Context: an optimization exercise on an open-source flow, tuned for small area and a short achievable clock period. The choices shown serve that exercise and are no tape-out recipe.
At most, simulation tests tie the RTL to the original design; equivalence was not proved.
Some runs may be left out. An edit can pass the tests and still lose a function that they never use.
The RTL of runs 1 to 6 was laid out without a check of its function.
Power is estimated from default activity; no workload was simulated.

<file path="flow/design.v">
`timescale 1ns/1ps
module half_adder(input a,b,output sum,carry);
  assign sum = a ^ b;
  assign carry = a & b;
endmodule
`timescale 1ns/1ps
module full_adder( output sum,carry, input a,b,c);
  wire w1, w2, w3;
  half_adder HA1(.a(a), .b(b), .sum(w1), .carry(w2));
  half_adder HA2(.a(w1), .b(c), .sum(sum), .carry(w3));
  or or1(carry, w2, w3);
endmodule
`timescale 1ns/1ps
module RCA_16bit(output cout, output [15:0] sum, input [15:0] a, b);
    wire [14:0] c;
    full_adder F0(.a(a[0]), .b(b[0]), .c(1'b0), .sum(sum[0]), .carry(c[0]));
    full_adder F1(.a(a[1]), .b(b[1]), .c(c[0]), .sum(sum[1]), .carry(c[1]));
    full_adder F2(.a(a[2]), .b(b[2]), .c(c[1]), .sum(sum[2]), .carry(c[2]));
    full_adder F3(.a(a[3]), .b(b[3]), .c(c[2]), .sum(sum[3]), .carry(c[3]));
    full_adder F4(.a(a[4]), .b(b[4]), .c(c[3]), .sum(sum[4]), .carry(c[4]));
    full_adder F5(.a(a[5]), .b(b[5]), .c(c[4]), .sum(sum[5]), .carry(c[5]));
    full_adder F6(.a(a[6]), .b(b[6]), .c(c[5]), .sum(sum[6]), .carry(c[6]));
    full_adder F7(.a(a[7]), .b(b[7]), .c(c[6]), .sum(sum[7]), .carry(c[7]));
    full_adder F8(.a(a[8]), .b(b[8]), .c(c[7]), .sum(sum[8]), .carry(c[8]));
    full_adder F9(.a(a[9]), .b(b[9]), .c(c[8]), .sum(sum[9]), .carry(c[9]));
    full_adder F10(.a(a[10]), .b(b[10]), .c(c[9]), .sum(sum[10]), .carry(c[10]));
    full_adder F11(.a(a[11]), .b(b[11]), .c(c[10]), .sum(sum[11]), .carry(c[11]));
    full_adder F12(.a(a[12]), .b(b[12]), .c(c[11]), .sum(sum[12]), .carry(c[12]));
    full_adder F13(.a(a[13]), .b(b[13]), .c(c[12]), .sum(sum[13]), .carry(c[13]));
    full_adder F14(.a(a[14]), .b(b[14]), .c(c[13]), .sum(sum[14]), .carry(c[14]));
    full_adder F15(.a(a[15]), .b(b[15]), .c(c[14]), .sum(sum[15]), .carry(cout));
endmodule
`timescale 1ns/1ps
module d_ff(input clk,input [15:0]d,output reg [15:0]q);
  always@(posedge clk)
      q<=d;       
endmodule         
`timescale 1ns / 1ps
module Braun_Multiplier(
    input [7:0] a, b,
    output [15:0] p
);
    wire [15:0] sum_0, sum_1, sum_2, sum_3, sum_4, sum_5, sum_6, sum_7;
    wire [7:0] partial_product[7:0];
    genvar i, j;
    generate
        for (i = 0; i < 8; i = i + 1) begin
            for (j = 0; j < 8; j = j + 1) begin
                assign partial_product[i][j] = a[i] & b[j];   
            end
        end
    endgenerate
    assign sum_0 = {8'b0, partial_product[0]};
    assign sum_1 = {partial_product[1], 1'b0} + sum_0;
    assign sum_2 = {partial_product[2], 2'b0} + sum_1;
    assign sum_3 = {partial_product[3], 3'b0} + sum_2;
    assign sum_4 = {partial_product[4], 4'b0} + sum_3;
    assign sum_5 = {partial_product[5], 5'b0} + sum_4;
    assign sum_6 = {partial_product[6], 6'b0} + sum_5;
    assign sum_7 = {partial_product[7], 7'b0} + sum_6;
    assign p = sum_7;
endmodule
module FIR_Top(input clk, input [7:0] Xin, H0, H1, H2, output reg [15:0] Yout);
  reg [15:0] Q1;
  reg [15:0] Q2;
  wire a1 = ~(Xin[0] & H2[0]);
  wire a2 = ~(Xin[0] & H2[1]);
  wire a3 = ~(Xin[0] & H2[2]);
  wire a4 = ~(Xin[0] & H2[3]);
  wire a5 = ~(Xin[0] & H2[4]);
  wire a6 = ~(Xin[0] & H2[5]);
  wire a7 = ~(Xin[0] & H2[6]);
  wire a8 = ~(Xin[0] & H2[7]);
  wire a9 = ~(Xin[1] & H2[0]);
  wire a10 = ~(Xin[1] & H2[1]);
  wire a11 = ~(Xin[1] & H2[2]);
  wire a12 = ~(Xin[1] & H2[3]);
  wire a13 = ~(Xin[1] & H2[4]);
  wire a14 = ~(Xin[1] & H2[5]);
  wire a15 = ~(Xin[1] & H2[6]);
  wire a16 = ~(Xin[1] & H2[7]);
  wire a17 = ~(Xin[2] & H2[0]);
  wire a18 = ~(Xin[2] & H2[1]);
  wire a19 = ~(Xin[2] & H2[2]);
  wire a20 = ~(Xin[2] & H2[3]);
  wire a21 = ~(Xin[2] & H2[4]);
  wire a22 = ~(Xin[2] & H2[5]);
  wire a23 = ~(Xin[2] & H2[6]);
  wire a24 = ~(Xin[2] & H2[7]);
  wire a25 = ~(Xin[3] & H2[0]);
  wire a26 = ~(Xin[3] & H2[1]);
  wire a27 = ~(Xin[3] & H2[2]);
  wire a28 = ~(Xin[3] & H2[3]);
  wire a29 = ~(Xin[3] & H2[4]);
  wire a30 = ~(Xin[3] & H2[5]);
  wire a31 = ~(Xin[3] & H2[6]);
  wire a32 = ~(Xin[3] & H2[7]);
  wire a33 = ~(Xin[4] & H2[0]);
  wire a34 = ~(Xin[4] & H2[1]);
  wire a35 = ~(Xin[4] & H2[2]);
  wire a36 = ~(Xin[4] & H2[3]);
  wire a37 = ~(Xin[4] & H2[4]);
  wire a38 = ~(Xin[4] & H2[5]);
  wire a39 = ~(Xin[4] & H2[6]);
  wire a40 = ~(Xin[4] & H2[7]);
  wire a41 = ~(Xin[5] & H2[0]);
  wire a42 = ~(Xin[5] & H2[1]);
  wire a43 = ~(Xin[5] & H2[2]);
  wire a44 = ~(Xin[5] & H2[3]);
  wire a45 = ~(Xin[5] & H2[4]);
  wire a46 = ~(Xin[5] & H2[5]);
  wire a47 = ~(Xin[5] & H2[6]);
  wire a48 = ~(Xin[5] & H2[7]);
  wire a49 = ~(Xin[6] & H2[0]);
  wire a50 = ~(Xin[6] & H2[1]);
  wire a51 = ~(Xin[6] & H2[2]);
  wire a52 = ~(Xin[6] & H2[3]);
  wire a53 = ~(Xin[6] & H2[4]);
  wire a54 = ~(Xin[6] & H2[5]);
  wire a55 = ~(Xin[6] & H2[6]);
  wire a56 = ~(Xin[6] & H2[7]);
  wire a57 = ~(Xin[7] & H2[0]);
  wire a58 = ~(Xin[7] & H2[1]);
  wire a59 = ~(Xin[7] & H2[2]);
  wire a60 = ~(Xin[7] & H2[3]);
  wire a61 = ~(Xin[7] & H2[4]);
  wire a62 = ~(Xin[7] & H2[5]);
  wire a63 = ~(Xin[7] & H2[6]);
  wire a64 = ~(Xin[7] & H2[7]);
  wire s65;
  fir_xnor2 u65 (.a(a7), .b(a14), .y(s65));
  wire c66;
  fir_or2 u66 (.a(a7), .b(a14), .y(c66));
  wire s67, c67;
  fir_fa u67 (.a(a8), .b(a15), .c(a22), .s(s67), .co(c67));
  wire s68;
  fir_xnor2 u68 (.a(a29), .b(a36), .y(s68));
  wire c69;
  fir_or2 u69 (.a(a29), .b(a36), .y(c69));
  wire s70, c70;
  fir_fa u70 (.a(a16), .b(a23), .c(a30), .s(s70), .co(c70));
  wire s71;
  fir_xnor2 u71 (.a(a37), .b(a44), .y(s71));
  wire c72;
  fir_or2 u72 (.a(a37), .b(a44), .y(c72));
  wire s73, c73;
  fir_fa u73 (.a(a24), .b(a31), .c(a38), .s(s73), .co(c73));
  wire s74;
  fir_xnor2 u74 (.a(a5), .b(a12), .y(s74));
  wire c75;
  fir_or2 u75 (.a(a5), .b(a12), .y(c75));
  wire s76, c76;
  fir_fa u76 (.a(a6), .b(a13), .c(a20), .s(s76), .co(c76));
  wire s77;
  fir_xnor2 u77 (.a(a27), .b(a34), .y(s77));
  wire c78;
  fir_or2 u78 (.a(a27), .b(a34), .y(c78));
  wire s79, c79;
  fir_fa u79 (.a(a21), .b(a28), .c(a35), .s(s79), .co(c79));
  wire s80, c80;
  fir_fa u80 (.a(a42), .b(a49), .c(s65), .s(s80), .co(c80));
  wire s81, c81;
  fir_fa u81 (.a(a43), .b(a50), .c(a57), .s(s81), .co(c81));
  wire s82, c82;
  fir_fa u82 (.a(c66), .b(s68), .c(s67), .s(s82), .co(c82));
  wire s83, c83;
  fir_fa u83 (.a(a51), .b(a58), .c(c69), .s(s83), .co(c83));
  wire s84, c84;
  fir_fa u84 (.a(s71), .b(c67), .c(s70), .s(s84), .co(c84));
  wire s85, c85;
  fir_fa u85 (.a(a45), .b(a52), .c(a59), .s(s85), .co(c85));
  wire s86, c86;
  fir_fa u86 (.a(c72), .b(c70), .c(s73), .s(s86), .co(c86));
  wire s87, c87;
  fir_fa u87 (.a(a32), .b(a39), .c(a46), .s(s87), .co(c87));
  wire s88, c88;
  fir_fa u88 (.a(a53), .b(a60), .c(c73), .s(s88), .co(c88));
  wire s89, c89;
  fir_fa u89 (.a(a40), .b(a47), .c(a54), .s(s89), .co(c89));
  wire s90;
  fir_xnor2 u90 (.a(a4), .b(a11), .y(s90));
  wire c91;
  fir_or2 u91 (.a(a4), .b(a11), .y(c91));
  wire s92, c92;
  fir_fa u92 (.a(a19), .b(a26), .c(a33), .s(s92), .co(c92));
  wire s93, c93;
  fir_fa u93 (.a(a41), .b(c75), .c(s77), .s(s93), .co(c93));
  wire s94, c94;
  fir_fa u94 (.a(c78), .b(c76), .c(s79), .s(s94), .co(c94));
  wire s95, c95;
  fir_fa u95 (.a(c79), .b(s81), .c(c80), .s(s95), .co(c95));
  wire s96, c96;
  fir_fa u96 (.a(c81), .b(s83), .c(c82), .s(s96), .co(c96));
  wire s97, c97;
  fir_fa u97 (.a(s85), .b(c83), .c(c84), .s(s97), .co(c97));
  wire s98, c98;
  fir_fa u98 (.a(c85), .b(s87), .c(c86), .s(s98), .co(c98));
  wire s99, c99;
  fir_fa u99 (.a(a61), .b(c87), .c(s89), .s(s99), .co(c99));
  wire s100, c100;
  fir_fa u100 (.a(a48), .b(a55), .c(a62), .s(s100), .co(c100));
  wire s101;
  fir_xnor2 u101 (.a(a3), .b(a10), .y(s101));
  wire c102;
  fir_or2 u102 (.a(a3), .b(a10), .y(c102));
  wire s103, c103;
  fir_fa u103 (.a(a18), .b(a25), .c(s90), .s(s103), .co(c103));
  wire s104, c104;
  fir_fa u104 (.a(c91), .b(s74), .c(s92), .s(s104), .co(c104));
  wire s105, c105;
  fir_fa u105 (.a(c92), .b(s76), .c(s93), .s(s105), .co(c105));
  wire s106, c106;
  fir_fa u106 (.a(c93), .b(s80), .c(s94), .s(s106), .co(c106));
  wire s107, c107;
  fir_fa u107 (.a(c94), .b(s82), .c(s95), .s(s107), .co(c107));
  wire s108, c108;
  fir_fa u108 (.a(s84), .b(c95), .c(s96), .s(s108), .co(c108));
  wire s109, c109;
  fir_fa u109 (.a(s86), .b(c96), .c(s97), .s(s109), .co(c109));
  wire s110, c110;
  fir_fa u110 (.a(s88), .b(c97), .c(s98), .s(s110), .co(c110));
  wire s111, c111;
  fir_fa u111 (.a(c88), .b(s99), .c(c98), .s(s111), .co(c111));
  wire s112, c112;
  fir_fa u112 (.a(c89), .b(s100), .c(c99), .s(s112), .co(c112));
  wire s113, c113;
  fir_fa u113 (.a(a56), .b(a63), .c(c100), .s(s113), .co(c113));
  wire p114;
  fir_xor2 u114 (.a(a2), .b(a9), .y(p114));
  wire g115;
  fir_nor2 u115 (.a(a2), .b(a9), .y(g115));
  wire p116;
  fir_xor2 u116 (.a(s101), .b(a17), .y(p116));
  wire g117;
  fir_nor2 u117 (.a(s101), .b(a17), .y(g117));
  wire p118;
  fir_xor2 u118 (.a(c102), .b(s103), .y(p118));
  wire g119;
  fir_nor2 u119 (.a(c102), .b(s103), .y(g119));
  wire p120;
  fir_xor2 u120 (.a(c103), .b(s104), .y(p120));
  wire g121;
  fir_nor2 u121 (.a(c103), .b(s104), .y(g121));
  wire p122;
  fir_xor2 u122 (.a(c104), .b(s105), .y(p122));
  wire g123;
  fir_nor2 u123 (.a(c104), .b(s105), .y(g123));
  wire p124;
  fir_xor2 u124 (.a(c105), .b(s106), .y(p124));
  wire g125;
  fir_nor2 u125 (.a(c105), .b(s106), .y(g125));
  wire p126;
  fir_xor2 u126 (.a(c106), .b(s107), .y(p126));
  wire g127;
  fir_nor2 u127 (.a(c106), .b(s107), .y(g127));
  wire p128;
  fir_xor2 u128 (.a(c107), .b(s108), .y(p128));
  wire g129;
  fir_nor2 u129 (.a(c107), .b(s108), .y(g129));
  wire p130;
  fir_xor2 u130 (.a(c108), .b(s109), .y(p130));
  wire g131;
  fir_nor2 u131 (.a(c108), .b(s109), .y(g131));
  wire p132;
  fir_xor2 u132 (.a(c109), .b(s110), .y(p132));
  wire g133;
  fir_nor2 u133 (.a(c109), .b(s110), .y(g133));
  wire p134;
  fir_xor2 u134 (.a(c110), .b(s111), .y(p134));
  wire g135;
  fir_nor2 u135 (.a(c110), .b(s111), .y(g135));
  wire p136;
  fir_xor2 u136 (.a(c111), .b(s112), .y(p136));
  wire g137;
  fir_nor2 u137 (.a(c111), .b(s112), .y(g137));
  wire p138;
  fir_xor2 u138 (.a(c112), .b(s113), .y(p138));
  wire g139;
  fir_nor2 u139 (.a(c112), .b(s113), .y(g139));
  wire p140;
  fir_xor2 u140 (.a(c113), .b(a64), .y(p140));
  wire g141;
  fir_nor2 u141 (.a(c113), .b(a64), .y(g141));
  wire G142 = g115 | (p114 & 1'b0);
  wire G143 = g117 | (p116 & G142);
  wire G144 = g119 | (p118 & G143);
  wire G145 = g121 | (p120 & G144);
  wire G146 = g123 | (p122 & G145);
  wire G147 = g125 | (p124 & G146);
  wire G148 = g127 | (p126 & G147);
  wire G149 = g131 | (p130 & g129);
  wire P150 = p130 & p128;
  wire G151 = g135 | (p134 & g133);
  wire P152 = p134 & p132;
  wire G153 = g139 | (p138 & g137);
  wire P154 = p138 & p136;
  wire G155 = 1'b0 | (1'b0 & g141);
  wire P156 = 1'b0 & p140;
  wire G157 = g133 | (p132 & G149);
  wire P158 = p132 & P150;
  wire G159 = G151 | (P152 & G149);
  wire P160 = P152 & P150;
  wire G161 = g141 | (p140 & G153);
  wire P162 = p140 & P154;
  wire G163 = G155 | (P156 & G153);
  wire P164 = P156 & P154;
  wire G165 = g137 | (p136 & G159);
  wire P166 = p136 & P160;
  wire G167 = G153 | (P154 & G159);
  wire P168 = P154 & P160;
  wire G169 = G161 | (P162 & G159);
  wire P170 = P162 & P160;
  wire G171 = G163 | (P164 & G159);
  wire P172 = P164 & P160;
  wire G173 = g129 | (p128 & G148);
  wire G174 = G149 | (P150 & G148);
  wire G175 = G157 | (P158 & G148);
  wire G176 = G159 | (P160 & G148);
  wire G177 = G165 | (P166 & G148);
  wire G178 = G167 | (P168 & G148);
  wire G179 = G169 | (P170 & G148);
  wire G180 = G171 | (P172 & G148);
  wire y181 = ~(~a1);
  wire y182 = ~(p114);
  wire y183;
  fir_xnor2 u183 (.a(p116), .b(G142), .y(y183));
  wire y184;
  fir_xnor2 u184 (.a(p118), .b(G143), .y(y184));
  wire y185;
  fir_xnor2 u185 (.a(p120), .b(G144), .y(y185));
  wire y186;
  fir_xnor2 u186 (.a(p122), .b(G145), .y(y186));
  wire y187;
  fir_xnor2 u187 (.a(p124), .b(G146), .y(y187));
  wire y188;
  fir_xnor2 u188 (.a(p126), .b(G147), .y(y188));
  wire y189;
  fir_xnor2 u189 (.a(p128), .b(G148), .y(y189));
  wire y190;
  fir_xnor2 u190 (.a(p130), .b(G173), .y(y190));
  wire y191;
  fir_xnor2 u191 (.a(p132), .b(G174), .y(y191));
  wire y192;
  fir_xnor2 u192 (.a(p134), .b(G175), .y(y192));
  wire y193;
  fir_xnor2 u193 (.a(p136), .b(G176), .y(y193));
  wire y194;
  fir_xnor2 u194 (.a(p138), .b(G177), .y(y194));
  wire y195;
  fir_xnor2 u195 (.a(p140), .b(G178), .y(y195));
  wire y196;
  fir_xnor2 u196 (.a(1'b0), .b(G179), .y(y196));
  wire a197 = ~(Xin[0] & H1[0]);
  wire a198 = ~(Xin[0] & H1[1]);
  wire a199 = ~(Xin[0] & H1[2]);
  wire a200 = ~(Xin[0] & H1[3]);
  wire a201 = ~(Xin[0] & H1[4]);
  wire a202 = ~(Xin[0] & H1[5]);
  wire a203 = ~(Xin[0] & H1[6]);
  wire a204 = ~(Xin[0] & H1[7]);
  wire a205 = ~(Xin[1] & H1[0]);
  wire a206 = ~(Xin[1] & H1[1]);
  wire a207 = ~(Xin[1] & H1[2]);
  wire a208 = ~(Xin[1] & H1[3]);
  wire a209 = ~(Xin[1] & H1[4]);
  wire a210 = ~(Xin[1] & H1[5]);
  wire a211 = ~(Xin[1] & H1[6]);
  wire a212 = ~(Xin[1] & H1[7]);
  wire a213 = ~(Xin[2] & H1[0]);
  wire a214 = ~(Xin[2] & H1[1]);
  wire a215 = ~(Xin[2] & H1[2]);
  wire a216 = ~(Xin[2] & H1[3]);
  wire a217 = ~(Xin[2] & H1[4]);
  wire a218 = ~(Xin[2] & H1[5]);
  wire a219 = ~(Xin[2] & H1[6]);
  wire a220 = ~(Xin[2] & H1[7]);
  wire a221 = ~(Xin[3] & H1[0]);
  wire a222 = ~(Xin[3] & H1[1]);
  wire a223 = ~(Xin[3] & H1[2]);
  wire a224 = ~(Xin[3] & H1[3]);
  wire a225 = ~(Xin[3] & H1[4]);
  wire a226 = ~(Xin[3] & H1[5]);
  wire a227 = ~(Xin[3] & H1[6]);
  wire a228 = ~(Xin[3] & H1[7]);
  wire a229 = ~(Xin[4] & H1[0]);
  wire a230 = ~(Xin[4] & H1[1]);
  wire a231 = ~(Xin[4] & H1[2]);
  wire a232 = ~(Xin[4] & H1[3]);
  wire a233 = ~(Xin[4] & H1[4]);
  wire a234 = ~(Xin[4] & H1[5]);
  wire a235 = ~(Xin[4] & H1[6]);
  wire a236 = ~(Xin[4] & H1[7]);
  wire a237 = ~(Xin[5] & H1[0]);
  wire a238 = ~(Xin[5] & H1[1]);
  wire a239 = ~(Xin[5] & H1[2]);
  wire a240 = ~(Xin[5] & H1[3]);
  wire a241 = ~(Xin[5] & H1[4]);
  wire a242 = ~(Xin[5] & H1[5]);
  wire a243 = ~(Xin[5] & H1[6]);
  wire a244 = ~(Xin[5] & H1[7]);
  wire a245 = ~(Xin[6] & H1[0]);
  wire a246 = ~(Xin[6] & H1[1]);
  wire a247 = ~(Xin[6] & H1[2]);
  wire a248 = ~(Xin[6] & H1[3]);
  wire a249 = ~(Xin[6] & H1[4]);
  wire a250 = ~(Xin[6] & H1[5]);
  wire a251 = ~(Xin[6] & H1[6]);
  wire a252 = ~(Xin[6] & H1[7]);
  wire a253 = ~(Xin[7] & H1[0]);
  wire a254 = ~(Xin[7] & H1[1]);
  wire a255 = ~(Xin[7] & H1[2]);
  wire a256 = ~(Xin[7] & H1[3]);
  wire a257 = ~(Xin[7] & H1[4]);
  wire a258 = ~(Xin[7] & H1[5]);
  wire a259 = ~(Xin[7] & H1[6]);
  wire a260 = ~(Xin[7] & H1[7]);
  wire s261;
  fir_xnor2 u261 (.a(Q1[5]), .b(a202), .y(s261));
  wire c262;
  fir_or2 u262 (.a(Q1[5]), .b(a202), .y(c262));
  wire s263, c263;
  fir_fa u263 (.a(Q1[6]), .b(a203), .c(a210), .s(s263), .co(c263));
  wire s264;
  fir_xnor2 u264 (.a(a217), .b(a224), .y(s264));
  wire c265;
  fir_or2 u265 (.a(a217), .b(a224), .y(c265));
  wire s266, c266;
  fir_fa u266 (.a(Q1[7]), .b(a204), .c(a211), .s(s266), .co(c266));
  wire s267, c267;
  fir_fa u267 (.a(a218), .b(a225), .c(a232), .s(s267), .co(c267));
  wire s268;
  fir_xnor2 u268 (.a(a239), .b(a246), .y(s268));
  wire c269;
  fir_or2 u269 (.a(a239), .b(a246), .y(c269));
  wire s270, c270;
  fir_fa u270 (.a(Q1[8]), .b(a212), .c(a219), .s(s270), .co(c270));
  wire s271, c271;
  fir_fa u271 (.a(a226), .b(a233), .c(a240), .s(s271), .co(c271));
  wire s272;
  fir_xnor2 u272 (.a(a247), .b(a254), .y(s272));
  wire c273;
  fir_or2 u273 (.a(a247), .b(a254), .y(c273));
  wire s274, c274;
  fir_fa u274 (.a(Q1[9]), .b(a220), .c(a227), .s(s274), .co(c274));
  wire s275, c275;
  fir_fa u275 (.a(a234), .b(a241), .c(a248), .s(s275), .co(c275));
  wire s276, c276;
  fir_fa u276 (.a(Q1[10]), .b(a228), .c(a235), .s(s276), .co(c276));
  wire s277;
  fir_xnor2 u277 (.a(Q1[3]), .b(a200), .y(s277));
  wire c278;
  fir_or2 u278 (.a(Q1[3]), .b(a200), .y(c278));
  wire s279, c279;
  fir_fa u279 (.a(Q1[4]), .b(a201), .c(a208), .s(s279), .co(c279));
  wire s280;
  fir_xnor2 u280 (.a(a215), .b(a222), .y(s280));
  wire c281;
  fir_or2 u281 (.a(a215), .b(a222), .y(c281));
  wire s282, c282;
  fir_fa u282 (.a(a209), .b(a216), .c(a223), .s(s282), .co(c282));
  wire s283, c283;
  fir_fa u283 (.a(a230), .b(a237), .c(s261), .s(s283), .co(c283));
  wire s284, c284;
  fir_fa u284 (.a(a231), .b(a238), .c(a245), .s(s284), .co(c284));
  wire s285, c285;
  fir_fa u285 (.a(c262), .b(s264), .c(s263), .s(s285), .co(c285));
  wire s286, c286;
  fir_fa u286 (.a(a253), .b(c265), .c(s268), .s(s286), .co(c286));
  wire s287, c287;
  fir_fa u287 (.a(c263), .b(s266), .c(s267), .s(s287), .co(c287));
  wire s288, c288;
  fir_fa u288 (.a(c269), .b(s272), .c(c266), .s(s288), .co(c288));
  wire s289, c289;
  fir_fa u289 (.a(c267), .b(s270), .c(s271), .s(s289), .co(c289));
  wire s290, c290;
  fir_fa u290 (.a(a255), .b(c273), .c(c270), .s(s290), .co(c290));
  wire s291, c291;
  fir_fa u291 (.a(c271), .b(s274), .c(s275), .s(s291), .co(c291));
  wire s292, c292;
  fir_fa u292 (.a(a242), .b(a249), .c(a256), .s(s292), .co(c292));
  wire s293, c293;
  fir_fa u293 (.a(c274), .b(c275), .c(s276), .s(s293), .co(c293));
  wire s294, c294;
  fir_fa u294 (.a(Q1[11]), .b(a236), .c(a243), .s(s294), .co(c294));
  wire s295, c295;
  fir_fa u295 (.a(a250), .b(a257), .c(c276), .s(s295), .co(c295));
  wire s296, c296;
  fir_fa u296 (.a(Q1[12]), .b(a244), .c(a251), .s(s296), .co(c296));
  wire s297;
  fir_xnor2 u297 (.a(Q1[2]), .b(a199), .y(s297));
  wire c298;
  fir_or2 u298 (.a(Q1[2]), .b(a199), .y(c298));
  wire s299, c299;
  fir_fa u299 (.a(a207), .b(a214), .c(a221), .s(s299), .co(c299));
  wire s300, c300;
  fir_fa u300 (.a(a229), .b(c278), .c(s280), .s(s300), .co(c300));
  wire s301, c301;
  fir_fa u301 (.a(c281), .b(c279), .c(s282), .s(s301), .co(c301));
  wire s302, c302;
  fir_fa u302 (.a(c282), .b(s284), .c(c283), .s(s302), .co(c302));
  wire s303, c303;
  fir_fa u303 (.a(c284), .b(s286), .c(c285), .s(s303), .co(c303));
  wire s304, c304;
  fir_fa u304 (.a(c286), .b(c287), .c(s288), .s(s304), .co(c304));
  wire s305, c305;
  fir_fa u305 (.a(c288), .b(c289), .c(s290), .s(s305), .co(c305));
  wire s306, c306;
  fir_fa u306 (.a(s292), .b(c290), .c(c291), .s(s306), .co(c306));
  wire s307, c307;
  fir_fa u307 (.a(c292), .b(s294), .c(c293), .s(s307), .co(c307));
  wire s308, c308;
  fir_fa u308 (.a(a258), .b(c294), .c(s296), .s(s308), .co(c308));
  wire s309, c309;
  fir_fa u309 (.a(Q1[13]), .b(a252), .c(a259), .s(s309), .co(c309));
  wire s310;
  fir_xnor2 u310 (.a(Q1[1]), .b(a198), .y(s310));
  wire c311;
  fir_or2 u311 (.a(Q1[1]), .b(a198), .y(c311));
  wire s312, c312;
  fir_fa u312 (.a(a206), .b(a213), .c(s297), .s(s312), .co(c312));
  wire s313, c313;
  fir_fa u313 (.a(c298), .b(s277), .c(s299), .s(s313), .co(c313));
  wire s314, c314;
  fir_fa u314 (.a(c299), .b(s279), .c(s300), .s(s314), .co(c314));
  wire s315, c315;
  fir_fa u315 (.a(c300), .b(s283), .c(s301), .s(s315), .co(c315));
  wire s316, c316;
  fir_fa u316 (.a(c301), .b(s285), .c(s302), .s(s316), .co(c316));
  wire s317, c317;
  fir_fa u317 (.a(s287), .b(c302), .c(s303), .s(s317), .co(c317));
  wire s318, c318;
  fir_fa u318 (.a(s289), .b(c303), .c(s304), .s(s318), .co(c318));
  wire s319, c319;
  fir_fa u319 (.a(s291), .b(c304), .c(s305), .s(s319), .co(c319));
  wire s320, c320;
  fir_fa u320 (.a(s293), .b(c305), .c(s306), .s(s320), .co(c320));
  wire s321, c321;
  fir_fa u321 (.a(s295), .b(c306), .c(s307), .s(s321), .co(c321));
  wire s322, c322;
  fir_fa u322 (.a(c295), .b(s308), .c(c307), .s(s322), .co(c322));
  wire s323, c323;
  fir_fa u323 (.a(c296), .b(s309), .c(c308), .s(s323), .co(c323));
  wire s324, c324;
  fir_fa u324 (.a(Q1[14]), .b(a260), .c(c309), .s(s324), .co(c324));
  wire p325;
  fir_xor2 u325 (.a(Q1[0]), .b(a197), .y(p325));
  wire g326;
  fir_nor2 u326 (.a(Q1[0]), .b(a197), .y(g326));
  wire p327;
  fir_xor2 u327 (.a(s310), .b(a205), .y(p327));
  wire g328;
  fir_nor2 u328 (.a(s310), .b(a205), .y(g328));
  wire p329;
  fir_xor2 u329 (.a(c311), .b(s312), .y(p329));
  wire g330;
  fir_nor2 u330 (.a(c311), .b(s312), .y(g330));
  wire p331;
  fir_xor2 u331 (.a(c312), .b(s313), .y(p331));
  wire g332;
  fir_nor2 u332 (.a(c312), .b(s313), .y(g332));
  wire p333;
  fir_xor2 u333 (.a(c313), .b(s314), .y(p333));
  wire g334;
  fir_nor2 u334 (.a(c313), .b(s314), .y(g334));
  wire p335;
  fir_xor2 u335 (.a(c314), .b(s315), .y(p335));
  wire g336;
  fir_nor2 u336 (.a(c314), .b(s315), .y(g336));
  wire p337;
  fir_xor2 u337 (.a(c315), .b(s316), .y(p337));
  wire g338;
  fir_nor2 u338 (.a(c315), .b(s316), .y(g338));
  wire p339;
  fir_xor2 u339 (.a(c316), .b(s317), .y(p339));
  wire g340;
  fir_nor2 u340 (.a(c316), .b(s317), .y(g340));
  wire p341;
  fir_xor2 u341 (.a(c317), .b(s318), .y(p341));
  wire g342;
  fir_nor2 u342 (.a(c317), .b(s318), .y(g342));
  wire p343;
  fir_xor2 u343 (.a(c318), .b(s319), .y(p343));
  wire g344;
  fir_nor2 u344 (.a(c318), .b(s319), .y(g344));
  wire p345;
  fir_xor2 u345 (.a(c319), .b(s320), .y(p345));
  wire g346;
  fir_nor2 u346 (.a(c319), .b(s320), .y(g346));
  wire p347;
  fir_xor2 u347 (.a(c320), .b(s321), .y(p347));
  wire g348;
  fir_nor2 u348 (.a(c320), .b(s321), .y(g348));
  wire p349;
  fir_xor2 u349 (.a(c321), .b(s322), .y(p349));
  wire g350;
  fir_nor2 u350 (.a(c321), .b(s322), .y(g350));
  wire p351;
  fir_xor2 u351 (.a(c322), .b(s323), .y(p351));
  wire g352;
  fir_nor2 u352 (.a(c322), .b(s323), .y(g352));
  wire p353;
  fir_xor2 u353 (.a(c323), .b(s324), .y(p353));
  wire g354;
  fir_nor2 u354 (.a(c323), .b(s324), .y(g354));
  wire p355;
  fir_xor2 u355 (.a(c324), .b(Q1[15]), .y(p355));
  wire g356;
  fir_nor2 u356 (.a(c324), .b(Q1[15]), .y(g356));
  wire G357 = g328 | (p327 & g326);
  wire G358 = g330 | (p329 & G357);
  wire G359 = g332 | (p331 & G358);
  wire G360 = g334 | (p333 & G359);
  wire G361 = g336 | (p335 & G360);
  wire G362 = g338 | (p337 & G361);
  wire G363 = g340 | (p339 & G362);
  wire G364 = g344 | (p343 & g342);
  wire P365 = p343 & p341;
  wire G366 = g348 | (p347 & g346);
  wire P367 = p347 & p345;
  wire G368 = g352 | (p351 & g350);
  wire P369 = p351 & p349;
  wire G370 = g356 | (p355 & g354);
  wire P371 = p355 & p353;
  wire G372 = g346 | (p345 & G364);
  wire P373 = p345 & P365;
  wire G374 = G366 | (P367 & G364);
  wire P375 = P367 & P365;
  wire G376 = g354 | (p353 & G368);
  wire P377 = p353 & P369;
  wire G378 = G370 | (P371 & G368);
  wire P379 = P371 & P369;
  wire G380 = g350 | (p349 & G374);
  wire P381 = p349 & P375;
  wire G382 = G368 | (P369 & G374);
  wire P383 = P369 & P375;
  wire G384 = G376 | (P377 & G374);
  wire P385 = P377 & P375;
  wire G386 = G378 | (P379 & G374);
  wire P387 = P379 & P375;
  wire G388 = g342 | (p341 & G363);
  wire G389 = G364 | (P365 & G363);
  wire G390 = G372 | (P373 & G363);
  wire G391 = G374 | (P375 & G363);
  wire G392 = G380 | (P381 & G363);
  wire G393 = G382 | (P383 & G363);
  wire G394 = G384 | (P385 & G363);
  wire G395 = G386 | (P387 & G363);
  wire y396 = ~(p325);
  wire y397;
  fir_xnor2 u397 (.a(p327), .b(g326), .y(y397));
  wire y398;
  fir_xnor2 u398 (.a(p329), .b(G357), .y(y398));
  wire y399;
  fir_xnor2 u399 (.a(p331), .b(G358), .y(y399));
  wire y400;
  fir_xnor2 u400 (.a(p333), .b(G359), .y(y400));
  wire y401;
  fir_xnor2 u401 (.a(p335), .b(G360), .y(y401));
  wire y402;
  fir_xnor2 u402 (.a(p337), .b(G361), .y(y402));
  wire y403;
  fir_xnor2 u403 (.a(p339), .b(G362), .y(y403));
  wire y404;
  fir_xnor2 u404 (.a(p341), .b(G363), .y(y404));
  wire y405;
  fir_xnor2 u405 (.a(p343), .b(G388), .y(y405));
  wire y406;
  fir_xnor2 u406 (.a(p345), .b(G389), .y(y406));
  wire y407;
  fir_xnor2 u407 (.a(p347), .b(G390), .y(y407));
  wire y408;
  fir_xnor2 u408 (.a(p349), .b(G391), .y(y408));
  wire y409;
  fir_xnor2 u409 (.a(p351), .b(G392), .y(y409));
  wire y410;
  fir_xnor2 u410 (.a(p353), .b(G393), .y(y410));
  wire y411;
  fir_xnor2 u411 (.a(p355), .b(G394), .y(y411));
  wire a412 = ~(Xin[0] & H0[0]);
  wire a413 = ~(Xin[0] & H0[1]);
  wire a414 = ~(Xin[0] & H0[2]);
  wire a415 = ~(Xin[0] & H0[3]);
  wire a416 = ~(Xin[0] & H0[4]);
  wire a417 = ~(Xin[0] & H0[5]);
  wire a418 = ~(Xin[0] & H0[6]);
  wire a419 = ~(Xin[0] & H0[7]);
  wire a420 = ~(Xin[1] & H0[0]);
  wire a421 = ~(Xin[1] & H0[1]);
  wire a422 = ~(Xin[1] & H0[2]);
  wire a423 = ~(Xin[1] & H0[3]);
  wire a424 = ~(Xin[1] & H0[4]);
  wire a425 = ~(Xin[1] & H0[5]);
  wire a426 = ~(Xin[1] & H0[6]);
  wire a427 = ~(Xin[1] & H0[7]);
  wire a428 = ~(Xin[2] & H0[0]);
  wire a429 = ~(Xin[2] & H0[1]);
  wire a430 = ~(Xin[2] & H0[2]);
  wire a431 = ~(Xin[2] & H0[3]);
  wire a432 = ~(Xin[2] & H0[4]);
  wire a433 = ~(Xin[2] & H0[5]);
  wire a434 = ~(Xin[2] & H0[6]);
  wire a435 = ~(Xin[2] & H0[7]);
  wire a436 = ~(Xin[3] & H0[0]);
  wire a437 = ~(Xin[3] & H0[1]);
  wire a438 = ~(Xin[3] & H0[2]);
  wire a439 = ~(Xin[3] & H0[3]);
  wire a440 = ~(Xin[3] & H0[4]);
  wire a441 = ~(Xin[3] & H0[5]);
  wire a442 = ~(Xin[3] & H0[6]);
  wire a443 = ~(Xin[3] & H0[7]);
  wire a444 = ~(Xin[4] & H0[0]);
  wire a445 = ~(Xin[4] & H0[1]);
  wire a446 = ~(Xin[4] & H0[2]);
  wire a447 = ~(Xin[4] & H0[3]);
  wire a448 = ~(Xin[4] & H0[4]);
  wire a449 = ~(Xin[4] & H0[5]);
  wire a450 = ~(Xin[4] & H0[6]);
  wire a451 = ~(Xin[4] & H0[7]);
  wire a452 = ~(Xin[5] & H0[0]);
  wire a453 = ~(Xin[5] & H0[1]);
  wire a454 = ~(Xin[5] & H0[2]);
  wire a455 = ~(Xin[5] & H0[3]);
  wire a456 = ~(Xin[5] & H0[4]);
  wire a457 = ~(Xin[5] & H0[5]);
  wire a458 = ~(Xin[5] & H0[6]);
  wire a459 = ~(Xin[5] & H0[7]);
  wire a460 = ~(Xin[6] & H0[0]);
  wire a461 = ~(Xin[6] & H0[1]);
  wire a462 = ~(Xin[6] & H0[2]);
  wire a463 = ~(Xin[6] & H0[3]);
  wire a464 = ~(Xin[6] & H0[4]);
  wire a465 = ~(Xin[6] & H0[5]);
  wire a466 = ~(Xin[6] & H0[6]);
  wire a467 = ~(Xin[6] & H0[7]);
  wire a468 = ~(Xin[7] & H0[0]);
  wire a469 = ~(Xin[7] & H0[1]);
  wire a470 = ~(Xin[7] & H0[2]);
  wire a471 = ~(Xin[7] & H0[3]);
  wire a472 = ~(Xin[7] & H0[4]);
  wire a473 = ~(Xin[7] & H0[5]);
  wire a474 = ~(Xin[7] & H0[6]);
  wire a475 = ~(Xin[7] & H0[7]);
  wire s476;
  fir_xnor2 u476 (.a(Q2[5]), .b(a417), .y(s476));
  wire c477;
  fir_or2 u477 (.a(Q2[5]), .b(a417), .y(c477));
  wire s478, c478;
  fir_fa u478 (.a(Q2[6]), .b(a418), .c(a425), .s(s478), .co(c478));
  wire s479;
  fir_xnor2 u479 (.a(a432), .b(a439), .y(s479));
  wire c480;
  fir_or2 u480 (.a(a432), .b(a439), .y(c480));
  wire s481, c481;
  fir_fa u481 (.a(Q2[7]), .b(a419), .c(a426), .s(s481), .co(c481));
  wire s482, c482;
  fir_fa u482 (.a(a433), .b(a440), .c(a447), .s(s482), .co(c482));
  wire s483;
  fir_xnor2 u483 (.a(a454), .b(a461), .y(s483));
  wire c484;
  fir_or2 u484 (.a(a454), .b(a461), .y(c484));
  wire s485, c485;
  fir_fa u485 (.a(Q2[8]), .b(a427), .c(a434), .s(s485), .co(c485));
  wire s486, c486;
  fir_fa u486 (.a(a441), .b(a448), .c(a455), .s(s486), .co(c486));
  wire s487;
  fir_xnor2 u487 (.a(a462), .b(a469), .y(s487));
  wire c488;
  fir_or2 u488 (.a(a462), .b(a469), .y(c488));
  wire s489, c489;
  fir_fa u489 (.a(Q2[9]), .b(a435), .c(a442), .s(s489), .co(c489));
  wire s490, c490;
  fir_fa u490 (.a(a449), .b(a456), .c(a463), .s(s490), .co(c490));
  wire s491, c491;
  fir_fa u491 (.a(Q2[10]), .b(a443), .c(a450), .s(s491), .co(c491));
  wire s492;
  fir_xnor2 u492 (.a(Q2[3]), .b(a415), .y(s492));
  wire c493;
  fir_or2 u493 (.a(Q2[3]), .b(a415), .y(c493));
  wire s494, c494;
  fir_fa u494 (.a(Q2[4]), .b(a416), .c(a423), .s(s494), .co(c494));
  wire s495;
  fir_xnor2 u495 (.a(a430), .b(a437), .y(s495));
  wire c496;
  fir_or2 u496 (.a(a430), .b(a437), .y(c496));
  wire s497, c497;
  fir_fa u497 (.a(a424), .b(a431), .c(a438), .s(s497), .co(c497));
  wire s498, c498;
  fir_fa u498 (.a(a445), .b(a452), .c(s476), .s(s498), .co(c498));
  wire s499, c499;
  fir_fa u499 (.a(a446), .b(a453), .c(a460), .s(s499), .co(c499));
  wire s500, c500;
  fir_fa u500 (.a(c477), .b(s479), .c(s478), .s(s500), .co(c500));
  wire s501, c501;
  fir_fa u501 (.a(a468), .b(c480), .c(s483), .s(s501), .co(c501));
  wire s502, c502;
  fir_fa u502 (.a(c478), .b(s481), .c(s482), .s(s502), .co(c502));
  wire s503, c503;
  fir_fa u503 (.a(c484), .b(s487), .c(c481), .s(s503), .co(c503));
  wire s504, c504;
  fir_fa u504 (.a(c482), .b(s485), .c(s486), .s(s504), .co(c504));
  wire s505, c505;
  fir_fa u505 (.a(a470), .b(c488), .c(c485), .s(s505), .co(c505));
  wire s506, c506;
  fir_fa u506 (.a(c486), .b(s489), .c(s490), .s(s506), .co(c506));
  wire s507, c507;
  fir_fa u507 (.a(a457), .b(a464), .c(a471), .s(s507), .co(c507));
  wire s508, c508;
  fir_fa u508 (.a(c489), .b(c490), .c(s491), .s(s508), .co(c508));
  wire s509, c509;
  fir_fa u509 (.a(Q2[11]), .b(a451), .c(a458), .s(s509), .co(c509));
  wire s510, c510;
  fir_fa u510 (.a(a465), .b(a472), .c(c491), .s(s510), .co(c510));
  wire s511, c511;
  fir_fa u511 (.a(Q2[12]), .b(a459), .c(a466), .s(s511), .co(c511));
  wire s512;
  fir_xnor2 u512 (.a(Q2[2]), .b(a414), .y(s512));
  wire c513;
  fir_or2 u513 (.a(Q2[2]), .b(a414), .y(c513));
  wire s514, c514;
  fir_fa u514 (.a(a422), .b(a429), .c(a436), .s(s514), .co(c514));
  wire s515, c515;
  fir_fa u515 (.a(a444), .b(c493), .c(s495), .s(s515), .co(c515));
  wire s516, c516;
  fir_fa u516 (.a(c496), .b(c494), .c(s497), .s(s516), .co(c516));
  wire s517, c517;
  fir_fa u517 (.a(c497), .b(s499), .c(c498), .s(s517), .co(c517));
  wire s518, c518;
  fir_fa u518 (.a(c499), .b(s501), .c(c500), .s(s518), .co(c518));
  wire s519, c519;
  fir_fa u519 (.a(c501), .b(c502), .c(s503), .s(s519), .co(c519));
  wire s520, c520;
  fir_fa u520 (.a(c503), .b(c504), .c(s505), .s(s520), .co(c520));
  wire s521, c521;
  fir_fa u521 (.a(s507), .b(c505), .c(c506), .s(s521), .co(c521));
  wire s522, c522;
  fir_fa u522 (.a(c507), .b(s509), .c(c508), .s(s522), .co(c522));
  wire s523, c523;
  fir_fa u523 (.a(a473), .b(c509), .c(s511), .s(s523), .co(c523));
  wire s524, c524;
  fir_fa u524 (.a(Q2[13]), .b(a467), .c(a474), .s(s524), .co(c524));
  wire s525;
  fir_xnor2 u525 (.a(Q2[1]), .b(a413), .y(s525));
  wire c526;
  fir_or2 u526 (.a(Q2[1]), .b(a413), .y(c526));
  wire s527, c527;
  fir_fa u527 (.a(a421), .b(a428), .c(s512), .s(s527), .co(c527));
  wire s528, c528;
  fir_fa u528 (.a(c513), .b(s492), .c(s514), .s(s528), .co(c528));
  wire s529, c529;
  fir_fa u529 (.a(c514), .b(s494), .c(s515), .s(s529), .co(c529));
  wire s530, c530;
  fir_fa u530 (.a(c515), .b(s498), .c(s516), .s(s530), .co(c530));
  wire s531, c531;
  fir_fa u531 (.a(c516), .b(s500), .c(s517), .s(s531), .co(c531));
  wire s532, c532;
  fir_fa u532 (.a(s502), .b(c517), .c(s518), .s(s532), .co(c532));
  wire s533, c533;
  fir_fa u533 (.a(s504), .b(c518), .c(s519), .s(s533), .co(c533));
  wire s534, c534;
  fir_fa u534 (.a(s506), .b(c519), .c(s520), .s(s534), .co(c534));
  wire s535, c535;
  fir_fa u535 (.a(s508), .b(c520), .c(s521), .s(s535), .co(c535));
  wire s536, c536;
  fir_fa u536 (.a(s510), .b(c521), .c(s522), .s(s536), .co(c536));
  wire s537, c537;
  fir_fa u537 (.a(c510), .b(s523), .c(c522), .s(s537), .co(c537));
  wire s538, c538;
  fir_fa u538 (.a(c511), .b(s524), .c(c523), .s(s538), .co(c538));
  wire s539, c539;
  fir_fa u539 (.a(Q2[14]), .b(a475), .c(c524), .s(s539), .co(c539));
  wire p540;
  fir_xor2 u540 (.a(Q2[0]), .b(a412), .y(p540));
  wire g541;
  fir_nor2 u541 (.a(Q2[0]), .b(a412), .y(g541));
  wire p542;
  fir_xor2 u542 (.a(s525), .b(a420), .y(p542));
  wire g543;
  fir_nor2 u543 (.a(s525), .b(a420), .y(g543));
  wire p544;
  fir_xor2 u544 (.a(c526), .b(s527), .y(p544));
  wire g545;
  fir_nor2 u545 (.a(c526), .b(s527), .y(g545));
  wire p546;
  fir_xor2 u546 (.a(c527), .b(s528), .y(p546));
  wire g547;
  fir_nor2 u547 (.a(c527), .b(s528), .y(g547));
  wire p548;
  fir_xor2 u548 (.a(c528), .b(s529), .y(p548));
  wire g549;
  fir_nor2 u549 (.a(c528), .b(s529), .y(g549));
  wire p550;
  fir_xor2 u550 (.a(c529), .b(s530), .y(p550));
  wire g551;
  fir_nor2 u551 (.a(c529), .b(s530), .y(g551));
  wire p552;
  fir_xor2 u552 (.a(c530), .b(s531), .y(p552));
  wire g553;
  fir_nor2 u553 (.a(c530), .b(s531), .y(g553));
  wire p554;
  fir_xor2 u554 (.a(c531), .b(s532), .y(p554));
  wire g555;
  fir_nor2 u555 (.a(c531), .b(s532), .y(g555));
  wire p556;
  fir_xor2 u556 (.a(c532), .b(s533), .y(p556));
  wire g557;
  fir_nor2 u557 (.a(c532), .b(s533), .y(g557));
  wire p558;
  fir_xor2 u558 (.a(c533), .b(s534), .y(p558));
  wire g559;
  fir_nor2 u559 (.a(c533), .b(s534), .y(g559));
  wire p560;
  fir_xor2 u560 (.a(c534), .b(s535), .y(p560));
  wire g561;
  fir_nor2 u561 (.a(c534), .b(s535), .y(g561));
  wire p562;
  fir_xor2 u562 (.a(c535), .b(s536), .y(p562));
  wire g563;
  fir_nor2 u563 (.a(c535), .b(s536), .y(g563));
  wire p564;
  fir_xor2 u564 (.a(c536), .b(s537), .y(p564));
  wire g565;
  fir_nor2 u565 (.a(c536), .b(s537), .y(g565));
  wire p566;
  fir_xor2 u566 (.a(c537), .b(s538), .y(p566));
  wire g567;
  fir_nor2 u567 (.a(c537), .b(s538), .y(g567));
  wire p568;
  fir_xor2 u568 (.a(c538), .b(s539), .y(p568));
  wire g569;
  fir_nor2 u569 (.a(c538), .b(s539), .y(g569));
  wire p570;
  fir_xor2 u570 (.a(c539), .b(Q2[15]), .y(p570));
  wire g571;
  fir_nor2 u571 (.a(c539), .b(Q2[15]), .y(g571));
  wire G572 = g543 | (p542 & g541);
  wire G573 = g545 | (p544 & G572);
  wire G574 = g547 | (p546 & G573);
  wire G575 = g549 | (p548 & G574);
  wire G576 = g551 | (p550 & G575);
  wire G577 = g553 | (p552 & G576);
  wire G578 = g555 | (p554 & G577);
  wire G579 = g559 | (p558 & g557);
  wire P580 = p558 & p556;
  wire G581 = g563 | (p562 & g561);
  wire P582 = p562 & p560;
  wire G583 = g567 | (p566 & g565);
  wire P584 = p566 & p564;
  wire G585 = g571 | (p570 & g569);
  wire P586 = p570 & p568;
  wire G587 = g561 | (p560 & G579);
  wire P588 = p560 & P580;
  wire G589 = G581 | (P582 & G579);
  wire P590 = P582 & P580;
  wire G591 = g569 | (p568 & G583);
  wire P592 = p568 & P584;
  wire G593 = G585 | (P586 & G583);
  wire P594 = P586 & P584;
  wire G595 = g565 | (p564 & G589);
  wire P596 = p564 & P590;
  wire G597 = G583 | (P584 & G589);
  wire P598 = P584 & P590;
  wire G599 = G591 | (P592 & G589);
  wire P600 = P592 & P590;
  wire G601 = G593 | (P594 & G589);
  wire P602 = P594 & P590;
  wire G603 = g557 | (p556 & G578);
  wire G604 = G579 | (P580 & G578);
  wire G605 = G587 | (P588 & G578);
  wire G606 = G589 | (P590 & G578);
  wire G607 = G595 | (P596 & G578);
  wire G608 = G597 | (P598 & G578);
  wire G609 = G599 | (P600 & G578);
  wire G610 = G601 | (P602 & G578);
  wire y611 = (p540);
  wire y612;
  fir_xor2 u612 (.a(p542), .b(g541), .y(y612));
  wire y613;
  fir_xor2 u613 (.a(p544), .b(G572), .y(y613));
  wire y614;
  fir_xor2 u614 (.a(p546), .b(G573), .y(y614));
  wire y615;
  fir_xor2 u615 (.a(p548), .b(G574), .y(y615));
  wire y616;
  fir_xor2 u616 (.a(p550), .b(G575), .y(y616));
  wire y617;
  fir_xor2 u617 (.a(p552), .b(G576), .y(y617));
  wire y618;
  fir_xor2 u618 (.a(p554), .b(G577), .y(y618));
  wire y619;
  fir_xor2 u619 (.a(p556), .b(G578), .y(y619));
  wire y620;
  fir_xor2 u620 (.a(p558), .b(G603), .y(y620));
  wire y621;
  fir_xor2 u621 (.a(p560), .b(G604), .y(y621));
  wire y622;
  fir_xor2 u622 (.a(p562), .b(G605), .y(y622));
  wire y623;
  fir_xor2 u623 (.a(p564), .b(G606), .y(y623));
  wire y624;
  fir_xor2 u624 (.a(p566), .b(G607), .y(y624));
  wire y625;
  fir_xor2 u625 (.a(p568), .b(G608), .y(y625));
  wire y626;
  fir_xor2 u626 (.a(p570), .b(G609), .y(y626));
  always @(posedge clk) begin
    Q1 <= {y196, y195, y194, y193, y192, y191, y190, y189, y188, y187, y186, y185, y184, y183, y182, y181};
    Q2 <= {y411, y410, y409, y408, y407, y406, y405, y404, y403, y402, y401, y400, y399, y398, y397, y396};
    Yout <= {y626, y625, y624, y623, y622, y621, y620, y619, y618, y617, y616, y615, y614, y613, y612, y611};
  end
endmodule
module fir_fa(input a, b, c, output s, co);
  assign s = a ^ b ^ c;
  assign co = (a & b) | (a & c) | (b & c);
endmodule
module fir_nor2(input a, b, output y);
  assign y = ~(a | b);
endmodule
module fir_or2(input a, b, output y);
  assign y = a | b;
endmodule
module fir_xnor2(input a, b, output y);
  assign y = ~(a ^ b);
endmodule
module fir_xor2(input a, b, output y);
  assign y = a ^ b;
endmodule
</file>
<file path="flow/run.sh">
#!/bin/bash
# synth_recipe.tcl (not shown) runs the flow's synth.tcl, then flattens the netlist and writes it again
# the make line also repeats each setting of config.mk as NAME=value (left out here)
make -C /OpenROAD-flow-scripts/flow DESIGN_CONFIG=/design/flow/config.mk WORK_HOME=/design/flow/orfs CLKGATE_MAP_FILE= SYNTH_SCRIPT=/design/flow/synth_recipe.tcl finish
</file>
<file path="flow/config.mk">
export PLATFORM = sky130hd
export DESIGN_NAME = FIR_Top
export DESIGN_NICKNAME = FIR_Top
export VERILOG_FILES = /design/flow/design.v
export SDC_FILE = /design/flow/constraint.sdc
export NUM_CORES = 4
export LEC_CHECK = 0
export CAP_MARGIN = 20
export CORE_MARGIN = 2
export CORE_UTILIZATION = 60
export SETUP_SLACK_MARGIN = 4.2
export SLEW_MARGIN = 20
export SYNTH_HIERARCHICAL = 1
export SYNTH_MINIMUM_KEEP_SIZE = 0
export TNS_END_PERCENT = 0
</file>
<file path="flow/constraint.sdc">
create_clock -name core_clock -period 9.5 [get_ports {clk}]
set_input_delay 1.9000 -clock core_clock [delete_from_list [all_inputs] [get_ports {clk}]]
set_output_delay 1.9000 -clock core_clock [all_outputs]
set_load 0.01 [all_outputs]
</file>
==> results.json, run 1 <==
{
  "clk_share_pct": 1.58,
  "drv_cap": 0,
  "cpPeakStageDelay_ns": 0.55,
  "netlist_top_cells_area": "fa_1 41%, dfxtp_1 15%, nand2_1 12%, xor2_1 8.3%, xnor2_1 7.0%",
  "syn_area_per_cell_sq_um": 9.20,
  "synthMuxAreaShare_pct": 0,
  "ys.flop_type": "dfxtp_1",
  "viasPerCell": 5.49,
  "multiInputGateArea_sq_um": 5420,
  "status": "no timing/DRC/antenna violations",
  "cts_hold_buf": 0,
  "vias": 4763,
  "ys_ff_latch": 48,
  "num-nonclk-inverters": 8,
  "crit_arrival_ns": 5.48,
  "fin_nets": 894,
  "dr_wl_met2_um": 6420,
  "synthSimpleGateAreaFrac_pct": 18.8,
  "yosysTopAreaCellShare_pct": 40.5,
  "synth_xor_area_share_pct": 15.3,
  "topRoutingLayerUsed": "met4",
  "ctsResizeCount": 86,
  "buffers": 60,
  "die-area_sq_um": 11600,
  "grt_pass1_vias": 5184,
  "grt_antenna_before_repair": 0,
  "drtIter0Drc": 242,
  "hold_viol": 0,
  "grt_overflow": 0,
  "met1_length_um": 5790,
  "die_h_um": 108,
  "synth_compound_area_share_pct": 7.68,
  "multi_input_area_share_pct": 73.9,
  "postRouteWirelength_um": 13200,
  "p_total_uw": 2920,
  "reg2regPathDepth": 11,
  "path_common_cell": "fa_1",
  "ios": 49,
  "drv_slew": 0,
  "use_met1_pct": 35.3,
  "setup_violations": 0,
  "seq_share_pct": 13.1,
  "largest_class": "multi-input combinational cells",
  "async_flop_share_pct": 0,
  "criticalPathCategory": "input port to flip-flop",
  "n_clock_buffer": 5,
  "start_util_pct": 62.1,
  "grtUsageTotal_pct": 25.9,
  "drc": 0,
  "switching_power_uw": 1350,
  "numCtsBuffers": 5,
  "ys_types": 30,
  "yosys.area_share.adder_pct": 40.5,
  "buf_share_pct": 8.74,
  "setup_ws_ns": 4.26,
  "path_max_fanout": 8,
  "yosys_warnings": 7,
  "pwr-share-comb_pct": 81.2,
  "holdPathStages": 1,
  "syn_area_sq_um": 6470,
  "fin_crit_ns": 5.24,
  "p_leak_uw": 0.00289,
  "startpoint_type": "input port",
  "layout-drive-gt1-share_pct": 8.62,
  "tritoncts": "yes",
  "p_int_uw": 1560,
  "finalCritPeriodShare_pct": 55.2,
  "clock_path_buffers": 2,
  "crit_chain": "clkdlybuf4s15_2, nand2_1, fa_1, fa_1, fa_1, fa_1, xor2_2, nand3_1, o32a_4, o21ai_2, o31a_1, xor2_1",
  "io_buffers": 48,
  "postSynthCellCount": 703,
  "synth_most_common_cell": "nand2_1"
}
[run 1: metrics by stage]
step | util (%) | instance area [sq um] | std cells | hold slack (ns)
after floorplan | - | 6520 | 703 | 0.428
after global placement | 67.3 | 7010 | 850 | 0.448
after detailed placement | 67.3 | 7010 | 850 | 0.457
after CTS | 69.8 | 7270 | 861 | 0.481
after global routing | 70.5 | 7340 | 867 | 0.507
final | 70.5 | 7340 | 867 | 0.480
[run 1: registers in the layout, summed over array words and instances (netlist names)]
signal,cells
Q1,16
Q2,16
Yout,16
[run 1: power groups by stage]
stage,sequential (uW),clock (uW),combinational (uW)
6_report,389,159,2370
5_1_grt,403,170,2650
4_1_cts,390,163,2200
3_5_place_dp,393,0,2150
3_3_place_gp,396,0,2100
2_1_floorplan,402,0,1750
[run 1: worst max-delay path: cells and delay by family]
kind / cells / cell delay (ns)
compound gates: 3 / 0.72
xor+xnor: 2 / 0.35
buf+inv: 1 / 0.30
fa+ha+maj: 4 / 1.95
simple gates: 2 / 0.24
[run 1: final timing paths]
path         start       end  slack, ns
min reg2reg  Q2[0]   Yout[0]       0.48
min          Q2[0]   Yout[0]       0.48
max          H0[4]  Yout[13]       4.26
max reg2reg  Q1[8]    Q2[15]       5.90
**Run 1: clock tree after CTS**

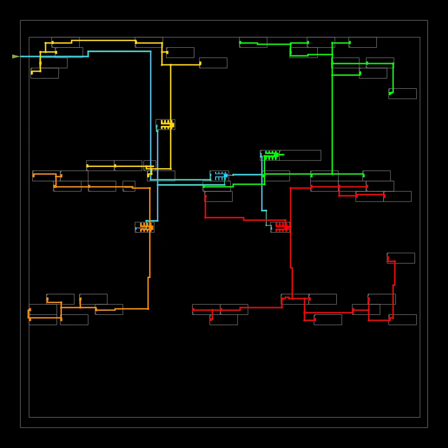
CTS Sinks: 48
H-tree depth: 2
CTS Root Cell: clkbuf_8
final sequential cell count: 48

**Run 1: clock distribution**

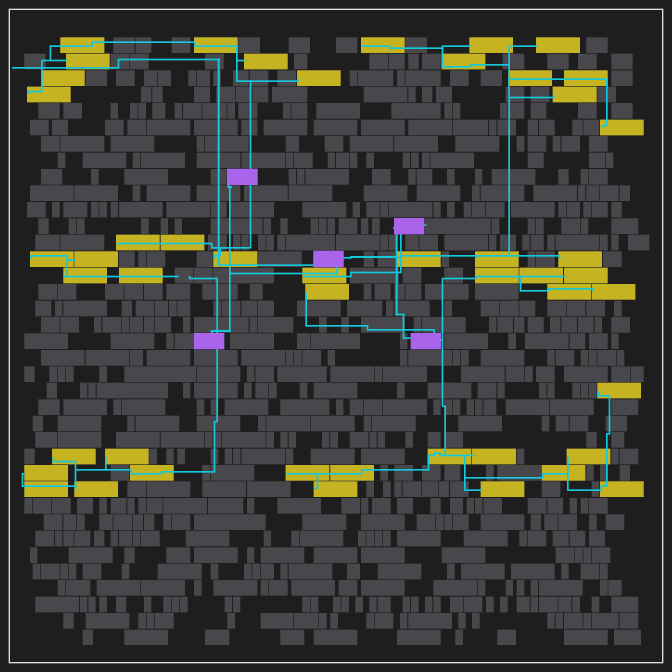
cyan -> clock wires  # length 754 um
yellow -> flip-flops  # count 48
purple -> clock drivers  # count 5
routed clock nets = 6
flops lie = widely spread
Clock Power Share: 5.5%
clk_skew: 0.0157 ns
Clock Latency Late Sink: 0.32 ns
Clk. pwr: 159 uW

**Run 1: met2 routing**

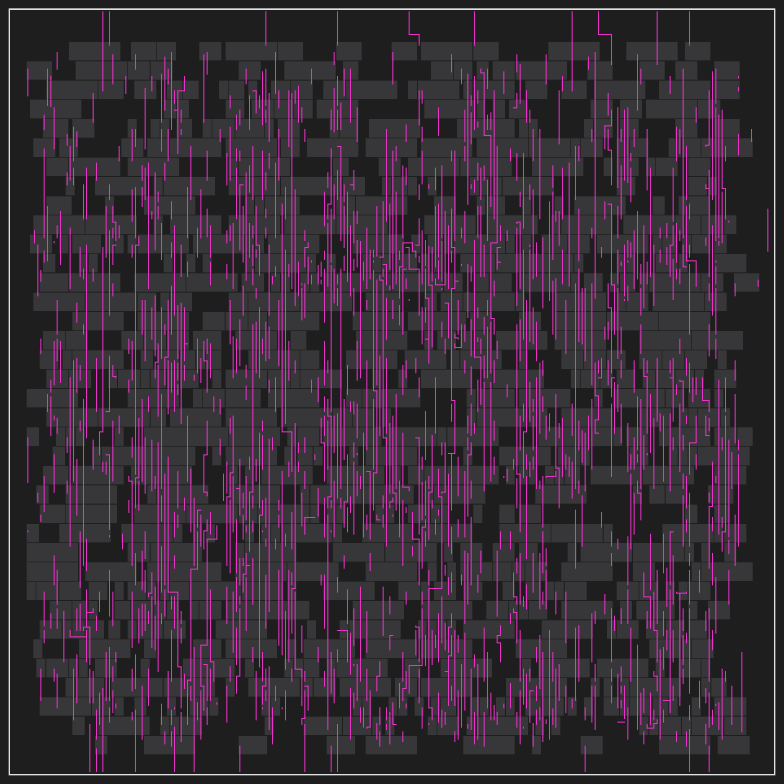
main direction = vertical
share of all routed wire = 49%
nets with wire on the layer = 821
longest straight run = 34.7 um
wire length on this layer = 6,420 um

--- run 2 (changed files replaced; the others as in run 1) ---
removed: flow/run.sh
==> flow/design.v <==
`timescale 1ns/1ps
module half_adder(input a,b,output sum,carry);
  assign sum = a ^ b;
  assign carry = a & b;
endmodule
`timescale 1ns/1ps
module full_adder( output sum,carry, input a,b,c);
  wire w1, w2, w3;
  half_adder HA1(.a(a), .b(b), .sum(w1), .carry(w2));
  half_adder HA2(.a(w1), .b(c), .sum(sum), .carry(w3));
  or or1(carry, w2, w3);
endmodule
`timescale 1ns/1ps
module RCA_16bit(output cout, output [15:0] sum, input [15:0] a, b);
    wire [14:0] c;
    full_adder F0(.a(a[0]), .b(b[0]), .c(1'b0), .sum(sum[0]), .carry(c[0]));
    full_adder F1(.a(a[1]), .b(b[1]), .c(c[0]), .sum(sum[1]), .carry(c[1]));
    full_adder F2(.a(a[2]), .b(b[2]), .c(c[1]), .sum(sum[2]), .carry(c[2]));
    full_adder F3(.a(a[3]), .b(b[3]), .c(c[2]), .sum(sum[3]), .carry(c[3]));
    full_adder F4(.a(a[4]), .b(b[4]), .c(c[3]), .sum(sum[4]), .carry(c[4]));
    full_adder F5(.a(a[5]), .b(b[5]), .c(c[4]), .sum(sum[5]), .carry(c[5]));
    full_adder F6(.a(a[6]), .b(b[6]), .c(c[5]), .sum(sum[6]), .carry(c[6]));
    full_adder F7(.a(a[7]), .b(b[7]), .c(c[6]), .sum(sum[7]), .carry(c[7]));
    full_adder F8(.a(a[8]), .b(b[8]), .c(c[7]), .sum(sum[8]), .carry(c[8]));
    full_adder F9(.a(a[9]), .b(b[9]), .c(c[8]), .sum(sum[9]), .carry(c[9]));
    full_adder F10(.a(a[10]), .b(b[10]), .c(c[9]), .sum(sum[10]), .carry(c[10]));
    full_adder F11(.a(a[11]), .b(b[11]), .c(c[10]), .sum(sum[11]), .carry(c[11]));
    full_adder F12(.a(a[12]), .b(b[12]), .c(c[11]), .sum(sum[12]), .carry(c[12]));
    full_adder F13(.a(a[13]), .b(b[13]), .c(c[12]), .sum(sum[13]), .carry(c[13]));
    full_adder F14(.a(a[14]), .b(b[14]), .c(c[13]), .sum(sum[14]), .carry(c[14]));
    full_adder F15(.a(a[15]), .b(b[15]), .c(c[14]), .sum(sum[15]), .carry(cout));
endmodule
`timescale 1ns/1ps
module d_ff(input clk,input [15:0]d,output reg [15:0]q);
  always@(posedge clk)
      q<=d;       
endmodule         
`timescale 1ns / 1ps
module Braun_Multiplier(
    input [7:0] a, b,
    output [15:0] p
);
    wire [15:0] sum_0, sum_1, sum_2, sum_3, sum_4, sum_5, sum_6, sum_7;
    wire [7:0] partial_product[7:0];
    genvar i, j;
    generate
        for (i = 0; i < 8; i = i + 1) begin
            for (j = 0; j < 8; j = j + 1) begin
                assign partial_product[i][j] = a[i] & b[j];   
            end
        end
    endgenerate
    assign sum_0 = {8'b0, partial_product[0]};
    assign sum_1 = {partial_product[1], 1'b0} + sum_0;
    assign sum_2 = {partial_product[2], 2'b0} + sum_1;
    assign sum_3 = {partial_product[3], 3'b0} + sum_2;
    assign sum_4 = {partial_product[4], 4'b0} + sum_3;
    assign sum_5 = {partial_product[5], 5'b0} + sum_4;
    assign sum_6 = {partial_product[6], 6'b0} + sum_5;
    assign sum_7 = {partial_product[7], 7'b0} + sum_6;
    assign p = sum_7;
endmodule
module FIR_Top(input clk, input [7:0] Xin, H0, H1, H2, output reg [15:0] Yout);
  reg [15:0] Q1;
  reg [15:0] Q2;
  wire a1 = ~(Xin[0] & H2[0]);
  wire a2 = ~(Xin[0] & H2[1]);
  wire a3 = ~(Xin[0] & H2[2]);
  wire a4 = ~(Xin[0] & H2[3]);
  wire a5 = ~(Xin[0] & H2[4]);
  wire a6 = ~(Xin[0] & H2[5]);
  wire a7 = ~(Xin[0] & H2[6]);
  wire a8 = ~(Xin[0] & H2[7]);
  wire a9 = ~(Xin[1] & H2[0]);
  wire a10 = ~(Xin[1] & H2[1]);
  wire a11 = ~(Xin[1] & H2[2]);
  wire a12 = ~(Xin[1] & H2[3]);
  wire a13 = ~(Xin[1] & H2[4]);
  wire a14 = ~(Xin[1] & H2[5]);
  wire a15 = ~(Xin[1] & H2[6]);
  wire a16 = ~(Xin[1] & H2[7]);
  wire a17 = ~(Xin[2] & H2[0]);
  wire a18 = ~(Xin[2] & H2[1]);
  wire a19 = ~(Xin[2] & H2[2]);
  wire a20 = ~(Xin[2] & H2[3]);
  wire a21 = ~(Xin[2] & H2[4]);
  wire a22 = ~(Xin[2] & H2[5]);
  wire a23 = ~(Xin[2] & H2[6]);
  wire a24 = ~(Xin[2] & H2[7]);
  wire a25 = ~(Xin[3] & H2[0]);
  wire a26 = ~(Xin[3] & H2[1]);
  wire a27 = ~(Xin[3] & H2[2]);
  wire a28 = ~(Xin[3] & H2[3]);
  wire a29 = ~(Xin[3] & H2[4]);
  wire a30 = ~(Xin[3] & H2[5]);
  wire a31 = ~(Xin[3] & H2[6]);
  wire a32 = ~(Xin[3] & H2[7]);
  wire a33 = ~(Xin[4] & H2[0]);
  wire a34 = ~(Xin[4] & H2[1]);
  wire a35 = ~(Xin[4] & H2[2]);
  wire a36 = ~(Xin[4] & H2[3]);
  wire a37 = ~(Xin[4] & H2[4]);
  wire a38 = ~(Xin[4] & H2[5]);
  wire a39 = ~(Xin[4] & H2[6]);
  wire a40 = ~(Xin[4] & H2[7]);
  wire a41 = ~(Xin[5] & H2[0]);
  wire a42 = ~(Xin[5] & H2[1]);
  wire a43 = ~(Xin[5] & H2[2]);
  wire a44 = ~(Xin[5] & H2[3]);
  wire a45 = ~(Xin[5] & H2[4]);
  wire a46 = ~(Xin[5] & H2[5]);
  wire a47 = ~(Xin[5] & H2[6]);
  wire a48 = ~(Xin[5] & H2[7]);
  wire a49 = ~(Xin[6] & H2[0]);
  wire a50 = ~(Xin[6] & H2[1]);
  wire a51 = ~(Xin[6] & H2[2]);
  wire a52 = ~(Xin[6] & H2[3]);
  wire a53 = ~(Xin[6] & H2[4]);
  wire a54 = ~(Xin[6] & H2[5]);
  wire a55 = ~(Xin[6] & H2[6]);
  wire a56 = ~(Xin[6] & H2[7]);
  wire a57 = ~(Xin[7] & H2[0]);
  wire a58 = ~(Xin[7] & H2[1]);
  wire a59 = ~(Xin[7] & H2[2]);
  wire a60 = ~(Xin[7] & H2[3]);
  wire a61 = ~(Xin[7] & H2[4]);
  wire a62 = ~(Xin[7] & H2[5]);
  wire a63 = ~(Xin[7] & H2[6]);
  wire a64 = ~(Xin[7] & H2[7]);
  wire s65;
  fir_xnor2 u65 (.a(a7), .b(a14), .y(s65));
  wire c66;
  fir_or2 u66 (.a(a7), .b(a14), .y(c66));
  wire s67, c67;
  fir_fa u67 (.a(a8), .b(a15), .c(a22), .s(s67), .co(c67));
  wire s68;
  fir_xnor2 u68 (.a(a29), .b(a36), .y(s68));
  wire c69;
  fir_or2 u69 (.a(a29), .b(a36), .y(c69));
  wire s70, c70;
  fir_fa u70 (.a(a16), .b(a23), .c(a30), .s(s70), .co(c70));
  wire s71;
  fir_xnor2 u71 (.a(a37), .b(a44), .y(s71));
  wire c72;
  fir_or2 u72 (.a(a37), .b(a44), .y(c72));
  wire s73, c73;
  fir_fa u73 (.a(a24), .b(a31), .c(a38), .s(s73), .co(c73));
  wire s74;
  fir_xnor2 u74 (.a(a5), .b(a12), .y(s74));
  wire c75;
  fir_or2 u75 (.a(a5), .b(a12), .y(c75));
  wire s76, c76;
  fir_fa u76 (.a(a6), .b(a13), .c(a20), .s(s76), .co(c76));
  wire s77;
  fir_xnor2 u77 (.a(a27), .b(a34), .y(s77));
  wire c78;
  fir_or2 u78 (.a(a27), .b(a34), .y(c78));
  wire s79, c79;
  fir_fa u79 (.a(a21), .b(a28), .c(a35), .s(s79), .co(c79));
  wire s80, c80;
  fir_fa u80 (.a(a42), .b(a49), .c(s65), .s(s80), .co(c80));
  wire s81, c81;
  fir_fa u81 (.a(a43), .b(a50), .c(a57), .s(s81), .co(c81));
  wire s82, c82;
  fir_fa u82 (.a(c66), .b(s68), .c(s67), .s(s82), .co(c82));
  wire s83, c83;
  fir_fa u83 (.a(a51), .b(a58), .c(c69), .s(s83), .co(c83));
  wire s84, c84;
  fir_fa u84 (.a(s71), .b(c67), .c(s70), .s(s84), .co(c84));
  wire s85, c85;
  fir_fa u85 (.a(a45), .b(a52), .c(a59), .s(s85), .co(c85));
  wire s86, c86;
  fir_fa u86 (.a(c72), .b(c70), .c(s73), .s(s86), .co(c86));
  wire s87, c87;
  fir_fa u87 (.a(a32), .b(a39), .c(a46), .s(s87), .co(c87));
  wire s88, c88;
  fir_fa u88 (.a(a53), .b(a60), .c(c73), .s(s88), .co(c88));
  wire s89, c89;
  fir_fa u89 (.a(a40), .b(a47), .c(a54), .s(s89), .co(c89));
  wire s90;
  fir_xnor2 u90 (.a(a4), .b(a11), .y(s90));
  wire c91;
  fir_or2 u91 (.a(a4), .b(a11), .y(c91));
  wire s92, c92;
  fir_fa u92 (.a(a19), .b(a26), .c(a33), .s(s92), .co(c92));
  wire s93, c93;
  fir_fa u93 (.a(a41), .b(c75), .c(s77), .s(s93), .co(c93));
  wire s94, c94;
  fir_fa u94 (.a(c78), .b(c76), .c(s79), .s(s94), .co(c94));
  wire s95, c95;
  fir_fa u95 (.a(c79), .b(s81), .c(c80), .s(s95), .co(c95));
  wire s96, c96;
  fir_fa u96 (.a(c81), .b(s83), .c(c82), .s(s96), .co(c96));
  wire s97, c97;
  fir_fa u97 (.a(s85), .b(c83), .c(c84), .s(s97), .co(c97));
  wire s98, c98;
  fir_fa u98 (.a(c85), .b(s87), .c(c86), .s(s98), .co(c98));
  wire s99, c99;
  fir_fa u99 (.a(a61), .b(c87), .c(s89), .s(s99), .co(c99));
  wire s100, c100;
  fir_fa u100 (.a(a48), .b(a55), .c(a62), .s(s100), .co(c100));
  wire s101;
  fir_xnor2 u101 (.a(a3), .b(a10), .y(s101));
  wire c102;
  fir_or2 u102 (.a(a3), .b(a10), .y(c102));
  wire s103, c103;
  fir_fa u103 (.a(a18), .b(a25), .c(s90), .s(s103), .co(c103));
  wire s104, c104;
  fir_fa u104 (.a(c91), .b(s74), .c(s92), .s(s104), .co(c104));
  wire s105, c105;
  fir_fa u105 (.a(c92), .b(s76), .c(s93), .s(s105), .co(c105));
  wire s106, c106;
  fir_fa u106 (.a(c93), .b(s80), .c(s94), .s(s106), .co(c106));
  wire s107, c107;
  fir_fa u107 (.a(c94), .b(s82), .c(s95), .s(s107), .co(c107));
  wire s108, c108;
  fir_fa u108 (.a(s84), .b(c95), .c(s96), .s(s108), .co(c108));
  wire s109, c109;
  fir_fa u109 (.a(s86), .b(c96), .c(s97), .s(s109), .co(c109));
  wire s110, c110;
  fir_fa u110 (.a(s88), .b(c97), .c(s98), .s(s110), .co(c110));
  wire s111, c111;
  fir_fa u111 (.a(c88), .b(s99), .c(c98), .s(s111), .co(c111));
  wire s112, c112;
  fir_fa u112 (.a(c89), .b(s100), .c(c99), .s(s112), .co(c112));
  wire s113, c113;
  fir_fa u113 (.a(a56), .b(a63), .c(c100), .s(s113), .co(c113));
  wire s114;
  fir_xnor2 u114 (.a(a2), .b(a9), .y(s114));
  wire c115;
  fir_or2 u115 (.a(a2), .b(a9), .y(c115));
  wire s116, c116;
  fir_fa u116 (.a(s101), .b(a17), .c(c115), .s(s116), .co(c116));
  wire s117, c117;
  fir_fa u117 (.a(c102), .b(s103), .c(c116), .s(s117), .co(c117));
  wire p118;
  fir_xor2 u118 (.a(c103), .b(s104), .y(p118));
  wire g119;
  fir_nor2 u119 (.a(c103), .b(s104), .y(g119));
  wire p120;
  fir_xor2 u120 (.a(c104), .b(s105), .y(p120));
  wire g121;
  fir_nor2 u121 (.a(c104), .b(s105), .y(g121));
  wire p122;
  fir_xor2 u122 (.a(c105), .b(s106), .y(p122));
  wire g123;
  fir_nor2 u123 (.a(c105), .b(s106), .y(g123));
  wire p124;
  fir_xor2 u124 (.a(c106), .b(s107), .y(p124));
  wire g125;
  fir_nor2 u125 (.a(c106), .b(s107), .y(g125));
  wire p126;
  fir_xor2 u126 (.a(c107), .b(s108), .y(p126));
  wire g127;
  fir_nor2 u127 (.a(c107), .b(s108), .y(g127));
  wire p128;
  fir_xor2 u128 (.a(c108), .b(s109), .y(p128));
  wire g129;
  fir_nor2 u129 (.a(c108), .b(s109), .y(g129));
  wire p130;
  fir_xor2 u130 (.a(c109), .b(s110), .y(p130));
  wire g131;
  fir_nor2 u131 (.a(c109), .b(s110), .y(g131));
  wire p132;
  fir_xor2 u132 (.a(c110), .b(s111), .y(p132));
  wire g133;
  fir_nor2 u133 (.a(c110), .b(s111), .y(g133));
  wire p134;
  fir_xor2 u134 (.a(c111), .b(s112), .y(p134));
  wire g135;
  fir_nor2 u135 (.a(c111), .b(s112), .y(g135));
  wire p136;
  fir_xor2 u136 (.a(c112), .b(s113), .y(p136));
  wire g137;
  fir_nor2 u137 (.a(c112), .b(s113), .y(g137));
  wire p138;
  fir_xor2 u138 (.a(c113), .b(a64), .y(p138));
  wire g139;
  fir_nor2 u139 (.a(c113), .b(a64), .y(g139));
  wire G140 = g119 | (p118 & ~c117);
  wire P141 = p118 & 1'b0;
  wire G142 = g123 | (p122 & g121);
  wire P143 = p122 & p120;
  wire G144 = g127 | (p126 & g125);
  wire P145 = p126 & p124;
  wire G146 = g131 | (p130 & g129);
  wire P147 = p130 & p128;
  wire G148 = g135 | (p134 & g133);
  wire P149 = p134 & p132;
  wire G150 = g139 | (p138 & g137);
  wire P151 = p138 & p136;
  wire G152 = g121 | (p120 & G140);
  wire P153 = p120 & P141;
  wire G154 = G142 | (P143 & G140);
  wire P155 = P143 & P141;
  wire G156 = g129 | (p128 & G144);
  wire P157 = p128 & P145;
  wire G158 = G146 | (P147 & G144);
  wire P159 = P147 & P145;
  wire G160 = g137 | (p136 & G148);
  wire P161 = p136 & P149;
  wire G162 = G150 | (P151 & G148);
  wire P163 = P151 & P149;
  wire G164 = g125 | (p124 & G154);
  wire P165 = p124 & P155;
  wire G166 = G144 | (P145 & G154);
  wire P167 = P145 & P155;
  wire G168 = G156 | (P157 & G154);
  wire P169 = P157 & P155;
  wire G170 = G158 | (P159 & G154);
  wire P171 = P159 & P155;
  wire G172 = 1'b0 | (1'b0 & G162);
  wire P173 = 1'b0 & P163;
  wire G174 = g133 | (p132 & G170);
  wire P175 = p132 & P171;
  wire G176 = G148 | (P149 & G170);
  wire P177 = P149 & P171;
  wire G178 = G160 | (P161 & G170);
  wire P179 = P161 & P171;
  wire G180 = G162 | (P163 & G170);
  wire P181 = P163 & P171;
  wire G182 = G172 | (P173 & G170);
  wire P183 = P173 & P171;
  wire y184 = ~(1'b0);
  wire y185;
  fir_xnor2 u185 (.a(p118), .b(~c117), .y(y185));
  wire y186;
  fir_xnor2 u186 (.a(p120), .b(G140), .y(y186));
  wire y187;
  fir_xnor2 u187 (.a(p122), .b(G152), .y(y187));
  wire y188;
  fir_xnor2 u188 (.a(p124), .b(G154), .y(y188));
  wire y189;
  fir_xnor2 u189 (.a(p126), .b(G164), .y(y189));
  wire y190;
  fir_xnor2 u190 (.a(p128), .b(G166), .y(y190));
  wire y191;
  fir_xnor2 u191 (.a(p130), .b(G168), .y(y191));
  wire y192;
  fir_xnor2 u192 (.a(p132), .b(G170), .y(y192));
  wire y193;
  fir_xnor2 u193 (.a(p134), .b(G174), .y(y193));
  wire y194;
  fir_xnor2 u194 (.a(p136), .b(G176), .y(y194));
  wire y195;
  fir_xnor2 u195 (.a(p138), .b(G178), .y(y195));
  wire y196;
  fir_xnor2 u196 (.a(1'b0), .b(G180), .y(y196));
  wire a197 = ~(Xin[0] & H1[0]);
  wire a198 = ~(Xin[0] & H1[1]);
  wire a199 = ~(Xin[0] & H1[2]);
  wire a200 = ~(Xin[0] & H1[3]);
  wire a201 = ~(Xin[0] & H1[4]);
  wire a202 = ~(Xin[0] & H1[5]);
  wire a203 = ~(Xin[0] & H1[6]);
  wire a204 = ~(Xin[0] & H1[7]);
  wire a205 = ~(Xin[1] & H1[0]);
  wire a206 = ~(Xin[1] & H1[1]);
  wire a207 = ~(Xin[1] & H1[2]);
  wire a208 = ~(Xin[1] & H1[3]);
  wire a209 = ~(Xin[1] & H1[4]);
  wire a210 = ~(Xin[1] & H1[5]);
  wire a211 = ~(Xin[1] & H1[6]);
  wire a212 = ~(Xin[1] & H1[7]);
  wire a213 = ~(Xin[2] & H1[0]);
  wire a214 = ~(Xin[2] & H1[1]);
  wire a215 = ~(Xin[2] & H1[2]);
  wire a216 = ~(Xin[2] & H1[3]);
  wire a217 = ~(Xin[2] & H1[4]);
  wire a218 = ~(Xin[2] & H1[5]);
  wire a219 = ~(Xin[2] & H1[6]);
  wire a220 = ~(Xin[2] & H1[7]);
  wire a221 = ~(Xin[3] & H1[0]);
  wire a222 = ~(Xin[3] & H1[1]);
  wire a223 = ~(Xin[3] & H1[2]);
  wire a224 = ~(Xin[3] & H1[3]);
  wire a225 = ~(Xin[3] & H1[4]);
  wire a226 = ~(Xin[3] & H1[5]);
  wire a227 = ~(Xin[3] & H1[6]);
  wire a228 = ~(Xin[3] & H1[7]);
  wire a229 = ~(Xin[4] & H1[0]);
  wire a230 = ~(Xin[4] & H1[1]);
  wire a231 = ~(Xin[4] & H1[2]);
  wire a232 = ~(Xin[4] & H1[3]);
  wire a233 = ~(Xin[4] & H1[4]);
  wire a234 = ~(Xin[4] & H1[5]);
  wire a235 = ~(Xin[4] & H1[6]);
  wire a236 = ~(Xin[4] & H1[7]);
  wire a237 = ~(Xin[5] & H1[0]);
  wire a238 = ~(Xin[5] & H1[1]);
  wire a239 = ~(Xin[5] & H1[2]);
  wire a240 = ~(Xin[5] & H1[3]);
  wire a241 = ~(Xin[5] & H1[4]);
  wire a242 = ~(Xin[5] & H1[5]);
  wire a243 = ~(Xin[5] & H1[6]);
  wire a244 = ~(Xin[5] & H1[7]);
  wire a245 = ~(Xin[6] & H1[0]);
  wire a246 = ~(Xin[6] & H1[1]);
  wire a247 = ~(Xin[6] & H1[2]);
  wire a248 = ~(Xin[6] & H1[3]);
  wire a249 = ~(Xin[6] & H1[4]);
  wire a250 = ~(Xin[6] & H1[5]);
  wire a251 = ~(Xin[6] & H1[6]);
  wire a252 = ~(Xin[6] & H1[7]);
  wire a253 = ~(Xin[7] & H1[0]);
  wire a254 = ~(Xin[7] & H1[1]);
  wire a255 = ~(Xin[7] & H1[2]);
  wire a256 = ~(Xin[7] & H1[3]);
  wire a257 = ~(Xin[7] & H1[4]);
  wire a258 = ~(Xin[7] & H1[5]);
  wire a259 = ~(Xin[7] & H1[6]);
  wire a260 = ~(Xin[7] & H1[7]);
  wire s261;
  fir_xnor2 u261 (.a(Q1[5]), .b(a202), .y(s261));
  wire c262;
  fir_or2 u262 (.a(Q1[5]), .b(a202), .y(c262));
  wire s263, c263;
  fir_fa u263 (.a(Q1[6]), .b(a203), .c(a210), .s(s263), .co(c263));
  wire s264;
  fir_xnor2 u264 (.a(a217), .b(a224), .y(s264));
  wire c265;
  fir_or2 u265 (.a(a217), .b(a224), .y(c265));
  wire s266, c266;
  fir_fa u266 (.a(Q1[7]), .b(a204), .c(a211), .s(s266), .co(c266));
  wire s267, c267;
  fir_fa u267 (.a(a218), .b(a225), .c(a232), .s(s267), .co(c267));
  wire s268;
  fir_xnor2 u268 (.a(a239), .b(a246), .y(s268));
  wire c269;
  fir_or2 u269 (.a(a239), .b(a246), .y(c269));
  wire s270, c270;
  fir_fa u270 (.a(Q1[8]), .b(a212), .c(a219), .s(s270), .co(c270));
  wire s271, c271;
  fir_fa u271 (.a(a226), .b(a233), .c(a240), .s(s271), .co(c271));
  wire s272;
  fir_xnor2 u272 (.a(a247), .b(a254), .y(s272));
  wire c273;
  fir_or2 u273 (.a(a247), .b(a254), .y(c273));
  wire s274, c274;
  fir_fa u274 (.a(Q1[9]), .b(a220), .c(a227), .s(s274), .co(c274));
  wire s275, c275;
  fir_fa u275 (.a(a234), .b(a241), .c(a248), .s(s275), .co(c275));
  wire s276, c276;
  fir_fa u276 (.a(Q1[10]), .b(a228), .c(a235), .s(s276), .co(c276));
  wire s277;
  fir_xnor2 u277 (.a(Q1[3]), .b(a200), .y(s277));
  wire c278;
  fir_or2 u278 (.a(Q1[3]), .b(a200), .y(c278));
  wire s279, c279;
  fir_fa u279 (.a(Q1[4]), .b(a201), .c(a208), .s(s279), .co(c279));
  wire s280;
  fir_xnor2 u280 (.a(a215), .b(a222), .y(s280));
  wire c281;
  fir_or2 u281 (.a(a215), .b(a222), .y(c281));
  wire s282, c282;
  fir_fa u282 (.a(a209), .b(a216), .c(a223), .s(s282), .co(c282));
  wire s283, c283;
  fir_fa u283 (.a(a230), .b(a237), .c(s261), .s(s283), .co(c283));
  wire s284, c284;
  fir_fa u284 (.a(a231), .b(a238), .c(a245), .s(s284), .co(c284));
  wire s285, c285;
  fir_fa u285 (.a(c262), .b(s264), .c(s263), .s(s285), .co(c285));
  wire s286, c286;
  fir_fa u286 (.a(a253), .b(c265), .c(s268), .s(s286), .co(c286));
  wire s287, c287;
  fir_fa u287 (.a(c263), .b(s266), .c(s267), .s(s287), .co(c287));
  wire s288, c288;
  fir_fa u288 (.a(c269), .b(s272), .c(c266), .s(s288), .co(c288));
  wire s289, c289;
  fir_fa u289 (.a(c267), .b(s270), .c(s271), .s(s289), .co(c289));
  wire s290, c290;
  fir_fa u290 (.a(a255), .b(c273), .c(c270), .s(s290), .co(c290));
  wire s291, c291;
  fir_fa u291 (.a(c271), .b(s274), .c(s275), .s(s291), .co(c291));
  wire s292, c292;
  fir_fa u292 (.a(a242), .b(a249), .c(a256), .s(s292), .co(c292));
  wire s293, c293;
  fir_fa u293 (.a(c274), .b(c275), .c(s276), .s(s293), .co(c293));
  wire s294, c294;
  fir_fa u294 (.a(Q1[11]), .b(a236), .c(a243), .s(s294), .co(c294));
  wire s295, c295;
  fir_fa u295 (.a(a250), .b(a257), .c(c276), .s(s295), .co(c295));
  wire s296, c296;
  fir_fa u296 (.a(Q1[12]), .b(a244), .c(a251), .s(s296), .co(c296));
  wire s297;
  fir_xnor2 u297 (.a(Q1[2]), .b(a199), .y(s297));
  wire c298;
  fir_or2 u298 (.a(Q1[2]), .b(a199), .y(c298));
  wire s299, c299;
  fir_fa u299 (.a(a207), .b(a214), .c(a221), .s(s299), .co(c299));
  wire s300, c300;
  fir_fa u300 (.a(a229), .b(c278), .c(s280), .s(s300), .co(c300));
  wire s301, c301;
  fir_fa u301 (.a(c281), .b(c279), .c(s282), .s(s301), .co(c301));
  wire s302, c302;
  fir_fa u302 (.a(c282), .b(s284), .c(c283), .s(s302), .co(c302));
  wire s303, c303;
  fir_fa u303 (.a(c284), .b(s286), .c(c285), .s(s303), .co(c303));
  wire s304, c304;
  fir_fa u304 (.a(c286), .b(c287), .c(s288), .s(s304), .co(c304));
  wire s305, c305;
  fir_fa u305 (.a(c288), .b(c289), .c(s290), .s(s305), .co(c305));
  wire s306, c306;
  fir_fa u306 (.a(s292), .b(c290), .c(c291), .s(s306), .co(c306));
  wire s307, c307;
  fir_fa u307 (.a(c292), .b(s294), .c(c293), .s(s307), .co(c307));
  wire s308, c308;
  fir_fa u308 (.a(a258), .b(c294), .c(s296), .s(s308), .co(c308));
  wire s309, c309;
  fir_fa u309 (.a(Q1[13]), .b(a252), .c(a259), .s(s309), .co(c309));
  wire s310;
  fir_xnor2 u310 (.a(Q1[1]), .b(a198), .y(s310));
  wire c311;
  fir_or2 u311 (.a(Q1[1]), .b(a198), .y(c311));
  wire s312, c312;
  fir_fa u312 (.a(a206), .b(a213), .c(s297), .s(s312), .co(c312));
  wire s313, c313;
  fir_fa u313 (.a(c298), .b(s277), .c(s299), .s(s313), .co(c313));
  wire s314, c314;
  fir_fa u314 (.a(c299), .b(s279), .c(s300), .s(s314), .co(c314));
  wire s315, c315;
  fir_fa u315 (.a(c300), .b(s283), .c(s301), .s(s315), .co(c315));
  wire s316, c316;
  fir_fa u316 (.a(c301), .b(s285), .c(s302), .s(s316), .co(c316));
  wire s317, c317;
  fir_fa u317 (.a(s287), .b(c302), .c(s303), .s(s317), .co(c317));
  wire s318, c318;
  fir_fa u318 (.a(s289), .b(c303), .c(s304), .s(s318), .co(c318));
  wire s319, c319;
  fir_fa u319 (.a(s291), .b(c304), .c(s305), .s(s319), .co(c319));
  wire s320, c320;
  fir_fa u320 (.a(s293), .b(c305), .c(s306), .s(s320), .co(c320));
  wire s321, c321;
  fir_fa u321 (.a(s295), .b(c306), .c(s307), .s(s321), .co(c321));
  wire s322, c322;
  fir_fa u322 (.a(c295), .b(s308), .c(c307), .s(s322), .co(c322));
  wire s323, c323;
  fir_fa u323 (.a(c296), .b(s309), .c(c308), .s(s323), .co(c323));
  wire s324, c324;
  fir_fa u324 (.a(Q1[14]), .b(a260), .c(c309), .s(s324), .co(c324));
  wire s325;
  fir_xnor2 u325 (.a(Q1[0]), .b(a197), .y(s325));
  wire c326;
  fir_or2 u326 (.a(Q1[0]), .b(a197), .y(c326));
  wire s327, c327;
  fir_fa u327 (.a(s310), .b(a205), .c(c326), .s(s327), .co(c327));
  wire s328, c328;
  fir_fa u328 (.a(c311), .b(s312), .c(c327), .s(s328), .co(c328));
  wire s329, c329;
  fir_fa u329 (.a(c312), .b(s313), .c(c328), .s(s329), .co(c329));
  wire p330;
  fir_xor2 u330 (.a(c313), .b(s314), .y(p330));
  wire g331;
  fir_nor2 u331 (.a(c313), .b(s314), .y(g331));
  wire p332;
  fir_xor2 u332 (.a(c314), .b(s315), .y(p332));
  wire g333;
  fir_nor2 u333 (.a(c314), .b(s315), .y(g333));
  wire p334;
  fir_xor2 u334 (.a(c315), .b(s316), .y(p334));
  wire g335;
  fir_nor2 u335 (.a(c315), .b(s316), .y(g335));
  wire p336;
  fir_xor2 u336 (.a(c316), .b(s317), .y(p336));
  wire g337;
  fir_nor2 u337 (.a(c316), .b(s317), .y(g337));
  wire p338;
  fir_xor2 u338 (.a(c317), .b(s318), .y(p338));
  wire g339;
  fir_nor2 u339 (.a(c317), .b(s318), .y(g339));
  wire p340;
  fir_xor2 u340 (.a(c318), .b(s319), .y(p340));
  wire g341;
  fir_nor2 u341 (.a(c318), .b(s319), .y(g341));
  wire p342;
  fir_xor2 u342 (.a(c319), .b(s320), .y(p342));
  wire g343;
  fir_nor2 u343 (.a(c319), .b(s320), .y(g343));
  wire p344;
  fir_xor2 u344 (.a(c320), .b(s321), .y(p344));
  wire g345;
  fir_nor2 u345 (.a(c320), .b(s321), .y(g345));
  wire p346;
  fir_xor2 u346 (.a(c321), .b(s322), .y(p346));
  wire g347;
  fir_nor2 u347 (.a(c321), .b(s322), .y(g347));
  wire p348;
  fir_xor2 u348 (.a(c322), .b(s323), .y(p348));
  wire g349;
  fir_nor2 u349 (.a(c322), .b(s323), .y(g349));
  wire p350;
  fir_xor2 u350 (.a(c323), .b(s324), .y(p350));
  wire g351;
  fir_nor2 u351 (.a(c323), .b(s324), .y(g351));
  wire p352;
  fir_xor2 u352 (.a(c324), .b(Q1[15]), .y(p352));
  wire g353;
  fir_nor2 u353 (.a(c324), .b(Q1[15]), .y(g353));
  wire G354 = g331 | (p330 & ~c329);
  wire P355 = p330 & 1'b0;
  wire G356 = g335 | (p334 & g333);
  wire P357 = p334 & p332;
  wire G358 = g339 | (p338 & g337);
  wire P359 = p338 & p336;
  wire G360 = g343 | (p342 & g341);
  wire P361 = p342 & p340;
  wire G362 = g347 | (p346 & g345);
  wire P363 = p346 & p344;
  wire G364 = g351 | (p350 & g349);
  wire P365 = p350 & p348;
  wire G366 = g333 | (p332 & G354);
  wire P367 = p332 & P355;
  wire G368 = G356 | (P357 & G354);
  wire P369 = P357 & P355;
  wire G370 = g341 | (p340 & G358);
  wire P371 = p340 & P359;
  wire G372 = G360 | (P361 & G358);
  wire P373 = P361 & P359;
  wire G374 = g349 | (p348 & G362);
  wire P375 = p348 & P363;
  wire G376 = G364 | (P365 & G362);
  wire P377 = P365 & P363;
  wire G378 = g337 | (p336 & G368);
  wire P379 = p336 & P369;
  wire G380 = G358 | (P359 & G368);
  wire P381 = P359 & P369;
  wire G382 = G370 | (P371 & G368);
  wire P383 = P371 & P369;
  wire G384 = G372 | (P373 & G368);
  wire P385 = P373 & P369;
  wire G386 = g353 | (p352 & G376);
  wire P387 = p352 & P377;
  wire G388 = g345 | (p344 & G384);
  wire P389 = p344 & P385;
  wire G390 = G362 | (P363 & G384);
  wire P391 = P363 & P385;
  wire G392 = G374 | (P375 & G384);
  wire P393 = P375 & P385;
  wire G394 = G376 | (P377 & G384);
  wire P395 = P377 & P385;
  wire G396 = G386 | (P387 & G384);
  wire P397 = P387 & P385;
  wire y398 = ~(1'b0);
  wire y399;
  fir_xnor2 u399 (.a(p330), .b(~c329), .y(y399));
  wire y400;
  fir_xnor2 u400 (.a(p332), .b(G354), .y(y400));
  wire y401;
  fir_xnor2 u401 (.a(p334), .b(G366), .y(y401));
  wire y402;
  fir_xnor2 u402 (.a(p336), .b(G368), .y(y402));
  wire y403;
  fir_xnor2 u403 (.a(p338), .b(G378), .y(y403));
  wire y404;
  fir_xnor2 u404 (.a(p340), .b(G380), .y(y404));
  wire y405;
  fir_xnor2 u405 (.a(p342), .b(G382), .y(y405));
  wire y406;
  fir_xnor2 u406 (.a(p344), .b(G384), .y(y406));
  wire y407;
  fir_xnor2 u407 (.a(p346), .b(G388), .y(y407));
  wire y408;
  fir_xnor2 u408 (.a(p348), .b(G390), .y(y408));
  wire y409;
  fir_xnor2 u409 (.a(p350), .b(G392), .y(y409));
  wire y410;
  fir_xnor2 u410 (.a(p352), .b(G394), .y(y410));
  wire a411 = ~(Xin[0] & H0[0]);
  wire a412 = ~(Xin[0] & H0[1]);
  wire a413 = ~(Xin[0] & H0[2]);
  wire a414 = ~(Xin[0] & H0[3]);
  wire a415 = ~(Xin[0] & H0[4]);
  wire a416 = ~(Xin[0] & H0[5]);
  wire a417 = ~(Xin[0] & H0[6]);
  wire a418 = ~(Xin[0] & H0[7]);
  wire a419 = ~(Xin[1] & H0[0]);
  wire a420 = ~(Xin[1] & H0[1]);
  wire a421 = ~(Xin[1] & H0[2]);
  wire a422 = ~(Xin[1] & H0[3]);
  wire a423 = ~(Xin[1] & H0[4]);
  wire a424 = ~(Xin[1] & H0[5]);
  wire a425 = ~(Xin[1] & H0[6]);
  wire a426 = ~(Xin[1] & H0[7]);
  wire a427 = ~(Xin[2] & H0[0]);
  wire a428 = ~(Xin[2] & H0[1]);
  wire a429 = ~(Xin[2] & H0[2]);
  wire a430 = ~(Xin[2] & H0[3]);
  wire a431 = ~(Xin[2] & H0[4]);
  wire a432 = ~(Xin[2] & H0[5]);
  wire a433 = ~(Xin[2] & H0[6]);
  wire a434 = ~(Xin[2] & H0[7]);
  wire a435 = ~(Xin[3] & H0[0]);
  wire a436 = ~(Xin[3] & H0[1]);
  wire a437 = ~(Xin[3] & H0[2]);
  wire a438 = ~(Xin[3] & H0[3]);
  wire a439 = ~(Xin[3] & H0[4]);
  wire a440 = ~(Xin[3] & H0[5]);
  wire a441 = ~(Xin[3] & H0[6]);
  wire a442 = ~(Xin[3] & H0[7]);
  wire a443 = ~(Xin[4] & H0[0]);
  wire a444 = ~(Xin[4] & H0[1]);
  wire a445 = ~(Xin[4] & H0[2]);
  wire a446 = ~(Xin[4] & H0[3]);
  wire a447 = ~(Xin[4] & H0[4]);
  wire a448 = ~(Xin[4] & H0[5]);
  wire a449 = ~(Xin[4] & H0[6]);
  wire a450 = ~(Xin[4] & H0[7]);
  wire a451 = ~(Xin[5] & H0[0]);
  wire a452 = ~(Xin[5] & H0[1]);
  wire a453 = ~(Xin[5] & H0[2]);
  wire a454 = ~(Xin[5] & H0[3]);
  wire a455 = ~(Xin[5] & H0[4]);
  wire a456 = ~(Xin[5] & H0[5]);
  wire a457 = ~(Xin[5] & H0[6]);
  wire a458 = ~(Xin[5] & H0[7]);
  wire a459 = ~(Xin[6] & H0[0]);
  wire a460 = ~(Xin[6] & H0[1]);
  wire a461 = ~(Xin[6] & H0[2]);
  wire a462 = ~(Xin[6] & H0[3]);
  wire a463 = ~(Xin[6] & H0[4]);
  wire a464 = ~(Xin[6] & H0[5]);
  wire a465 = ~(Xin[6] & H0[6]);
  wire a466 = ~(Xin[6] & H0[7]);
  wire a467 = ~(Xin[7] & H0[0]);
  wire a468 = ~(Xin[7] & H0[1]);
  wire a469 = ~(Xin[7] & H0[2]);
  wire a470 = ~(Xin[7] & H0[3]);
  wire a471 = ~(Xin[7] & H0[4]);
  wire a472 = ~(Xin[7] & H0[5]);
  wire a473 = ~(Xin[7] & H0[6]);
  wire a474 = ~(Xin[7] & H0[7]);
  wire s475;
  fir_xnor2 u475 (.a(Q2[5]), .b(a416), .y(s475));
  wire c476;
  fir_or2 u476 (.a(Q2[5]), .b(a416), .y(c476));
  wire s477, c477;
  fir_fa u477 (.a(Q2[6]), .b(a417), .c(a424), .s(s477), .co(c477));
  wire s478;
  fir_xnor2 u478 (.a(a431), .b(a438), .y(s478));
  wire c479;
  fir_or2 u479 (.a(a431), .b(a438), .y(c479));
  wire s480, c480;
  fir_fa u480 (.a(Q2[7]), .b(a418), .c(a425), .s(s480), .co(c480));
  wire s481, c481;
  fir_fa u481 (.a(a432), .b(a439), .c(a446), .s(s481), .co(c481));
  wire s482;
  fir_xnor2 u482 (.a(a453), .b(a460), .y(s482));
  wire c483;
  fir_or2 u483 (.a(a453), .b(a460), .y(c483));
  wire s484, c484;
  fir_fa u484 (.a(Q2[8]), .b(a426), .c(a433), .s(s484), .co(c484));
  wire s485, c485;
  fir_fa u485 (.a(a440), .b(a447), .c(a454), .s(s485), .co(c485));
  wire s486;
  fir_xnor2 u486 (.a(a461), .b(a468), .y(s486));
  wire c487;
  fir_or2 u487 (.a(a461), .b(a468), .y(c487));
  wire s488, c488;
  fir_fa u488 (.a(Q2[9]), .b(a434), .c(a441), .s(s488), .co(c488));
  wire s489, c489;
  fir_fa u489 (.a(a448), .b(a455), .c(a462), .s(s489), .co(c489));
  wire s490, c490;
  fir_fa u490 (.a(Q2[10]), .b(a442), .c(a449), .s(s490), .co(c490));
  wire s491;
  fir_xnor2 u491 (.a(Q2[3]), .b(a414), .y(s491));
  wire c492;
  fir_or2 u492 (.a(Q2[3]), .b(a414), .y(c492));
  wire s493, c493;
  fir_fa u493 (.a(Q2[4]), .b(a415), .c(a422), .s(s493), .co(c493));
  wire s494;
  fir_xnor2 u494 (.a(a429), .b(a436), .y(s494));
  wire c495;
  fir_or2 u495 (.a(a429), .b(a436), .y(c495));
  wire s496, c496;
  fir_fa u496 (.a(a423), .b(a430), .c(a437), .s(s496), .co(c496));
  wire s497, c497;
  fir_fa u497 (.a(a444), .b(a451), .c(s475), .s(s497), .co(c497));
  wire s498, c498;
  fir_fa u498 (.a(a445), .b(a452), .c(a459), .s(s498), .co(c498));
  wire s499, c499;
  fir_fa u499 (.a(c476), .b(s478), .c(s477), .s(s499), .co(c499));
  wire s500, c500;
  fir_fa u500 (.a(a467), .b(c479), .c(s482), .s(s500), .co(c500));
  wire s501, c501;
  fir_fa u501 (.a(c477), .b(s480), .c(s481), .s(s501), .co(c501));
  wire s502, c502;
  fir_fa u502 (.a(c483), .b(s486), .c(c480), .s(s502), .co(c502));
  wire s503, c503;
  fir_fa u503 (.a(c481), .b(s484), .c(s485), .s(s503), .co(c503));
  wire s504, c504;
  fir_fa u504 (.a(a469), .b(c487), .c(c484), .s(s504), .co(c504));
  wire s505, c505;
  fir_fa u505 (.a(c485), .b(s488), .c(s489), .s(s505), .co(c505));
  wire s506, c506;
  fir_fa u506 (.a(a456), .b(a463), .c(a470), .s(s506), .co(c506));
  wire s507, c507;
  fir_fa u507 (.a(c488), .b(c489), .c(s490), .s(s507), .co(c507));
  wire s508, c508;
  fir_fa u508 (.a(Q2[11]), .b(a450), .c(a457), .s(s508), .co(c508));
  wire s509, c509;
  fir_fa u509 (.a(a464), .b(a471), .c(c490), .s(s509), .co(c509));
  wire s510, c510;
  fir_fa u510 (.a(Q2[12]), .b(a458), .c(a465), .s(s510), .co(c510));
  wire s511;
  fir_xnor2 u511 (.a(Q2[2]), .b(a413), .y(s511));
  wire c512;
  fir_or2 u512 (.a(Q2[2]), .b(a413), .y(c512));
  wire s513, c513;
  fir_fa u513 (.a(a421), .b(a428), .c(a435), .s(s513), .co(c513));
  wire s514, c514;
  fir_fa u514 (.a(a443), .b(c492), .c(s494), .s(s514), .co(c514));
  wire s515, c515;
  fir_fa u515 (.a(c495), .b(c493), .c(s496), .s(s515), .co(c515));
  wire s516, c516;
  fir_fa u516 (.a(c496), .b(s498), .c(c497), .s(s516), .co(c516));
  wire s517, c517;
  fir_fa u517 (.a(c498), .b(s500), .c(c499), .s(s517), .co(c517));
  wire s518, c518;
  fir_fa u518 (.a(c500), .b(c501), .c(s502), .s(s518), .co(c518));
  wire s519, c519;
  fir_fa u519 (.a(c502), .b(c503), .c(s504), .s(s519), .co(c519));
  wire s520, c520;
  fir_fa u520 (.a(s506), .b(c504), .c(c505), .s(s520), .co(c520));
  wire s521, c521;
  fir_fa u521 (.a(c506), .b(s508), .c(c507), .s(s521), .co(c521));
  wire s522, c522;
  fir_fa u522 (.a(a472), .b(c508), .c(s510), .s(s522), .co(c522));
  wire s523, c523;
  fir_fa u523 (.a(Q2[13]), .b(a466), .c(a473), .s(s523), .co(c523));
  wire s524;
  fir_xnor2 u524 (.a(Q2[1]), .b(a412), .y(s524));
  wire c525;
  fir_or2 u525 (.a(Q2[1]), .b(a412), .y(c525));
  wire s526, c526;
  fir_fa u526 (.a(a420), .b(a427), .c(s511), .s(s526), .co(c526));
  wire s527, c527;
  fir_fa u527 (.a(c512), .b(s491), .c(s513), .s(s527), .co(c527));
  wire s528, c528;
  fir_fa u528 (.a(c513), .b(s493), .c(s514), .s(s528), .co(c528));
  wire s529, c529;
  fir_fa u529 (.a(c514), .b(s497), .c(s515), .s(s529), .co(c529));
  wire s530, c530;
  fir_fa u530 (.a(c515), .b(s499), .c(s516), .s(s530), .co(c530));
  wire s531, c531;
  fir_fa u531 (.a(s501), .b(c516), .c(s517), .s(s531), .co(c531));
  wire s532, c532;
  fir_fa u532 (.a(s503), .b(c517), .c(s518), .s(s532), .co(c532));
  wire s533, c533;
  fir_fa u533 (.a(s505), .b(c518), .c(s519), .s(s533), .co(c533));
  wire s534, c534;
  fir_fa u534 (.a(s507), .b(c519), .c(s520), .s(s534), .co(c534));
  wire s535, c535;
  fir_fa u535 (.a(s509), .b(c520), .c(s521), .s(s535), .co(c535));
  wire s536, c536;
  fir_fa u536 (.a(c509), .b(s522), .c(c521), .s(s536), .co(c536));
  wire s537, c537;
  fir_fa u537 (.a(c510), .b(s523), .c(c522), .s(s537), .co(c537));
  wire s538, c538;
  fir_fa u538 (.a(Q2[14]), .b(a474), .c(c523), .s(s538), .co(c538));
  wire s539;
  fir_xnor2 u539 (.a(Q2[0]), .b(a411), .y(s539));
  wire c540;
  fir_or2 u540 (.a(Q2[0]), .b(a411), .y(c540));
  wire y541 = ~s539;
  wire s542, c542;
  fir_fa u542 (.a(s524), .b(a419), .c(c540), .s(s542), .co(c542));
  wire y543 = ~s542;
  wire s544, c544;
  fir_fa u544 (.a(c525), .b(s526), .c(c542), .s(s544), .co(c544));
  wire y545 = ~s544;
  wire s546, c546;
  fir_fa u546 (.a(c526), .b(s527), .c(c544), .s(s546), .co(c546));
  wire y547 = ~s546;
  wire p548;
  fir_xor2 u548 (.a(c527), .b(s528), .y(p548));
  wire g549;
  fir_nor2 u549 (.a(c527), .b(s528), .y(g549));
  wire p550;
  fir_xor2 u550 (.a(c528), .b(s529), .y(p550));
  wire g551;
  fir_nor2 u551 (.a(c528), .b(s529), .y(g551));
  wire p552;
  fir_xor2 u552 (.a(c529), .b(s530), .y(p552));
  wire g553;
  fir_nor2 u553 (.a(c529), .b(s530), .y(g553));
  wire p554;
  fir_xor2 u554 (.a(c530), .b(s531), .y(p554));
  wire g555;
  fir_nor2 u555 (.a(c530), .b(s531), .y(g555));
  wire p556;
  fir_xor2 u556 (.a(c531), .b(s532), .y(p556));
  wire g557;
  fir_nor2 u557 (.a(c531), .b(s532), .y(g557));
  wire p558;
  fir_xor2 u558 (.a(c532), .b(s533), .y(p558));
  wire g559;
  fir_nor2 u559 (.a(c532), .b(s533), .y(g559));
  wire p560;
  fir_xor2 u560 (.a(c533), .b(s534), .y(p560));
  wire g561;
  fir_nor2 u561 (.a(c533), .b(s534), .y(g561));
  wire p562;
  fir_xor2 u562 (.a(c534), .b(s535), .y(p562));
  wire g563;
  fir_nor2 u563 (.a(c534), .b(s535), .y(g563));
  wire p564;
  fir_xor2 u564 (.a(c535), .b(s536), .y(p564));
  wire g565;
  fir_nor2 u565 (.a(c535), .b(s536), .y(g565));
  wire p566;
  fir_xor2 u566 (.a(c536), .b(s537), .y(p566));
  wire g567;
  fir_nor2 u567 (.a(c536), .b(s537), .y(g567));
  wire p568;
  fir_xor2 u568 (.a(c537), .b(s538), .y(p568));
  wire g569;
  fir_nor2 u569 (.a(c537), .b(s538), .y(g569));
  wire p570;
  fir_xor2 u570 (.a(c538), .b(Q2[15]), .y(p570));
  wire g571;
  fir_nor2 u571 (.a(c538), .b(Q2[15]), .y(g571));
  wire G572 = g549 | (p548 & ~c546);
  wire P573 = p548 & 1'b0;
  wire G574 = g553 | (p552 & g551);
  wire P575 = p552 & p550;
  wire G576 = g557 | (p556 & g555);
  wire P577 = p556 & p554;
  wire G578 = g561 | (p560 & g559);
  wire P579 = p560 & p558;
  wire G580 = g565 | (p564 & g563);
  wire P581 = p564 & p562;
  wire G582 = g569 | (p568 & g567);
  wire P583 = p568 & p566;
  wire G584 = g551 | (p550 & G572);
  wire P585 = p550 & P573;
  wire G586 = G574 | (P575 & G572);
  wire P587 = P575 & P573;
  wire G588 = g559 | (p558 & G576);
  wire P589 = p558 & P577;
  wire G590 = G578 | (P579 & G576);
  wire P591 = P579 & P577;
  wire G592 = g567 | (p566 & G580);
  wire P593 = p566 & P581;
  wire G594 = G582 | (P583 & G580);
  wire P595 = P583 & P581;
  wire G596 = g555 | (p554 & G586);
  wire P597 = p554 & P587;
  wire G598 = G576 | (P577 & G586);
  wire P599 = P577 & P587;
  wire G600 = G588 | (P589 & G586);
  wire P601 = P589 & P587;
  wire G602 = G590 | (P591 & G586);
  wire P603 = P591 & P587;
  wire G604 = g571 | (p570 & G594);
  wire P605 = p570 & P595;
  wire G606 = g563 | (p562 & G602);
  wire P607 = p562 & P603;
  wire G608 = G580 | (P581 & G602);
  wire P609 = P581 & P603;
  wire G610 = G592 | (P593 & G602);
  wire P611 = P593 & P603;
  wire G612 = G594 | (P595 & G602);
  wire P613 = P595 & P603;
  wire G614 = G604 | (P605 & G602);
  wire P615 = P605 & P603;
  wire y616 = (1'b0);
  wire y617;
  fir_xor2 u617 (.a(p548), .b(~c546), .y(y617));
  wire y618;
  fir_xor2 u618 (.a(p550), .b(G572), .y(y618));
  wire y619;
  fir_xor2 u619 (.a(p552), .b(G584), .y(y619));
  wire y620;
  fir_xor2 u620 (.a(p554), .b(G586), .y(y620));
  wire y621;
  fir_xor2 u621 (.a(p556), .b(G596), .y(y621));
  wire y622;
  fir_xor2 u622 (.a(p558), .b(G598), .y(y622));
  wire y623;
  fir_xor2 u623 (.a(p560), .b(G600), .y(y623));
  wire y624;
  fir_xor2 u624 (.a(p562), .b(G602), .y(y624));
  wire y625;
  fir_xor2 u625 (.a(p564), .b(G606), .y(y625));
  wire y626;
  fir_xor2 u626 (.a(p566), .b(G608), .y(y626));
  wire y627;
  fir_xor2 u627 (.a(p568), .b(G610), .y(y627));
  wire y628;
  fir_xor2 u628 (.a(p570), .b(G612), .y(y628));
  always @(posedge clk) begin
    Q1 <= {y196, y195, y194, y193, y192, y191, y190, y189, y188, y187, y186, y185, s117, s116, s114, a1};
    Q2 <= {y410, y409, y408, y407, y406, y405, y404, y403, y402, y401, y400, y399, s329, s328, s327, s325};
    Yout <= {y628, y627, y626, y625, y624, y623, y622, y621, y620, y619, y618, y617, y547, y545, y543, y541};
  end
endmodule
module fir_fa(input a, b, c, output s, co);
  assign s = a ^ b ^ c;
  assign co = (a & b) | (a & c) | (b & c);
endmodule
module fir_nor2(input a, b, output y);
  assign y = ~(a | b);
endmodule
module fir_or2(input a, b, output y);
  assign y = a | b;
endmodule
module fir_xnor2(input a, b, output y);
  assign y = ~(a ^ b);
endmodule
module fir_xor2(input a, b, output y);
  assign y = a ^ b;
endmodule
==> flow/flow/run.sh <==
#!/bin/bash
# Own flow: the standard layout (standard.sh, unchanged synthesis and steps),
# with the port buffers that global placement inserts made as the smallest
# plain buffer instead of the default; repair then upsizes them where timing needs it.
set -euo pipefail
export BUFFER_PORTS_ARGS="-buffer_cell sky130_fd_sc_hd__buf_1"
bash standard.sh > standard_make.log 2>&1
==> flow/standard.sh <==
#!/bin/bash
# synth_recipe.tcl (not shown) runs the flow's synth.tcl, then flattens the netlist and writes it again
# the make line also repeats each setting of config.mk as NAME=value (left out here)
make -C /OpenROAD-flow-scripts/flow DESIGN_CONFIG=/design/flow/config.mk WORK_HOME=/design/flow/orfs CLKGATE_MAP_FILE= SYNTH_SCRIPT=/design/flow/synth_recipe.tcl "${@:-finish}"
==> run 2 against run 1 <==
Compared with the run above:
- clock skew decreased by 0.0053 ns
- global-route usage down 0.63 points
- utilization decreased by 3.1 points
- non-clock buffer count up 2
- maximum frequency rose by 0.60%
- synthesized cell count fell by 4.3%
- sequential power hardly changed
- critical endpoint is now Q1[15]
- highest routed layer unchanged
==> results.json, run 2 <==
{
  "p_leak_uw": 0.00259,
  "reg_top3": "Q1 (16), Q2 (16), Yout (16)",
  "drv_cap": 0,
  "status": "no timing/DRC/antenna violations",
  "grt_antenna_before_repair": 0,
  "synth_nets": 845,
  "clk_share_pct": 1.12,
  "min_to": "Q2[0]",
  "ys.flop_type": "dfxtp_1",
  "holdPathStages": 1,
  "ys_ff_latch": 48,
  "n_antenna_cell": 0,
  "netlist_top_cells_area": "fa_1 44%, dfxtp_1 15%, nand2_1 12%, xnor2_1 6.9%, xor2_1 6.5%",
  "path_max_fanout": 24,
  "cts_sinks": 48,
  "start_util_pct": 61.3,
  "r2r-start": "Q2[9]",
  "drtIter0Drc": 235,
  "die-area_sq_um": 11300,
  "fin_nets": 874,
  "path_buf_inv": 2,
  "seq_share_pct": 13.9,
  "postRouteWirelength_um": 13300,
  "synth_top_cell_by_area": "fa_1",
  "multiInputGateArea_sq_um": 5260,
  "dpl.hpwl_um": 10000,
  "setup.worst_path.end": "Q1[15]",
  "die_width_um": 106,
  "wl_per_cell_um": 15.9,
  "dp_slack_ns": 3.05,
  "dr_wl_met2_um": 6770,
  "synth_most_common_cell": "nand2_1",
  "crit_path_start": "Xin[0]",
  "grt_overflow": 0,
  "crit_family": "adder cells",
  "syn_area_sq_um": 6300,
  "syn_area_per_cell_sq_um": 9.36,
  "insertion_delay_ns": 0.30,
  "synth_compound_area_share_pct": 5.00,
  "yosys_warnings": 7,
  "cp.depth": 13,
  "die_h_um": 106,
  "topRoutingLayerUsed": "met4",
  "seq_cells": 48,
  "cpPeakStageDelay_ns": 0.57,
  "drc": 0,
  "worstReg2RegEnd": "Yout[13]",
  "setup_violations": 0,
  "ys_types": 22,
  "postSynthCellCount": 673,
  "ys_seq_area_share_pct": 15.2,
  "synth_xor_area_share_pct": 13.5,
  "io_buffers": 48,
  "endpoint_kind": "flip-flop",
  "yosysTopAreaCellShare_pct": 44.2,
  "fin_crit_ns": 5.21,
  "synth_common_cells": "201 x nand2_1, 139 x fa_1, 50 x xnor2_1",
  "routed-wl-met3_um": 709,
  "viasPerCell": 5.50,
  "max_clock_freq_mhz": 192,
  "buf_share_pct": 6.32,
  "n_clock_buffer": 6,
  "area.sequential_sq_um": 961,
  "crit_arrival_ns": 5.40,
  "whs_ns": 0.453,
  "placed_cells": 824,
  "drv_slew": 0,
  "synthMuxAreaShare_pct": 0,
  "layout-drive-gt1-share_pct": 8.69,
  "criticalPathCategory": "input port to flip-flop",
  "final_cell_mix": "201 x nand2_1, 138 x fa_1, 50 x xnor2_1",
  "clockRootBuffer": "clkbuf_8",
  "async_flop_share_pct": 0,
  "cp.required_ns": 9.69,
  "met1_length_um": 5570,
  "rrSetupSlack_ns": 5.98,
  "ios": 49,
  "grtUsageTotal_pct": 25.3,
  "min-delay-start": "Q1[0]",
  "crit_chain": "buf_1, buf_8, nand2_1, fa_1, fa_1, fa_1, fa_1, xor2_2, nand4_1, a21oi_1, o2111ai_1, a21oi_1, xnor2_1",
  "synthSimpleGateAreaFrac_pct": 19.3,
  "grt_pass1_vias": 4958,
  "fin_skew_ns": 0.0104,
  "clock_path_buffers": 2,
  "top_usage_layer": "met2",
  "grt_util_met2_pct": 43.4,
  "buffers": 62,
  "largest_class": "multi-input combinational cells",
  "setup_ws_ns": 4.29,
  "cts_hold_buf": 0,
  "vias": 4610,
  "reg2regPathDepth": 10,
  "use_met1_pct": 34.7,
  "yosys.area_share.adder_pct": 44.2,
  "hold_viol": 0,
  "ir_drop_mv": 0.403,
  "cts_max_level": 2,
  "path_common_cell": "fa_1",
  "postCtsSetupBuffers": 0,
  "num-nonclk-inverters": 7,
  "finalCritPeriodShare_pct": 54.8,
  "startpoint_type": "input port",
  "tritoncts": "yes",
  "ctsResizeCount": 16
}
## run 2: cell count changes in the layout (fill, tap and decap cells not counted), sizes merged, moves of 6 or more
cell	change
buf	+26
clkdlybuf4s50	-16
xor2	-14
a21o	-13
a21oi	+13
clkbuf	+10
or2	+9
fa	+8
o21a	-7
clkdlybuf4s15	-6
nor2	-6
nor2b	+6
o21bai	-6
## run 2: through the flow
| stage | utilization (%) | power [uW] | cell area, sq um |
|---|---|---|---|
| finish | 67.4 | 2630 | 6930 |
| global route | 67.4 | 2920 | 6930 |
| CTS | 65.2 | 2520 | 6700 |
| detailed placement | 63.8 | 2320 | 6560 |
| global placement | 63.7 | 2280 | 6550 |
| floorplan | - | 1990 | 6300 |
## run 2: Yosys stat by module (local to each module, per instance)
module / times used / area, sq um
fir_xor2: 47 / 8.76
fir_fa: 139 / 20.0
fir_or2: 26 / 6.26
FIR_Top: 1 / 2380
fir_xnor2: 50 / 8.76
fir_nor2: 33 / 3.75
## run 2: where the power goes
part / internal (uW) / switching [uW]
combinational: 983 / 1140
clock: 50.3 / 69.4
sequential: 342 / 46.4
**Run 2: gate families picked out**

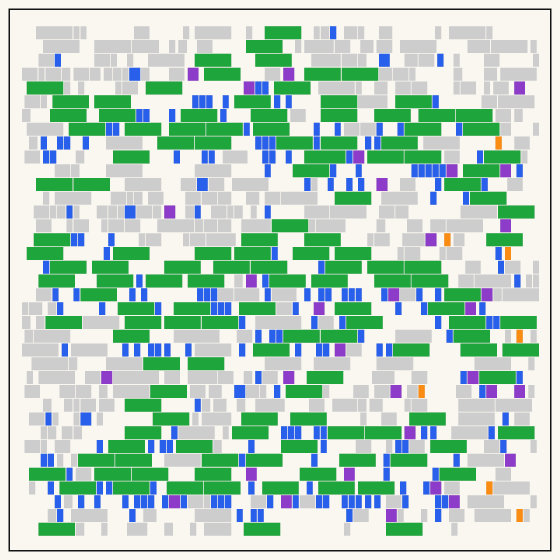
purple -> AND and OR gates  # cells 32
orange -> inverters  # cells 7
blue -> NAND gates  # cells 207, where widely spread
green -> adder and majority cells  # cells 139, where widely spread
multi-input gate share of total cell area: 75.9%
most common cell after layout, fill and taps aside: nand2_1
fin cells: 838

**Run 2: met2 routing**

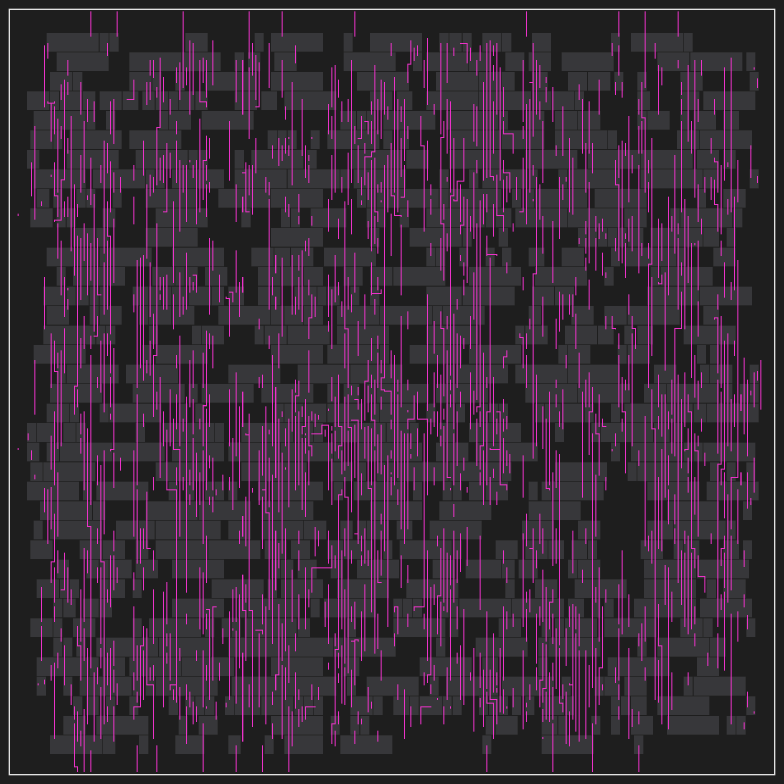
wire length on this layer = 6,770 um
share of all routed wire = 51%
main direction = vertical
longest straight run = 37.7 um
nets with wire on the layer = 785

**Run 2: clock distribution**

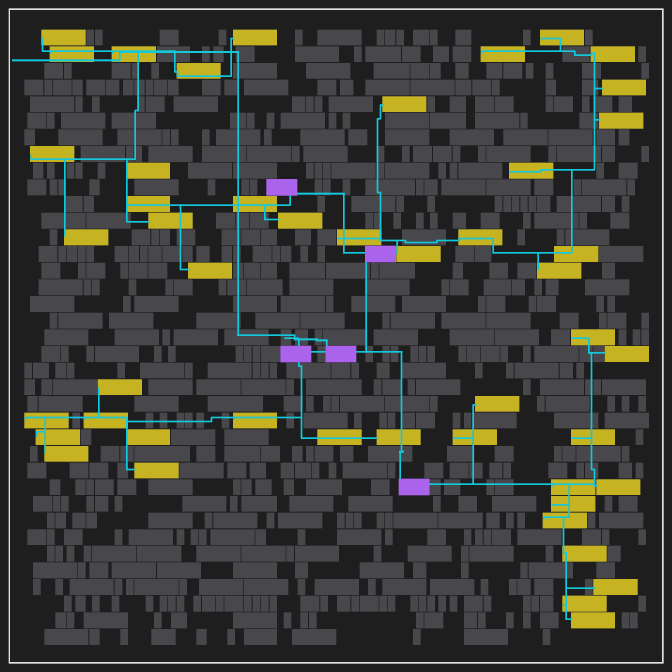
purple -> clock drivers  # count 5
yellow -> flip-flops  # count 48
cyan -> clock wires  # length 701 um
flops lie = widely spread

**Run 2: clock tree after CTS**

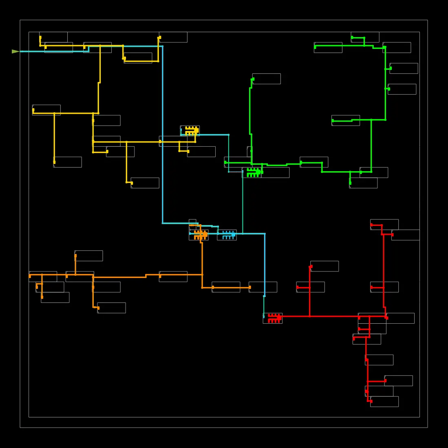
CTS buffer count: 5

--- run 3 (changed files replaced; the others as in run 2) ---
==> flow/design.v <==
`timescale 1ns/1ps
module half_adder(input a,b,output sum,carry);
  assign sum = a ^ b;
  assign carry = a & b;
endmodule
`timescale 1ns/1ps
module full_adder( output sum,carry, input a,b,c);
  wire w1, w2, w3;
  half_adder HA1(.a(a), .b(b), .sum(w1), .carry(w2));
  half_adder HA2(.a(w1), .b(c), .sum(sum), .carry(w3));
  or or1(carry, w2, w3);
endmodule
`timescale 1ns/1ps
module RCA_16bit(output cout, output [15:0] sum, input [15:0] a, b);
    wire [14:0] c;
    full_adder F0(.a(a[0]), .b(b[0]), .c(1'b0), .sum(sum[0]), .carry(c[0]));
    full_adder F1(.a(a[1]), .b(b[1]), .c(c[0]), .sum(sum[1]), .carry(c[1]));
    full_adder F2(.a(a[2]), .b(b[2]), .c(c[1]), .sum(sum[2]), .carry(c[2]));
    full_adder F3(.a(a[3]), .b(b[3]), .c(c[2]), .sum(sum[3]), .carry(c[3]));
    full_adder F4(.a(a[4]), .b(b[4]), .c(c[3]), .sum(sum[4]), .carry(c[4]));
    full_adder F5(.a(a[5]), .b(b[5]), .c(c[4]), .sum(sum[5]), .carry(c[5]));
    full_adder F6(.a(a[6]), .b(b[6]), .c(c[5]), .sum(sum[6]), .carry(c[6]));
    full_adder F7(.a(a[7]), .b(b[7]), .c(c[6]), .sum(sum[7]), .carry(c[7]));
    full_adder F8(.a(a[8]), .b(b[8]), .c(c[7]), .sum(sum[8]), .carry(c[8]));
    full_adder F9(.a(a[9]), .b(b[9]), .c(c[8]), .sum(sum[9]), .carry(c[9]));
    full_adder F10(.a(a[10]), .b(b[10]), .c(c[9]), .sum(sum[10]), .carry(c[10]));
    full_adder F11(.a(a[11]), .b(b[11]), .c(c[10]), .sum(sum[11]), .carry(c[11]));
    full_adder F12(.a(a[12]), .b(b[12]), .c(c[11]), .sum(sum[12]), .carry(c[12]));
    full_adder F13(.a(a[13]), .b(b[13]), .c(c[12]), .sum(sum[13]), .carry(c[13]));
    full_adder F14(.a(a[14]), .b(b[14]), .c(c[13]), .sum(sum[14]), .carry(c[14]));
    full_adder F15(.a(a[15]), .b(b[15]), .c(c[14]), .sum(sum[15]), .carry(cout));
endmodule
`timescale 1ns/1ps
module d_ff(input clk,input [15:0]d,output reg [15:0]q);
  always@(posedge clk)
      q<=d;       
endmodule         
`timescale 1ns / 1ps
module Braun_Multiplier(
    input [7:0] a, b,
    output [15:0] p
);
    wire [15:0] sum_0, sum_1, sum_2, sum_3, sum_4, sum_5, sum_6, sum_7;
    wire [7:0] partial_product[7:0];
    genvar i, j;
    generate
        for (i = 0; i < 8; i = i + 1) begin
            for (j = 0; j < 8; j = j + 1) begin
                assign partial_product[i][j] = a[i] & b[j];   
            end
        end
    endgenerate
    assign sum_0 = {8'b0, partial_product[0]};
    assign sum_1 = {partial_product[1], 1'b0} + sum_0;
    assign sum_2 = {partial_product[2], 2'b0} + sum_1;
    assign sum_3 = {partial_product[3], 3'b0} + sum_2;
    assign sum_4 = {partial_product[4], 4'b0} + sum_3;
    assign sum_5 = {partial_product[5], 5'b0} + sum_4;
    assign sum_6 = {partial_product[6], 6'b0} + sum_5;
    assign sum_7 = {partial_product[7], 7'b0} + sum_6;
    assign p = sum_7;
endmodule
module FIR_Top(input clk, input [7:0] Xin, H0, H1, H2, output reg [15:0] Yout);
  reg [15:0] Q1;
  reg [15:0] Q2;
  wire a1 = ~(Xin[0] & H2[0]);
  wire a2 = ~(Xin[0] & H2[1]);
  wire a3 = ~(Xin[0] & H2[2]);
  wire a4 = ~(Xin[0] & H2[3]);
  wire a5 = ~(Xin[0] & H2[4]);
  wire a6 = ~(Xin[0] & H2[5]);
  wire a7 = ~(Xin[0] & H2[6]);
  wire a8 = ~(Xin[0] & H2[7]);
  wire a9 = ~(Xin[1] & H2[0]);
  wire a10 = ~(Xin[1] & H2[1]);
  wire a11 = ~(Xin[1] & H2[2]);
  wire a12 = ~(Xin[1] & H2[3]);
  wire a13 = ~(Xin[1] & H2[4]);
  wire a14 = ~(Xin[1] & H2[5]);
  wire a15 = ~(Xin[1] & H2[6]);
  wire a16 = ~(Xin[1] & H2[7]);
  wire a17 = ~(Xin[2] & H2[0]);
  wire a18 = ~(Xin[2] & H2[1]);
  wire a19 = ~(Xin[2] & H2[2]);
  wire a20 = ~(Xin[2] & H2[3]);
  wire a21 = ~(Xin[2] & H2[4]);
  wire a22 = ~(Xin[2] & H2[5]);
  wire a23 = ~(Xin[2] & H2[6]);
  wire a24 = ~(Xin[2] & H2[7]);
  wire a25 = ~(Xin[3] & H2[0]);
  wire a26 = ~(Xin[3] & H2[1]);
  wire a27 = ~(Xin[3] & H2[2]);
  wire a28 = ~(Xin[3] & H2[3]);
  wire a29 = ~(Xin[3] & H2[4]);
  wire a30 = ~(Xin[3] & H2[5]);
  wire a31 = ~(Xin[3] & H2[6]);
  wire a32 = ~(Xin[3] & H2[7]);
  wire a33 = ~(Xin[4] & H2[0]);
  wire a34 = ~(Xin[4] & H2[1]);
  wire a35 = ~(Xin[4] & H2[2]);
  wire a36 = ~(Xin[4] & H2[3]);
  wire a37 = ~(Xin[4] & H2[4]);
  wire a38 = ~(Xin[4] & H2[5]);
  wire a39 = ~(Xin[4] & H2[6]);
  wire a40 = ~(Xin[4] & H2[7]);
  wire a41 = ~(Xin[5] & H2[0]);
  wire a42 = ~(Xin[5] & H2[1]);
  wire a43 = ~(Xin[5] & H2[2]);
  wire a44 = ~(Xin[5] & H2[3]);
  wire a45 = ~(Xin[5] & H2[4]);
  wire a46 = ~(Xin[5] & H2[5]);
  wire a47 = ~(Xin[5] & H2[6]);
  wire a48 = ~(Xin[5] & H2[7]);
  wire a49 = ~(Xin[6] & H2[0]);
  wire a50 = ~(Xin[6] & H2[1]);
  wire a51 = ~(Xin[6] & H2[2]);
  wire a52 = ~(Xin[6] & H2[3]);
  wire a53 = ~(Xin[6] & H2[4]);
  wire a54 = ~(Xin[6] & H2[5]);
  wire a55 = ~(Xin[6] & H2[6]);
  wire a56 = ~(Xin[6] & H2[7]);
  wire a57 = ~(Xin[7] & H2[0]);
  wire a58 = ~(Xin[7] & H2[1]);
  wire a59 = ~(Xin[7] & H2[2]);
  wire a60 = ~(Xin[7] & H2[3]);
  wire a61 = ~(Xin[7] & H2[4]);
  wire a62 = ~(Xin[7] & H2[5]);
  wire a63 = ~(Xin[7] & H2[6]);
  wire a64 = ~(Xin[7] & H2[7]);
  wire s65;
  fir_xnor2 u65 (.a(a7), .b(a14), .y(s65));
  wire c66;
  fir_or2 u66 (.a(a7), .b(a14), .y(c66));
  wire s67, c67;
  fir_fa u67 (.a(a8), .b(a15), .c(a22), .s(s67), .co(c67));
  wire s68;
  fir_xnor2 u68 (.a(a29), .b(a36), .y(s68));
  wire c69;
  fir_or2 u69 (.a(a29), .b(a36), .y(c69));
  wire s70, c70;
  fir_fa u70 (.a(a16), .b(a23), .c(a30), .s(s70), .co(c70));
  wire s71;
  fir_xnor2 u71 (.a(a37), .b(a44), .y(s71));
  wire c72;
  fir_or2 u72 (.a(a37), .b(a44), .y(c72));
  wire s73, c73;
  fir_fa u73 (.a(a24), .b(a31), .c(a38), .s(s73), .co(c73));
  wire s74;
  fir_xnor2 u74 (.a(a5), .b(a12), .y(s74));
  wire c75;
  fir_or2 u75 (.a(a5), .b(a12), .y(c75));
  wire s76, c76;
  fir_fa u76 (.a(a6), .b(a13), .c(a20), .s(s76), .co(c76));
  wire s77;
  fir_xnor2 u77 (.a(a27), .b(a34), .y(s77));
  wire c78;
  fir_or2 u78 (.a(a27), .b(a34), .y(c78));
  wire s79, c79;
  fir_fa u79 (.a(a21), .b(a28), .c(a35), .s(s79), .co(c79));
  wire s80, c80;
  fir_fa u80 (.a(a42), .b(a49), .c(s65), .s(s80), .co(c80));
  wire s81, c81;
  fir_fa u81 (.a(a43), .b(a50), .c(a57), .s(s81), .co(c81));
  wire s82, c82;
  fir_fa u82 (.a(c66), .b(s68), .c(s67), .s(s82), .co(c82));
  wire s83, c83;
  fir_fa u83 (.a(a51), .b(a58), .c(c69), .s(s83), .co(c83));
  wire s84, c84;
  fir_fa u84 (.a(s71), .b(c67), .c(s70), .s(s84), .co(c84));
  wire s85, c85;
  fir_fa u85 (.a(a45), .b(a52), .c(a59), .s(s85), .co(c85));
  wire s86, c86;
  fir_fa u86 (.a(c72), .b(c70), .c(s73), .s(s86), .co(c86));
  wire s87, c87;
  fir_fa u87 (.a(a32), .b(a39), .c(a46), .s(s87), .co(c87));
  wire s88, c88;
  fir_fa u88 (.a(a53), .b(a60), .c(c73), .s(s88), .co(c88));
  wire s89, c89;
  fir_fa u89 (.a(a40), .b(a47), .c(a54), .s(s89), .co(c89));
  wire s90;
  fir_xnor2 u90 (.a(a4), .b(a11), .y(s90));
  wire c91;
  fir_or2 u91 (.a(a4), .b(a11), .y(c91));
  wire s92, c92;
  fir_fa u92 (.a(a19), .b(a26), .c(a33), .s(s92), .co(c92));
  wire s93, c93;
  fir_fa u93 (.a(a41), .b(c75), .c(s77), .s(s93), .co(c93));
  wire s94, c94;
  fir_fa u94 (.a(c78), .b(c76), .c(s79), .s(s94), .co(c94));
  wire s95, c95;
  fir_fa u95 (.a(c79), .b(s81), .c(c80), .s(s95), .co(c95));
  wire s96, c96;
  fir_fa u96 (.a(c81), .b(s83), .c(c82), .s(s96), .co(c96));
  wire s97, c97;
  fir_fa u97 (.a(s85), .b(c83), .c(c84), .s(s97), .co(c97));
  wire s98, c98;
  fir_fa u98 (.a(c85), .b(s87), .c(c86), .s(s98), .co(c98));
  wire s99, c99;
  fir_fa u99 (.a(a61), .b(c87), .c(s89), .s(s99), .co(c99));
  wire s100, c100;
  fir_fa u100 (.a(a48), .b(a55), .c(a62), .s(s100), .co(c100));
  wire s101;
  fir_xnor2 u101 (.a(a3), .b(a10), .y(s101));
  wire c102;
  fir_or2 u102 (.a(a3), .b(a10), .y(c102));
  wire s103, c103;
  fir_fa u103 (.a(a18), .b(a25), .c(s90), .s(s103), .co(c103));
  wire s104, c104;
  fir_fa u104 (.a(c91), .b(s74), .c(s92), .s(s104), .co(c104));
  wire s105, c105;
  fir_fa u105 (.a(c92), .b(s76), .c(s93), .s(s105), .co(c105));
  wire s106, c106;
  fir_fa u106 (.a(c93), .b(s80), .c(s94), .s(s106), .co(c106));
  wire s107, c107;
  fir_fa u107 (.a(c94), .b(s82), .c(s95), .s(s107), .co(c107));
  wire s108, c108;
  fir_fa u108 (.a(s84), .b(c95), .c(s96), .s(s108), .co(c108));
  wire s109, c109;
  fir_fa u109 (.a(s86), .b(c96), .c(s97), .s(s109), .co(c109));
  wire s110, c110;
  fir_fa u110 (.a(s88), .b(c97), .c(s98), .s(s110), .co(c110));
  wire s111, c111;
  fir_fa u111 (.a(c88), .b(s99), .c(c98), .s(s111), .co(c111));
  wire s112, c112;
  fir_fa u112 (.a(c89), .b(s100), .c(c99), .s(s112), .co(c112));
  wire s113, c113;
  fir_fa u113 (.a(a56), .b(a63), .c(c100), .s(s113), .co(c113));
  wire s114;
  fir_xnor2 u114 (.a(a2), .b(a9), .y(s114));
  wire c115;
  fir_or2 u115 (.a(a2), .b(a9), .y(c115));
  wire s116, c116;
  fir_fa u116 (.a(s101), .b(a17), .c(c115), .s(s116), .co(c116));
  wire s117, c117;
  fir_fa u117 (.a(c102), .b(s103), .c(c116), .s(s117), .co(c117));
  wire s118, c118;
  fir_fa u118 (.a(c103), .b(s104), .c(c117), .s(s118), .co(c118));
  wire p119;
  fir_xor2 u119 (.a(c104), .b(s105), .y(p119));
  wire g120;
  fir_nor2 u120 (.a(c104), .b(s105), .y(g120));
  wire p121;
  fir_xor2 u121 (.a(c105), .b(s106), .y(p121));
  wire g122;
  fir_nor2 u122 (.a(c105), .b(s106), .y(g122));
  wire p123;
  fir_xor2 u123 (.a(c106), .b(s107), .y(p123));
  wire g124;
  fir_nor2 u124 (.a(c106), .b(s107), .y(g124));
  wire p125;
  fir_xor2 u125 (.a(c107), .b(s108), .y(p125));
  wire g126;
  fir_nor2 u126 (.a(c107), .b(s108), .y(g126));
  wire p127;
  fir_xor2 u127 (.a(c108), .b(s109), .y(p127));
  wire g128;
  fir_nor2 u128 (.a(c108), .b(s109), .y(g128));
  wire p129;
  fir_xor2 u129 (.a(c109), .b(s110), .y(p129));
  wire g130;
  fir_nor2 u130 (.a(c109), .b(s110), .y(g130));
  wire p131;
  fir_xor2 u131 (.a(c110), .b(s111), .y(p131));
  wire g132;
  fir_nor2 u132 (.a(c110), .b(s111), .y(g132));
  wire p133;
  fir_xor2 u133 (.a(c111), .b(s112), .y(p133));
  wire g134;
  fir_nor2 u134 (.a(c111), .b(s112), .y(g134));
  wire p135;
  fir_xor2 u135 (.a(c112), .b(s113), .y(p135));
  wire g136;
  fir_nor2 u136 (.a(c112), .b(s113), .y(g136));
  wire p137;
  fir_xor2 u137 (.a(c113), .b(a64), .y(p137));
  wire g138;
  fir_nor2 u138 (.a(c113), .b(a64), .y(g138));
  wire G139 = g120 | (p119 & ~c118);
  wire P140 = p119 & 1'b0;
  wire G141 = g124 | (p123 & g122);
  wire P142 = p123 & p121;
  wire G143 = g128 | (p127 & g126);
  wire P144 = p127 & p125;
  wire G145 = g132 | (p131 & g130);
  wire P146 = p131 & p129;
  wire G147 = g136 | (p135 & g134);
  wire P148 = p135 & p133;
  wire G149 = 1'b0 | (1'b0 & g138);
  wire P150 = 1'b0 & p137;
  wire G151 = g122 | (p121 & G139);
  wire P152 = p121 & P140;
  wire G153 = G141 | (P142 & G139);
  wire P154 = P142 & P140;
  wire G155 = g130 | (p129 & G143);
  wire P156 = p129 & P144;
  wire G157 = G145 | (P146 & G143);
  wire P158 = P146 & P144;
  wire G159 = g138 | (p137 & G147);
  wire P160 = p137 & P148;
  wire G161 = G149 | (P150 & G147);
  wire P162 = P150 & P148;
  wire G163 = g126 | (p125 & G153);
  wire P164 = p125 & P154;
  wire G165 = G143 | (P144 & G153);
  wire P166 = P144 & P154;
  wire G167 = G155 | (P156 & G153);
  wire P168 = P156 & P154;
  wire G169 = G157 | (P158 & G153);
  wire P170 = P158 & P154;
  wire G171 = g134 | (p133 & G169);
  wire P172 = p133 & P170;
  wire G173 = G147 | (P148 & G169);
  wire P174 = P148 & P170;
  wire G175 = G159 | (P160 & G169);
  wire P176 = P160 & P170;
  wire G177 = G161 | (P162 & G169);
  wire P178 = P162 & P170;
  wire y179 = ~(1'b0);
  wire y180;
  fir_xnor2 u180 (.a(p119), .b(~c118), .y(y180));
  wire y181;
  fir_xnor2 u181 (.a(p121), .b(G139), .y(y181));
  wire y182;
  fir_xnor2 u182 (.a(p123), .b(G151), .y(y182));
  wire y183;
  fir_xnor2 u183 (.a(p125), .b(G153), .y(y183));
  wire y184;
  fir_xnor2 u184 (.a(p127), .b(G163), .y(y184));
  wire y185;
  fir_xnor2 u185 (.a(p129), .b(G165), .y(y185));
  wire y186;
  fir_xnor2 u186 (.a(p131), .b(G167), .y(y186));
  wire y187;
  fir_xnor2 u187 (.a(p133), .b(G169), .y(y187));
  wire y188;
  fir_xnor2 u188 (.a(p135), .b(G171), .y(y188));
  wire y189;
  fir_xnor2 u189 (.a(p137), .b(G173), .y(y189));
  wire y190;
  fir_xnor2 u190 (.a(1'b0), .b(G175), .y(y190));
  wire a191 = ~(Xin[0] & H1[0]);
  wire a192 = ~(Xin[0] & H1[1]);
  wire a193 = ~(Xin[0] & H1[2]);
  wire a194 = ~(Xin[0] & H1[3]);
  wire a195 = ~(Xin[0] & H1[4]);
  wire a196 = ~(Xin[0] & H1[5]);
  wire a197 = ~(Xin[0] & H1[6]);
  wire a198 = ~(Xin[0] & H1[7]);
  wire a199 = ~(Xin[1] & H1[0]);
  wire a200 = ~(Xin[1] & H1[1]);
  wire a201 = ~(Xin[1] & H1[2]);
  wire a202 = ~(Xin[1] & H1[3]);
  wire a203 = ~(Xin[1] & H1[4]);
  wire a204 = ~(Xin[1] & H1[5]);
  wire a205 = ~(Xin[1] & H1[6]);
  wire a206 = ~(Xin[1] & H1[7]);
  wire a207 = ~(Xin[2] & H1[0]);
  wire a208 = ~(Xin[2] & H1[1]);
  wire a209 = ~(Xin[2] & H1[2]);
  wire a210 = ~(Xin[2] & H1[3]);
  wire a211 = ~(Xin[2] & H1[4]);
  wire a212 = ~(Xin[2] & H1[5]);
  wire a213 = ~(Xin[2] & H1[6]);
  wire a214 = ~(Xin[2] & H1[7]);
  wire a215 = ~(Xin[3] & H1[0]);
  wire a216 = ~(Xin[3] & H1[1]);
  wire a217 = ~(Xin[3] & H1[2]);
  wire a218 = ~(Xin[3] & H1[3]);
  wire a219 = ~(Xin[3] & H1[4]);
  wire a220 = ~(Xin[3] & H1[5]);
  wire a221 = ~(Xin[3] & H1[6]);
  wire a222 = ~(Xin[3] & H1[7]);
  wire a223 = ~(Xin[4] & H1[0]);
  wire a224 = ~(Xin[4] & H1[1]);
  wire a225 = ~(Xin[4] & H1[2]);
  wire a226 = ~(Xin[4] & H1[3]);
  wire a227 = ~(Xin[4] & H1[4]);
  wire a228 = ~(Xin[4] & H1[5]);
  wire a229 = ~(Xin[4] & H1[6]);
  wire a230 = ~(Xin[4] & H1[7]);
  wire a231 = ~(Xin[5] & H1[0]);
  wire a232 = ~(Xin[5] & H1[1]);
  wire a233 = ~(Xin[5] & H1[2]);
  wire a234 = ~(Xin[5] & H1[3]);
  wire a235 = ~(Xin[5] & H1[4]);
  wire a236 = ~(Xin[5] & H1[5]);
  wire a237 = ~(Xin[5] & H1[6]);
  wire a238 = ~(Xin[5] & H1[7]);
  wire a239 = ~(Xin[6] & H1[0]);
  wire a240 = ~(Xin[6] & H1[1]);
  wire a241 = ~(Xin[6] & H1[2]);
  wire a242 = ~(Xin[6] & H1[3]);
  wire a243 = ~(Xin[6] & H1[4]);
  wire a244 = ~(Xin[6] & H1[5]);
  wire a245 = ~(Xin[6] & H1[6]);
  wire a246 = ~(Xin[6] & H1[7]);
  wire a247 = ~(Xin[7] & H1[0]);
  wire a248 = ~(Xin[7] & H1[1]);
  wire a249 = ~(Xin[7] & H1[2]);
  wire a250 = ~(Xin[7] & H1[3]);
  wire a251 = ~(Xin[7] & H1[4]);
  wire a252 = ~(Xin[7] & H1[5]);
  wire a253 = ~(Xin[7] & H1[6]);
  wire a254 = ~(Xin[7] & H1[7]);
  wire s255;
  fir_xnor2 u255 (.a(Q1[5]), .b(a196), .y(s255));
  wire c256;
  fir_or2 u256 (.a(Q1[5]), .b(a196), .y(c256));
  wire s257, c257;
  fir_fa u257 (.a(Q1[6]), .b(a197), .c(a204), .s(s257), .co(c257));
  wire s258;
  fir_xnor2 u258 (.a(a211), .b(a218), .y(s258));
  wire c259;
  fir_or2 u259 (.a(a211), .b(a218), .y(c259));
  wire s260, c260;
  fir_fa u260 (.a(Q1[7]), .b(a198), .c(a205), .s(s260), .co(c260));
  wire s261, c261;
  fir_fa u261 (.a(a212), .b(a219), .c(a226), .s(s261), .co(c261));
  wire s262;
  fir_xnor2 u262 (.a(a233), .b(a240), .y(s262));
  wire c263;
  fir_or2 u263 (.a(a233), .b(a240), .y(c263));
  wire s264, c264;
  fir_fa u264 (.a(Q1[8]), .b(a206), .c(a213), .s(s264), .co(c264));
  wire s265, c265;
  fir_fa u265 (.a(a220), .b(a227), .c(a234), .s(s265), .co(c265));
  wire s266;
  fir_xnor2 u266 (.a(a241), .b(a248), .y(s266));
  wire c267;
  fir_or2 u267 (.a(a241), .b(a248), .y(c267));
  wire s268, c268;
  fir_fa u268 (.a(Q1[9]), .b(a214), .c(a221), .s(s268), .co(c268));
  wire s269, c269;
  fir_fa u269 (.a(a228), .b(a235), .c(a242), .s(s269), .co(c269));
  wire s270, c270;
  fir_fa u270 (.a(Q1[10]), .b(a222), .c(a229), .s(s270), .co(c270));
  wire s271;
  fir_xnor2 u271 (.a(Q1[3]), .b(a194), .y(s271));
  wire c272;
  fir_or2 u272 (.a(Q1[3]), .b(a194), .y(c272));
  wire s273, c273;
  fir_fa u273 (.a(Q1[4]), .b(a195), .c(a202), .s(s273), .co(c273));
  wire s274;
  fir_xnor2 u274 (.a(a209), .b(a216), .y(s274));
  wire c275;
  fir_or2 u275 (.a(a209), .b(a216), .y(c275));
  wire s276, c276;
  fir_fa u276 (.a(a203), .b(a210), .c(a217), .s(s276), .co(c276));
  wire s277, c277;
  fir_fa u277 (.a(a224), .b(a231), .c(s255), .s(s277), .co(c277));
  wire s278, c278;
  fir_fa u278 (.a(a225), .b(a232), .c(a239), .s(s278), .co(c278));
  wire s279, c279;
  fir_fa u279 (.a(c256), .b(s258), .c(s257), .s(s279), .co(c279));
  wire s280, c280;
  fir_fa u280 (.a(a247), .b(c259), .c(s262), .s(s280), .co(c280));
  wire s281, c281;
  fir_fa u281 (.a(c257), .b(s260), .c(s261), .s(s281), .co(c281));
  wire s282, c282;
  fir_fa u282 (.a(c263), .b(s266), .c(c260), .s(s282), .co(c282));
  wire s283, c283;
  fir_fa u283 (.a(c261), .b(s264), .c(s265), .s(s283), .co(c283));
  wire s284, c284;
  fir_fa u284 (.a(a249), .b(c267), .c(c264), .s(s284), .co(c284));
  wire s285, c285;
  fir_fa u285 (.a(c265), .b(s268), .c(s269), .s(s285), .co(c285));
  wire s286, c286;
  fir_fa u286 (.a(a236), .b(a243), .c(a250), .s(s286), .co(c286));
  wire s287, c287;
  fir_fa u287 (.a(c268), .b(c269), .c(s270), .s(s287), .co(c287));
  wire s288, c288;
  fir_fa u288 (.a(Q1[11]), .b(a230), .c(a237), .s(s288), .co(c288));
  wire s289, c289;
  fir_fa u289 (.a(a244), .b(a251), .c(c270), .s(s289), .co(c289));
  wire s290, c290;
  fir_fa u290 (.a(Q1[12]), .b(a238), .c(a245), .s(s290), .co(c290));
  wire s291;
  fir_xnor2 u291 (.a(Q1[2]), .b(a193), .y(s291));
  wire c292;
  fir_or2 u292 (.a(Q1[2]), .b(a193), .y(c292));
  wire s293, c293;
  fir_fa u293 (.a(a201), .b(a208), .c(a215), .s(s293), .co(c293));
  wire s294, c294;
  fir_fa u294 (.a(a223), .b(c272), .c(s274), .s(s294), .co(c294));
  wire s295, c295;
  fir_fa u295 (.a(c275), .b(c273), .c(s276), .s(s295), .co(c295));
  wire s296, c296;
  fir_fa u296 (.a(c276), .b(s278), .c(c277), .s(s296), .co(c296));
  wire s297, c297;
  fir_fa u297 (.a(c278), .b(s280), .c(c279), .s(s297), .co(c297));
  wire s298, c298;
  fir_fa u298 (.a(c280), .b(c281), .c(s282), .s(s298), .co(c298));
  wire s299, c299;
  fir_fa u299 (.a(c282), .b(c283), .c(s284), .s(s299), .co(c299));
  wire s300, c300;
  fir_fa u300 (.a(s286), .b(c284), .c(c285), .s(s300), .co(c300));
  wire s301, c301;
  fir_fa u301 (.a(c286), .b(s288), .c(c287), .s(s301), .co(c301));
  wire s302, c302;
  fir_fa u302 (.a(a252), .b(c288), .c(s290), .s(s302), .co(c302));
  wire s303, c303;
  fir_fa u303 (.a(Q1[13]), .b(a246), .c(a253), .s(s303), .co(c303));
  wire s304;
  fir_xnor2 u304 (.a(Q1[1]), .b(a192), .y(s304));
  wire c305;
  fir_or2 u305 (.a(Q1[1]), .b(a192), .y(c305));
  wire s306, c306;
  fir_fa u306 (.a(a200), .b(a207), .c(s291), .s(s306), .co(c306));
  wire s307, c307;
  fir_fa u307 (.a(c292), .b(s271), .c(s293), .s(s307), .co(c307));
  wire s308, c308;
  fir_fa u308 (.a(c293), .b(s273), .c(s294), .s(s308), .co(c308));
  wire s309, c309;
  fir_fa u309 (.a(c294), .b(s277), .c(s295), .s(s309), .co(c309));
  wire s310, c310;
  fir_fa u310 (.a(c295), .b(s279), .c(s296), .s(s310), .co(c310));
  wire s311, c311;
  fir_fa u311 (.a(s281), .b(c296), .c(s297), .s(s311), .co(c311));
  wire s312, c312;
  fir_fa u312 (.a(s283), .b(c297), .c(s298), .s(s312), .co(c312));
  wire s313, c313;
  fir_fa u313 (.a(s285), .b(c298), .c(s299), .s(s313), .co(c313));
  wire s314, c314;
  fir_fa u314 (.a(s287), .b(c299), .c(s300), .s(s314), .co(c314));
  wire s315, c315;
  fir_fa u315 (.a(s289), .b(c300), .c(s301), .s(s315), .co(c315));
  wire s316, c316;
  fir_fa u316 (.a(c289), .b(s302), .c(c301), .s(s316), .co(c316));
  wire s317, c317;
  fir_fa u317 (.a(c290), .b(s303), .c(c302), .s(s317), .co(c317));
  wire s318, c318;
  fir_fa u318 (.a(Q1[14]), .b(a254), .c(c303), .s(s318), .co(c318));
  wire s319;
  fir_xnor2 u319 (.a(Q1[0]), .b(a191), .y(s319));
  wire c320;
  fir_or2 u320 (.a(Q1[0]), .b(a191), .y(c320));
  wire s321, c321;
  fir_fa u321 (.a(s304), .b(a199), .c(c320), .s(s321), .co(c321));
  wire s322, c322;
  fir_fa u322 (.a(c305), .b(s306), .c(c321), .s(s322), .co(c322));
  wire s323, c323;
  fir_fa u323 (.a(c306), .b(s307), .c(c322), .s(s323), .co(c323));
  wire s324, c324;
  fir_fa u324 (.a(c307), .b(s308), .c(c323), .s(s324), .co(c324));
  wire p325;
  fir_xor2 u325 (.a(c308), .b(s309), .y(p325));
  wire g326;
  fir_nor2 u326 (.a(c308), .b(s309), .y(g326));
  wire p327;
  fir_xor2 u327 (.a(c309), .b(s310), .y(p327));
  wire g328;
  fir_nor2 u328 (.a(c309), .b(s310), .y(g328));
  wire p329;
  fir_xor2 u329 (.a(c310), .b(s311), .y(p329));
  wire g330;
  fir_nor2 u330 (.a(c310), .b(s311), .y(g330));
  wire p331;
  fir_xor2 u331 (.a(c311), .b(s312), .y(p331));
  wire g332;
  fir_nor2 u332 (.a(c311), .b(s312), .y(g332));
  wire p333;
  fir_xor2 u333 (.a(c312), .b(s313), .y(p333));
  wire g334;
  fir_nor2 u334 (.a(c312), .b(s313), .y(g334));
  wire p335;
  fir_xor2 u335 (.a(c313), .b(s314), .y(p335));
  wire g336;
  fir_nor2 u336 (.a(c313), .b(s314), .y(g336));
  wire p337;
  fir_xor2 u337 (.a(c314), .b(s315), .y(p337));
  wire g338;
  fir_nor2 u338 (.a(c314), .b(s315), .y(g338));
  wire p339;
  fir_xor2 u339 (.a(c315), .b(s316), .y(p339));
  wire g340;
  fir_nor2 u340 (.a(c315), .b(s316), .y(g340));
  wire p341;
  fir_xor2 u341 (.a(c316), .b(s317), .y(p341));
  wire g342;
  fir_nor2 u342 (.a(c316), .b(s317), .y(g342));
  wire p343;
  fir_xor2 u343 (.a(c317), .b(s318), .y(p343));
  wire g344;
  fir_nor2 u344 (.a(c317), .b(s318), .y(g344));
  wire p345;
  fir_xor2 u345 (.a(c318), .b(Q1[15]), .y(p345));
  wire g346;
  fir_nor2 u346 (.a(c318), .b(Q1[15]), .y(g346));
  wire G347 = g326 | (p325 & ~c324);
  wire P348 = p325 & 1'b0;
  wire G349 = g330 | (p329 & g328);
  wire P350 = p329 & p327;
  wire G351 = g334 | (p333 & g332);
  wire P352 = p333 & p331;
  wire G353 = g338 | (p337 & g336);
  wire P354 = p337 & p335;
  wire G355 = g342 | (p341 & g340);
  wire P356 = p341 & p339;
  wire G357 = g346 | (p345 & g344);
  wire P358 = p345 & p343;
  wire G359 = g328 | (p327 & G347);
  wire P360 = p327 & P348;
  wire G361 = G349 | (P350 & G347);
  wire P362 = P350 & P348;
  wire G363 = g336 | (p335 & G351);
  wire P364 = p335 & P352;
  wire G365 = G353 | (P354 & G351);
  wire P366 = P354 & P352;
  wire G367 = g344 | (p343 & G355);
  wire P368 = p343 & P356;
  wire G369 = G357 | (P358 & G355);
  wire P370 = P358 & P356;
  wire G371 = g332 | (p331 & G361);
  wire P372 = p331 & P362;
  wire G373 = G351 | (P352 & G361);
  wire P374 = P352 & P362;
  wire G375 = G363 | (P364 & G361);
  wire P376 = P364 & P362;
  wire G377 = G365 | (P366 & G361);
  wire P378 = P366 & P362;
  wire G379 = g340 | (p339 & G377);
  wire P380 = p339 & P378;
  wire G381 = G355 | (P356 & G377);
  wire P382 = P356 & P378;
  wire G383 = G367 | (P368 & G377);
  wire P384 = P368 & P378;
  wire G385 = G369 | (P370 & G377);
  wire P386 = P370 & P378;
  wire y387 = ~(1'b0);
  wire y388;
  fir_xnor2 u388 (.a(p325), .b(~c324), .y(y388));
  wire y389;
  fir_xnor2 u389 (.a(p327), .b(G347), .y(y389));
  wire y390;
  fir_xnor2 u390 (.a(p329), .b(G359), .y(y390));
  wire y391;
  fir_xnor2 u391 (.a(p331), .b(G361), .y(y391));
  wire y392;
  fir_xnor2 u392 (.a(p333), .b(G371), .y(y392));
  wire y393;
  fir_xnor2 u393 (.a(p335), .b(G373), .y(y393));
  wire y394;
  fir_xnor2 u394 (.a(p337), .b(G375), .y(y394));
  wire y395;
  fir_xnor2 u395 (.a(p339), .b(G377), .y(y395));
  wire y396;
  fir_xnor2 u396 (.a(p341), .b(G379), .y(y396));
  wire y397;
  fir_xnor2 u397 (.a(p343), .b(G381), .y(y397));
  wire y398;
  fir_xnor2 u398 (.a(p345), .b(G383), .y(y398));
  wire a399 = ~(Xin[0] & H0[0]);
  wire a400 = ~(Xin[0] & H0[1]);
  wire a401 = ~(Xin[0] & H0[2]);
  wire a402 = ~(Xin[0] & H0[3]);
  wire a403 = ~(Xin[0] & H0[4]);
  wire a404 = ~(Xin[0] & H0[5]);
  wire a405 = ~(Xin[0] & H0[6]);
  wire a406 = ~(Xin[0] & H0[7]);
  wire a407 = ~(Xin[1] & H0[0]);
  wire a408 = ~(Xin[1] & H0[1]);
  wire a409 = ~(Xin[1] & H0[2]);
  wire a410 = ~(Xin[1] & H0[3]);
  wire a411 = ~(Xin[1] & H0[4]);
  wire a412 = ~(Xin[1] & H0[5]);
  wire a413 = ~(Xin[1] & H0[6]);
  wire a414 = ~(Xin[1] & H0[7]);
  wire a415 = ~(Xin[2] & H0[0]);
  wire a416 = ~(Xin[2] & H0[1]);
  wire a417 = ~(Xin[2] & H0[2]);
  wire a418 = ~(Xin[2] & H0[3]);
  wire a419 = ~(Xin[2] & H0[4]);
  wire a420 = ~(Xin[2] & H0[5]);
  wire a421 = ~(Xin[2] & H0[6]);
  wire a422 = ~(Xin[2] & H0[7]);
  wire a423 = ~(Xin[3] & H0[0]);
  wire a424 = ~(Xin[3] & H0[1]);
  wire a425 = ~(Xin[3] & H0[2]);
  wire a426 = ~(Xin[3] & H0[3]);
  wire a427 = ~(Xin[3] & H0[4]);
  wire a428 = ~(Xin[3] & H0[5]);
  wire a429 = ~(Xin[3] & H0[6]);
  wire a430 = ~(Xin[3] & H0[7]);
  wire a431 = ~(Xin[4] & H0[0]);
  wire a432 = ~(Xin[4] & H0[1]);
  wire a433 = ~(Xin[4] & H0[2]);
  wire a434 = ~(Xin[4] & H0[3]);
  wire a435 = ~(Xin[4] & H0[4]);
  wire a436 = ~(Xin[4] & H0[5]);
  wire a437 = ~(Xin[4] & H0[6]);
  wire a438 = ~(Xin[4] & H0[7]);
  wire a439 = ~(Xin[5] & H0[0]);
  wire a440 = ~(Xin[5] & H0[1]);
  wire a441 = ~(Xin[5] & H0[2]);
  wire a442 = ~(Xin[5] & H0[3]);
  wire a443 = ~(Xin[5] & H0[4]);
  wire a444 = ~(Xin[5] & H0[5]);
  wire a445 = ~(Xin[5] & H0[6]);
  wire a446 = ~(Xin[5] & H0[7]);
  wire a447 = ~(Xin[6] & H0[0]);
  wire a448 = ~(Xin[6] & H0[1]);
  wire a449 = ~(Xin[6] & H0[2]);
  wire a450 = ~(Xin[6] & H0[3]);
  wire a451 = ~(Xin[6] & H0[4]);
  wire a452 = ~(Xin[6] & H0[5]);
  wire a453 = ~(Xin[6] & H0[6]);
  wire a454 = ~(Xin[6] & H0[7]);
  wire a455 = ~(Xin[7] & H0[0]);
  wire a456 = ~(Xin[7] & H0[1]);
  wire a457 = ~(Xin[7] & H0[2]);
  wire a458 = ~(Xin[7] & H0[3]);
  wire a459 = ~(Xin[7] & H0[4]);
  wire a460 = ~(Xin[7] & H0[5]);
  wire a461 = ~(Xin[7] & H0[6]);
  wire a462 = ~(Xin[7] & H0[7]);
  wire s463;
  fir_xnor2 u463 (.a(Q2[5]), .b(a404), .y(s463));
  wire c464;
  fir_or2 u464 (.a(Q2[5]), .b(a404), .y(c464));
  wire s465, c465;
  fir_fa u465 (.a(Q2[6]), .b(a405), .c(a412), .s(s465), .co(c465));
  wire s466;
  fir_xnor2 u466 (.a(a419), .b(a426), .y(s466));
  wire c467;
  fir_or2 u467 (.a(a419), .b(a426), .y(c467));
  wire s468, c468;
  fir_fa u468 (.a(Q2[7]), .b(a406), .c(a413), .s(s468), .co(c468));
  wire s469, c469;
  fir_fa u469 (.a(a420), .b(a427), .c(a434), .s(s469), .co(c469));
  wire s470;
  fir_xnor2 u470 (.a(a441), .b(a448), .y(s470));
  wire c471;
  fir_or2 u471 (.a(a441), .b(a448), .y(c471));
  wire s472, c472;
  fir_fa u472 (.a(Q2[8]), .b(a414), .c(a421), .s(s472), .co(c472));
  wire s473, c473;
  fir_fa u473 (.a(a428), .b(a435), .c(a442), .s(s473), .co(c473));
  wire s474;
  fir_xnor2 u474 (.a(a449), .b(a456), .y(s474));
  wire c475;
  fir_or2 u475 (.a(a449), .b(a456), .y(c475));
  wire s476, c476;
  fir_fa u476 (.a(Q2[9]), .b(a422), .c(a429), .s(s476), .co(c476));
  wire s477, c477;
  fir_fa u477 (.a(a436), .b(a443), .c(a450), .s(s477), .co(c477));
  wire s478, c478;
  fir_fa u478 (.a(Q2[10]), .b(a430), .c(a437), .s(s478), .co(c478));
  wire s479;
  fir_xnor2 u479 (.a(Q2[3]), .b(a402), .y(s479));
  wire c480;
  fir_or2 u480 (.a(Q2[3]), .b(a402), .y(c480));
  wire s481, c481;
  fir_fa u481 (.a(Q2[4]), .b(a403), .c(a410), .s(s481), .co(c481));
  wire s482;
  fir_xnor2 u482 (.a(a417), .b(a424), .y(s482));
  wire c483;
  fir_or2 u483 (.a(a417), .b(a424), .y(c483));
  wire s484, c484;
  fir_fa u484 (.a(a411), .b(a418), .c(a425), .s(s484), .co(c484));
  wire s485, c485;
  fir_fa u485 (.a(a432), .b(a439), .c(s463), .s(s485), .co(c485));
  wire s486, c486;
  fir_fa u486 (.a(a433), .b(a440), .c(a447), .s(s486), .co(c486));
  wire s487, c487;
  fir_fa u487 (.a(c464), .b(s466), .c(s465), .s(s487), .co(c487));
  wire s488, c488;
  fir_fa u488 (.a(a455), .b(c467), .c(s470), .s(s488), .co(c488));
  wire s489, c489;
  fir_fa u489 (.a(c465), .b(s468), .c(s469), .s(s489), .co(c489));
  wire s490, c490;
  fir_fa u490 (.a(c471), .b(s474), .c(c468), .s(s490), .co(c490));
  wire s491, c491;
  fir_fa u491 (.a(c469), .b(s472), .c(s473), .s(s491), .co(c491));
  wire s492, c492;
  fir_fa u492 (.a(a457), .b(c475), .c(c472), .s(s492), .co(c492));
  wire s493, c493;
  fir_fa u493 (.a(c473), .b(s476), .c(s477), .s(s493), .co(c493));
  wire s494, c494;
  fir_fa u494 (.a(a444), .b(a451), .c(a458), .s(s494), .co(c494));
  wire s495, c495;
  fir_fa u495 (.a(c476), .b(c477), .c(s478), .s(s495), .co(c495));
  wire s496, c496;
  fir_fa u496 (.a(Q2[11]), .b(a438), .c(a445), .s(s496), .co(c496));
  wire s497, c497;
  fir_fa u497 (.a(a452), .b(a459), .c(c478), .s(s497), .co(c497));
  wire s498, c498;
  fir_fa u498 (.a(Q2[12]), .b(a446), .c(a453), .s(s498), .co(c498));
  wire s499;
  fir_xnor2 u499 (.a(Q2[2]), .b(a401), .y(s499));
  wire c500;
  fir_or2 u500 (.a(Q2[2]), .b(a401), .y(c500));
  wire s501, c501;
  fir_fa u501 (.a(a409), .b(a416), .c(a423), .s(s501), .co(c501));
  wire s502, c502;
  fir_fa u502 (.a(a431), .b(c480), .c(s482), .s(s502), .co(c502));
  wire s503, c503;
  fir_fa u503 (.a(c483), .b(c481), .c(s484), .s(s503), .co(c503));
  wire s504, c504;
  fir_fa u504 (.a(c484), .b(s486), .c(c485), .s(s504), .co(c504));
  wire s505, c505;
  fir_fa u505 (.a(c486), .b(s488), .c(c487), .s(s505), .co(c505));
  wire s506, c506;
  fir_fa u506 (.a(c488), .b(c489), .c(s490), .s(s506), .co(c506));
  wire s507, c507;
  fir_fa u507 (.a(c490), .b(c491), .c(s492), .s(s507), .co(c507));
  wire s508, c508;
  fir_fa u508 (.a(s494), .b(c492), .c(c493), .s(s508), .co(c508));
  wire s509, c509;
  fir_fa u509 (.a(c494), .b(s496), .c(c495), .s(s509), .co(c509));
  wire s510, c510;
  fir_fa u510 (.a(a460), .b(c496), .c(s498), .s(s510), .co(c510));
  wire s511, c511;
  fir_fa u511 (.a(Q2[13]), .b(a454), .c(a461), .s(s511), .co(c511));
  wire s512;
  fir_xnor2 u512 (.a(Q2[1]), .b(a400), .y(s512));
  wire c513;
  fir_or2 u513 (.a(Q2[1]), .b(a400), .y(c513));
  wire s514, c514;
  fir_fa u514 (.a(a408), .b(a415), .c(s499), .s(s514), .co(c514));
  wire s515, c515;
  fir_fa u515 (.a(c500), .b(s479), .c(s501), .s(s515), .co(c515));
  wire s516, c516;
  fir_fa u516 (.a(c501), .b(s481), .c(s502), .s(s516), .co(c516));
  wire s517, c517;
  fir_fa u517 (.a(c502), .b(s485), .c(s503), .s(s517), .co(c517));
  wire s518, c518;
  fir_fa u518 (.a(c503), .b(s487), .c(s504), .s(s518), .co(c518));
  wire s519, c519;
  fir_fa u519 (.a(s489), .b(c504), .c(s505), .s(s519), .co(c519));
  wire s520, c520;
  fir_fa u520 (.a(s491), .b(c505), .c(s506), .s(s520), .co(c520));
  wire s521, c521;
  fir_fa u521 (.a(s493), .b(c506), .c(s507), .s(s521), .co(c521));
  wire s522, c522;
  fir_fa u522 (.a(s495), .b(c507), .c(s508), .s(s522), .co(c522));
  wire s523, c523;
  fir_fa u523 (.a(s497), .b(c508), .c(s509), .s(s523), .co(c523));
  wire s524, c524;
  fir_fa u524 (.a(c497), .b(s510), .c(c509), .s(s524), .co(c524));
  wire s525, c525;
  fir_fa u525 (.a(c498), .b(s511), .c(c510), .s(s525), .co(c525));
  wire s526, c526;
  fir_fa u526 (.a(Q2[14]), .b(a462), .c(c511), .s(s526), .co(c526));
  wire s527;
  fir_xnor2 u527 (.a(Q2[0]), .b(a399), .y(s527));
  wire c528;
  fir_or2 u528 (.a(Q2[0]), .b(a399), .y(c528));
  wire y529 = ~s527;
  wire s530, c530;
  fir_fa u530 (.a(s512), .b(a407), .c(c528), .s(s530), .co(c530));
  wire y531 = ~s530;
  wire s532, c532;
  fir_fa u532 (.a(c513), .b(s514), .c(c530), .s(s532), .co(c532));
  wire y533 = ~s532;
  wire s534, c534;
  fir_fa u534 (.a(c514), .b(s515), .c(c532), .s(s534), .co(c534));
  wire y535 = ~s534;
  wire s536, c536;
  fir_fa u536 (.a(c515), .b(s516), .c(c534), .s(s536), .co(c536));
  wire y537 = ~s536;
  wire p538;
  fir_xor2 u538 (.a(c516), .b(s517), .y(p538));
  wire g539;
  fir_nor2 u539 (.a(c516), .b(s517), .y(g539));
  wire p540;
  fir_xor2 u540 (.a(c517), .b(s518), .y(p540));
  wire g541;
  fir_nor2 u541 (.a(c517), .b(s518), .y(g541));
  wire p542;
  fir_xor2 u542 (.a(c518), .b(s519), .y(p542));
  wire g543;
  fir_nor2 u543 (.a(c518), .b(s519), .y(g543));
  wire p544;
  fir_xor2 u544 (.a(c519), .b(s520), .y(p544));
  wire g545;
  fir_nor2 u545 (.a(c519), .b(s520), .y(g545));
  wire p546;
  fir_xor2 u546 (.a(c520), .b(s521), .y(p546));
  wire g547;
  fir_nor2 u547 (.a(c520), .b(s521), .y(g547));
  wire p548;
  fir_xor2 u548 (.a(c521), .b(s522), .y(p548));
  wire g549;
  fir_nor2 u549 (.a(c521), .b(s522), .y(g549));
  wire p550;
  fir_xor2 u550 (.a(c522), .b(s523), .y(p550));
  wire g551;
  fir_nor2 u551 (.a(c522), .b(s523), .y(g551));
  wire p552;
  fir_xor2 u552 (.a(c523), .b(s524), .y(p552));
  wire g553;
  fir_nor2 u553 (.a(c523), .b(s524), .y(g553));
  wire p554;
  fir_xor2 u554 (.a(c524), .b(s525), .y(p554));
  wire g555;
  fir_nor2 u555 (.a(c524), .b(s525), .y(g555));
  wire p556;
  fir_xor2 u556 (.a(c525), .b(s526), .y(p556));
  wire g557;
  fir_nor2 u557 (.a(c525), .b(s526), .y(g557));
  wire p558;
  fir_xor2 u558 (.a(c526), .b(Q2[15]), .y(p558));
  wire g559;
  fir_nor2 u559 (.a(c526), .b(Q2[15]), .y(g559));
  wire G560 = g539 | (p538 & ~c536);
  wire P561 = p538 & 1'b0;
  wire G562 = g543 | (p542 & g541);
  wire P563 = p542 & p540;
  wire G564 = g547 | (p546 & g545);
  wire P565 = p546 & p544;
  wire G566 = g551 | (p550 & g549);
  wire P567 = p550 & p548;
  wire G568 = g555 | (p554 & g553);
  wire P569 = p554 & p552;
  wire G570 = g559 | (p558 & g557);
  wire P571 = p558 & p556;
  wire G572 = g541 | (p540 & G560);
  wire P573 = p540 & P561;
  wire G574 = G562 | (P563 & G560);
  wire P575 = P563 & P561;
  wire G576 = g549 | (p548 & G564);
  wire P577 = p548 & P565;
  wire G578 = G566 | (P567 & G564);
  wire P579 = P567 & P565;
  wire G580 = g557 | (p556 & G568);
  wire P581 = p556 & P569;
  wire G582 = G570 | (P571 & G568);
  wire P583 = P571 & P569;
  wire G584 = g545 | (p544 & G574);
  wire P585 = p544 & P575;
  wire G586 = G564 | (P565 & G574);
  wire P587 = P565 & P575;
  wire G588 = G576 | (P577 & G574);
  wire P589 = P577 & P575;
  wire G590 = G578 | (P579 & G574);
  wire P591 = P579 & P575;
  wire G592 = g553 | (p552 & G590);
  wire P593 = p552 & P591;
  wire G594 = G568 | (P569 & G590);
  wire P595 = P569 & P591;
  wire G596 = G580 | (P581 & G590);
  wire P597 = P581 & P591;
  wire G598 = G582 | (P583 & G590);
  wire P599 = P583 & P591;
  wire y600 = (1'b0);
  wire y601;
  fir_xor2 u601 (.a(p538), .b(~c536), .y(y601));
  wire y602;
  fir_xor2 u602 (.a(p540), .b(G560), .y(y602));
  wire y603;
  fir_xor2 u603 (.a(p542), .b(G572), .y(y603));
  wire y604;
  fir_xor2 u604 (.a(p544), .b(G574), .y(y604));
  wire y605;
  fir_xor2 u605 (.a(p546), .b(G584), .y(y605));
  wire y606;
  fir_xor2 u606 (.a(p548), .b(G586), .y(y606));
  wire y607;
  fir_xor2 u607 (.a(p550), .b(G588), .y(y607));
  wire y608;
  fir_xor2 u608 (.a(p552), .b(G590), .y(y608));
  wire y609;
  fir_xor2 u609 (.a(p554), .b(G592), .y(y609));
  wire y610;
  fir_xor2 u610 (.a(p556), .b(G594), .y(y610));
  wire y611;
  fir_xor2 u611 (.a(p558), .b(G596), .y(y611));
  always @(posedge clk) begin
    Q1 <= {y190, y189, y188, y187, y186, y185, y184, y183, y182, y181, y180, s118, s117, s116, s114, a1};
    Q2 <= {y398, y397, y396, y395, y394, y393, y392, y391, y390, y389, y388, s324, s323, s322, s321, s319};
    Yout <= {y611, y610, y609, y608, y607, y606, y605, y604, y603, y602, y601, y537, y535, y533, y531, y529};
  end
endmodule
module fir_fa(input a, b, c, output s, co);
  assign s = a ^ b ^ c;
  assign co = (a & b) | (a & c) | (b & c);
endmodule
module fir_nor2(input a, b, output y);
  assign y = ~(a | b);
endmodule
module fir_or2(input a, b, output y);
  assign y = a | b;
endmodule
module fir_xnor2(input a, b, output y);
  assign y = ~(a ^ b);
endmodule
module fir_xor2(input a, b, output y);
  assign y = a ^ b;
endmodule
**Run 3: clock tree after CTS**

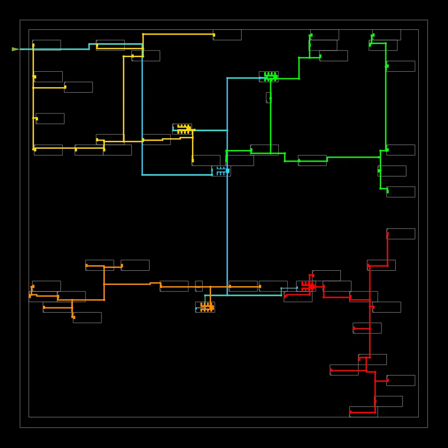

**Run 3: met2 routing**

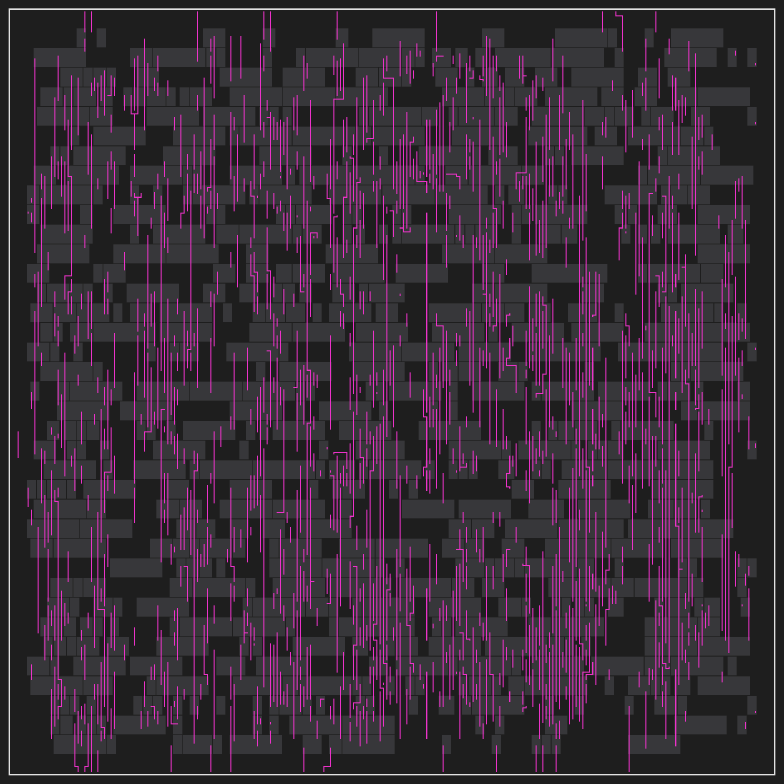
wire length on this layer = 6,260 um
nets with wire on the layer = 754
main direction = vertical
longest straight run = 49.3 um
share of all routed wire = 52%
WL final: 12,100 um
GR Util met2: 42.7%
Vias: 4,356

**Run 3: gate families picked out**

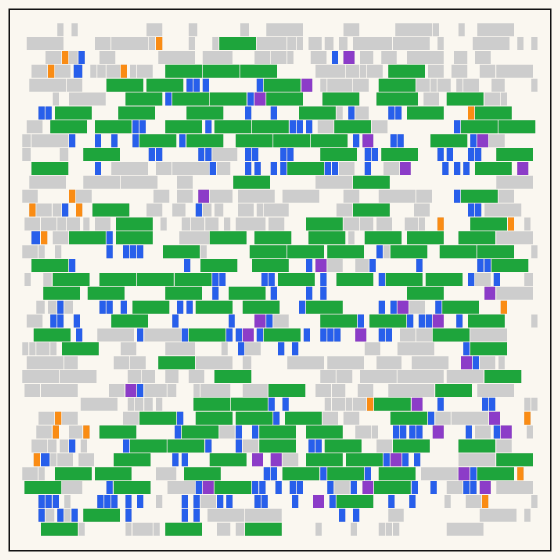
green -> adder and majority cells  # cells 142, where widely spread
purple -> AND and OR gates  # cells 29
orange -> inverters  # cells 20, where widely spread
blue -> NAND gates  # cells 201, where widely spread
fin cells: 814
multi-input gate share of total cell area: 75.5%

**Run 3: clock distribution**

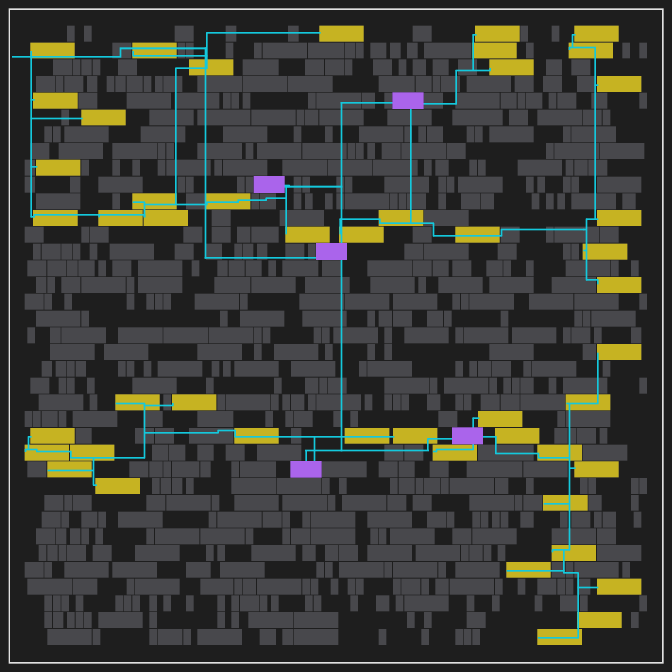
yellow -> flip-flops  # count 48
purple -> clock drivers  # count 5
cyan -> clock wires  # length 713 um
routed clock nets = 6
flops lie = widely spread
Clock Latency Late Sink: 0.31 ns
Clk. pwr: 120 uW
Clock Power Share: 4.7%

==> run 3 against run 2 <==
Compared with the run above:
- global-route usage shrank 0.73 points
- critical path type unchanged
- sequential share of layout area grew 0.33 points
- sequential cell count is the same
- final cell count shrank 2.9%
- still clean on timing, DRC and antenna
==> results.json, run 3 <==
{
  "yosys.area_share.adder_pct": 45.7,
  "synth_compound_area_share_pct": 5.51,
  "syn_area_sq_um": 6220,
  "final_common_cell": "nand2_1",
  "pwr-share-comb_pct": 80.2,
  "criticalPathCategory": "input port to flip-flop",
  "syn_area_per_cell_sq_um": 9.58,
  "fin_crit_ns": 5.22,
  "area.sequential_sq_um": 961,
  "fillers": 847,
  "ctsResizeCount": 7,
  "area_delta_synth_final_pct": 8.72,
  "crit_path_start": "Xin[1]",
  "synth_nets": 825,
  "swShare_pct": 47.5,
  "reg2regPathDepth": 10,
  "dpl.hpwl_um": 9450,
  "hold_viol": 0,
  "p_seq_uw": 386,
  "cts_hold_buf": 0,
  "drc": 0,
  "drv_cap": 0,
  "p_int_uw": 1340,
  "ys_ff_latch": 48,
  "routed-wl-met3_um": 647,
  "status": "no timing/DRC/antenna violations",
  "drv_slew": 0,
  "tritoncts": "yes",
  "viasPerCell": 5.35,
  "ir_drop_mv": 0.417,
  "r2r-start": "Q2[6]",
  "io_buffers": 48,
  "postCtsSetupBuffers": 0,
  "min_to": "Q2[0]",
  "wl_per_cell_um": 14.9,
  "min-delay-start": "Q1[0]",
  "synth_most_common_cell": "nand2_1",
  "grt_pass1_vias": 4835,
  "top_power_group": "combinational logic",
  "max_clock_freq_mhz": 192,
  "cts_max_level": 2,
  "clock_path_buffers": 2,
  "die_h_um": 106,
  "final_cell_mix": "198 x nand2_1, 141 x fa_1, 48 x dfxtp_1, 48 x xnor2_1, 36 x xor2_1",
  "holdCritPathClass": "flip-flop to flip-flop",
  "multiInputGateArea_sq_um": 5110,
  "die_width_um": 106,
  "ios": 49,
  "worstReg2RegEnd": "Yout[11]",
  "grt_max_degree": 25,
  "synth_common_cells": "198 x nand2_1, 142 x fa_1, 48 x dfxtp_1, 48 x xnor2_1, 43 x xor2_1",
  "synthSimpleGateAreaFrac_pct": 16.9,
  "setup_violations": 0,
  "dr_wl_met2_um": 6260,
  "grtUsageTotal_pct": 24.6,
  "fin_skew_ns": 0.0107,
  "layout-drive-gt1-share_pct": 6.49,
  "n_antenna_cell": 0,
  "pwr-share-seq_pct": 15.1,
  "ys_types": 22,
  "path_max_fanout": 12,
  "fin_nets": 853,
  "holdPathStages": 1,
  "synth_xor_area_share_pct": 12.8,
  "topRoutingLayerUsed": "met4",
  "top_usage_layer": "met2",
  "switching_power_uw": 1220,
  "core_area_sq_um": 10200,
  "crit_arrival_ns": 5.42,
  "placed_cells": 802,
  "p_comb_uw": 2050,
  "start_util_pct": 61.1,
  "clockRootBuffer": "clkbuf_8",
  "numCtsBuffers": 5,
  "cts_sinks": 48,
  "die-area_sq_um": 11200,
  "finalCritPeriodShare_pct": 54.9,
  "setup.worst_path.end": "Yout[11]",
  "async_flop_share_pct": 0,
  "use_met1_pct": 32.4,
  "synth_top_cell_by_area": "fa_1",
  "synthMuxAreaShare_pct": 0,
  "netlist_top_cells_area": "fa_1 46%, dfxtp_1 15%, nand2_1 12%, xnor2_1 6.8%, xor2_1 6.1%",
  "reg_top3": "Q1 (16), Q2 (16), Yout (16)",
  "met3_usage_pct": 4.21,
  "cp.required_ns": 9.70,
  "clk_pin_slew_ns": 0.09,
  "grt_overflow": 0,
  "ys_seq_area_share_pct": 15.4,
  "postSynthCellCount": 650,
  "grt_antenna_before_repair": 0,
  "yosysTopAreaCellShare_pct": 45.7,
  "startpoint_type": "input port",
  "p_leak_uw": 0.00257,
  "rrSetupSlack_ns": 5.92,
  "yosys_warnings": 7,
  "endpoint_kind": "flip-flop",
  "ys.flop_type": "dfxtp_1",
  "drtIter0Drc": 192,
  "met1_length_um": 5100
}
==> run 3: cell count changes after synthesis, moves of 4 or more <==
cell | previous run | this run
nor2b_1 | 6 | 0
xor2_1 | 47 | 43
a21o_1 | 12 | 18
nor2_1 | 45 | 30
or2_2 | 6 | 0
inv_1 | 7 | 20
a21oi_1 | 21 | 9
==> run 3: final cells by class <==
cell class	instances	share of cell area, %
clock buffers	6	1.07
clock inverters	1	0.0740
inverters	20	1.11
multi-input cells	542	75.5
flip-flops and latches	48	14.2
well taps	136	2.51
repair buffers	61	5.55
==> run 3: metrics by stage <==
stage	hold WS, ns	power, uW	cell area, sq um	utilization [%]	worst slack [ns]
final	0.443	2560	6770	66.4	4.28
after global routing	0.474	2870	6770	66.4	4.18
after CTS	0.450	2500	6600	64.8	4.23
after detailed placement	0.437	2300	6480	63.7	3.63
after global placement	0.425	2250	6480	63.7	3.76
after floorplan	0.418	1960	6230	-	4.20
==> run 3: critical path, cell delays in order <==
cell,delay (ns)
clkbuf_4,0.16
buf_12,0.14
nand2_1,0.08
fa_1,0.50
fa_2,0.37
fa_1,0.55
fa_1,0.45
xor2_1,0.21
a21o_1,0.19
a31o_2,0.25
a21o_1,0.22
a31o_1,0.23
xor2_1,0.15
==> run 4, diff against run 3 <==
--- a/flow/config.mk
+++ b/flow/config.mk
@@ -10,3 +10,3 @@
 export CORE_UTILIZATION = 60
-export SETUP_SLACK_MARGIN = 4.2
+export SETUP_SLACK_MARGIN = 4.4
 export SLEW_MARGIN = 20
**Run 4: clock tree after CTS**

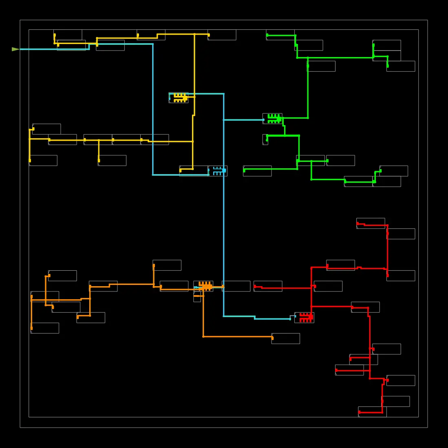

**Run 4: met2 routing**

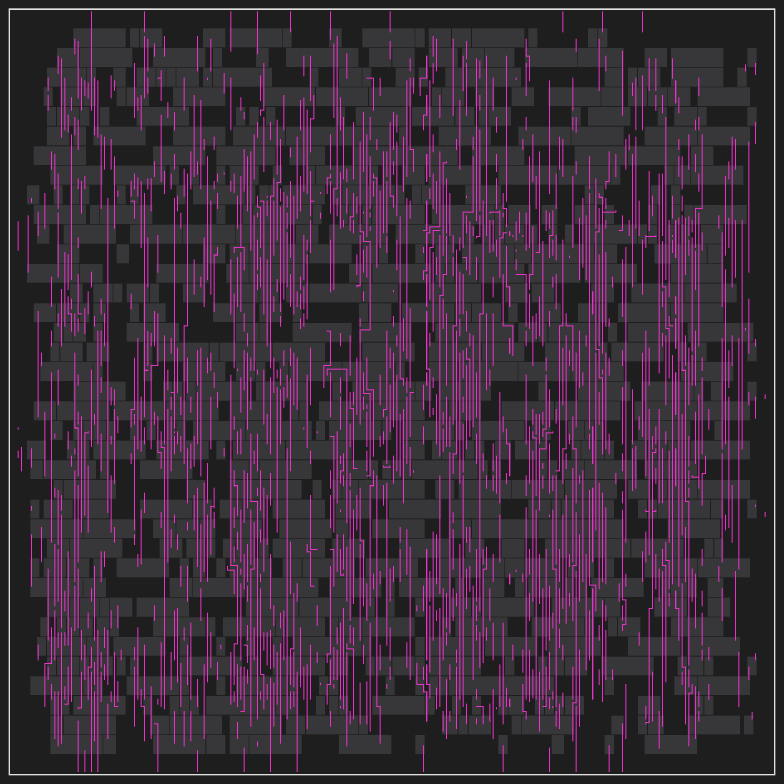
wire length on this layer = 7,280 um
nets with wire on the layer = 787
share of all routed wire = 52%
GR Util met2: 45.3%
Vias: 4,532
WL final: 14,000 um

==> run 4 against run 3 <==
Compared with the run above:
- non-clock buffer count increased by 15
- first-iteration DRC count decreased by 11%
- sequential power increased by 1%
- sequential cell count unchanged
- sequential share of layout area decreased by 0.98 points
- clock-buffer cell count unchanged
- clock skew decreased by 0.0076 ns
- combinational power increased by 13%
- hold slack improved by 0.0057 ns
- worst setup slack improved by 0.17 ns
- critical endpoint is now Q2[11]
==> results.json, run 4 <==
{
  "holdCritPathClass": "flip-flop to flip-flop",
  "setup_ws_ns": 4.45,
  "reg2regPathDepth": 10,
  "fin_nets": 868,
  "postSynthCellCount": 650,
  "use_met1_pct": 33.5,
  "min-delay-start": "Q1[0]",
  "die_h_um": 106,
  "async_flop_share_pct": 0,
  "r2r-start": "Q1[6]",
  "synth_top_cell_by_area": "fa_1",
  "die-area_sq_um": 11200,
  "max_clock_freq_mhz": 198,
  "crit_arrival_ns": 5.25,
  "ys_seq_area_share_pct": 15.4,
  "drv_slew": 0,
  "yosys_warnings": 7,
  "insertion_delay_ns": 0.31,
  "endpoint_kind": "flip-flop",
  "slowest_stage": "fa_1",
  "startpoint_type": "input port",
  "die_width_um": 106,
  "cpPeakStageDelay_ns": 0.54,
  "cts_sinks": 48,
  "layout.cells.non_filler": 829,
  "cts_max_level": 2,
  "grt_pass1_vias": 4827,
  "synth_nets": 825,
  "drc": 0,
  "dp_slack_ns": 3.86,
  "setup.worst_path.end": "Q2[11]",
  "netlist_top_cells_area": "fa_1 46%, dfxtp_1 15%, nand2_1 12%, xnor2_1 6.8%, xor2_1 6.1%",
  "layout-drive-gt1-share_pct": 14.7,
  "min_to": "Q2[0]",
  "tritoncts": "yes",
  "ys_types": 22,
  "status": "no timing/DRC/antenna violations",
  "drv_cap": 0,
  "met1_length_um": 5520,
  "holdPathStages": 1,
  "ir_drop_mv": 0.385,
  "grt_overflow": 0,
  "rrSetupSlack_ns": 5.96,
  "n_antenna_cell": 0,
  "clk_pin_slew_ns": 0.09,
  "hold_viol": 0,
  "start_util_pct": 61.1,
  "topRoutingLayerUsed": "met4",
  "setup_violations": 0,
  "routed-wl-met3_um": 836,
  "top_usage_layer": "met2",
  "viasPerCell": 5.47,
  "grt_antenna_before_repair": 0,
  "place_area_sq_um": 6540,
  "core_area_sq_um": 10200,
  "syn_area_sq_um": 6220,
  "fin_crit_ns": 5.05,
  "wl_per_cell_um": 16.9,
  "drtIter0Drc": 170,
  "reg_top3": "Q1 (16), Q2 (16), Yout (16)",
  "final_common_cell": "nand2_1",
  "path_buf_inv": 2,
  "crit_path_start": "Xin[0]",
  "whs_ns": 0.449,
  "syn_area_per_cell_sq_um": 9.58,
  "p_total_uw": 2830,
  "crit_chain": "buf_4, buf_12, nand2_4, fa_1, fa_2, fa_1, fa_2, xor2_2, a21o_1, a31o_4, a21o_1, a31o_1, xnor2_1",
  "area_delta_synth_final_pct": 16.7,
  "numCtsBuffers": 5,
  "grtUsageTotal_pct": 25.8,
  "finish.instance_area_sq_um": 7270,
  "cp.depth": 13,
  "path_max_fanout": 8,
  "clockRootBuffer": "clkbuf_8",
  "final_cell_mix": "194 x nand2_1, 130 x fa_1, 48 x dfxtp_1",
  "cp.required_ns": 9.70,
  "clock_path_buffers": 2,
  "fin_util_pct": 71.4,
  "p_leak_uw": 0.00280,
  "finalCritPeriodShare_pct": 53.2
}
**Run 4: wires at chosen ports, followed through buffers**

Scale bar: 20 um.
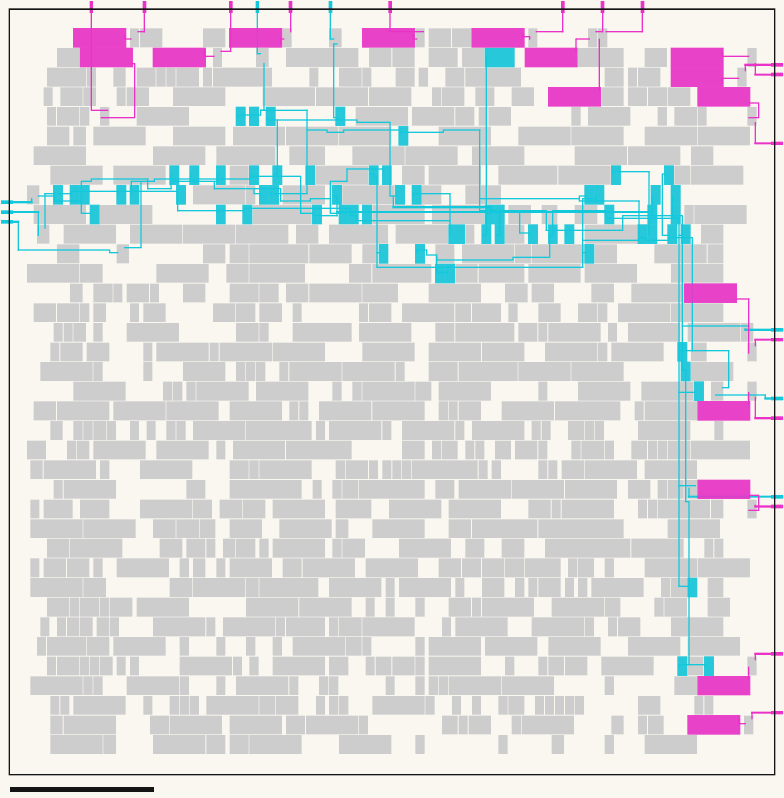
magenta -> Yout  # bits 16, direction output, edge 8 east, 8 north, end cells 16, buffers 16, wire 146 um
cyan -> H0  # bits 8, direction input, edge 3 east, 3 west, 2 north, end cells 64, buffers 8, wire 859 um
PortBufs: 48
IO Count: 49

**Run 4: clock distribution**

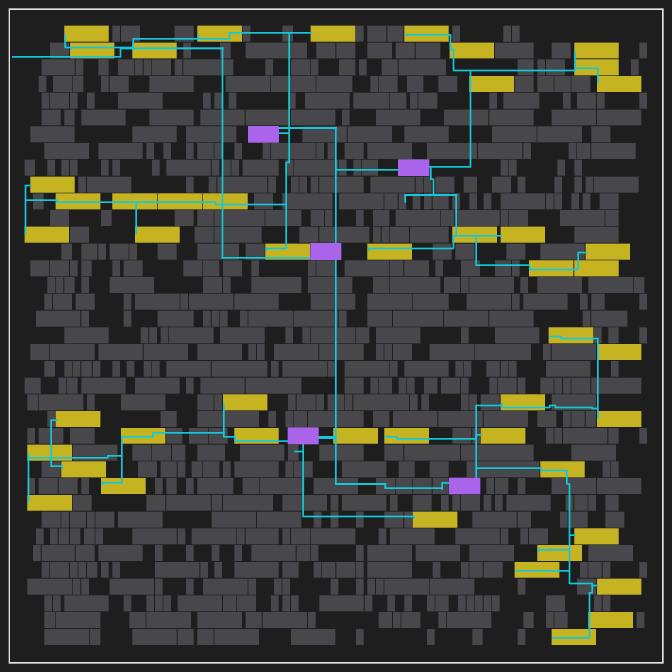
cyan -> clock wires  # length 738 um
yellow -> flip-flops  # count 48
purple -> clock drivers  # count 5
flops lie = widely spread
routed clock nets = 6
Clock Power Share: 4.4%
Clk. pwr: 123 uW
clk_skew: 0.00315 ns

==> run 4: final cells by class <==
type | count | area (sq um)
clock buffers | 6 | 72.6
clock inverters | 1 | 5.00
fillers | 831 | 2920
inverters | 20 | 75.1
multi-input cells | 542 | 5290
flip-flops and latches | 48 | 961
well taps | 136 | 170
repair buffers | 76 | 694
==> run 4: power by group <==
part / internal (uW) / switching (uW)
registers: 342 / 47.9
clock network: 50.3 / 72.9
logic: 1080 / 1230
==> run 4: what timing repair did <==
item                       in CTS  in global routing
buffers inserted                0                 12
setup endpoints to repair      15                 17
cloned                          2                  6
resized for setup              25                 78
pin swaps                       1                 37
==> run 4: cells by family (layout without fill, tap and decap cells) <==
group | count (synthesis) | after routing | synth area share (%)
XOR/XNOR | 91 | 91 | 12.8
AND/OR/NAND/NOR | 260 | 260 | 16.9
flip-flops | 48 | 48 | 15.4
adder cells (fa/ha/maj) | 142 | 142 | 45.7
buffers and inverters | 60 | 103 | 3.62
other | 1 | 1 | 0.0602
AO/OA/AOI/OAI | 48 | 48 | 5.51
**Run 4: gate families picked out**

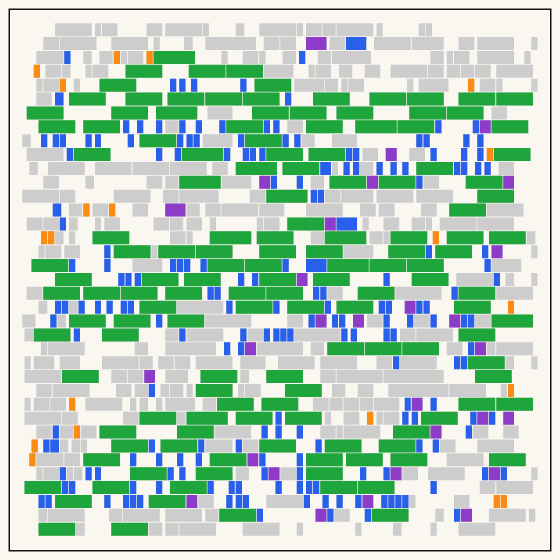

## Run 5: files that changed since run 4, shown whole
==> flow/design.v <==
`timescale 1ns/1ps
module half_adder(input a,b,output sum,carry);
  assign sum = a ^ b;
  assign carry = a & b;
endmodule
`timescale 1ns/1ps
module full_adder( output sum,carry, input a,b,c);
  wire w1, w2, w3;
  half_adder HA1(.a(a), .b(b), .sum(w1), .carry(w2));
  half_adder HA2(.a(w1), .b(c), .sum(sum), .carry(w3));
  or or1(carry, w2, w3);
endmodule
`timescale 1ns/1ps
module RCA_16bit(output cout, output [15:0] sum, input [15:0] a, b);
    wire [14:0] c;
    full_adder F0(.a(a[0]), .b(b[0]), .c(1'b0), .sum(sum[0]), .carry(c[0]));
    full_adder F1(.a(a[1]), .b(b[1]), .c(c[0]), .sum(sum[1]), .carry(c[1]));
    full_adder F2(.a(a[2]), .b(b[2]), .c(c[1]), .sum(sum[2]), .carry(c[2]));
    full_adder F3(.a(a[3]), .b(b[3]), .c(c[2]), .sum(sum[3]), .carry(c[3]));
    full_adder F4(.a(a[4]), .b(b[4]), .c(c[3]), .sum(sum[4]), .carry(c[4]));
    full_adder F5(.a(a[5]), .b(b[5]), .c(c[4]), .sum(sum[5]), .carry(c[5]));
    full_adder F6(.a(a[6]), .b(b[6]), .c(c[5]), .sum(sum[6]), .carry(c[6]));
    full_adder F7(.a(a[7]), .b(b[7]), .c(c[6]), .sum(sum[7]), .carry(c[7]));
    full_adder F8(.a(a[8]), .b(b[8]), .c(c[7]), .sum(sum[8]), .carry(c[8]));
    full_adder F9(.a(a[9]), .b(b[9]), .c(c[8]), .sum(sum[9]), .carry(c[9]));
    full_adder F10(.a(a[10]), .b(b[10]), .c(c[9]), .sum(sum[10]), .carry(c[10]));
    full_adder F11(.a(a[11]), .b(b[11]), .c(c[10]), .sum(sum[11]), .carry(c[11]));
    full_adder F12(.a(a[12]), .b(b[12]), .c(c[11]), .sum(sum[12]), .carry(c[12]));
    full_adder F13(.a(a[13]), .b(b[13]), .c(c[12]), .sum(sum[13]), .carry(c[13]));
    full_adder F14(.a(a[14]), .b(b[14]), .c(c[13]), .sum(sum[14]), .carry(c[14]));
    full_adder F15(.a(a[15]), .b(b[15]), .c(c[14]), .sum(sum[15]), .carry(cout));
endmodule
`timescale 1ns/1ps
module d_ff(input clk,input [15:0]d,output reg [15:0]q);
  always@(posedge clk)
      q<=d;       
endmodule         
`timescale 1ns / 1ps
module Braun_Multiplier(
    input [7:0] a, b,
    output [15:0] p
);
    wire [15:0] sum_0, sum_1, sum_2, sum_3, sum_4, sum_5, sum_6, sum_7;
    wire [7:0] partial_product[7:0];
    genvar i, j;
    generate
        for (i = 0; i < 8; i = i + 1) begin
            for (j = 0; j < 8; j = j + 1) begin
                assign partial_product[i][j] = a[i] & b[j];   
            end
        end
    endgenerate
    assign sum_0 = {8'b0, partial_product[0]};
    assign sum_1 = {partial_product[1], 1'b0} + sum_0;
    assign sum_2 = {partial_product[2], 2'b0} + sum_1;
    assign sum_3 = {partial_product[3], 3'b0} + sum_2;
    assign sum_4 = {partial_product[4], 4'b0} + sum_3;
    assign sum_5 = {partial_product[5], 5'b0} + sum_4;
    assign sum_6 = {partial_product[6], 6'b0} + sum_5;
    assign sum_7 = {partial_product[7], 7'b0} + sum_6;
    assign p = sum_7;
endmodule
module FIR_Top(input clk, input [7:0] Xin, H0, H1, H2, output reg [15:0] Yout);
  reg [15:0] Q1;
  reg [15:0] Q2;
  wire a1 = ~(Xin[0] & H2[0]);
  wire a2 = ~(Xin[0] & H2[1]);
  wire a3 = ~(Xin[0] & H2[2]);
  wire a4 = ~(Xin[0] & H2[3]);
  wire a5 = ~(Xin[0] & H2[4]);
  wire a6 = ~(Xin[0] & H2[5]);
  wire a7 = ~(Xin[0] & H2[6]);
  wire a8 = ~(Xin[0] & H2[7]);
  wire a9 = ~(Xin[1] & H2[0]);
  wire a10 = ~(Xin[1] & H2[1]);
  wire a11 = ~(Xin[1] & H2[2]);
  wire a12 = ~(Xin[1] & H2[3]);
  wire a13 = ~(Xin[1] & H2[4]);
  wire a14 = ~(Xin[1] & H2[5]);
  wire a15 = ~(Xin[1] & H2[6]);
  wire a16 = ~(Xin[1] & H2[7]);
  wire a17 = ~(Xin[2] & H2[0]);
  wire a18 = ~(Xin[2] & H2[1]);
  wire a19 = ~(Xin[2] & H2[2]);
  wire a20 = ~(Xin[2] & H2[3]);
  wire a21 = ~(Xin[2] & H2[4]);
  wire a22 = ~(Xin[2] & H2[5]);
  wire a23 = ~(Xin[2] & H2[6]);
  wire a24 = ~(Xin[2] & H2[7]);
  wire a25 = ~(Xin[3] & H2[0]);
  wire a26 = ~(Xin[3] & H2[1]);
  wire a27 = ~(Xin[3] & H2[2]);
  wire a28 = ~(Xin[3] & H2[3]);
  wire a29 = ~(Xin[3] & H2[4]);
  wire a30 = ~(Xin[3] & H2[5]);
  wire a31 = ~(Xin[3] & H2[6]);
  wire a32 = ~(Xin[3] & H2[7]);
  wire a33 = ~(Xin[4] & H2[0]);
  wire a34 = ~(Xin[4] & H2[1]);
  wire a35 = ~(Xin[4] & H2[2]);
  wire a36 = ~(Xin[4] & H2[3]);
  wire a37 = ~(Xin[4] & H2[4]);
  wire a38 = ~(Xin[4] & H2[5]);
  wire a39 = ~(Xin[4] & H2[6]);
  wire a40 = ~(Xin[4] & H2[7]);
  wire a41 = ~(Xin[5] & H2[0]);
  wire a42 = ~(Xin[5] & H2[1]);
  wire a43 = ~(Xin[5] & H2[2]);
  wire a44 = ~(Xin[5] & H2[3]);
  wire a45 = ~(Xin[5] & H2[4]);
  wire a46 = ~(Xin[5] & H2[5]);
  wire a47 = ~(Xin[5] & H2[6]);
  wire a48 = ~(Xin[5] & H2[7]);
  wire a49 = ~(Xin[6] & H2[0]);
  wire a50 = ~(Xin[6] & H2[1]);
  wire a51 = ~(Xin[6] & H2[2]);
  wire a52 = ~(Xin[6] & H2[3]);
  wire a53 = ~(Xin[6] & H2[4]);
  wire a54 = ~(Xin[6] & H2[5]);
  wire a55 = ~(Xin[6] & H2[6]);
  wire a56 = ~(Xin[6] & H2[7]);
  wire a57 = ~(Xin[7] & H2[0]);
  wire a58 = ~(Xin[7] & H2[1]);
  wire a59 = ~(Xin[7] & H2[2]);
  wire a60 = ~(Xin[7] & H2[3]);
  wire a61 = ~(Xin[7] & H2[4]);
  wire a62 = ~(Xin[7] & H2[5]);
  wire a63 = ~(Xin[7] & H2[6]);
  wire a64 = ~(Xin[7] & H2[7]);
  wire s65;
  fir_xnor2 u65 (.a(a7), .b(a14), .y(s65));
  wire c66;
  fir_or2 u66 (.a(a7), .b(a14), .y(c66));
  wire s67, c67;
  fir_fa u67 (.a(a8), .b(a15), .c(a22), .s(s67), .co(c67));
  wire s68;
  fir_xnor2 u68 (.a(a29), .b(a36), .y(s68));
  wire c69;
  fir_or2 u69 (.a(a29), .b(a36), .y(c69));
  wire s70, c70;
  fir_fa u70 (.a(a16), .b(a23), .c(a30), .s(s70), .co(c70));
  wire s71;
  fir_xnor2 u71 (.a(a37), .b(a44), .y(s71));
  wire c72;
  fir_or2 u72 (.a(a37), .b(a44), .y(c72));
  wire s73, c73;
  fir_fa u73 (.a(a24), .b(a31), .c(a38), .s(s73), .co(c73));
  wire s74;
  fir_xnor2 u74 (.a(a5), .b(a12), .y(s74));
  wire c75;
  fir_or2 u75 (.a(a5), .b(a12), .y(c75));
  wire s76, c76;
  fir_fa u76 (.a(a6), .b(a13), .c(a20), .s(s76), .co(c76));
  wire s77;
  fir_xnor2 u77 (.a(a27), .b(a34), .y(s77));
  wire c78;
  fir_or2 u78 (.a(a27), .b(a34), .y(c78));
  wire s79, c79;
  fir_fa u79 (.a(a21), .b(a28), .c(a35), .s(s79), .co(c79));
  wire s80, c80;
  fir_fa u80 (.a(a42), .b(a49), .c(s65), .s(s80), .co(c80));
  wire s81, c81;
  fir_fa u81 (.a(a43), .b(a50), .c(a57), .s(s81), .co(c81));
  wire s82, c82;
  fir_fa u82 (.a(c66), .b(s68), .c(s67), .s(s82), .co(c82));
  wire s83, c83;
  fir_fa u83 (.a(a51), .b(a58), .c(c69), .s(s83), .co(c83));
  wire s84, c84;
  fir_fa u84 (.a(s71), .b(c67), .c(s70), .s(s84), .co(c84));
  wire s85, c85;
  fir_fa u85 (.a(a45), .b(a52), .c(a59), .s(s85), .co(c85));
  wire s86, c86;
  fir_fa u86 (.a(c72), .b(c70), .c(s73), .s(s86), .co(c86));
  wire s87, c87;
  fir_fa u87 (.a(a32), .b(a39), .c(a46), .s(s87), .co(c87));
  wire s88, c88;
  fir_fa u88 (.a(a53), .b(a60), .c(c73), .s(s88), .co(c88));
  wire s89, c89;
  fir_fa u89 (.a(a40), .b(a47), .c(a54), .s(s89), .co(c89));
  wire s90;
  fir_xnor2 u90 (.a(a4), .b(a11), .y(s90));
  wire c91;
  fir_or2 u91 (.a(a4), .b(a11), .y(c91));
  wire s92, c92;
  fir_fa u92 (.a(a19), .b(a26), .c(a33), .s(s92), .co(c92));
  wire s93, c93;
  fir_fa u93 (.a(a41), .b(c75), .c(s77), .s(s93), .co(c93));
  wire s94, c94;
  fir_fa u94 (.a(c78), .b(c76), .c(s79), .s(s94), .co(c94));
  wire s95, c95;
  fir_fa u95 (.a(c79), .b(s81), .c(c80), .s(s95), .co(c95));
  wire s96, c96;
  fir_fa u96 (.a(c81), .b(s83), .c(c82), .s(s96), .co(c96));
  wire s97, c97;
  fir_fa u97 (.a(s85), .b(c83), .c(c84), .s(s97), .co(c97));
  wire s98, c98;
  fir_fa u98 (.a(c85), .b(s87), .c(c86), .s(s98), .co(c98));
  wire s99, c99;
  fir_fa u99 (.a(a61), .b(c87), .c(s89), .s(s99), .co(c99));
  wire s100, c100;
  fir_fa u100 (.a(a48), .b(a55), .c(a62), .s(s100), .co(c100));
  wire s101;
  fir_xnor2 u101 (.a(a3), .b(a10), .y(s101));
  wire c102;
  fir_or2 u102 (.a(a3), .b(a10), .y(c102));
  wire s103, c103;
  fir_fa u103 (.a(a18), .b(a25), .c(s90), .s(s103), .co(c103));
  wire s104, c104;
  fir_fa u104 (.a(c91), .b(s74), .c(s92), .s(s104), .co(c104));
  wire s105, c105;
  fir_fa u105 (.a(c92), .b(s76), .c(s93), .s(s105), .co(c105));
  wire s106, c106;
  fir_fa u106 (.a(c93), .b(s80), .c(s94), .s(s106), .co(c106));
  wire s107, c107;
  fir_fa u107 (.a(c94), .b(s82), .c(s95), .s(s107), .co(c107));
  wire s108, c108;
  fir_fa u108 (.a(s84), .b(c95), .c(s96), .s(s108), .co(c108));
  wire s109, c109;
  fir_fa u109 (.a(s86), .b(c96), .c(s97), .s(s109), .co(c109));
  wire s110, c110;
  fir_fa u110 (.a(s88), .b(c97), .c(s98), .s(s110), .co(c110));
  wire s111, c111;
  fir_fa u111 (.a(c88), .b(s99), .c(c98), .s(s111), .co(c111));
  wire s112, c112;
  fir_fa u112 (.a(c89), .b(s100), .c(c99), .s(s112), .co(c112));
  wire s113, c113;
  fir_fa u113 (.a(a56), .b(a63), .c(c100), .s(s113), .co(c113));
  wire s114;
  fir_xnor2 u114 (.a(a2), .b(a9), .y(s114));
  wire c115;
  fir_or2 u115 (.a(a2), .b(a9), .y(c115));
  wire s116, c116;
  fir_fa u116 (.a(s101), .b(a17), .c(c115), .s(s116), .co(c116));
  wire s117, c117;
  fir_fa u117 (.a(c102), .b(s103), .c(c116), .s(s117), .co(c117));
  wire s118, c118;
  fir_fa u118 (.a(c103), .b(s104), .c(c117), .s(s118), .co(c118));
  wire s119, c119;
  fir_fa u119 (.a(c104), .b(s105), .c(c118), .s(s119), .co(c119));
  wire s120, c120;
  fir_fa u120 (.a(c105), .b(s106), .c(c119), .s(s120), .co(c120));
  wire p121;
  fir_xor2 u121 (.a(c106), .b(s107), .y(p121));
  wire g122;
  fir_nor2 u122 (.a(c106), .b(s107), .y(g122));
  wire p123;
  fir_xor2 u123 (.a(c107), .b(s108), .y(p123));
  wire g124;
  fir_nor2 u124 (.a(c107), .b(s108), .y(g124));
  wire p125;
  fir_xor2 u125 (.a(c108), .b(s109), .y(p125));
  wire g126;
  fir_nor2 u126 (.a(c108), .b(s109), .y(g126));
  wire p127;
  fir_xor2 u127 (.a(c109), .b(s110), .y(p127));
  wire g128;
  fir_nor2 u128 (.a(c109), .b(s110), .y(g128));
  wire p129;
  fir_xor2 u129 (.a(c110), .b(s111), .y(p129));
  wire g130;
  fir_nor2 u130 (.a(c110), .b(s111), .y(g130));
  wire p131;
  fir_xor2 u131 (.a(c111), .b(s112), .y(p131));
  wire g132;
  fir_nor2 u132 (.a(c111), .b(s112), .y(g132));
  wire p133;
  fir_xor2 u133 (.a(c112), .b(s113), .y(p133));
  wire g134;
  fir_nor2 u134 (.a(c112), .b(s113), .y(g134));
  wire p135;
  fir_xor2 u135 (.a(c113), .b(a64), .y(p135));
  wire g136;
  fir_nor2 u136 (.a(c113), .b(a64), .y(g136));
  wire G137 = g122 | (p121 & ~c120);
  wire P138 = p121 & 1'b0;
  wire G139 = g126 | (p125 & g124);
  wire P140 = p125 & p123;
  wire G141 = g130 | (p129 & g128);
  wire P142 = p129 & p127;
  wire G143 = g134 | (p133 & g132);
  wire P144 = p133 & p131;
  wire G145 = 1'b0 | (1'b0 & g136);
  wire P146 = 1'b0 & p135;
  wire G147 = g124 | (p123 & G137);
  wire P148 = p123 & P138;
  wire G149 = G139 | (P140 & G137);
  wire P150 = P140 & P138;
  wire G151 = g132 | (p131 & G141);
  wire P152 = p131 & P142;
  wire G153 = G143 | (P144 & G141);
  wire P154 = P144 & P142;
  wire G155 = g128 | (p127 & G149);
  wire P156 = p127 & P150;
  wire G157 = G141 | (P142 & G149);
  wire P158 = P142 & P150;
  wire G159 = G151 | (P152 & G149);
  wire P160 = P152 & P150;
  wire G161 = G153 | (P154 & G149);
  wire P162 = P154 & P150;
  wire G163 = g136 | (p135 & G161);
  wire P164 = p135 & P162;
  wire G165 = G145 | (P146 & G161);
  wire P166 = P146 & P162;
  wire y167 = ~(1'b0);
  wire y168;
  fir_xnor2 u168 (.a(p121), .b(~c120), .y(y168));
  wire y169;
  fir_xnor2 u169 (.a(p123), .b(G137), .y(y169));
  wire y170;
  fir_xnor2 u170 (.a(p125), .b(G147), .y(y170));
  wire y171;
  fir_xnor2 u171 (.a(p127), .b(G149), .y(y171));
  wire y172;
  fir_xnor2 u172 (.a(p129), .b(G155), .y(y172));
  wire y173;
  fir_xnor2 u173 (.a(p131), .b(G157), .y(y173));
  wire y174;
  fir_xnor2 u174 (.a(p133), .b(G159), .y(y174));
  wire y175;
  fir_xnor2 u175 (.a(p135), .b(G161), .y(y175));
  wire y176;
  fir_xnor2 u176 (.a(1'b0), .b(G163), .y(y176));
  wire a177 = ~(Xin[0] & H1[0]);
  wire a178 = ~(Xin[0] & H1[1]);
  wire a179 = ~(Xin[0] & H1[2]);
  wire a180 = ~(Xin[0] & H1[3]);
  wire a181 = ~(Xin[0] & H1[4]);
  wire a182 = ~(Xin[0] & H1[5]);
  wire a183 = ~(Xin[0] & H1[6]);
  wire a184 = ~(Xin[0] & H1[7]);
  wire a185 = ~(Xin[1] & H1[0]);
  wire a186 = ~(Xin[1] & H1[1]);
  wire a187 = ~(Xin[1] & H1[2]);
  wire a188 = ~(Xin[1] & H1[3]);
  wire a189 = ~(Xin[1] & H1[4]);
  wire a190 = ~(Xin[1] & H1[5]);
  wire a191 = ~(Xin[1] & H1[6]);
  wire a192 = ~(Xin[1] & H1[7]);
  wire a193 = ~(Xin[2] & H1[0]);
  wire a194 = ~(Xin[2] & H1[1]);
  wire a195 = ~(Xin[2] & H1[2]);
  wire a196 = ~(Xin[2] & H1[3]);
  wire a197 = ~(Xin[2] & H1[4]);
  wire a198 = ~(Xin[2] & H1[5]);
  wire a199 = ~(Xin[2] & H1[6]);
  wire a200 = ~(Xin[2] & H1[7]);
  wire a201 = ~(Xin[3] & H1[0]);
  wire a202 = ~(Xin[3] & H1[1]);
  wire a203 = ~(Xin[3] & H1[2]);
  wire a204 = ~(Xin[3] & H1[3]);
  wire a205 = ~(Xin[3] & H1[4]);
  wire a206 = ~(Xin[3] & H1[5]);
  wire a207 = ~(Xin[3] & H1[6]);
  wire a208 = ~(Xin[3] & H1[7]);
  wire a209 = ~(Xin[4] & H1[0]);
  wire a210 = ~(Xin[4] & H1[1]);
  wire a211 = ~(Xin[4] & H1[2]);
  wire a212 = ~(Xin[4] & H1[3]);
  wire a213 = ~(Xin[4] & H1[4]);
  wire a214 = ~(Xin[4] & H1[5]);
  wire a215 = ~(Xin[4] & H1[6]);
  wire a216 = ~(Xin[4] & H1[7]);
  wire a217 = ~(Xin[5] & H1[0]);
  wire a218 = ~(Xin[5] & H1[1]);
  wire a219 = ~(Xin[5] & H1[2]);
  wire a220 = ~(Xin[5] & H1[3]);
  wire a221 = ~(Xin[5] & H1[4]);
  wire a222 = ~(Xin[5] & H1[5]);
  wire a223 = ~(Xin[5] & H1[6]);
  wire a224 = ~(Xin[5] & H1[7]);
  wire a225 = ~(Xin[6] & H1[0]);
  wire a226 = ~(Xin[6] & H1[1]);
  wire a227 = ~(Xin[6] & H1[2]);
  wire a228 = ~(Xin[6] & H1[3]);
  wire a229 = ~(Xin[6] & H1[4]);
  wire a230 = ~(Xin[6] & H1[5]);
  wire a231 = ~(Xin[6] & H1[6]);
  wire a232 = ~(Xin[6] & H1[7]);
  wire a233 = ~(Xin[7] & H1[0]);
  wire a234 = ~(Xin[7] & H1[1]);
  wire a235 = ~(Xin[7] & H1[2]);
  wire a236 = ~(Xin[7] & H1[3]);
  wire a237 = ~(Xin[7] & H1[4]);
  wire a238 = ~(Xin[7] & H1[5]);
  wire a239 = ~(Xin[7] & H1[6]);
  wire a240 = ~(Xin[7] & H1[7]);
  wire s241;
  fir_xnor2 u241 (.a(Q1[5]), .b(a182), .y(s241));
  wire c242;
  fir_or2 u242 (.a(Q1[5]), .b(a182), .y(c242));
  wire s243, c243;
  fir_fa u243 (.a(Q1[6]), .b(a183), .c(a190), .s(s243), .co(c243));
  wire s244;
  fir_xnor2 u244 (.a(a197), .b(a204), .y(s244));
  wire c245;
  fir_or2 u245 (.a(a197), .b(a204), .y(c245));
  wire s246, c246;
  fir_fa u246 (.a(Q1[7]), .b(a184), .c(a191), .s(s246), .co(c246));
  wire s247, c247;
  fir_fa u247 (.a(a198), .b(a205), .c(a212), .s(s247), .co(c247));
  wire s248;
  fir_xnor2 u248 (.a(a219), .b(a226), .y(s248));
  wire c249;
  fir_or2 u249 (.a(a219), .b(a226), .y(c249));
  wire s250, c250;
  fir_fa u250 (.a(Q1[8]), .b(a192), .c(a199), .s(s250), .co(c250));
  wire s251, c251;
  fir_fa u251 (.a(a206), .b(a213), .c(a220), .s(s251), .co(c251));
  wire s252;
  fir_xnor2 u252 (.a(a227), .b(a234), .y(s252));
  wire c253;
  fir_or2 u253 (.a(a227), .b(a234), .y(c253));
  wire s254, c254;
  fir_fa u254 (.a(Q1[9]), .b(a200), .c(a207), .s(s254), .co(c254));
  wire s255, c255;
  fir_fa u255 (.a(a214), .b(a221), .c(a228), .s(s255), .co(c255));
  wire s256, c256;
  fir_fa u256 (.a(Q1[10]), .b(a208), .c(a215), .s(s256), .co(c256));
  wire s257;
  fir_xnor2 u257 (.a(Q1[3]), .b(a180), .y(s257));
  wire c258;
  fir_or2 u258 (.a(Q1[3]), .b(a180), .y(c258));
  wire s259, c259;
  fir_fa u259 (.a(Q1[4]), .b(a181), .c(a188), .s(s259), .co(c259));
  wire s260;
  fir_xnor2 u260 (.a(a195), .b(a202), .y(s260));
  wire c261;
  fir_or2 u261 (.a(a195), .b(a202), .y(c261));
  wire s262, c262;
  fir_fa u262 (.a(a189), .b(a196), .c(a203), .s(s262), .co(c262));
  wire s263, c263;
  fir_fa u263 (.a(a210), .b(a217), .c(s241), .s(s263), .co(c263));
  wire s264, c264;
  fir_fa u264 (.a(a211), .b(a218), .c(a225), .s(s264), .co(c264));
  wire s265, c265;
  fir_fa u265 (.a(c242), .b(s244), .c(s243), .s(s265), .co(c265));
  wire s266, c266;
  fir_fa u266 (.a(a233), .b(c245), .c(s248), .s(s266), .co(c266));
  wire s267, c267;
  fir_fa u267 (.a(c243), .b(s246), .c(s247), .s(s267), .co(c267));
  wire s268, c268;
  fir_fa u268 (.a(c249), .b(s252), .c(c246), .s(s268), .co(c268));
  wire s269, c269;
  fir_fa u269 (.a(c247), .b(s250), .c(s251), .s(s269), .co(c269));
  wire s270, c270;
  fir_fa u270 (.a(a235), .b(c253), .c(c250), .s(s270), .co(c270));
  wire s271, c271;
  fir_fa u271 (.a(c251), .b(s254), .c(s255), .s(s271), .co(c271));
  wire s272, c272;
  fir_fa u272 (.a(a222), .b(a229), .c(a236), .s(s272), .co(c272));
  wire s273, c273;
  fir_fa u273 (.a(c254), .b(c255), .c(s256), .s(s273), .co(c273));
  wire s274, c274;
  fir_fa u274 (.a(Q1[11]), .b(a216), .c(a223), .s(s274), .co(c274));
  wire s275, c275;
  fir_fa u275 (.a(a230), .b(a237), .c(c256), .s(s275), .co(c275));
  wire s276, c276;
  fir_fa u276 (.a(Q1[12]), .b(a224), .c(a231), .s(s276), .co(c276));
  wire s277;
  fir_xnor2 u277 (.a(Q1[2]), .b(a179), .y(s277));
  wire c278;
  fir_or2 u278 (.a(Q1[2]), .b(a179), .y(c278));
  wire s279, c279;
  fir_fa u279 (.a(a187), .b(a194), .c(a201), .s(s279), .co(c279));
  wire s280, c280;
  fir_fa u280 (.a(a209), .b(c258), .c(s260), .s(s280), .co(c280));
  wire s281, c281;
  fir_fa u281 (.a(c261), .b(c259), .c(s262), .s(s281), .co(c281));
  wire s282, c282;
  fir_fa u282 (.a(c262), .b(s264), .c(c263), .s(s282), .co(c282));
  wire s283, c283;
  fir_fa u283 (.a(c264), .b(s266), .c(c265), .s(s283), .co(c283));
  wire s284, c284;
  fir_fa u284 (.a(c266), .b(c267), .c(s268), .s(s284), .co(c284));
  wire s285, c285;
  fir_fa u285 (.a(c268), .b(c269), .c(s270), .s(s285), .co(c285));
  wire s286, c286;
  fir_fa u286 (.a(s272), .b(c270), .c(c271), .s(s286), .co(c286));
  wire s287, c287;
  fir_fa u287 (.a(c272), .b(s274), .c(c273), .s(s287), .co(c287));
  wire s288, c288;
  fir_fa u288 (.a(a238), .b(c274), .c(s276), .s(s288), .co(c288));
  wire s289, c289;
  fir_fa u289 (.a(Q1[13]), .b(a232), .c(a239), .s(s289), .co(c289));
  wire s290;
  fir_xnor2 u290 (.a(Q1[1]), .b(a178), .y(s290));
  wire c291;
  fir_or2 u291 (.a(Q1[1]), .b(a178), .y(c291));
  wire s292, c292;
  fir_fa u292 (.a(a186), .b(a193), .c(s277), .s(s292), .co(c292));
  wire s293, c293;
  fir_fa u293 (.a(c278), .b(s257), .c(s279), .s(s293), .co(c293));
  wire s294, c294;
  fir_fa u294 (.a(c279), .b(s259), .c(s280), .s(s294), .co(c294));
  wire s295, c295;
  fir_fa u295 (.a(c280), .b(s263), .c(s281), .s(s295), .co(c295));
  wire s296, c296;
  fir_fa u296 (.a(c281), .b(s265), .c(s282), .s(s296), .co(c296));
  wire s297, c297;
  fir_fa u297 (.a(s267), .b(c282), .c(s283), .s(s297), .co(c297));
  wire s298, c298;
  fir_fa u298 (.a(s269), .b(c283), .c(s284), .s(s298), .co(c298));
  wire s299, c299;
  fir_fa u299 (.a(s271), .b(c284), .c(s285), .s(s299), .co(c299));
  wire s300, c300;
  fir_fa u300 (.a(s273), .b(c285), .c(s286), .s(s300), .co(c300));
  wire s301, c301;
  fir_fa u301 (.a(s275), .b(c286), .c(s287), .s(s301), .co(c301));
  wire s302, c302;
  fir_fa u302 (.a(c275), .b(s288), .c(c287), .s(s302), .co(c302));
  wire s303, c303;
  fir_fa u303 (.a(c276), .b(s289), .c(c288), .s(s303), .co(c303));
  wire s304, c304;
  fir_fa u304 (.a(Q1[14]), .b(a240), .c(c289), .s(s304), .co(c304));
  wire s305;
  fir_xnor2 u305 (.a(Q1[0]), .b(a177), .y(s305));
  wire c306;
  fir_or2 u306 (.a(Q1[0]), .b(a177), .y(c306));
  wire s307, c307;
  fir_fa u307 (.a(s290), .b(a185), .c(c306), .s(s307), .co(c307));
  wire s308, c308;
  fir_fa u308 (.a(c291), .b(s292), .c(c307), .s(s308), .co(c308));
  wire s309, c309;
  fir_fa u309 (.a(c292), .b(s293), .c(c308), .s(s309), .co(c309));
  wire s310, c310;
  fir_fa u310 (.a(c293), .b(s294), .c(c309), .s(s310), .co(c310));
  wire s311, c311;
  fir_fa u311 (.a(c294), .b(s295), .c(c310), .s(s311), .co(c311));
  wire s312, c312;
  fir_fa u312 (.a(c295), .b(s296), .c(c311), .s(s312), .co(c312));
  wire p313;
  fir_xor2 u313 (.a(c296), .b(s297), .y(p313));
  wire g314;
  fir_nor2 u314 (.a(c296), .b(s297), .y(g314));
  wire p315;
  fir_xor2 u315 (.a(c297), .b(s298), .y(p315));
  wire g316;
  fir_nor2 u316 (.a(c297), .b(s298), .y(g316));
  wire p317;
  fir_xor2 u317 (.a(c298), .b(s299), .y(p317));
  wire g318;
  fir_nor2 u318 (.a(c298), .b(s299), .y(g318));
  wire p319;
  fir_xor2 u319 (.a(c299), .b(s300), .y(p319));
  wire g320;
  fir_nor2 u320 (.a(c299), .b(s300), .y(g320));
  wire p321;
  fir_xor2 u321 (.a(c300), .b(s301), .y(p321));
  wire g322;
  fir_nor2 u322 (.a(c300), .b(s301), .y(g322));
  wire p323;
  fir_xor2 u323 (.a(c301), .b(s302), .y(p323));
  wire g324;
  fir_nor2 u324 (.a(c301), .b(s302), .y(g324));
  wire p325;
  fir_xor2 u325 (.a(c302), .b(s303), .y(p325));
  wire g326;
  fir_nor2 u326 (.a(c302), .b(s303), .y(g326));
  wire p327;
  fir_xor2 u327 (.a(c303), .b(s304), .y(p327));
  wire g328;
  fir_nor2 u328 (.a(c303), .b(s304), .y(g328));
  wire p329;
  fir_xor2 u329 (.a(c304), .b(Q1[15]), .y(p329));
  wire g330;
  fir_nor2 u330 (.a(c304), .b(Q1[15]), .y(g330));
  wire G331 = g314 | (p313 & ~c312);
  wire P332 = p313 & 1'b0;
  wire G333 = g318 | (p317 & g316);
  wire P334 = p317 & p315;
  wire G335 = g322 | (p321 & g320);
  wire P336 = p321 & p319;
  wire G337 = g326 | (p325 & g324);
  wire P338 = p325 & p323;
  wire G339 = g330 | (p329 & g328);
  wire P340 = p329 & p327;
  wire G341 = g316 | (p315 & G331);
  wire P342 = p315 & P332;
  wire G343 = G333 | (P334 & G331);
  wire P344 = P334 & P332;
  wire G345 = g324 | (p323 & G335);
  wire P346 = p323 & P336;
  wire G347 = G337 | (P338 & G335);
  wire P348 = P338 & P336;
  wire G349 = g320 | (p319 & G343);
  wire P350 = p319 & P344;
  wire G351 = G335 | (P336 & G343);
  wire P352 = P336 & P344;
  wire G353 = G345 | (P346 & G343);
  wire P354 = P346 & P344;
  wire G355 = G347 | (P348 & G343);
  wire P356 = P348 & P344;
  wire G357 = g328 | (p327 & G355);
  wire P358 = p327 & P356;
  wire G359 = G339 | (P340 & G355);
  wire P360 = P340 & P356;
  wire y361 = ~(1'b0);
  wire y362;
  fir_xnor2 u362 (.a(p313), .b(~c312), .y(y362));
  wire y363;
  fir_xnor2 u363 (.a(p315), .b(G331), .y(y363));
  wire y364;
  fir_xnor2 u364 (.a(p317), .b(G341), .y(y364));
  wire y365;
  fir_xnor2 u365 (.a(p319), .b(G343), .y(y365));
  wire y366;
  fir_xnor2 u366 (.a(p321), .b(G349), .y(y366));
  wire y367;
  fir_xnor2 u367 (.a(p323), .b(G351), .y(y367));
  wire y368;
  fir_xnor2 u368 (.a(p325), .b(G353), .y(y368));
  wire y369;
  fir_xnor2 u369 (.a(p327), .b(G355), .y(y369));
  wire y370;
  fir_xnor2 u370 (.a(p329), .b(G357), .y(y370));
  wire a371 = ~(Xin[0] & H0[0]);
  wire a372 = ~(Xin[0] & H0[1]);
  wire a373 = ~(Xin[0] & H0[2]);
  wire a374 = ~(Xin[0] & H0[3]);
  wire a375 = ~(Xin[0] & H0[4]);
  wire a376 = ~(Xin[0] & H0[5]);
  wire a377 = ~(Xin[0] & H0[6]);
  wire a378 = ~(Xin[0] & H0[7]);
  wire a379 = ~(Xin[1] & H0[0]);
  wire a380 = ~(Xin[1] & H0[1]);
  wire a381 = ~(Xin[1] & H0[2]);
  wire a382 = ~(Xin[1] & H0[3]);
  wire a383 = ~(Xin[1] & H0[4]);
  wire a384 = ~(Xin[1] & H0[5]);
  wire a385 = ~(Xin[1] & H0[6]);
  wire a386 = ~(Xin[1] & H0[7]);
  wire a387 = ~(Xin[2] & H0[0]);
  wire a388 = ~(Xin[2] & H0[1]);
  wire a389 = ~(Xin[2] & H0[2]);
  wire a390 = ~(Xin[2] & H0[3]);
  wire a391 = ~(Xin[2] & H0[4]);
  wire a392 = ~(Xin[2] & H0[5]);
  wire a393 = ~(Xin[2] & H0[6]);
  wire a394 = ~(Xin[2] & H0[7]);
  wire a395 = ~(Xin[3] & H0[0]);
  wire a396 = ~(Xin[3] & H0[1]);
  wire a397 = ~(Xin[3] & H0[2]);
  wire a398 = ~(Xin[3] & H0[3]);
  wire a399 = ~(Xin[3] & H0[4]);
  wire a400 = ~(Xin[3] & H0[5]);
  wire a401 = ~(Xin[3] & H0[6]);
  wire a402 = ~(Xin[3] & H0[7]);
  wire a403 = ~(Xin[4] & H0[0]);
  wire a404 = ~(Xin[4] & H0[1]);
  wire a405 = ~(Xin[4] & H0[2]);
  wire a406 = ~(Xin[4] & H0[3]);
  wire a407 = ~(Xin[4] & H0[4]);
  wire a408 = ~(Xin[4] & H0[5]);
  wire a409 = ~(Xin[4] & H0[6]);
  wire a410 = ~(Xin[4] & H0[7]);
  wire a411 = ~(Xin[5] & H0[0]);
  wire a412 = ~(Xin[5] & H0[1]);
  wire a413 = ~(Xin[5] & H0[2]);
  wire a414 = ~(Xin[5] & H0[3]);
  wire a415 = ~(Xin[5] & H0[4]);
  wire a416 = ~(Xin[5] & H0[5]);
  wire a417 = ~(Xin[5] & H0[6]);
  wire a418 = ~(Xin[5] & H0[7]);
  wire a419 = ~(Xin[6] & H0[0]);
  wire a420 = ~(Xin[6] & H0[1]);
  wire a421 = ~(Xin[6] & H0[2]);
  wire a422 = ~(Xin[6] & H0[3]);
  wire a423 = ~(Xin[6] & H0[4]);
  wire a424 = ~(Xin[6] & H0[5]);
  wire a425 = ~(Xin[6] & H0[6]);
  wire a426 = ~(Xin[6] & H0[7]);
  wire a427 = ~(Xin[7] & H0[0]);
  wire a428 = ~(Xin[7] & H0[1]);
  wire a429 = ~(Xin[7] & H0[2]);
  wire a430 = ~(Xin[7] & H0[3]);
  wire a431 = ~(Xin[7] & H0[4]);
  wire a432 = ~(Xin[7] & H0[5]);
  wire a433 = ~(Xin[7] & H0[6]);
  wire a434 = ~(Xin[7] & H0[7]);
  wire s435;
  fir_xnor2 u435 (.a(Q2[5]), .b(a376), .y(s435));
  wire c436;
  fir_or2 u436 (.a(Q2[5]), .b(a376), .y(c436));
  wire s437, c437;
  fir_fa u437 (.a(Q2[6]), .b(a377), .c(a384), .s(s437), .co(c437));
  wire s438;
  fir_xnor2 u438 (.a(a391), .b(a398), .y(s438));
  wire c439;
  fir_or2 u439 (.a(a391), .b(a398), .y(c439));
  wire s440, c440;
  fir_fa u440 (.a(Q2[7]), .b(a378), .c(a385), .s(s440), .co(c440));
  wire s441, c441;
  fir_fa u441 (.a(a392), .b(a399), .c(a406), .s(s441), .co(c441));
  wire s442;
  fir_xnor2 u442 (.a(a413), .b(a420), .y(s442));
  wire c443;
  fir_or2 u443 (.a(a413), .b(a420), .y(c443));
  wire s444, c444;
  fir_fa u444 (.a(Q2[8]), .b(a386), .c(a393), .s(s444), .co(c444));
  wire s445, c445;
  fir_fa u445 (.a(a400), .b(a407), .c(a414), .s(s445), .co(c445));
  wire s446;
  fir_xnor2 u446 (.a(a421), .b(a428), .y(s446));
  wire c447;
  fir_or2 u447 (.a(a421), .b(a428), .y(c447));
  wire s448, c448;
  fir_fa u448 (.a(Q2[9]), .b(a394), .c(a401), .s(s448), .co(c448));
  wire s449, c449;
  fir_fa u449 (.a(a408), .b(a415), .c(a422), .s(s449), .co(c449));
  wire s450, c450;
  fir_fa u450 (.a(Q2[10]), .b(a402), .c(a409), .s(s450), .co(c450));
  wire s451;
  fir_xnor2 u451 (.a(Q2[3]), .b(a374), .y(s451));
  wire c452;
  fir_or2 u452 (.a(Q2[3]), .b(a374), .y(c452));
  wire s453, c453;
  fir_fa u453 (.a(Q2[4]), .b(a375), .c(a382), .s(s453), .co(c453));
  wire s454;
  fir_xnor2 u454 (.a(a389), .b(a396), .y(s454));
  wire c455;
  fir_or2 u455 (.a(a389), .b(a396), .y(c455));
  wire s456, c456;
  fir_fa u456 (.a(a383), .b(a390), .c(a397), .s(s456), .co(c456));
  wire s457, c457;
  fir_fa u457 (.a(a404), .b(a411), .c(s435), .s(s457), .co(c457));
  wire s458, c458;
  fir_fa u458 (.a(a405), .b(a412), .c(a419), .s(s458), .co(c458));
  wire s459, c459;
  fir_fa u459 (.a(c436), .b(s438), .c(s437), .s(s459), .co(c459));
  wire s460, c460;
  fir_fa u460 (.a(a427), .b(c439), .c(s442), .s(s460), .co(c460));
  wire s461, c461;
  fir_fa u461 (.a(c437), .b(s440), .c(s441), .s(s461), .co(c461));
  wire s462, c462;
  fir_fa u462 (.a(c443), .b(s446), .c(c440), .s(s462), .co(c462));
  wire s463, c463;
  fir_fa u463 (.a(c441), .b(s444), .c(s445), .s(s463), .co(c463));
  wire s464, c464;
  fir_fa u464 (.a(a429), .b(c447), .c(c444), .s(s464), .co(c464));
  wire s465, c465;
  fir_fa u465 (.a(c445), .b(s448), .c(s449), .s(s465), .co(c465));
  wire s466, c466;
  fir_fa u466 (.a(a416), .b(a423), .c(a430), .s(s466), .co(c466));
  wire s467, c467;
  fir_fa u467 (.a(c448), .b(c449), .c(s450), .s(s467), .co(c467));
  wire s468, c468;
  fir_fa u468 (.a(Q2[11]), .b(a410), .c(a417), .s(s468), .co(c468));
  wire s469, c469;
  fir_fa u469 (.a(a424), .b(a431), .c(c450), .s(s469), .co(c469));
  wire s470, c470;
  fir_fa u470 (.a(Q2[12]), .b(a418), .c(a425), .s(s470), .co(c470));
  wire s471;
  fir_xnor2 u471 (.a(Q2[2]), .b(a373), .y(s471));
  wire c472;
  fir_or2 u472 (.a(Q2[2]), .b(a373), .y(c472));
  wire s473, c473;
  fir_fa u473 (.a(a381), .b(a388), .c(a395), .s(s473), .co(c473));
  wire s474, c474;
  fir_fa u474 (.a(a403), .b(c452), .c(s454), .s(s474), .co(c474));
  wire s475, c475;
  fir_fa u475 (.a(c455), .b(c453), .c(s456), .s(s475), .co(c475));
  wire s476, c476;
  fir_fa u476 (.a(c456), .b(s458), .c(c457), .s(s476), .co(c476));
  wire s477, c477;
  fir_fa u477 (.a(c458), .b(s460), .c(c459), .s(s477), .co(c477));
  wire s478, c478;
  fir_fa u478 (.a(c460), .b(c461), .c(s462), .s(s478), .co(c478));
  wire s479, c479;
  fir_fa u479 (.a(c462), .b(c463), .c(s464), .s(s479), .co(c479));
  wire s480, c480;
  fir_fa u480 (.a(s466), .b(c464), .c(c465), .s(s480), .co(c480));
  wire s481, c481;
  fir_fa u481 (.a(c466), .b(s468), .c(c467), .s(s481), .co(c481));
  wire s482, c482;
  fir_fa u482 (.a(a432), .b(c468), .c(s470), .s(s482), .co(c482));
  wire s483, c483;
  fir_fa u483 (.a(Q2[13]), .b(a426), .c(a433), .s(s483), .co(c483));
  wire s484;
  fir_xnor2 u484 (.a(Q2[1]), .b(a372), .y(s484));
  wire c485;
  fir_or2 u485 (.a(Q2[1]), .b(a372), .y(c485));
  wire s486, c486;
  fir_fa u486 (.a(a380), .b(a387), .c(s471), .s(s486), .co(c486));
  wire s487, c487;
  fir_fa u487 (.a(c472), .b(s451), .c(s473), .s(s487), .co(c487));
  wire s488, c488;
  fir_fa u488 (.a(c473), .b(s453), .c(s474), .s(s488), .co(c488));
  wire s489, c489;
  fir_fa u489 (.a(c474), .b(s457), .c(s475), .s(s489), .co(c489));
  wire s490, c490;
  fir_fa u490 (.a(c475), .b(s459), .c(s476), .s(s490), .co(c490));
  wire s491, c491;
  fir_fa u491 (.a(s461), .b(c476), .c(s477), .s(s491), .co(c491));
  wire s492, c492;
  fir_fa u492 (.a(s463), .b(c477), .c(s478), .s(s492), .co(c492));
  wire s493, c493;
  fir_fa u493 (.a(s465), .b(c478), .c(s479), .s(s493), .co(c493));
  wire s494, c494;
  fir_fa u494 (.a(s467), .b(c479), .c(s480), .s(s494), .co(c494));
  wire s495, c495;
  fir_fa u495 (.a(s469), .b(c480), .c(s481), .s(s495), .co(c495));
  wire s496, c496;
  fir_fa u496 (.a(c469), .b(s482), .c(c481), .s(s496), .co(c496));
  wire s497, c497;
  fir_fa u497 (.a(c470), .b(s483), .c(c482), .s(s497), .co(c497));
  wire s498, c498;
  fir_fa u498 (.a(Q2[14]), .b(a434), .c(c483), .s(s498), .co(c498));
  wire s499;
  fir_xnor2 u499 (.a(Q2[0]), .b(a371), .y(s499));
  wire c500;
  fir_or2 u500 (.a(Q2[0]), .b(a371), .y(c500));
  wire y501 = ~s499;
  wire s502, c502;
  fir_fa u502 (.a(s484), .b(a379), .c(c500), .s(s502), .co(c502));
  wire y503 = ~s502;
  wire s504, c504;
  fir_fa u504 (.a(c485), .b(s486), .c(c502), .s(s504), .co(c504));
  wire y505 = ~s504;
  wire s506, c506;
  fir_fa u506 (.a(c486), .b(s487), .c(c504), .s(s506), .co(c506));
  wire y507 = ~s506;
  wire s508, c508;
  fir_fa u508 (.a(c487), .b(s488), .c(c506), .s(s508), .co(c508));
  wire y509 = ~s508;
  wire s510, c510;
  fir_fa u510 (.a(c488), .b(s489), .c(c508), .s(s510), .co(c510));
  wire y511 = ~s510;
  wire s512, c512;
  fir_fa u512 (.a(c489), .b(s490), .c(c510), .s(s512), .co(c512));
  wire y513 = ~s512;
  wire p514;
  fir_xor2 u514 (.a(c490), .b(s491), .y(p514));
  wire g515;
  fir_nor2 u515 (.a(c490), .b(s491), .y(g515));
  wire p516;
  fir_xor2 u516 (.a(c491), .b(s492), .y(p516));
  wire g517;
  fir_nor2 u517 (.a(c491), .b(s492), .y(g517));
  wire p518;
  fir_xor2 u518 (.a(c492), .b(s493), .y(p518));
  wire g519;
  fir_nor2 u519 (.a(c492), .b(s493), .y(g519));
  wire p520;
  fir_xor2 u520 (.a(c493), .b(s494), .y(p520));
  wire g521;
  fir_nor2 u521 (.a(c493), .b(s494), .y(g521));
  wire p522;
  fir_xor2 u522 (.a(c494), .b(s495), .y(p522));
  wire g523;
  fir_nor2 u523 (.a(c494), .b(s495), .y(g523));
  wire p524;
  fir_xor2 u524 (.a(c495), .b(s496), .y(p524));
  wire g525;
  fir_nor2 u525 (.a(c495), .b(s496), .y(g525));
  wire p526;
  fir_xor2 u526 (.a(c496), .b(s497), .y(p526));
  wire g527;
  fir_nor2 u527 (.a(c496), .b(s497), .y(g527));
  wire p528;
  fir_xor2 u528 (.a(c497), .b(s498), .y(p528));
  wire g529;
  fir_nor2 u529 (.a(c497), .b(s498), .y(g529));
  wire p530;
  fir_xor2 u530 (.a(c498), .b(Q2[15]), .y(p530));
  wire g531;
  fir_nor2 u531 (.a(c498), .b(Q2[15]), .y(g531));
  wire G532 = g515 | (p514 & ~c512);
  wire P533 = p514 & 1'b0;
  wire G534 = g519 | (p518 & g517);
  wire P535 = p518 & p516;
  wire G536 = g523 | (p522 & g521);
  wire P537 = p522 & p520;
  wire G538 = g527 | (p526 & g525);
  wire P539 = p526 & p524;
  wire G540 = g531 | (p530 & g529);
  wire P541 = p530 & p528;
  wire G542 = g517 | (p516 & G532);
  wire P543 = p516 & P533;
  wire G544 = G534 | (P535 & G532);
  wire P545 = P535 & P533;
  wire G546 = g525 | (p524 & G536);
  wire P547 = p524 & P537;
  wire G548 = G538 | (P539 & G536);
  wire P549 = P539 & P537;
  wire G550 = g521 | (p520 & G544);
  wire P551 = p520 & P545;
  wire G552 = G536 | (P537 & G544);
  wire P553 = P537 & P545;
  wire G554 = G546 | (P547 & G544);
  wire P555 = P547 & P545;
  wire G556 = G548 | (P549 & G544);
  wire P557 = P549 & P545;
  wire G558 = g529 | (p528 & G556);
  wire P559 = p528 & P557;
  wire G560 = G540 | (P541 & G556);
  wire P561 = P541 & P557;
  wire y562 = (1'b0);
  wire y563;
  fir_xor2 u563 (.a(p514), .b(~c512), .y(y563));
  wire y564;
  fir_xor2 u564 (.a(p516), .b(G532), .y(y564));
  wire y565;
  fir_xor2 u565 (.a(p518), .b(G542), .y(y565));
  wire y566;
  fir_xor2 u566 (.a(p520), .b(G544), .y(y566));
  wire y567;
  fir_xor2 u567 (.a(p522), .b(G550), .y(y567));
  wire y568;
  fir_xor2 u568 (.a(p524), .b(G552), .y(y568));
  wire y569;
  fir_xor2 u569 (.a(p526), .b(G554), .y(y569));
  wire y570;
  fir_xor2 u570 (.a(p528), .b(G556), .y(y570));
  wire y571;
  fir_xor2 u571 (.a(p530), .b(G558), .y(y571));
  always @(posedge clk) begin
    Q1 <= {y176, y175, y174, y173, y172, y171, y170, y169, y168, s120, s119, s118, s117, s116, s114, a1};
    Q2 <= {y370, y369, y368, y367, y366, y365, y364, y363, y362, s312, s311, s310, s309, s308, s307, s305};
    Yout <= {y571, y570, y569, y568, y567, y566, y565, y564, y563, y513, y511, y509, y507, y505, y503, y501};
  end
endmodule
module fir_fa(input a, b, c, output s, co);
  assign s = a ^ b ^ c;
  assign co = (a & b) | (a & c) | (b & c);
endmodule
module fir_nor2(input a, b, output y);
  assign y = ~(a | b);
endmodule
module fir_or2(input a, b, output y);
  assign y = a | b;
endmodule
module fir_xnor2(input a, b, output y);
  assign y = ~(a ^ b);
endmodule
module fir_xor2(input a, b, output y);
  assign y = a ^ b;
endmodule
==> flow/config.mk <==
export PLATFORM = sky130hd
export DESIGN_NAME = FIR_Top
export DESIGN_NICKNAME = FIR_Top
export VERILOG_FILES = /design/flow/design.v
export SDC_FILE = /design/flow/constraint.sdc
export NUM_CORES = 4
export LEC_CHECK = 0
export CAP_MARGIN = 20
export CORE_MARGIN = 2
export CORE_UTILIZATION = 60
export SETUP_SLACK_MARGIN = 4.2
export SLEW_MARGIN = 20
export SYNTH_HIERARCHICAL = 1
export SYNTH_MINIMUM_KEEP_SIZE = 0
export TNS_END_PERCENT = 0
**Run 5: gate families picked out**

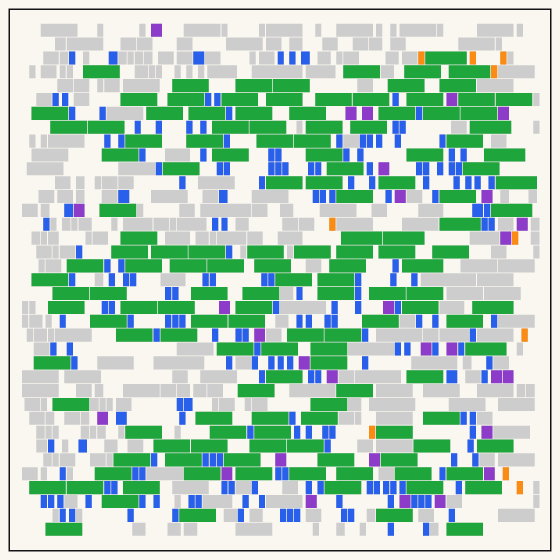
green -> adder and majority cells  # cells 148, where widely spread
orange -> inverters  # cells 10
purple -> AND and OR gates  # cells 29
blue -> NAND gates  # cells 210, where widely spread
multi-input gate share of total cell area: 74.2%
fin cells: 817

**Run 5: met2 routing**

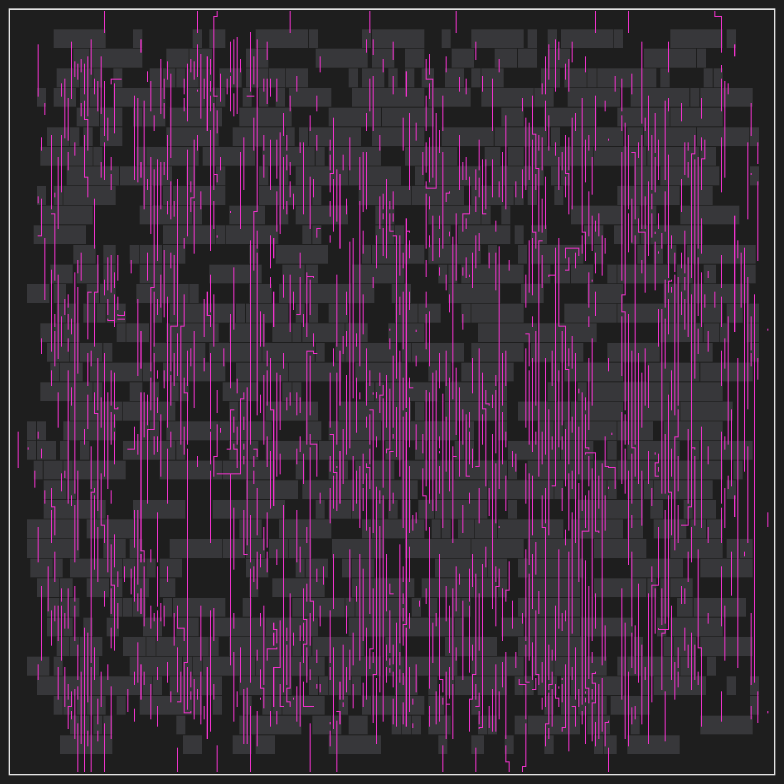
wire length on this layer = 6,950 um
nets with wire on the layer = 789

**Run 5: clock distribution**

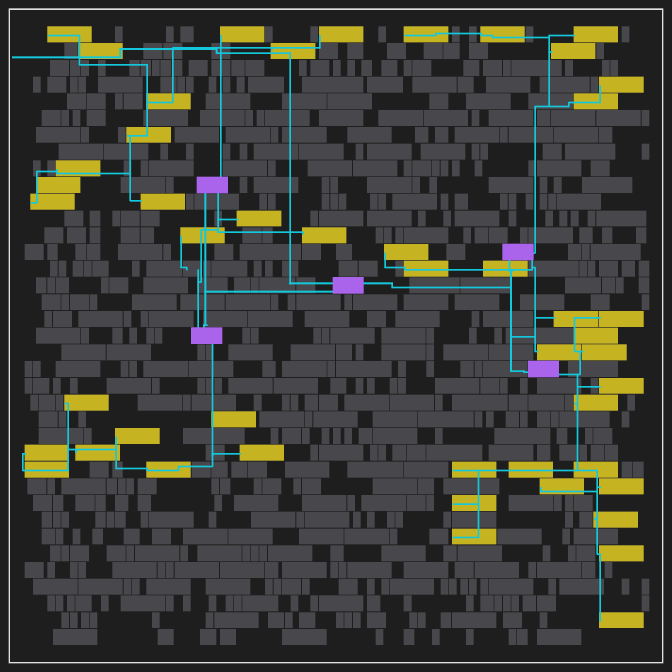
yellow -> flip-flops  # count 48
purple -> clock drivers  # count 5
cyan -> clock wires  # length 713 um
routed clock nets = 6
flops lie = widely spread
Clock Power Share: 6.1%
clk_skew: 0.0156 ns
Clk. pwr: 161 uW

**Run 5: clock tree after CTS**

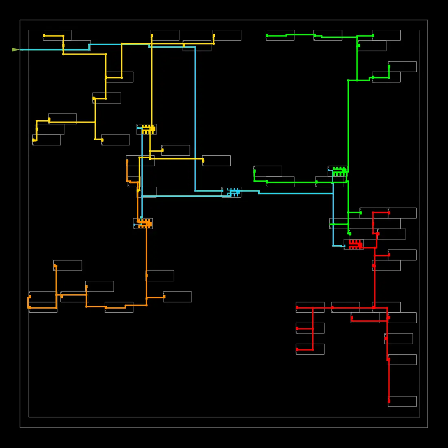

==> run 5 against run 4 <==
Compared with the run above:
- global-route usage down 0.70 points
- still clean
- critical path type unchanged
- sequential share of layout area up 0.43 points
- total power down 6.5%
- utilization down 2.6 points
- clock-buffer cell count unchanged
==> results.json, run 5 <==
{
  "p_seq_uw": 391,
  "io_buffers": 48,
  "p_leak_uw": 0.00258,
  "finalCritPeriodShare_pct": 54.8,
  "pwr-share-comb_pct": 79.1,
  "nWellTaps": 136,
  "area_delta_synth_final_pct": 12.8,
  "holdCritPathClass": "flip-flop to flip-flop",
  "yosysTopAreaCellShare_pct": 47.5,
  "wl_per_cell_um": 16.5,
  "status": "no timing/DRC/antenna violations",
  "worstReg2RegEnd": "Q2[15]",
  "die-area_sq_um": 11200,
  "endpoint_kind": "flip-flop",
  "met1_length_um": 5380,
  "path_common_cell": "fa_2",
  "seq_cells": 48,
  "crit_chain": "buf_4, buf_12, nand2_1, fa_1, fa_1, fa_2, fa_2, fa_2, fa_2, inv_2, a21o_1, a41oi_4, o21ai_2, xor2_1",
  "clock_path_buffers": 2,
  "crit_arrival_ns": 5.46,
  "drv_cap": 0,
  "topRoutingLayerUsed": "met4",
  "yosys_warnings": 7,
  "r2r-start": "Q1[2]",
  "grt_pass1_vias": 4885,
  "multiInputGateArea_sq_um": 5220,
  "drtIter0Drc": 237,
  "die_h_um": 106,
  "syn_area_sq_um": 6240,
  "syn_area_per_cell_sq_um": 9.66,
  "min_to": "Q2[0]",
  "grt_overflow": 0,
  "grt_antenna_before_repair": 0,
  "cp.required_ns": 9.75,
  "seq_share_pct": 13.7,
  "criticalPathCategory": "input port to flip-flop",
  "cts_hold_buf": 0,
  "postSynthCellCount": 646,
  "buffers": 67,
  "postRouteWirelength_um": 13500,
  "clk_share_pct": 1.72,
  "async_flop_share_pct": 0,
  "insertion_delay_ns": 0.32,
  "p_int_uw": 1380,
  "final_cell_mix": "199 x nand2_1, 136 x fa_1, 48 x dfxtp_1",
  "switching_power_uw": 1270,
  "setup.worst_path.end": "Yout[14]",
  "cp.depth": 14,
  "rrSetupSlack_ns": 5.88,
  "drc": 0,
  "synth_nets": 827,
  "fin_crit_ns": 5.20,
  "drv_slew": 0,
  "viasPerCell": 5.52,
  "holdPathStages": 1,
  "clockRootBuffer": "clkbuf_8",
  "path_max_fanout": 6,
  "startpoint_type": "input port",
  "synth_top_cell_by_area": "fa_1",
  "grt_max_degree": 25,
  "synth_most_common_cell": "nand2_1",
  "pwr-share-seq_pct": 14.8,
  "crit_path_start": "Xin[1]",
  "num-nonclk-inverters": 10,
  "start_util_pct": 61.0,
  "fillers": 830,
  "ir_drop_mv": 0.373,
  "cpPeakStageDelay_ns": 0.57,
  "ios": 49,
  "p_comb_uw": 2090,
  "max_clock_freq_mhz": 192,
  "cts_sinks": 48,
  "dpl.hpwl_um": 9660,
  "core_area_sq_um": 10200,
  "hold_viol": 0,
  "numCtsBuffers": 5,
  "multi_input_cells": 548,
  "n_clock_buffer": 6,
  "reg_top3": "Q1 (16), Q2 (16), Yout (16)",
  "tritoncts": "yes",
  "final_common_cell": "nand2_1",
  "routed-wl-met3_um": 893,
  "swShare_pct": 48.0,
  "grtUsageTotal_pct": 25.1,
  "synth_common_cells": "201 x nand2_1, 148 x fa_1, 48 x dfxtp_1",
  "reg2regPathDepth": 12,
  "ys_types": 24,
  "ys_seq_area_share_pct": 15.4,
  "grt_util_met2_pct": 43.6,
  "slowest_stage": "fa_1",
  "n_antenna_cell": 0,
  "ys_ff_latch": 48,
  "setup_violations": 0,
  "place_area_sq_um": 6560,
  "vias": 4506,
  "top_usage_layer": "met2",
  "min-delay-start": "Q1[0]",
  "met3_usage_pct": 3.25,
  "use_met1_pct": 34.4,
  "path_buf_inv": 3,
  "die_width_um": 106,
  "top_power_group": "combinational logic",
  "placed_cells": 798
}
-- run 5: cell types whose count changed after synthesis, moves of 4 or more --
cell and change:
nor2_1 +9, nor3_1 +6, xor2_1 -8, a31o_1 -5, a21o_1 -9, xnor2_1 -4
inv_1 -13, fa_1 +6
-- run 5: logic make-up after synthesis --
logic type	count (synthesis)	share of synthesized area [%]
compound gates	36	4.33
buf+inv	50	3.01
simple gates	284	18.6
other cells	1	0.0601
flops	48	15.4
fa+ha+maj	148	47.5
xor+xnor	79	11.1
-- run 5: repair_timing --
action / in CTS / in global routing
setup buffers: 1 / 3
gates cloned: 0 / 7
gates resized for setup: 8 / 44
pin swaps: 1 / 12
endpoints found under the setup margin: 9 / 18
-- run 5: per-stage QoR --
step / total power [uW] / util [%] / setup WS, ns / hold WS, ns
final: 2650 / 68.8 / 4.30 / 0.479
after CTS: 2560 / 65.7 / 4.19 / 0.476
after global routing: 2980 / 68.8 / 4.15 / 0.483
after floorplan: 2020 / - / 4.20 / 0.418
after detailed placement: 2350 / 64.1 / 3.72 / 0.463
after global placement: 2290 / 64.1 / 3.81 / 0.460
**Run 5: wires at chosen ports, followed through buffers**

Scale bar: 20 um.
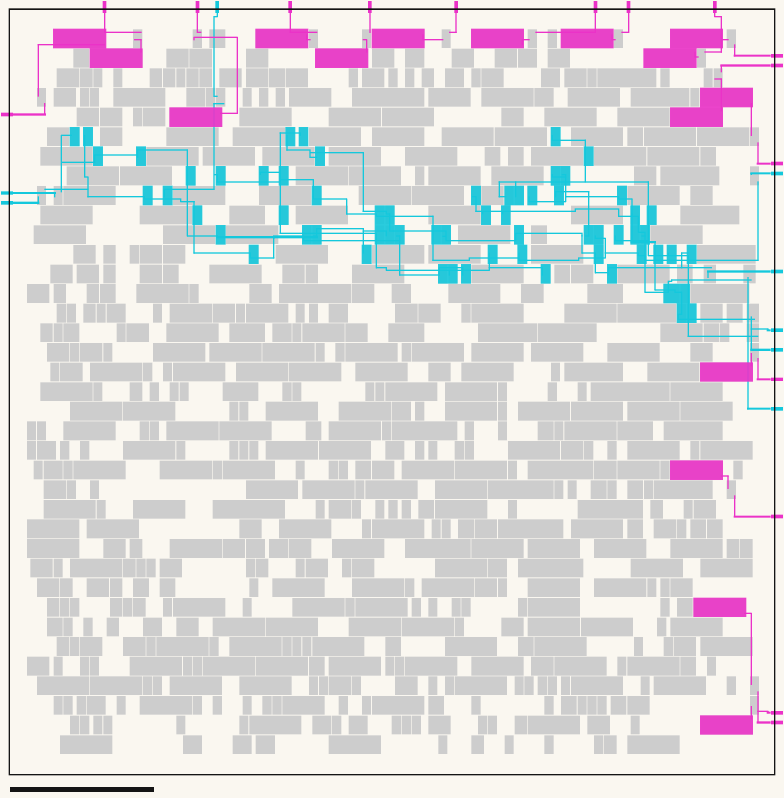

## Run 6: large edit since run 5, in outline
flow/design.v: 937 -> 975 lines; modules unchanged: 10
  FIR_Top: edited, 859 -> 897 lines
**Run 6: wires at chosen ports, followed through buffers**

Scale bar: 20 um.
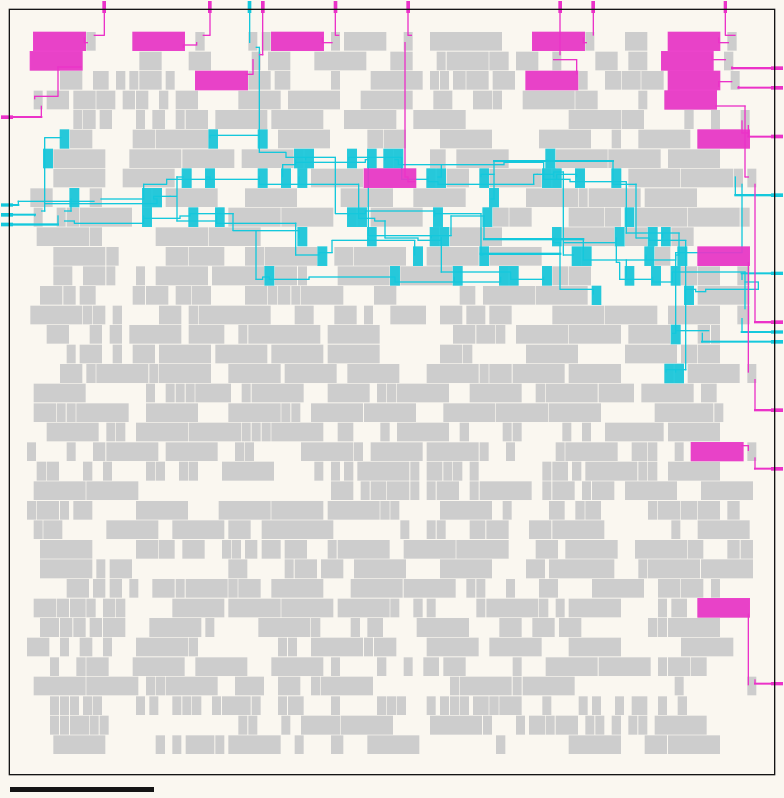
cyan -> H0  # bits 8, direction input, edge 4 east, 3 west, 1 north, end cells 64, buffers 8, wire 745 um
magenta -> Yout  # bits 16, direction output, edge 8 north, 7 east, 1 west, end cells 16, buffers 16, wire 189 um

**Run 6: met2 routing**

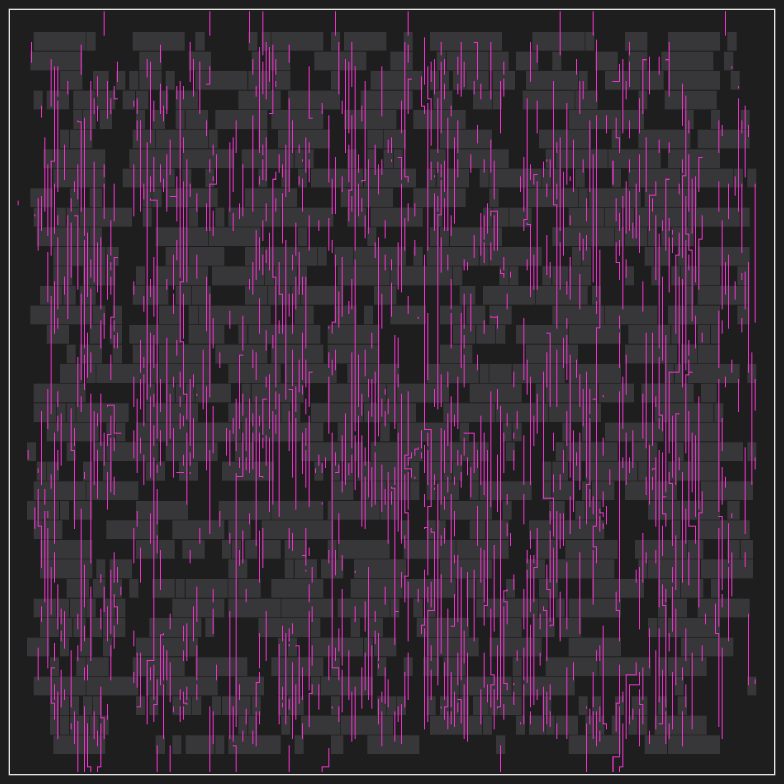
nets with wire on the layer = 767
wire length on this layer = 6,190 um
longest straight run = 41.8 um
WL final: 12,200 um
GR Util met2: 42.1%

==> run 6 against run 5 <==
Compared with the run above:
- critical path depth unchanged
- design area down 3.2%
- largest power group unchanged
- critical endpoint unchanged
- still clean on timing, DRC and antenna
- worst setup slack better by 0.026 ns
- die area increased by 0.76%
- final cell count down 0.37%
- non-clock buffer count fell by 8
==> results.json, run 6 <==
{
  "status": "no timing/DRC/antenna violations",
  "finalCritPeriodShare_pct": 54.5,
  "p_leak_uw": 0.00249,
  "seq_share_pct": 14.1,
  "powerClk_uw": 135,
  "setup_ws_ns": 4.32,
  "cts_max_level": 2,
  "cpPeakStageDelay_ns": 0.46,
  "largest_class": "multi-input combinational cells",
  "fin_util_pct": 66.6,
  "slowest_stage": "fa_1",
  "num-nonclk-inverters": 15,
  "multi_input_cells": 548,
  "clock_path_buffers": 2,
  "topRoutingLayerUsed": "met4",
  "die-area_sq_um": 11300,
  "ys_ff_latch": 48,
  "finish.instance_area_sq_um": 6810,
  "top_usage_layer": "met2",
  "ys_seq_area_share_pct": 15.3,
  "setup_violations": 0,
  "dp_slack_ns": 3.89,
  "fin_crit_ns": 5.18,
  "criticalPathCategory": "input port to flip-flop",
  "met3_usage_pct": 3.49,
  "layout-drive-gt1-share_pct": 7.82,
  "insertion_delay_ns": 0.31,
  "use_met1_pct": 33.6,
  "synth_most_common_cell": "nand2_1",
  "clk_pin_slew_ns": 0.10,
  "reg_top3": "Q1 (16), Q2 (16), Yout (16)",
  "wl_per_cell_um": 15.0,
  "dpl.hpwl_um": 9470,
  "pwr-share-comb_pct": 80.1,
  "fin_nets": 855,
  "ys_types": 23,
  "holdPathStages": 1,
  "switching_power_uw": 1300,
  "p_comb_uw": 2110,
  "clockRootBuffer": "clkbuf_8",
  "whs_ns": 0.471,
  "synth_nets": 829,
  "crit_family": "adder cells",
  "ir_drop_mv": 0.357,
  "pwr-share-seq_pct": 14.8,
  "area_delta_synth_final_pct": 8.36,
  "top_power_group": "combinational logic",
  "multi_input_area_share_pct": 76.4,
  "final_cell_mix": "204 x nand2_1, 143 x fa_1, 48 x dfxtp_1",
  "syn_area_per_cell_sq_um": 9.66,
  "grt_overflow": 0,
  "fin_skew_ns": 0.00898,
  "yosys_warnings": 7,
  "grt_antenna_before_repair": 0,
  "drc": 0,
  "path_max_fanout": 12,
  "die_h_um": 106,
  "buffers": 59,
  "syn_area_sq_um": 6290,
  "routed-wl-met3_um": 581,
  "crit_arrival_ns": 5.43,
  "core_area_sq_um": 10200,
  "reg2regPathDepth": 11,
  "p_seq_uw": 391,
  "synth_common_cells": "204 x nand2_1, 145 x fa_1, 48 x dfxtp_1",
  "crit_chain": "clkbuf_2, buf_12, nand2_1, xnor2_1, fa_1, fa_1, fa_1, fa_1, fa_1, nand3b_1, nand2_2, a41oi_4, o21bai_1, xor2_1",
  "seq_cells": 48,
  "n_antenna_cell": 0,
  "start_util_pct": 61.5,
  "drv_slew": 0,
  "viasPerCell": 5.38,
  "power_frac_clock_pct": 5.1,
  "place_area_sq_um": 6550,
  "postSynthCellCount": 651,
  "drtIter0Drc": 217,
  "holdCritPathClass": "flip-flop to flip-flop",
  "hold_viol": 0,
  "placed_cells": 803,
  "p_total_uw": 2640,
  "vias": 4378,
  "path_common_cell": "fa_1",
  "async_flop_share_pct": 0,
  "cts_sinks": 48,
  "met1_length_um": 5360,
  "drv_cap": 0,
  "clk_share_pct": 1.38,
  "startpoint_type": "input port",
  "grt_pass1_vias": 4709,
  "dr_wl_met2_um": 6190
}
**Run 6: gate families picked out**

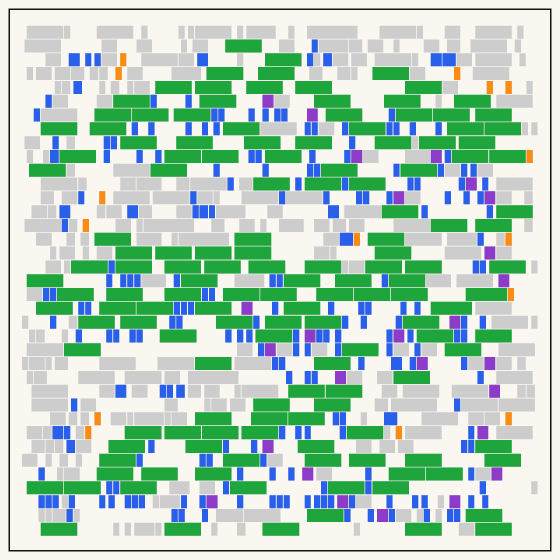
green -> adder and majority cells  # cells 145, where widely spread
purple -> AND and OR gates  # cells 26
blue -> NAND gates  # cells 222, where widely spread
orange -> inverters  # cells 15, where widely spread

**Run 6: clock distribution**

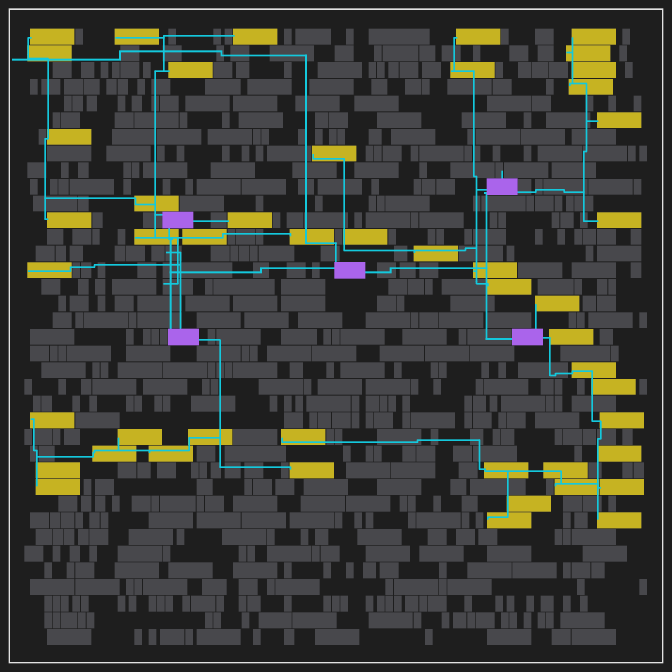
cyan -> clock wires  # length 751 um
yellow -> flip-flops  # count 48
purple -> clock drivers  # count 5
routed clock nets = 6

[run 6: cell count changes in the layout (fill, tap and decap cells not counted), sizes merged, moves of 4 or more]
cell    previous run  this run
nor3               6         0
nor2              39        27
inv               10        15
a21oi              9        15
nand2            201       207
xor2              35        39
clkbuf            25        18
[run 6: modules after synthesis (local to each module, per instance)]
module,cells,times used
FIR_Top,368,1
fir_fa,1,145
fir_xnor2,1,46
fir_xor2,1,39
fir_or2,1,26
fir_nor2,1,27
[run 6: cell families after synthesis]
family	share of synthesized area, %
AO/OA/AOI/OAI	5.25
buffers and inverters	3.28
other	0.0596
flip-flops	15.3
adder cells (fa/ha/maj)	46.2
XOR/XNOR	11.8
AND/OR/NAND/NOR	18.1
[run 6: final timing paths]
kind | start | to | slack (ns)
setup / recovery | Xin[0] | Yout[14] | 4.32
hold / removal | Q1[0] | Q2[0] | 0.47
setup reg to reg | Q2[2] | Yout[14] | 5.98
hold reg to reg | Q1[0] | Q2[0] | 0.47
[run 6: timing repair]
action | 4_1_cts | 5_1_grt
endpoints found under the setup margin | 0 | 16
hold buffers | 0 | 0
resized for setup | 0 | 32
buffers inserted | 0 | 2
## Run 7: large edit since run 6, in outline
flow/design.v: 975 -> 960 lines; modules unchanged: 10
  FIR_Top: edited, 897 -> 882 lines
==> flow/flow/run.sh (replaced) <==
#!/bin/bash
# Own flow: the standard layout (standard.sh: unchanged synthesis and steps) with
#  - the port buffers that global placement inserts made as the smallest plain buffer
#    (repair upsizes them where timing needs it), and
#  - timing repair limited to resizing and pin swaps (no buffer insertion or cloning).
set -euo pipefail
export BUFFER_PORTS_ARGS="-buffer_cell sky130_fd_sc_hd__buf_1"
export SETUP_MOVE_SEQUENCE="unbuffer,sizeup,swap"
bash standard.sh > standard_make.log 2>&1
**Run 7: gate families picked out**

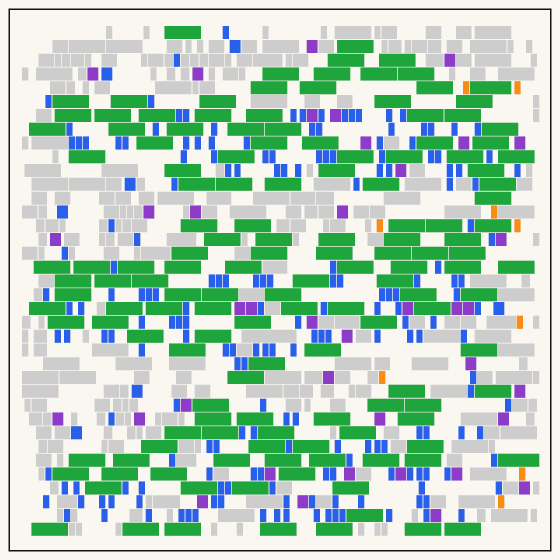
blue -> NAND gates  # cells 204, where widely spread
purple -> AND and OR gates  # cells 38, where widely spread
orange -> inverters  # cells 9
green -> adder and majority cells  # cells 145, where widely spread

**Run 7: clock tree after CTS**

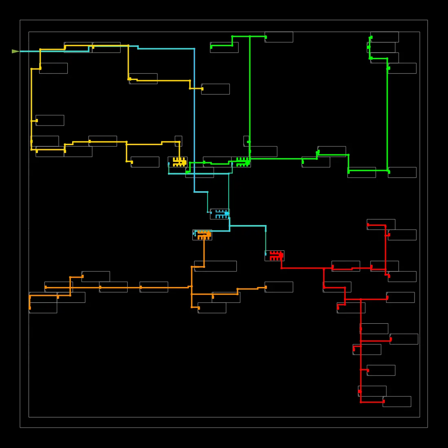

**Run 7: wires at chosen ports, followed through buffers**

Scale bar: 20 um.
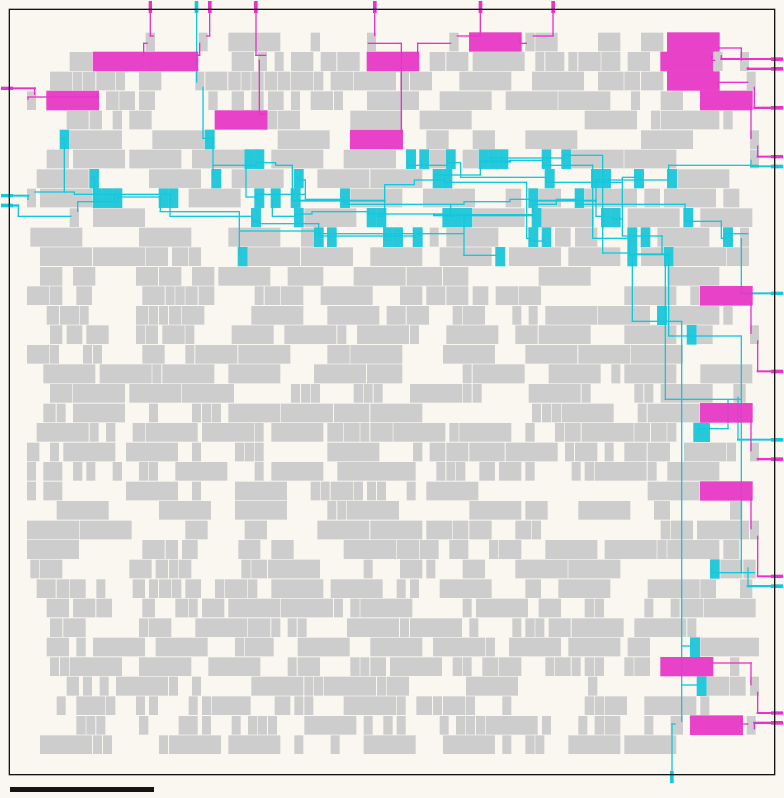
magenta -> Yout  # bits 16, direction output, edge 9 east, 6 north, 1 west, end cells 16, buffers 16, wire 167 um
cyan -> H0  # bits 8, direction input, edge 4 east, 2 west, 1 south, 1 north, end cells 64, buffers 8, wire 781 um

**Run 7: clock distribution**

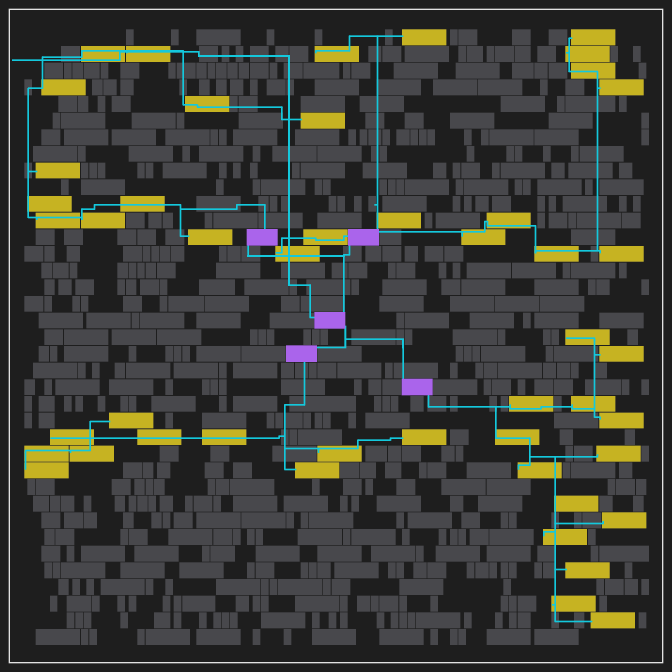
purple -> clock drivers  # count 5
yellow -> flip-flops  # count 48
cyan -> clock wires  # length 689 um
flops lie = widely spread

==> run 7 against run 6 <==
Compared with the run above:
- still clean
- clock-buffer cell count is 1 lower
- global-route usage fell by 0.092 points
- highest routed layer unchanged
- clock power up about 10%
- sequential cell count unchanged
- die area increased by 0.17%
- largest cell class unchanged
- critical path depth unchanged
- wire length fell by 0.83%
- sequential share of layout area grew 0.14 points
- first-iteration DRC count increased by 17%
- critical endpoint is now Yout[12]
==> results.json, run 7 <==
{
  "synth_xor_area_share_pct": 11.8,
  "drv_cap": 0,
  "yosysTopAreaCellShare_pct": 46.1,
  "postRouteWirelength_um": 12100,
  "finalCritPeriodShare_pct": 54.2,
  "r2r-start": "Q2[2]",
  "endpoint_kind": "flip-flop",
  "min_to": "Q2[0]",
  "ctsResizeCount": 1,
  "status": "no timing/DRC/antenna violations",
  "synth_most_common_cell": "nand2_1",
  "setup.worst_path.end": "Yout[12]",
  "start_util_pct": 61.3,
  "ir_drop_mv": 0.395,
  "yosys.area_share.adder_pct": 46.1,
  "layout-drive-gt1-share_pct": 6.44,
  "insertion_delay_ns": 0.30,
  "final_common_cell": "nand2_1",
  "holdCritPathClass": "flip-flop to flip-flop",
  "met1_length_um": 5170,
  "tritoncts": "yes",
  "cp.depth": 14,
  "viasPerCell": 5.37,
  "slowest_stage": "fa_1",
  "die_h_um": 106,
  "fin_nets": 860,
  "grt_antenna_before_repair": 0,
  "netlist_top_cells_area": "fa_1 46%, dfxtp_1 15%, nand2_1 12%, xnor2_1 6.4%, xor2_1 5.4%",
  "synth_top_cell_by_area": "fa_1",
  "cts_sinks": 48,
  "synth_nets": 838,
  "drv_slew": 0,
  "grt_pass1_vias": 4672,
  "core_area_sq_um": 10300,
  "reg_top3": "Q1 (16), Q2 (16), Yout (16)",
  "numCtsBuffers": 5,
  "ys_ff_latch": 48,
  "criticalPathCategory": "input port to flip-flop",
  "clk_pin_slew_ns": 0.09,
  "worstReg2RegEnd": "Yout[12]",
  "die-area_sq_um": 11300,
  "cts_max_level": 2,
  "clockRootBuffer": "clkbuf_8",
  "io_buffers": 48,
  "cts_hold_buf": 0,
  "holdPathStages": 1,
  "clock_path_buffers": 2,
  "min-delay-start": "Q1[0]",
  "postCtsSetupBuffers": 0,
  "yosys_warnings": 7,
  "rrSetupSlack_ns": 6.00,
  "wl_per_cell_um": 14.8,
  "hold_viol": 0,
  "dr_wl_met2_um": 6240,
  "place_area_sq_um": 6530,
  "synthSimpleGateAreaFrac_pct": 19.3,
  "postSynthCellCount": 660,
  "vias": 4396,
  "drc": 0,
  "setup_violations": 0,
  "path_max_fanout": 24,
  "async_flop_share_pct": 0,
  "crit_chain": "buf_1, buf_12, nand2_2, xnor2_2, fa_1, fa_1, fa_1, fa_1, fa_2, nor2b_2, o211a_1, o21ai_2, a21oi_1, xor2_1",
  "fillers": 909,
  "ios": 49,
  "cpPeakStageDelay_ns": 0.46,
  "reg2regPathDepth": 11,
  "synthMuxAreaShare_pct": 0,
  "fin_util_pct": 65.7,
  "grt_overflow": 0,
  "setup_ws_ns": 4.35,
  "final_cell_mix": "197 x nand2_1, 143 x fa_1, 48 x dfxtp_1",
  "startpoint_type": "input port",
  "finish.instance_area_sq_um": 6750,
  "ys_seq_area_share_pct": 15.3,
  "ys.flop_type": "dfxtp_1"
}
[run 7: changes by cell type in the layout (fill, tap and decap cells not counted), sizes merged, moves of 6 or more]
cell and delta:
nand2 -9, or2 +9, inv -6, nor2 +12
nand3 -6, nor3 +6
[run 7: per-stage QoR]
| stage | instances | power [uW] |
|---|---|---|
| CTS | 819 | 2500 |
| floorplan | 660 | 2000 |
| detailed placement | 811 | 2330 |
| global route | 819 | 2850 |
| global placement | 811 | 2280 |
| finish | 819 | 2540 |
[run 7: report_power, final]
| group | internal [uW] | switching [uW] |
|---|---|---|
| clock network | 78.3 | 70.2 |
| logic | 922 | 1080 |
| registers | 342 | 47.1 |
[run 7: final cells by class]
type	count	area, sq um	area share (%)
Timing Repair Buffer	55	287	4.25
Clock inverter	2	35.0	0.519
Multi-Input combinational cell	563	5190	76.9
Inverter	9	33.8	0.501
Tap cell	136	170	2.52
Clock buffer	6	72.6	1.08
Sequential cell	48	961	14.2
[run 7: per-layer routing]
metal | track usage (%) | vias up
met1 | 34.2 | 2234
met5 | 0 | -
met3 | 2.88 | 6
met2 | 42.2 | 118
li1 | - | 2038
met4 | 3.62 | 0
**Run 7: met2 routing**

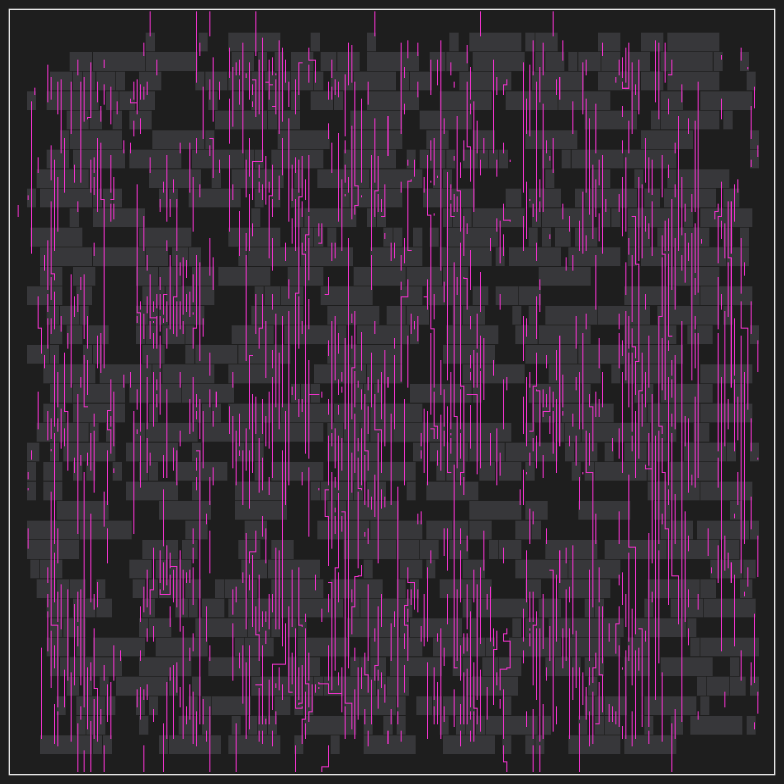

==> run 8, diff against run 7 <==
--- a/flow/config.mk
+++ b/flow/config.mk
@@ -10,2 +10,3 @@
 export CORE_UTILIZATION = 60
+export PLACE_DENSITY = 0.8
 export SETUP_SLACK_MARGIN = 4.2
**Run 8: met2 routing**

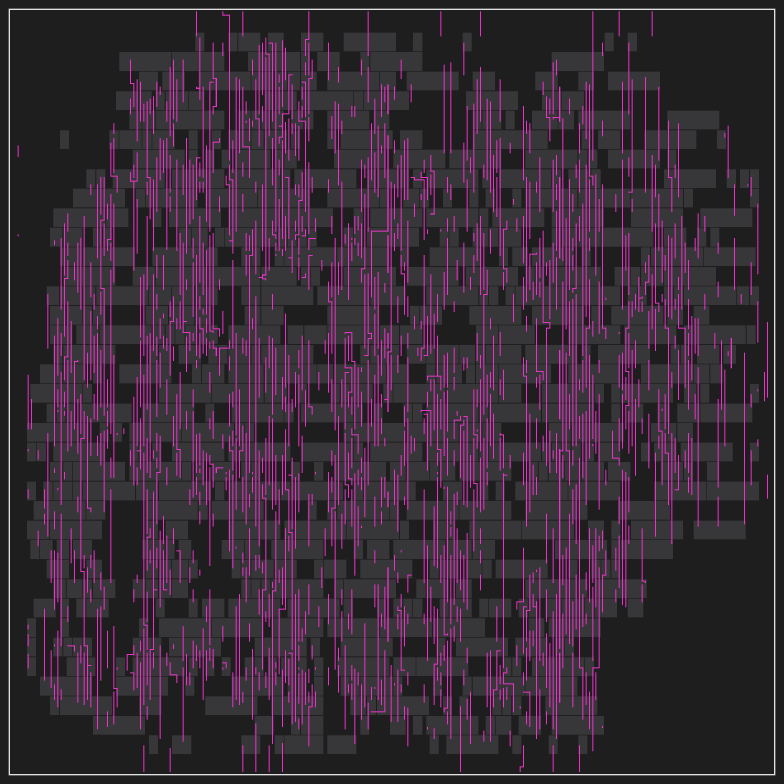
main direction = vertical
wire length on this layer = 6,630 um
longest straight run = 32.0 um
nets with wire on the layer = 785
share of all routed wire = 53%
GR Util met2: 44.9%
Vias: 4,461
WL final: 12,500 um

**Run 8: gate families picked out**

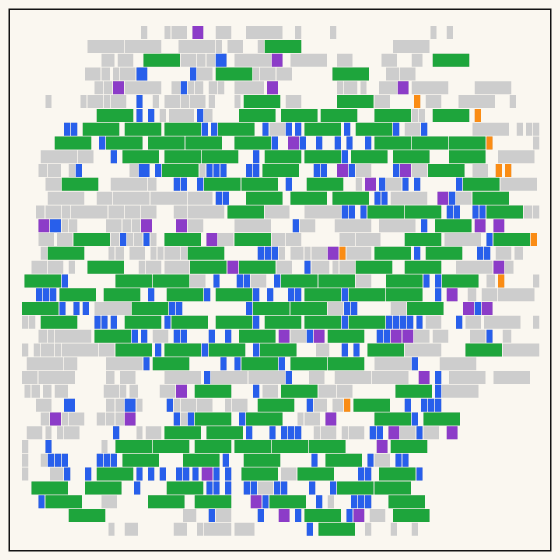
green -> adder and majority cells  # cells 145
blue -> NAND gates  # cells 204
purple -> AND and OR gates  # cells 38, where widely spread
orange -> inverters  # cells 9
fin cells: 816
multi-input gate share of total cell area: 77.4%

==> run 8 against run 7 <==
Compared with the run above:
- clock skew rose by 0.0012 ns
- die area unchanged
- maximum frequency down 0.16%
- worst setup slack worse by 0.0080 ns
==> results.json, run 8 <==
{
  "ys_ff_latch": 48,
  "dr_wl_met2_um": 6630,
  "synth_compound_area_share_pct": 4.29,
  "reg_top3": "Q1 (16), Q2 (16), Yout (16)",
  "clk_pin_slew_ns": 0.09,
  "num-nonclk-inverters": 9,
  "routed-wl-met3_um": 704,
  "min_to": "Q2[0]",
  "clockRootBuffer": "clkbuf_8",
  "wl_per_cell_um": 15.3,
  "multi_input_cells": 563,
  "synth_nets": 838,
  "netlist_top_cells_area": "fa_1 46%, dfxtp_1 15%, nand2_1 12%, xnor2_1 6.4%, xor2_1 5.4%",
  "met1_length_um": 4930,
  "dp_slack_ns": 3.29,
  "async_flop_share_pct": 0,
  "final_cell_mix": "198 x nand2_1, 145 x fa_1, 48 x dfxtp_1",
  "ir_drop_mv": 0.407,
  "syn_area_sq_um": 6300,
  "yosys_warnings": 7,
  "postSynthCellCount": 660,
  "grt_max_degree": 25,
  "io_buffers": 48,
  "largest_class": "multi-input combinational cells",
  "clk_share_pct": 1.41,
  "drc": 0,
  "fin_nets": 857,
  "grt_antenna_before_repair": 0,
  "finalCritPeriodShare_pct": 54.3,
  "status": "no timing/DRC/antenna violations",
  "worstReg2RegEnd": "Yout[11]",
  "layout-drive-gt1-share_pct": 5.00,
  "viasPerCell": 5.47,
  "max_clock_freq_mhz": 194,
  "met3_usage_pct": 3.68,
  "endpoint_kind": "flip-flop",
  "path_common_cell": "fa_1",
  "cts_hold_buf": 0,
  "yosys.area_share.adder_pct": 46.1,
  "synth_xor_area_share_pct": 11.8,
  "start_util_pct": 61.3,
  "die_h_um": 106,
  "fillers": 838,
  "top_usage_layer": "met2",
  "min-delay-start": "Q1[0]",
  "criticalPathCategory": "input port to flip-flop",
  "cts_sinks": 48,
  "topRoutingLayerUsed": "met4",
  "cts_max_level": 2,
  "area.sequential_sq_um": 961,
  "synth_top_cell_by_area": "fa_1",
  "n_antenna_cell": 0,
  "crit_chain": "buf_1, buf_8, nand2_1, fa_1, fa_1, fa_1, fa_1, fa_1, nor2b_1, o211a_1, o21ai_2, a21oi_1, xor2_1",
  "postCtsSetupBuffers": 0
}
**Run 8: clock tree after CTS**

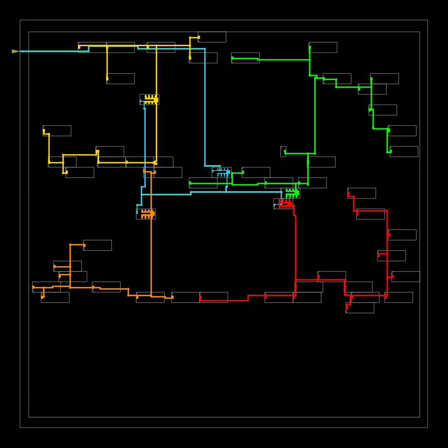

**Run 8: clock distribution**

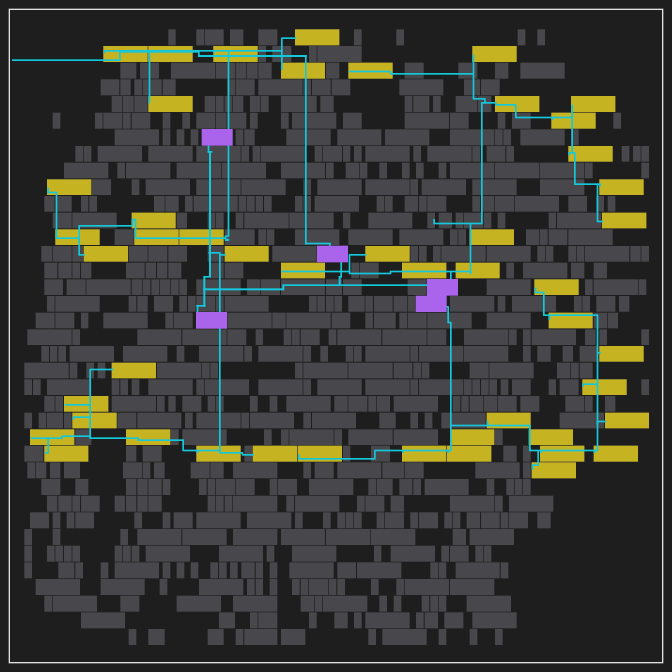
yellow -> flip-flops  # count 48
cyan -> clock wires  # length 669 um
purple -> clock drivers  # count 5
routed clock nets = 6
Clock Power Share: 5.3%
Clock Latency Late Sink: 0.30 ns
Clk. pwr: 131 uW
clk_skew: 0.00993 ns

[run 8: power breakdown]
part | internal, uW | leakage [uW] | total [uW] | switching (uW)
combinational | 899 | 0.00200 | 1970 | 1070
sequential | 342 | 0.000405 | 389 | 47.2
clock | 59.3 | 0.0000445 | 131 | 71.4
[run 8: metrics by stage]
| step | total power, uW | instance area (sq um) | std cells | utilization, % |
|---|---|---|---|---|
| 4_1_cts | 2490 | 6610 | 816 | 64.3 |
| 2_1_floorplan | 2000 | 6300 | 660 | - |
| 5_1_grt | 2780 | 6650 | 816 | 64.7 |
| 3_3_place_gp | 2250 | 6510 | 808 | 63.3 |
| 3_5_place_dp | 2350 | 6510 | 808 | 63.4 |
| 6_report | 2490 | 6650 | 816 | 64.7 |
[run 8: kinds of logic (layout without fill, tap and decap cells)]
logic type               after synthesis  after routing
AND/OR/NAND/NOR                      290            290
adder cells (fa/ha/maj)              145            145
XOR/XNOR                              85             85
buffers and inverters                 49             69
flip-flops                            48             48
AO/OA/AOI/OAI                         42             42
other                                  1              1
[run 8: timing repair]
action	4_1_cts	5_1_grt
gates resized for setup	13	17
gates cloned	0	0
endpoints found under the setup margin	25	16

[port drivers added, routing unchanged]
The flow's constraints put no driver on any port. The routed layouts listed below were extracted and timed again, unchanged, in two steps. Step 1 assumes that a clkbuf_16 drives the clock port and a buf_2 every other input. Step 2, shift: input delay + t, output delay - t, t = (earliest + latest rising clock arrival at the registers) / 2. This alone moves slack from input paths to output paths. Slacks: no drivers / after step 1 / after step 2; pairs: no drivers / after step 1.
run	shift t [ns]	setup slack, ns
run 1	0.343	4.259 / 4.265 / 3.922
run 2	0.335	4.290 / 4.299 / 3.964
run 3	0.338	4.280 / 4.291 / 3.954
run 4	0.343	4.448 / 4.423 / 4.080
run 5	0.343	4.297 / 4.305 / 3.962
run 6	0.342	4.323 / 4.333 / 3.992
run 7	0.330	4.353 / 4.365 / 4.036
run 8	0.331	4.345 / 4.355 / 4.024
After both steps setup and hold are still met in every run listed.
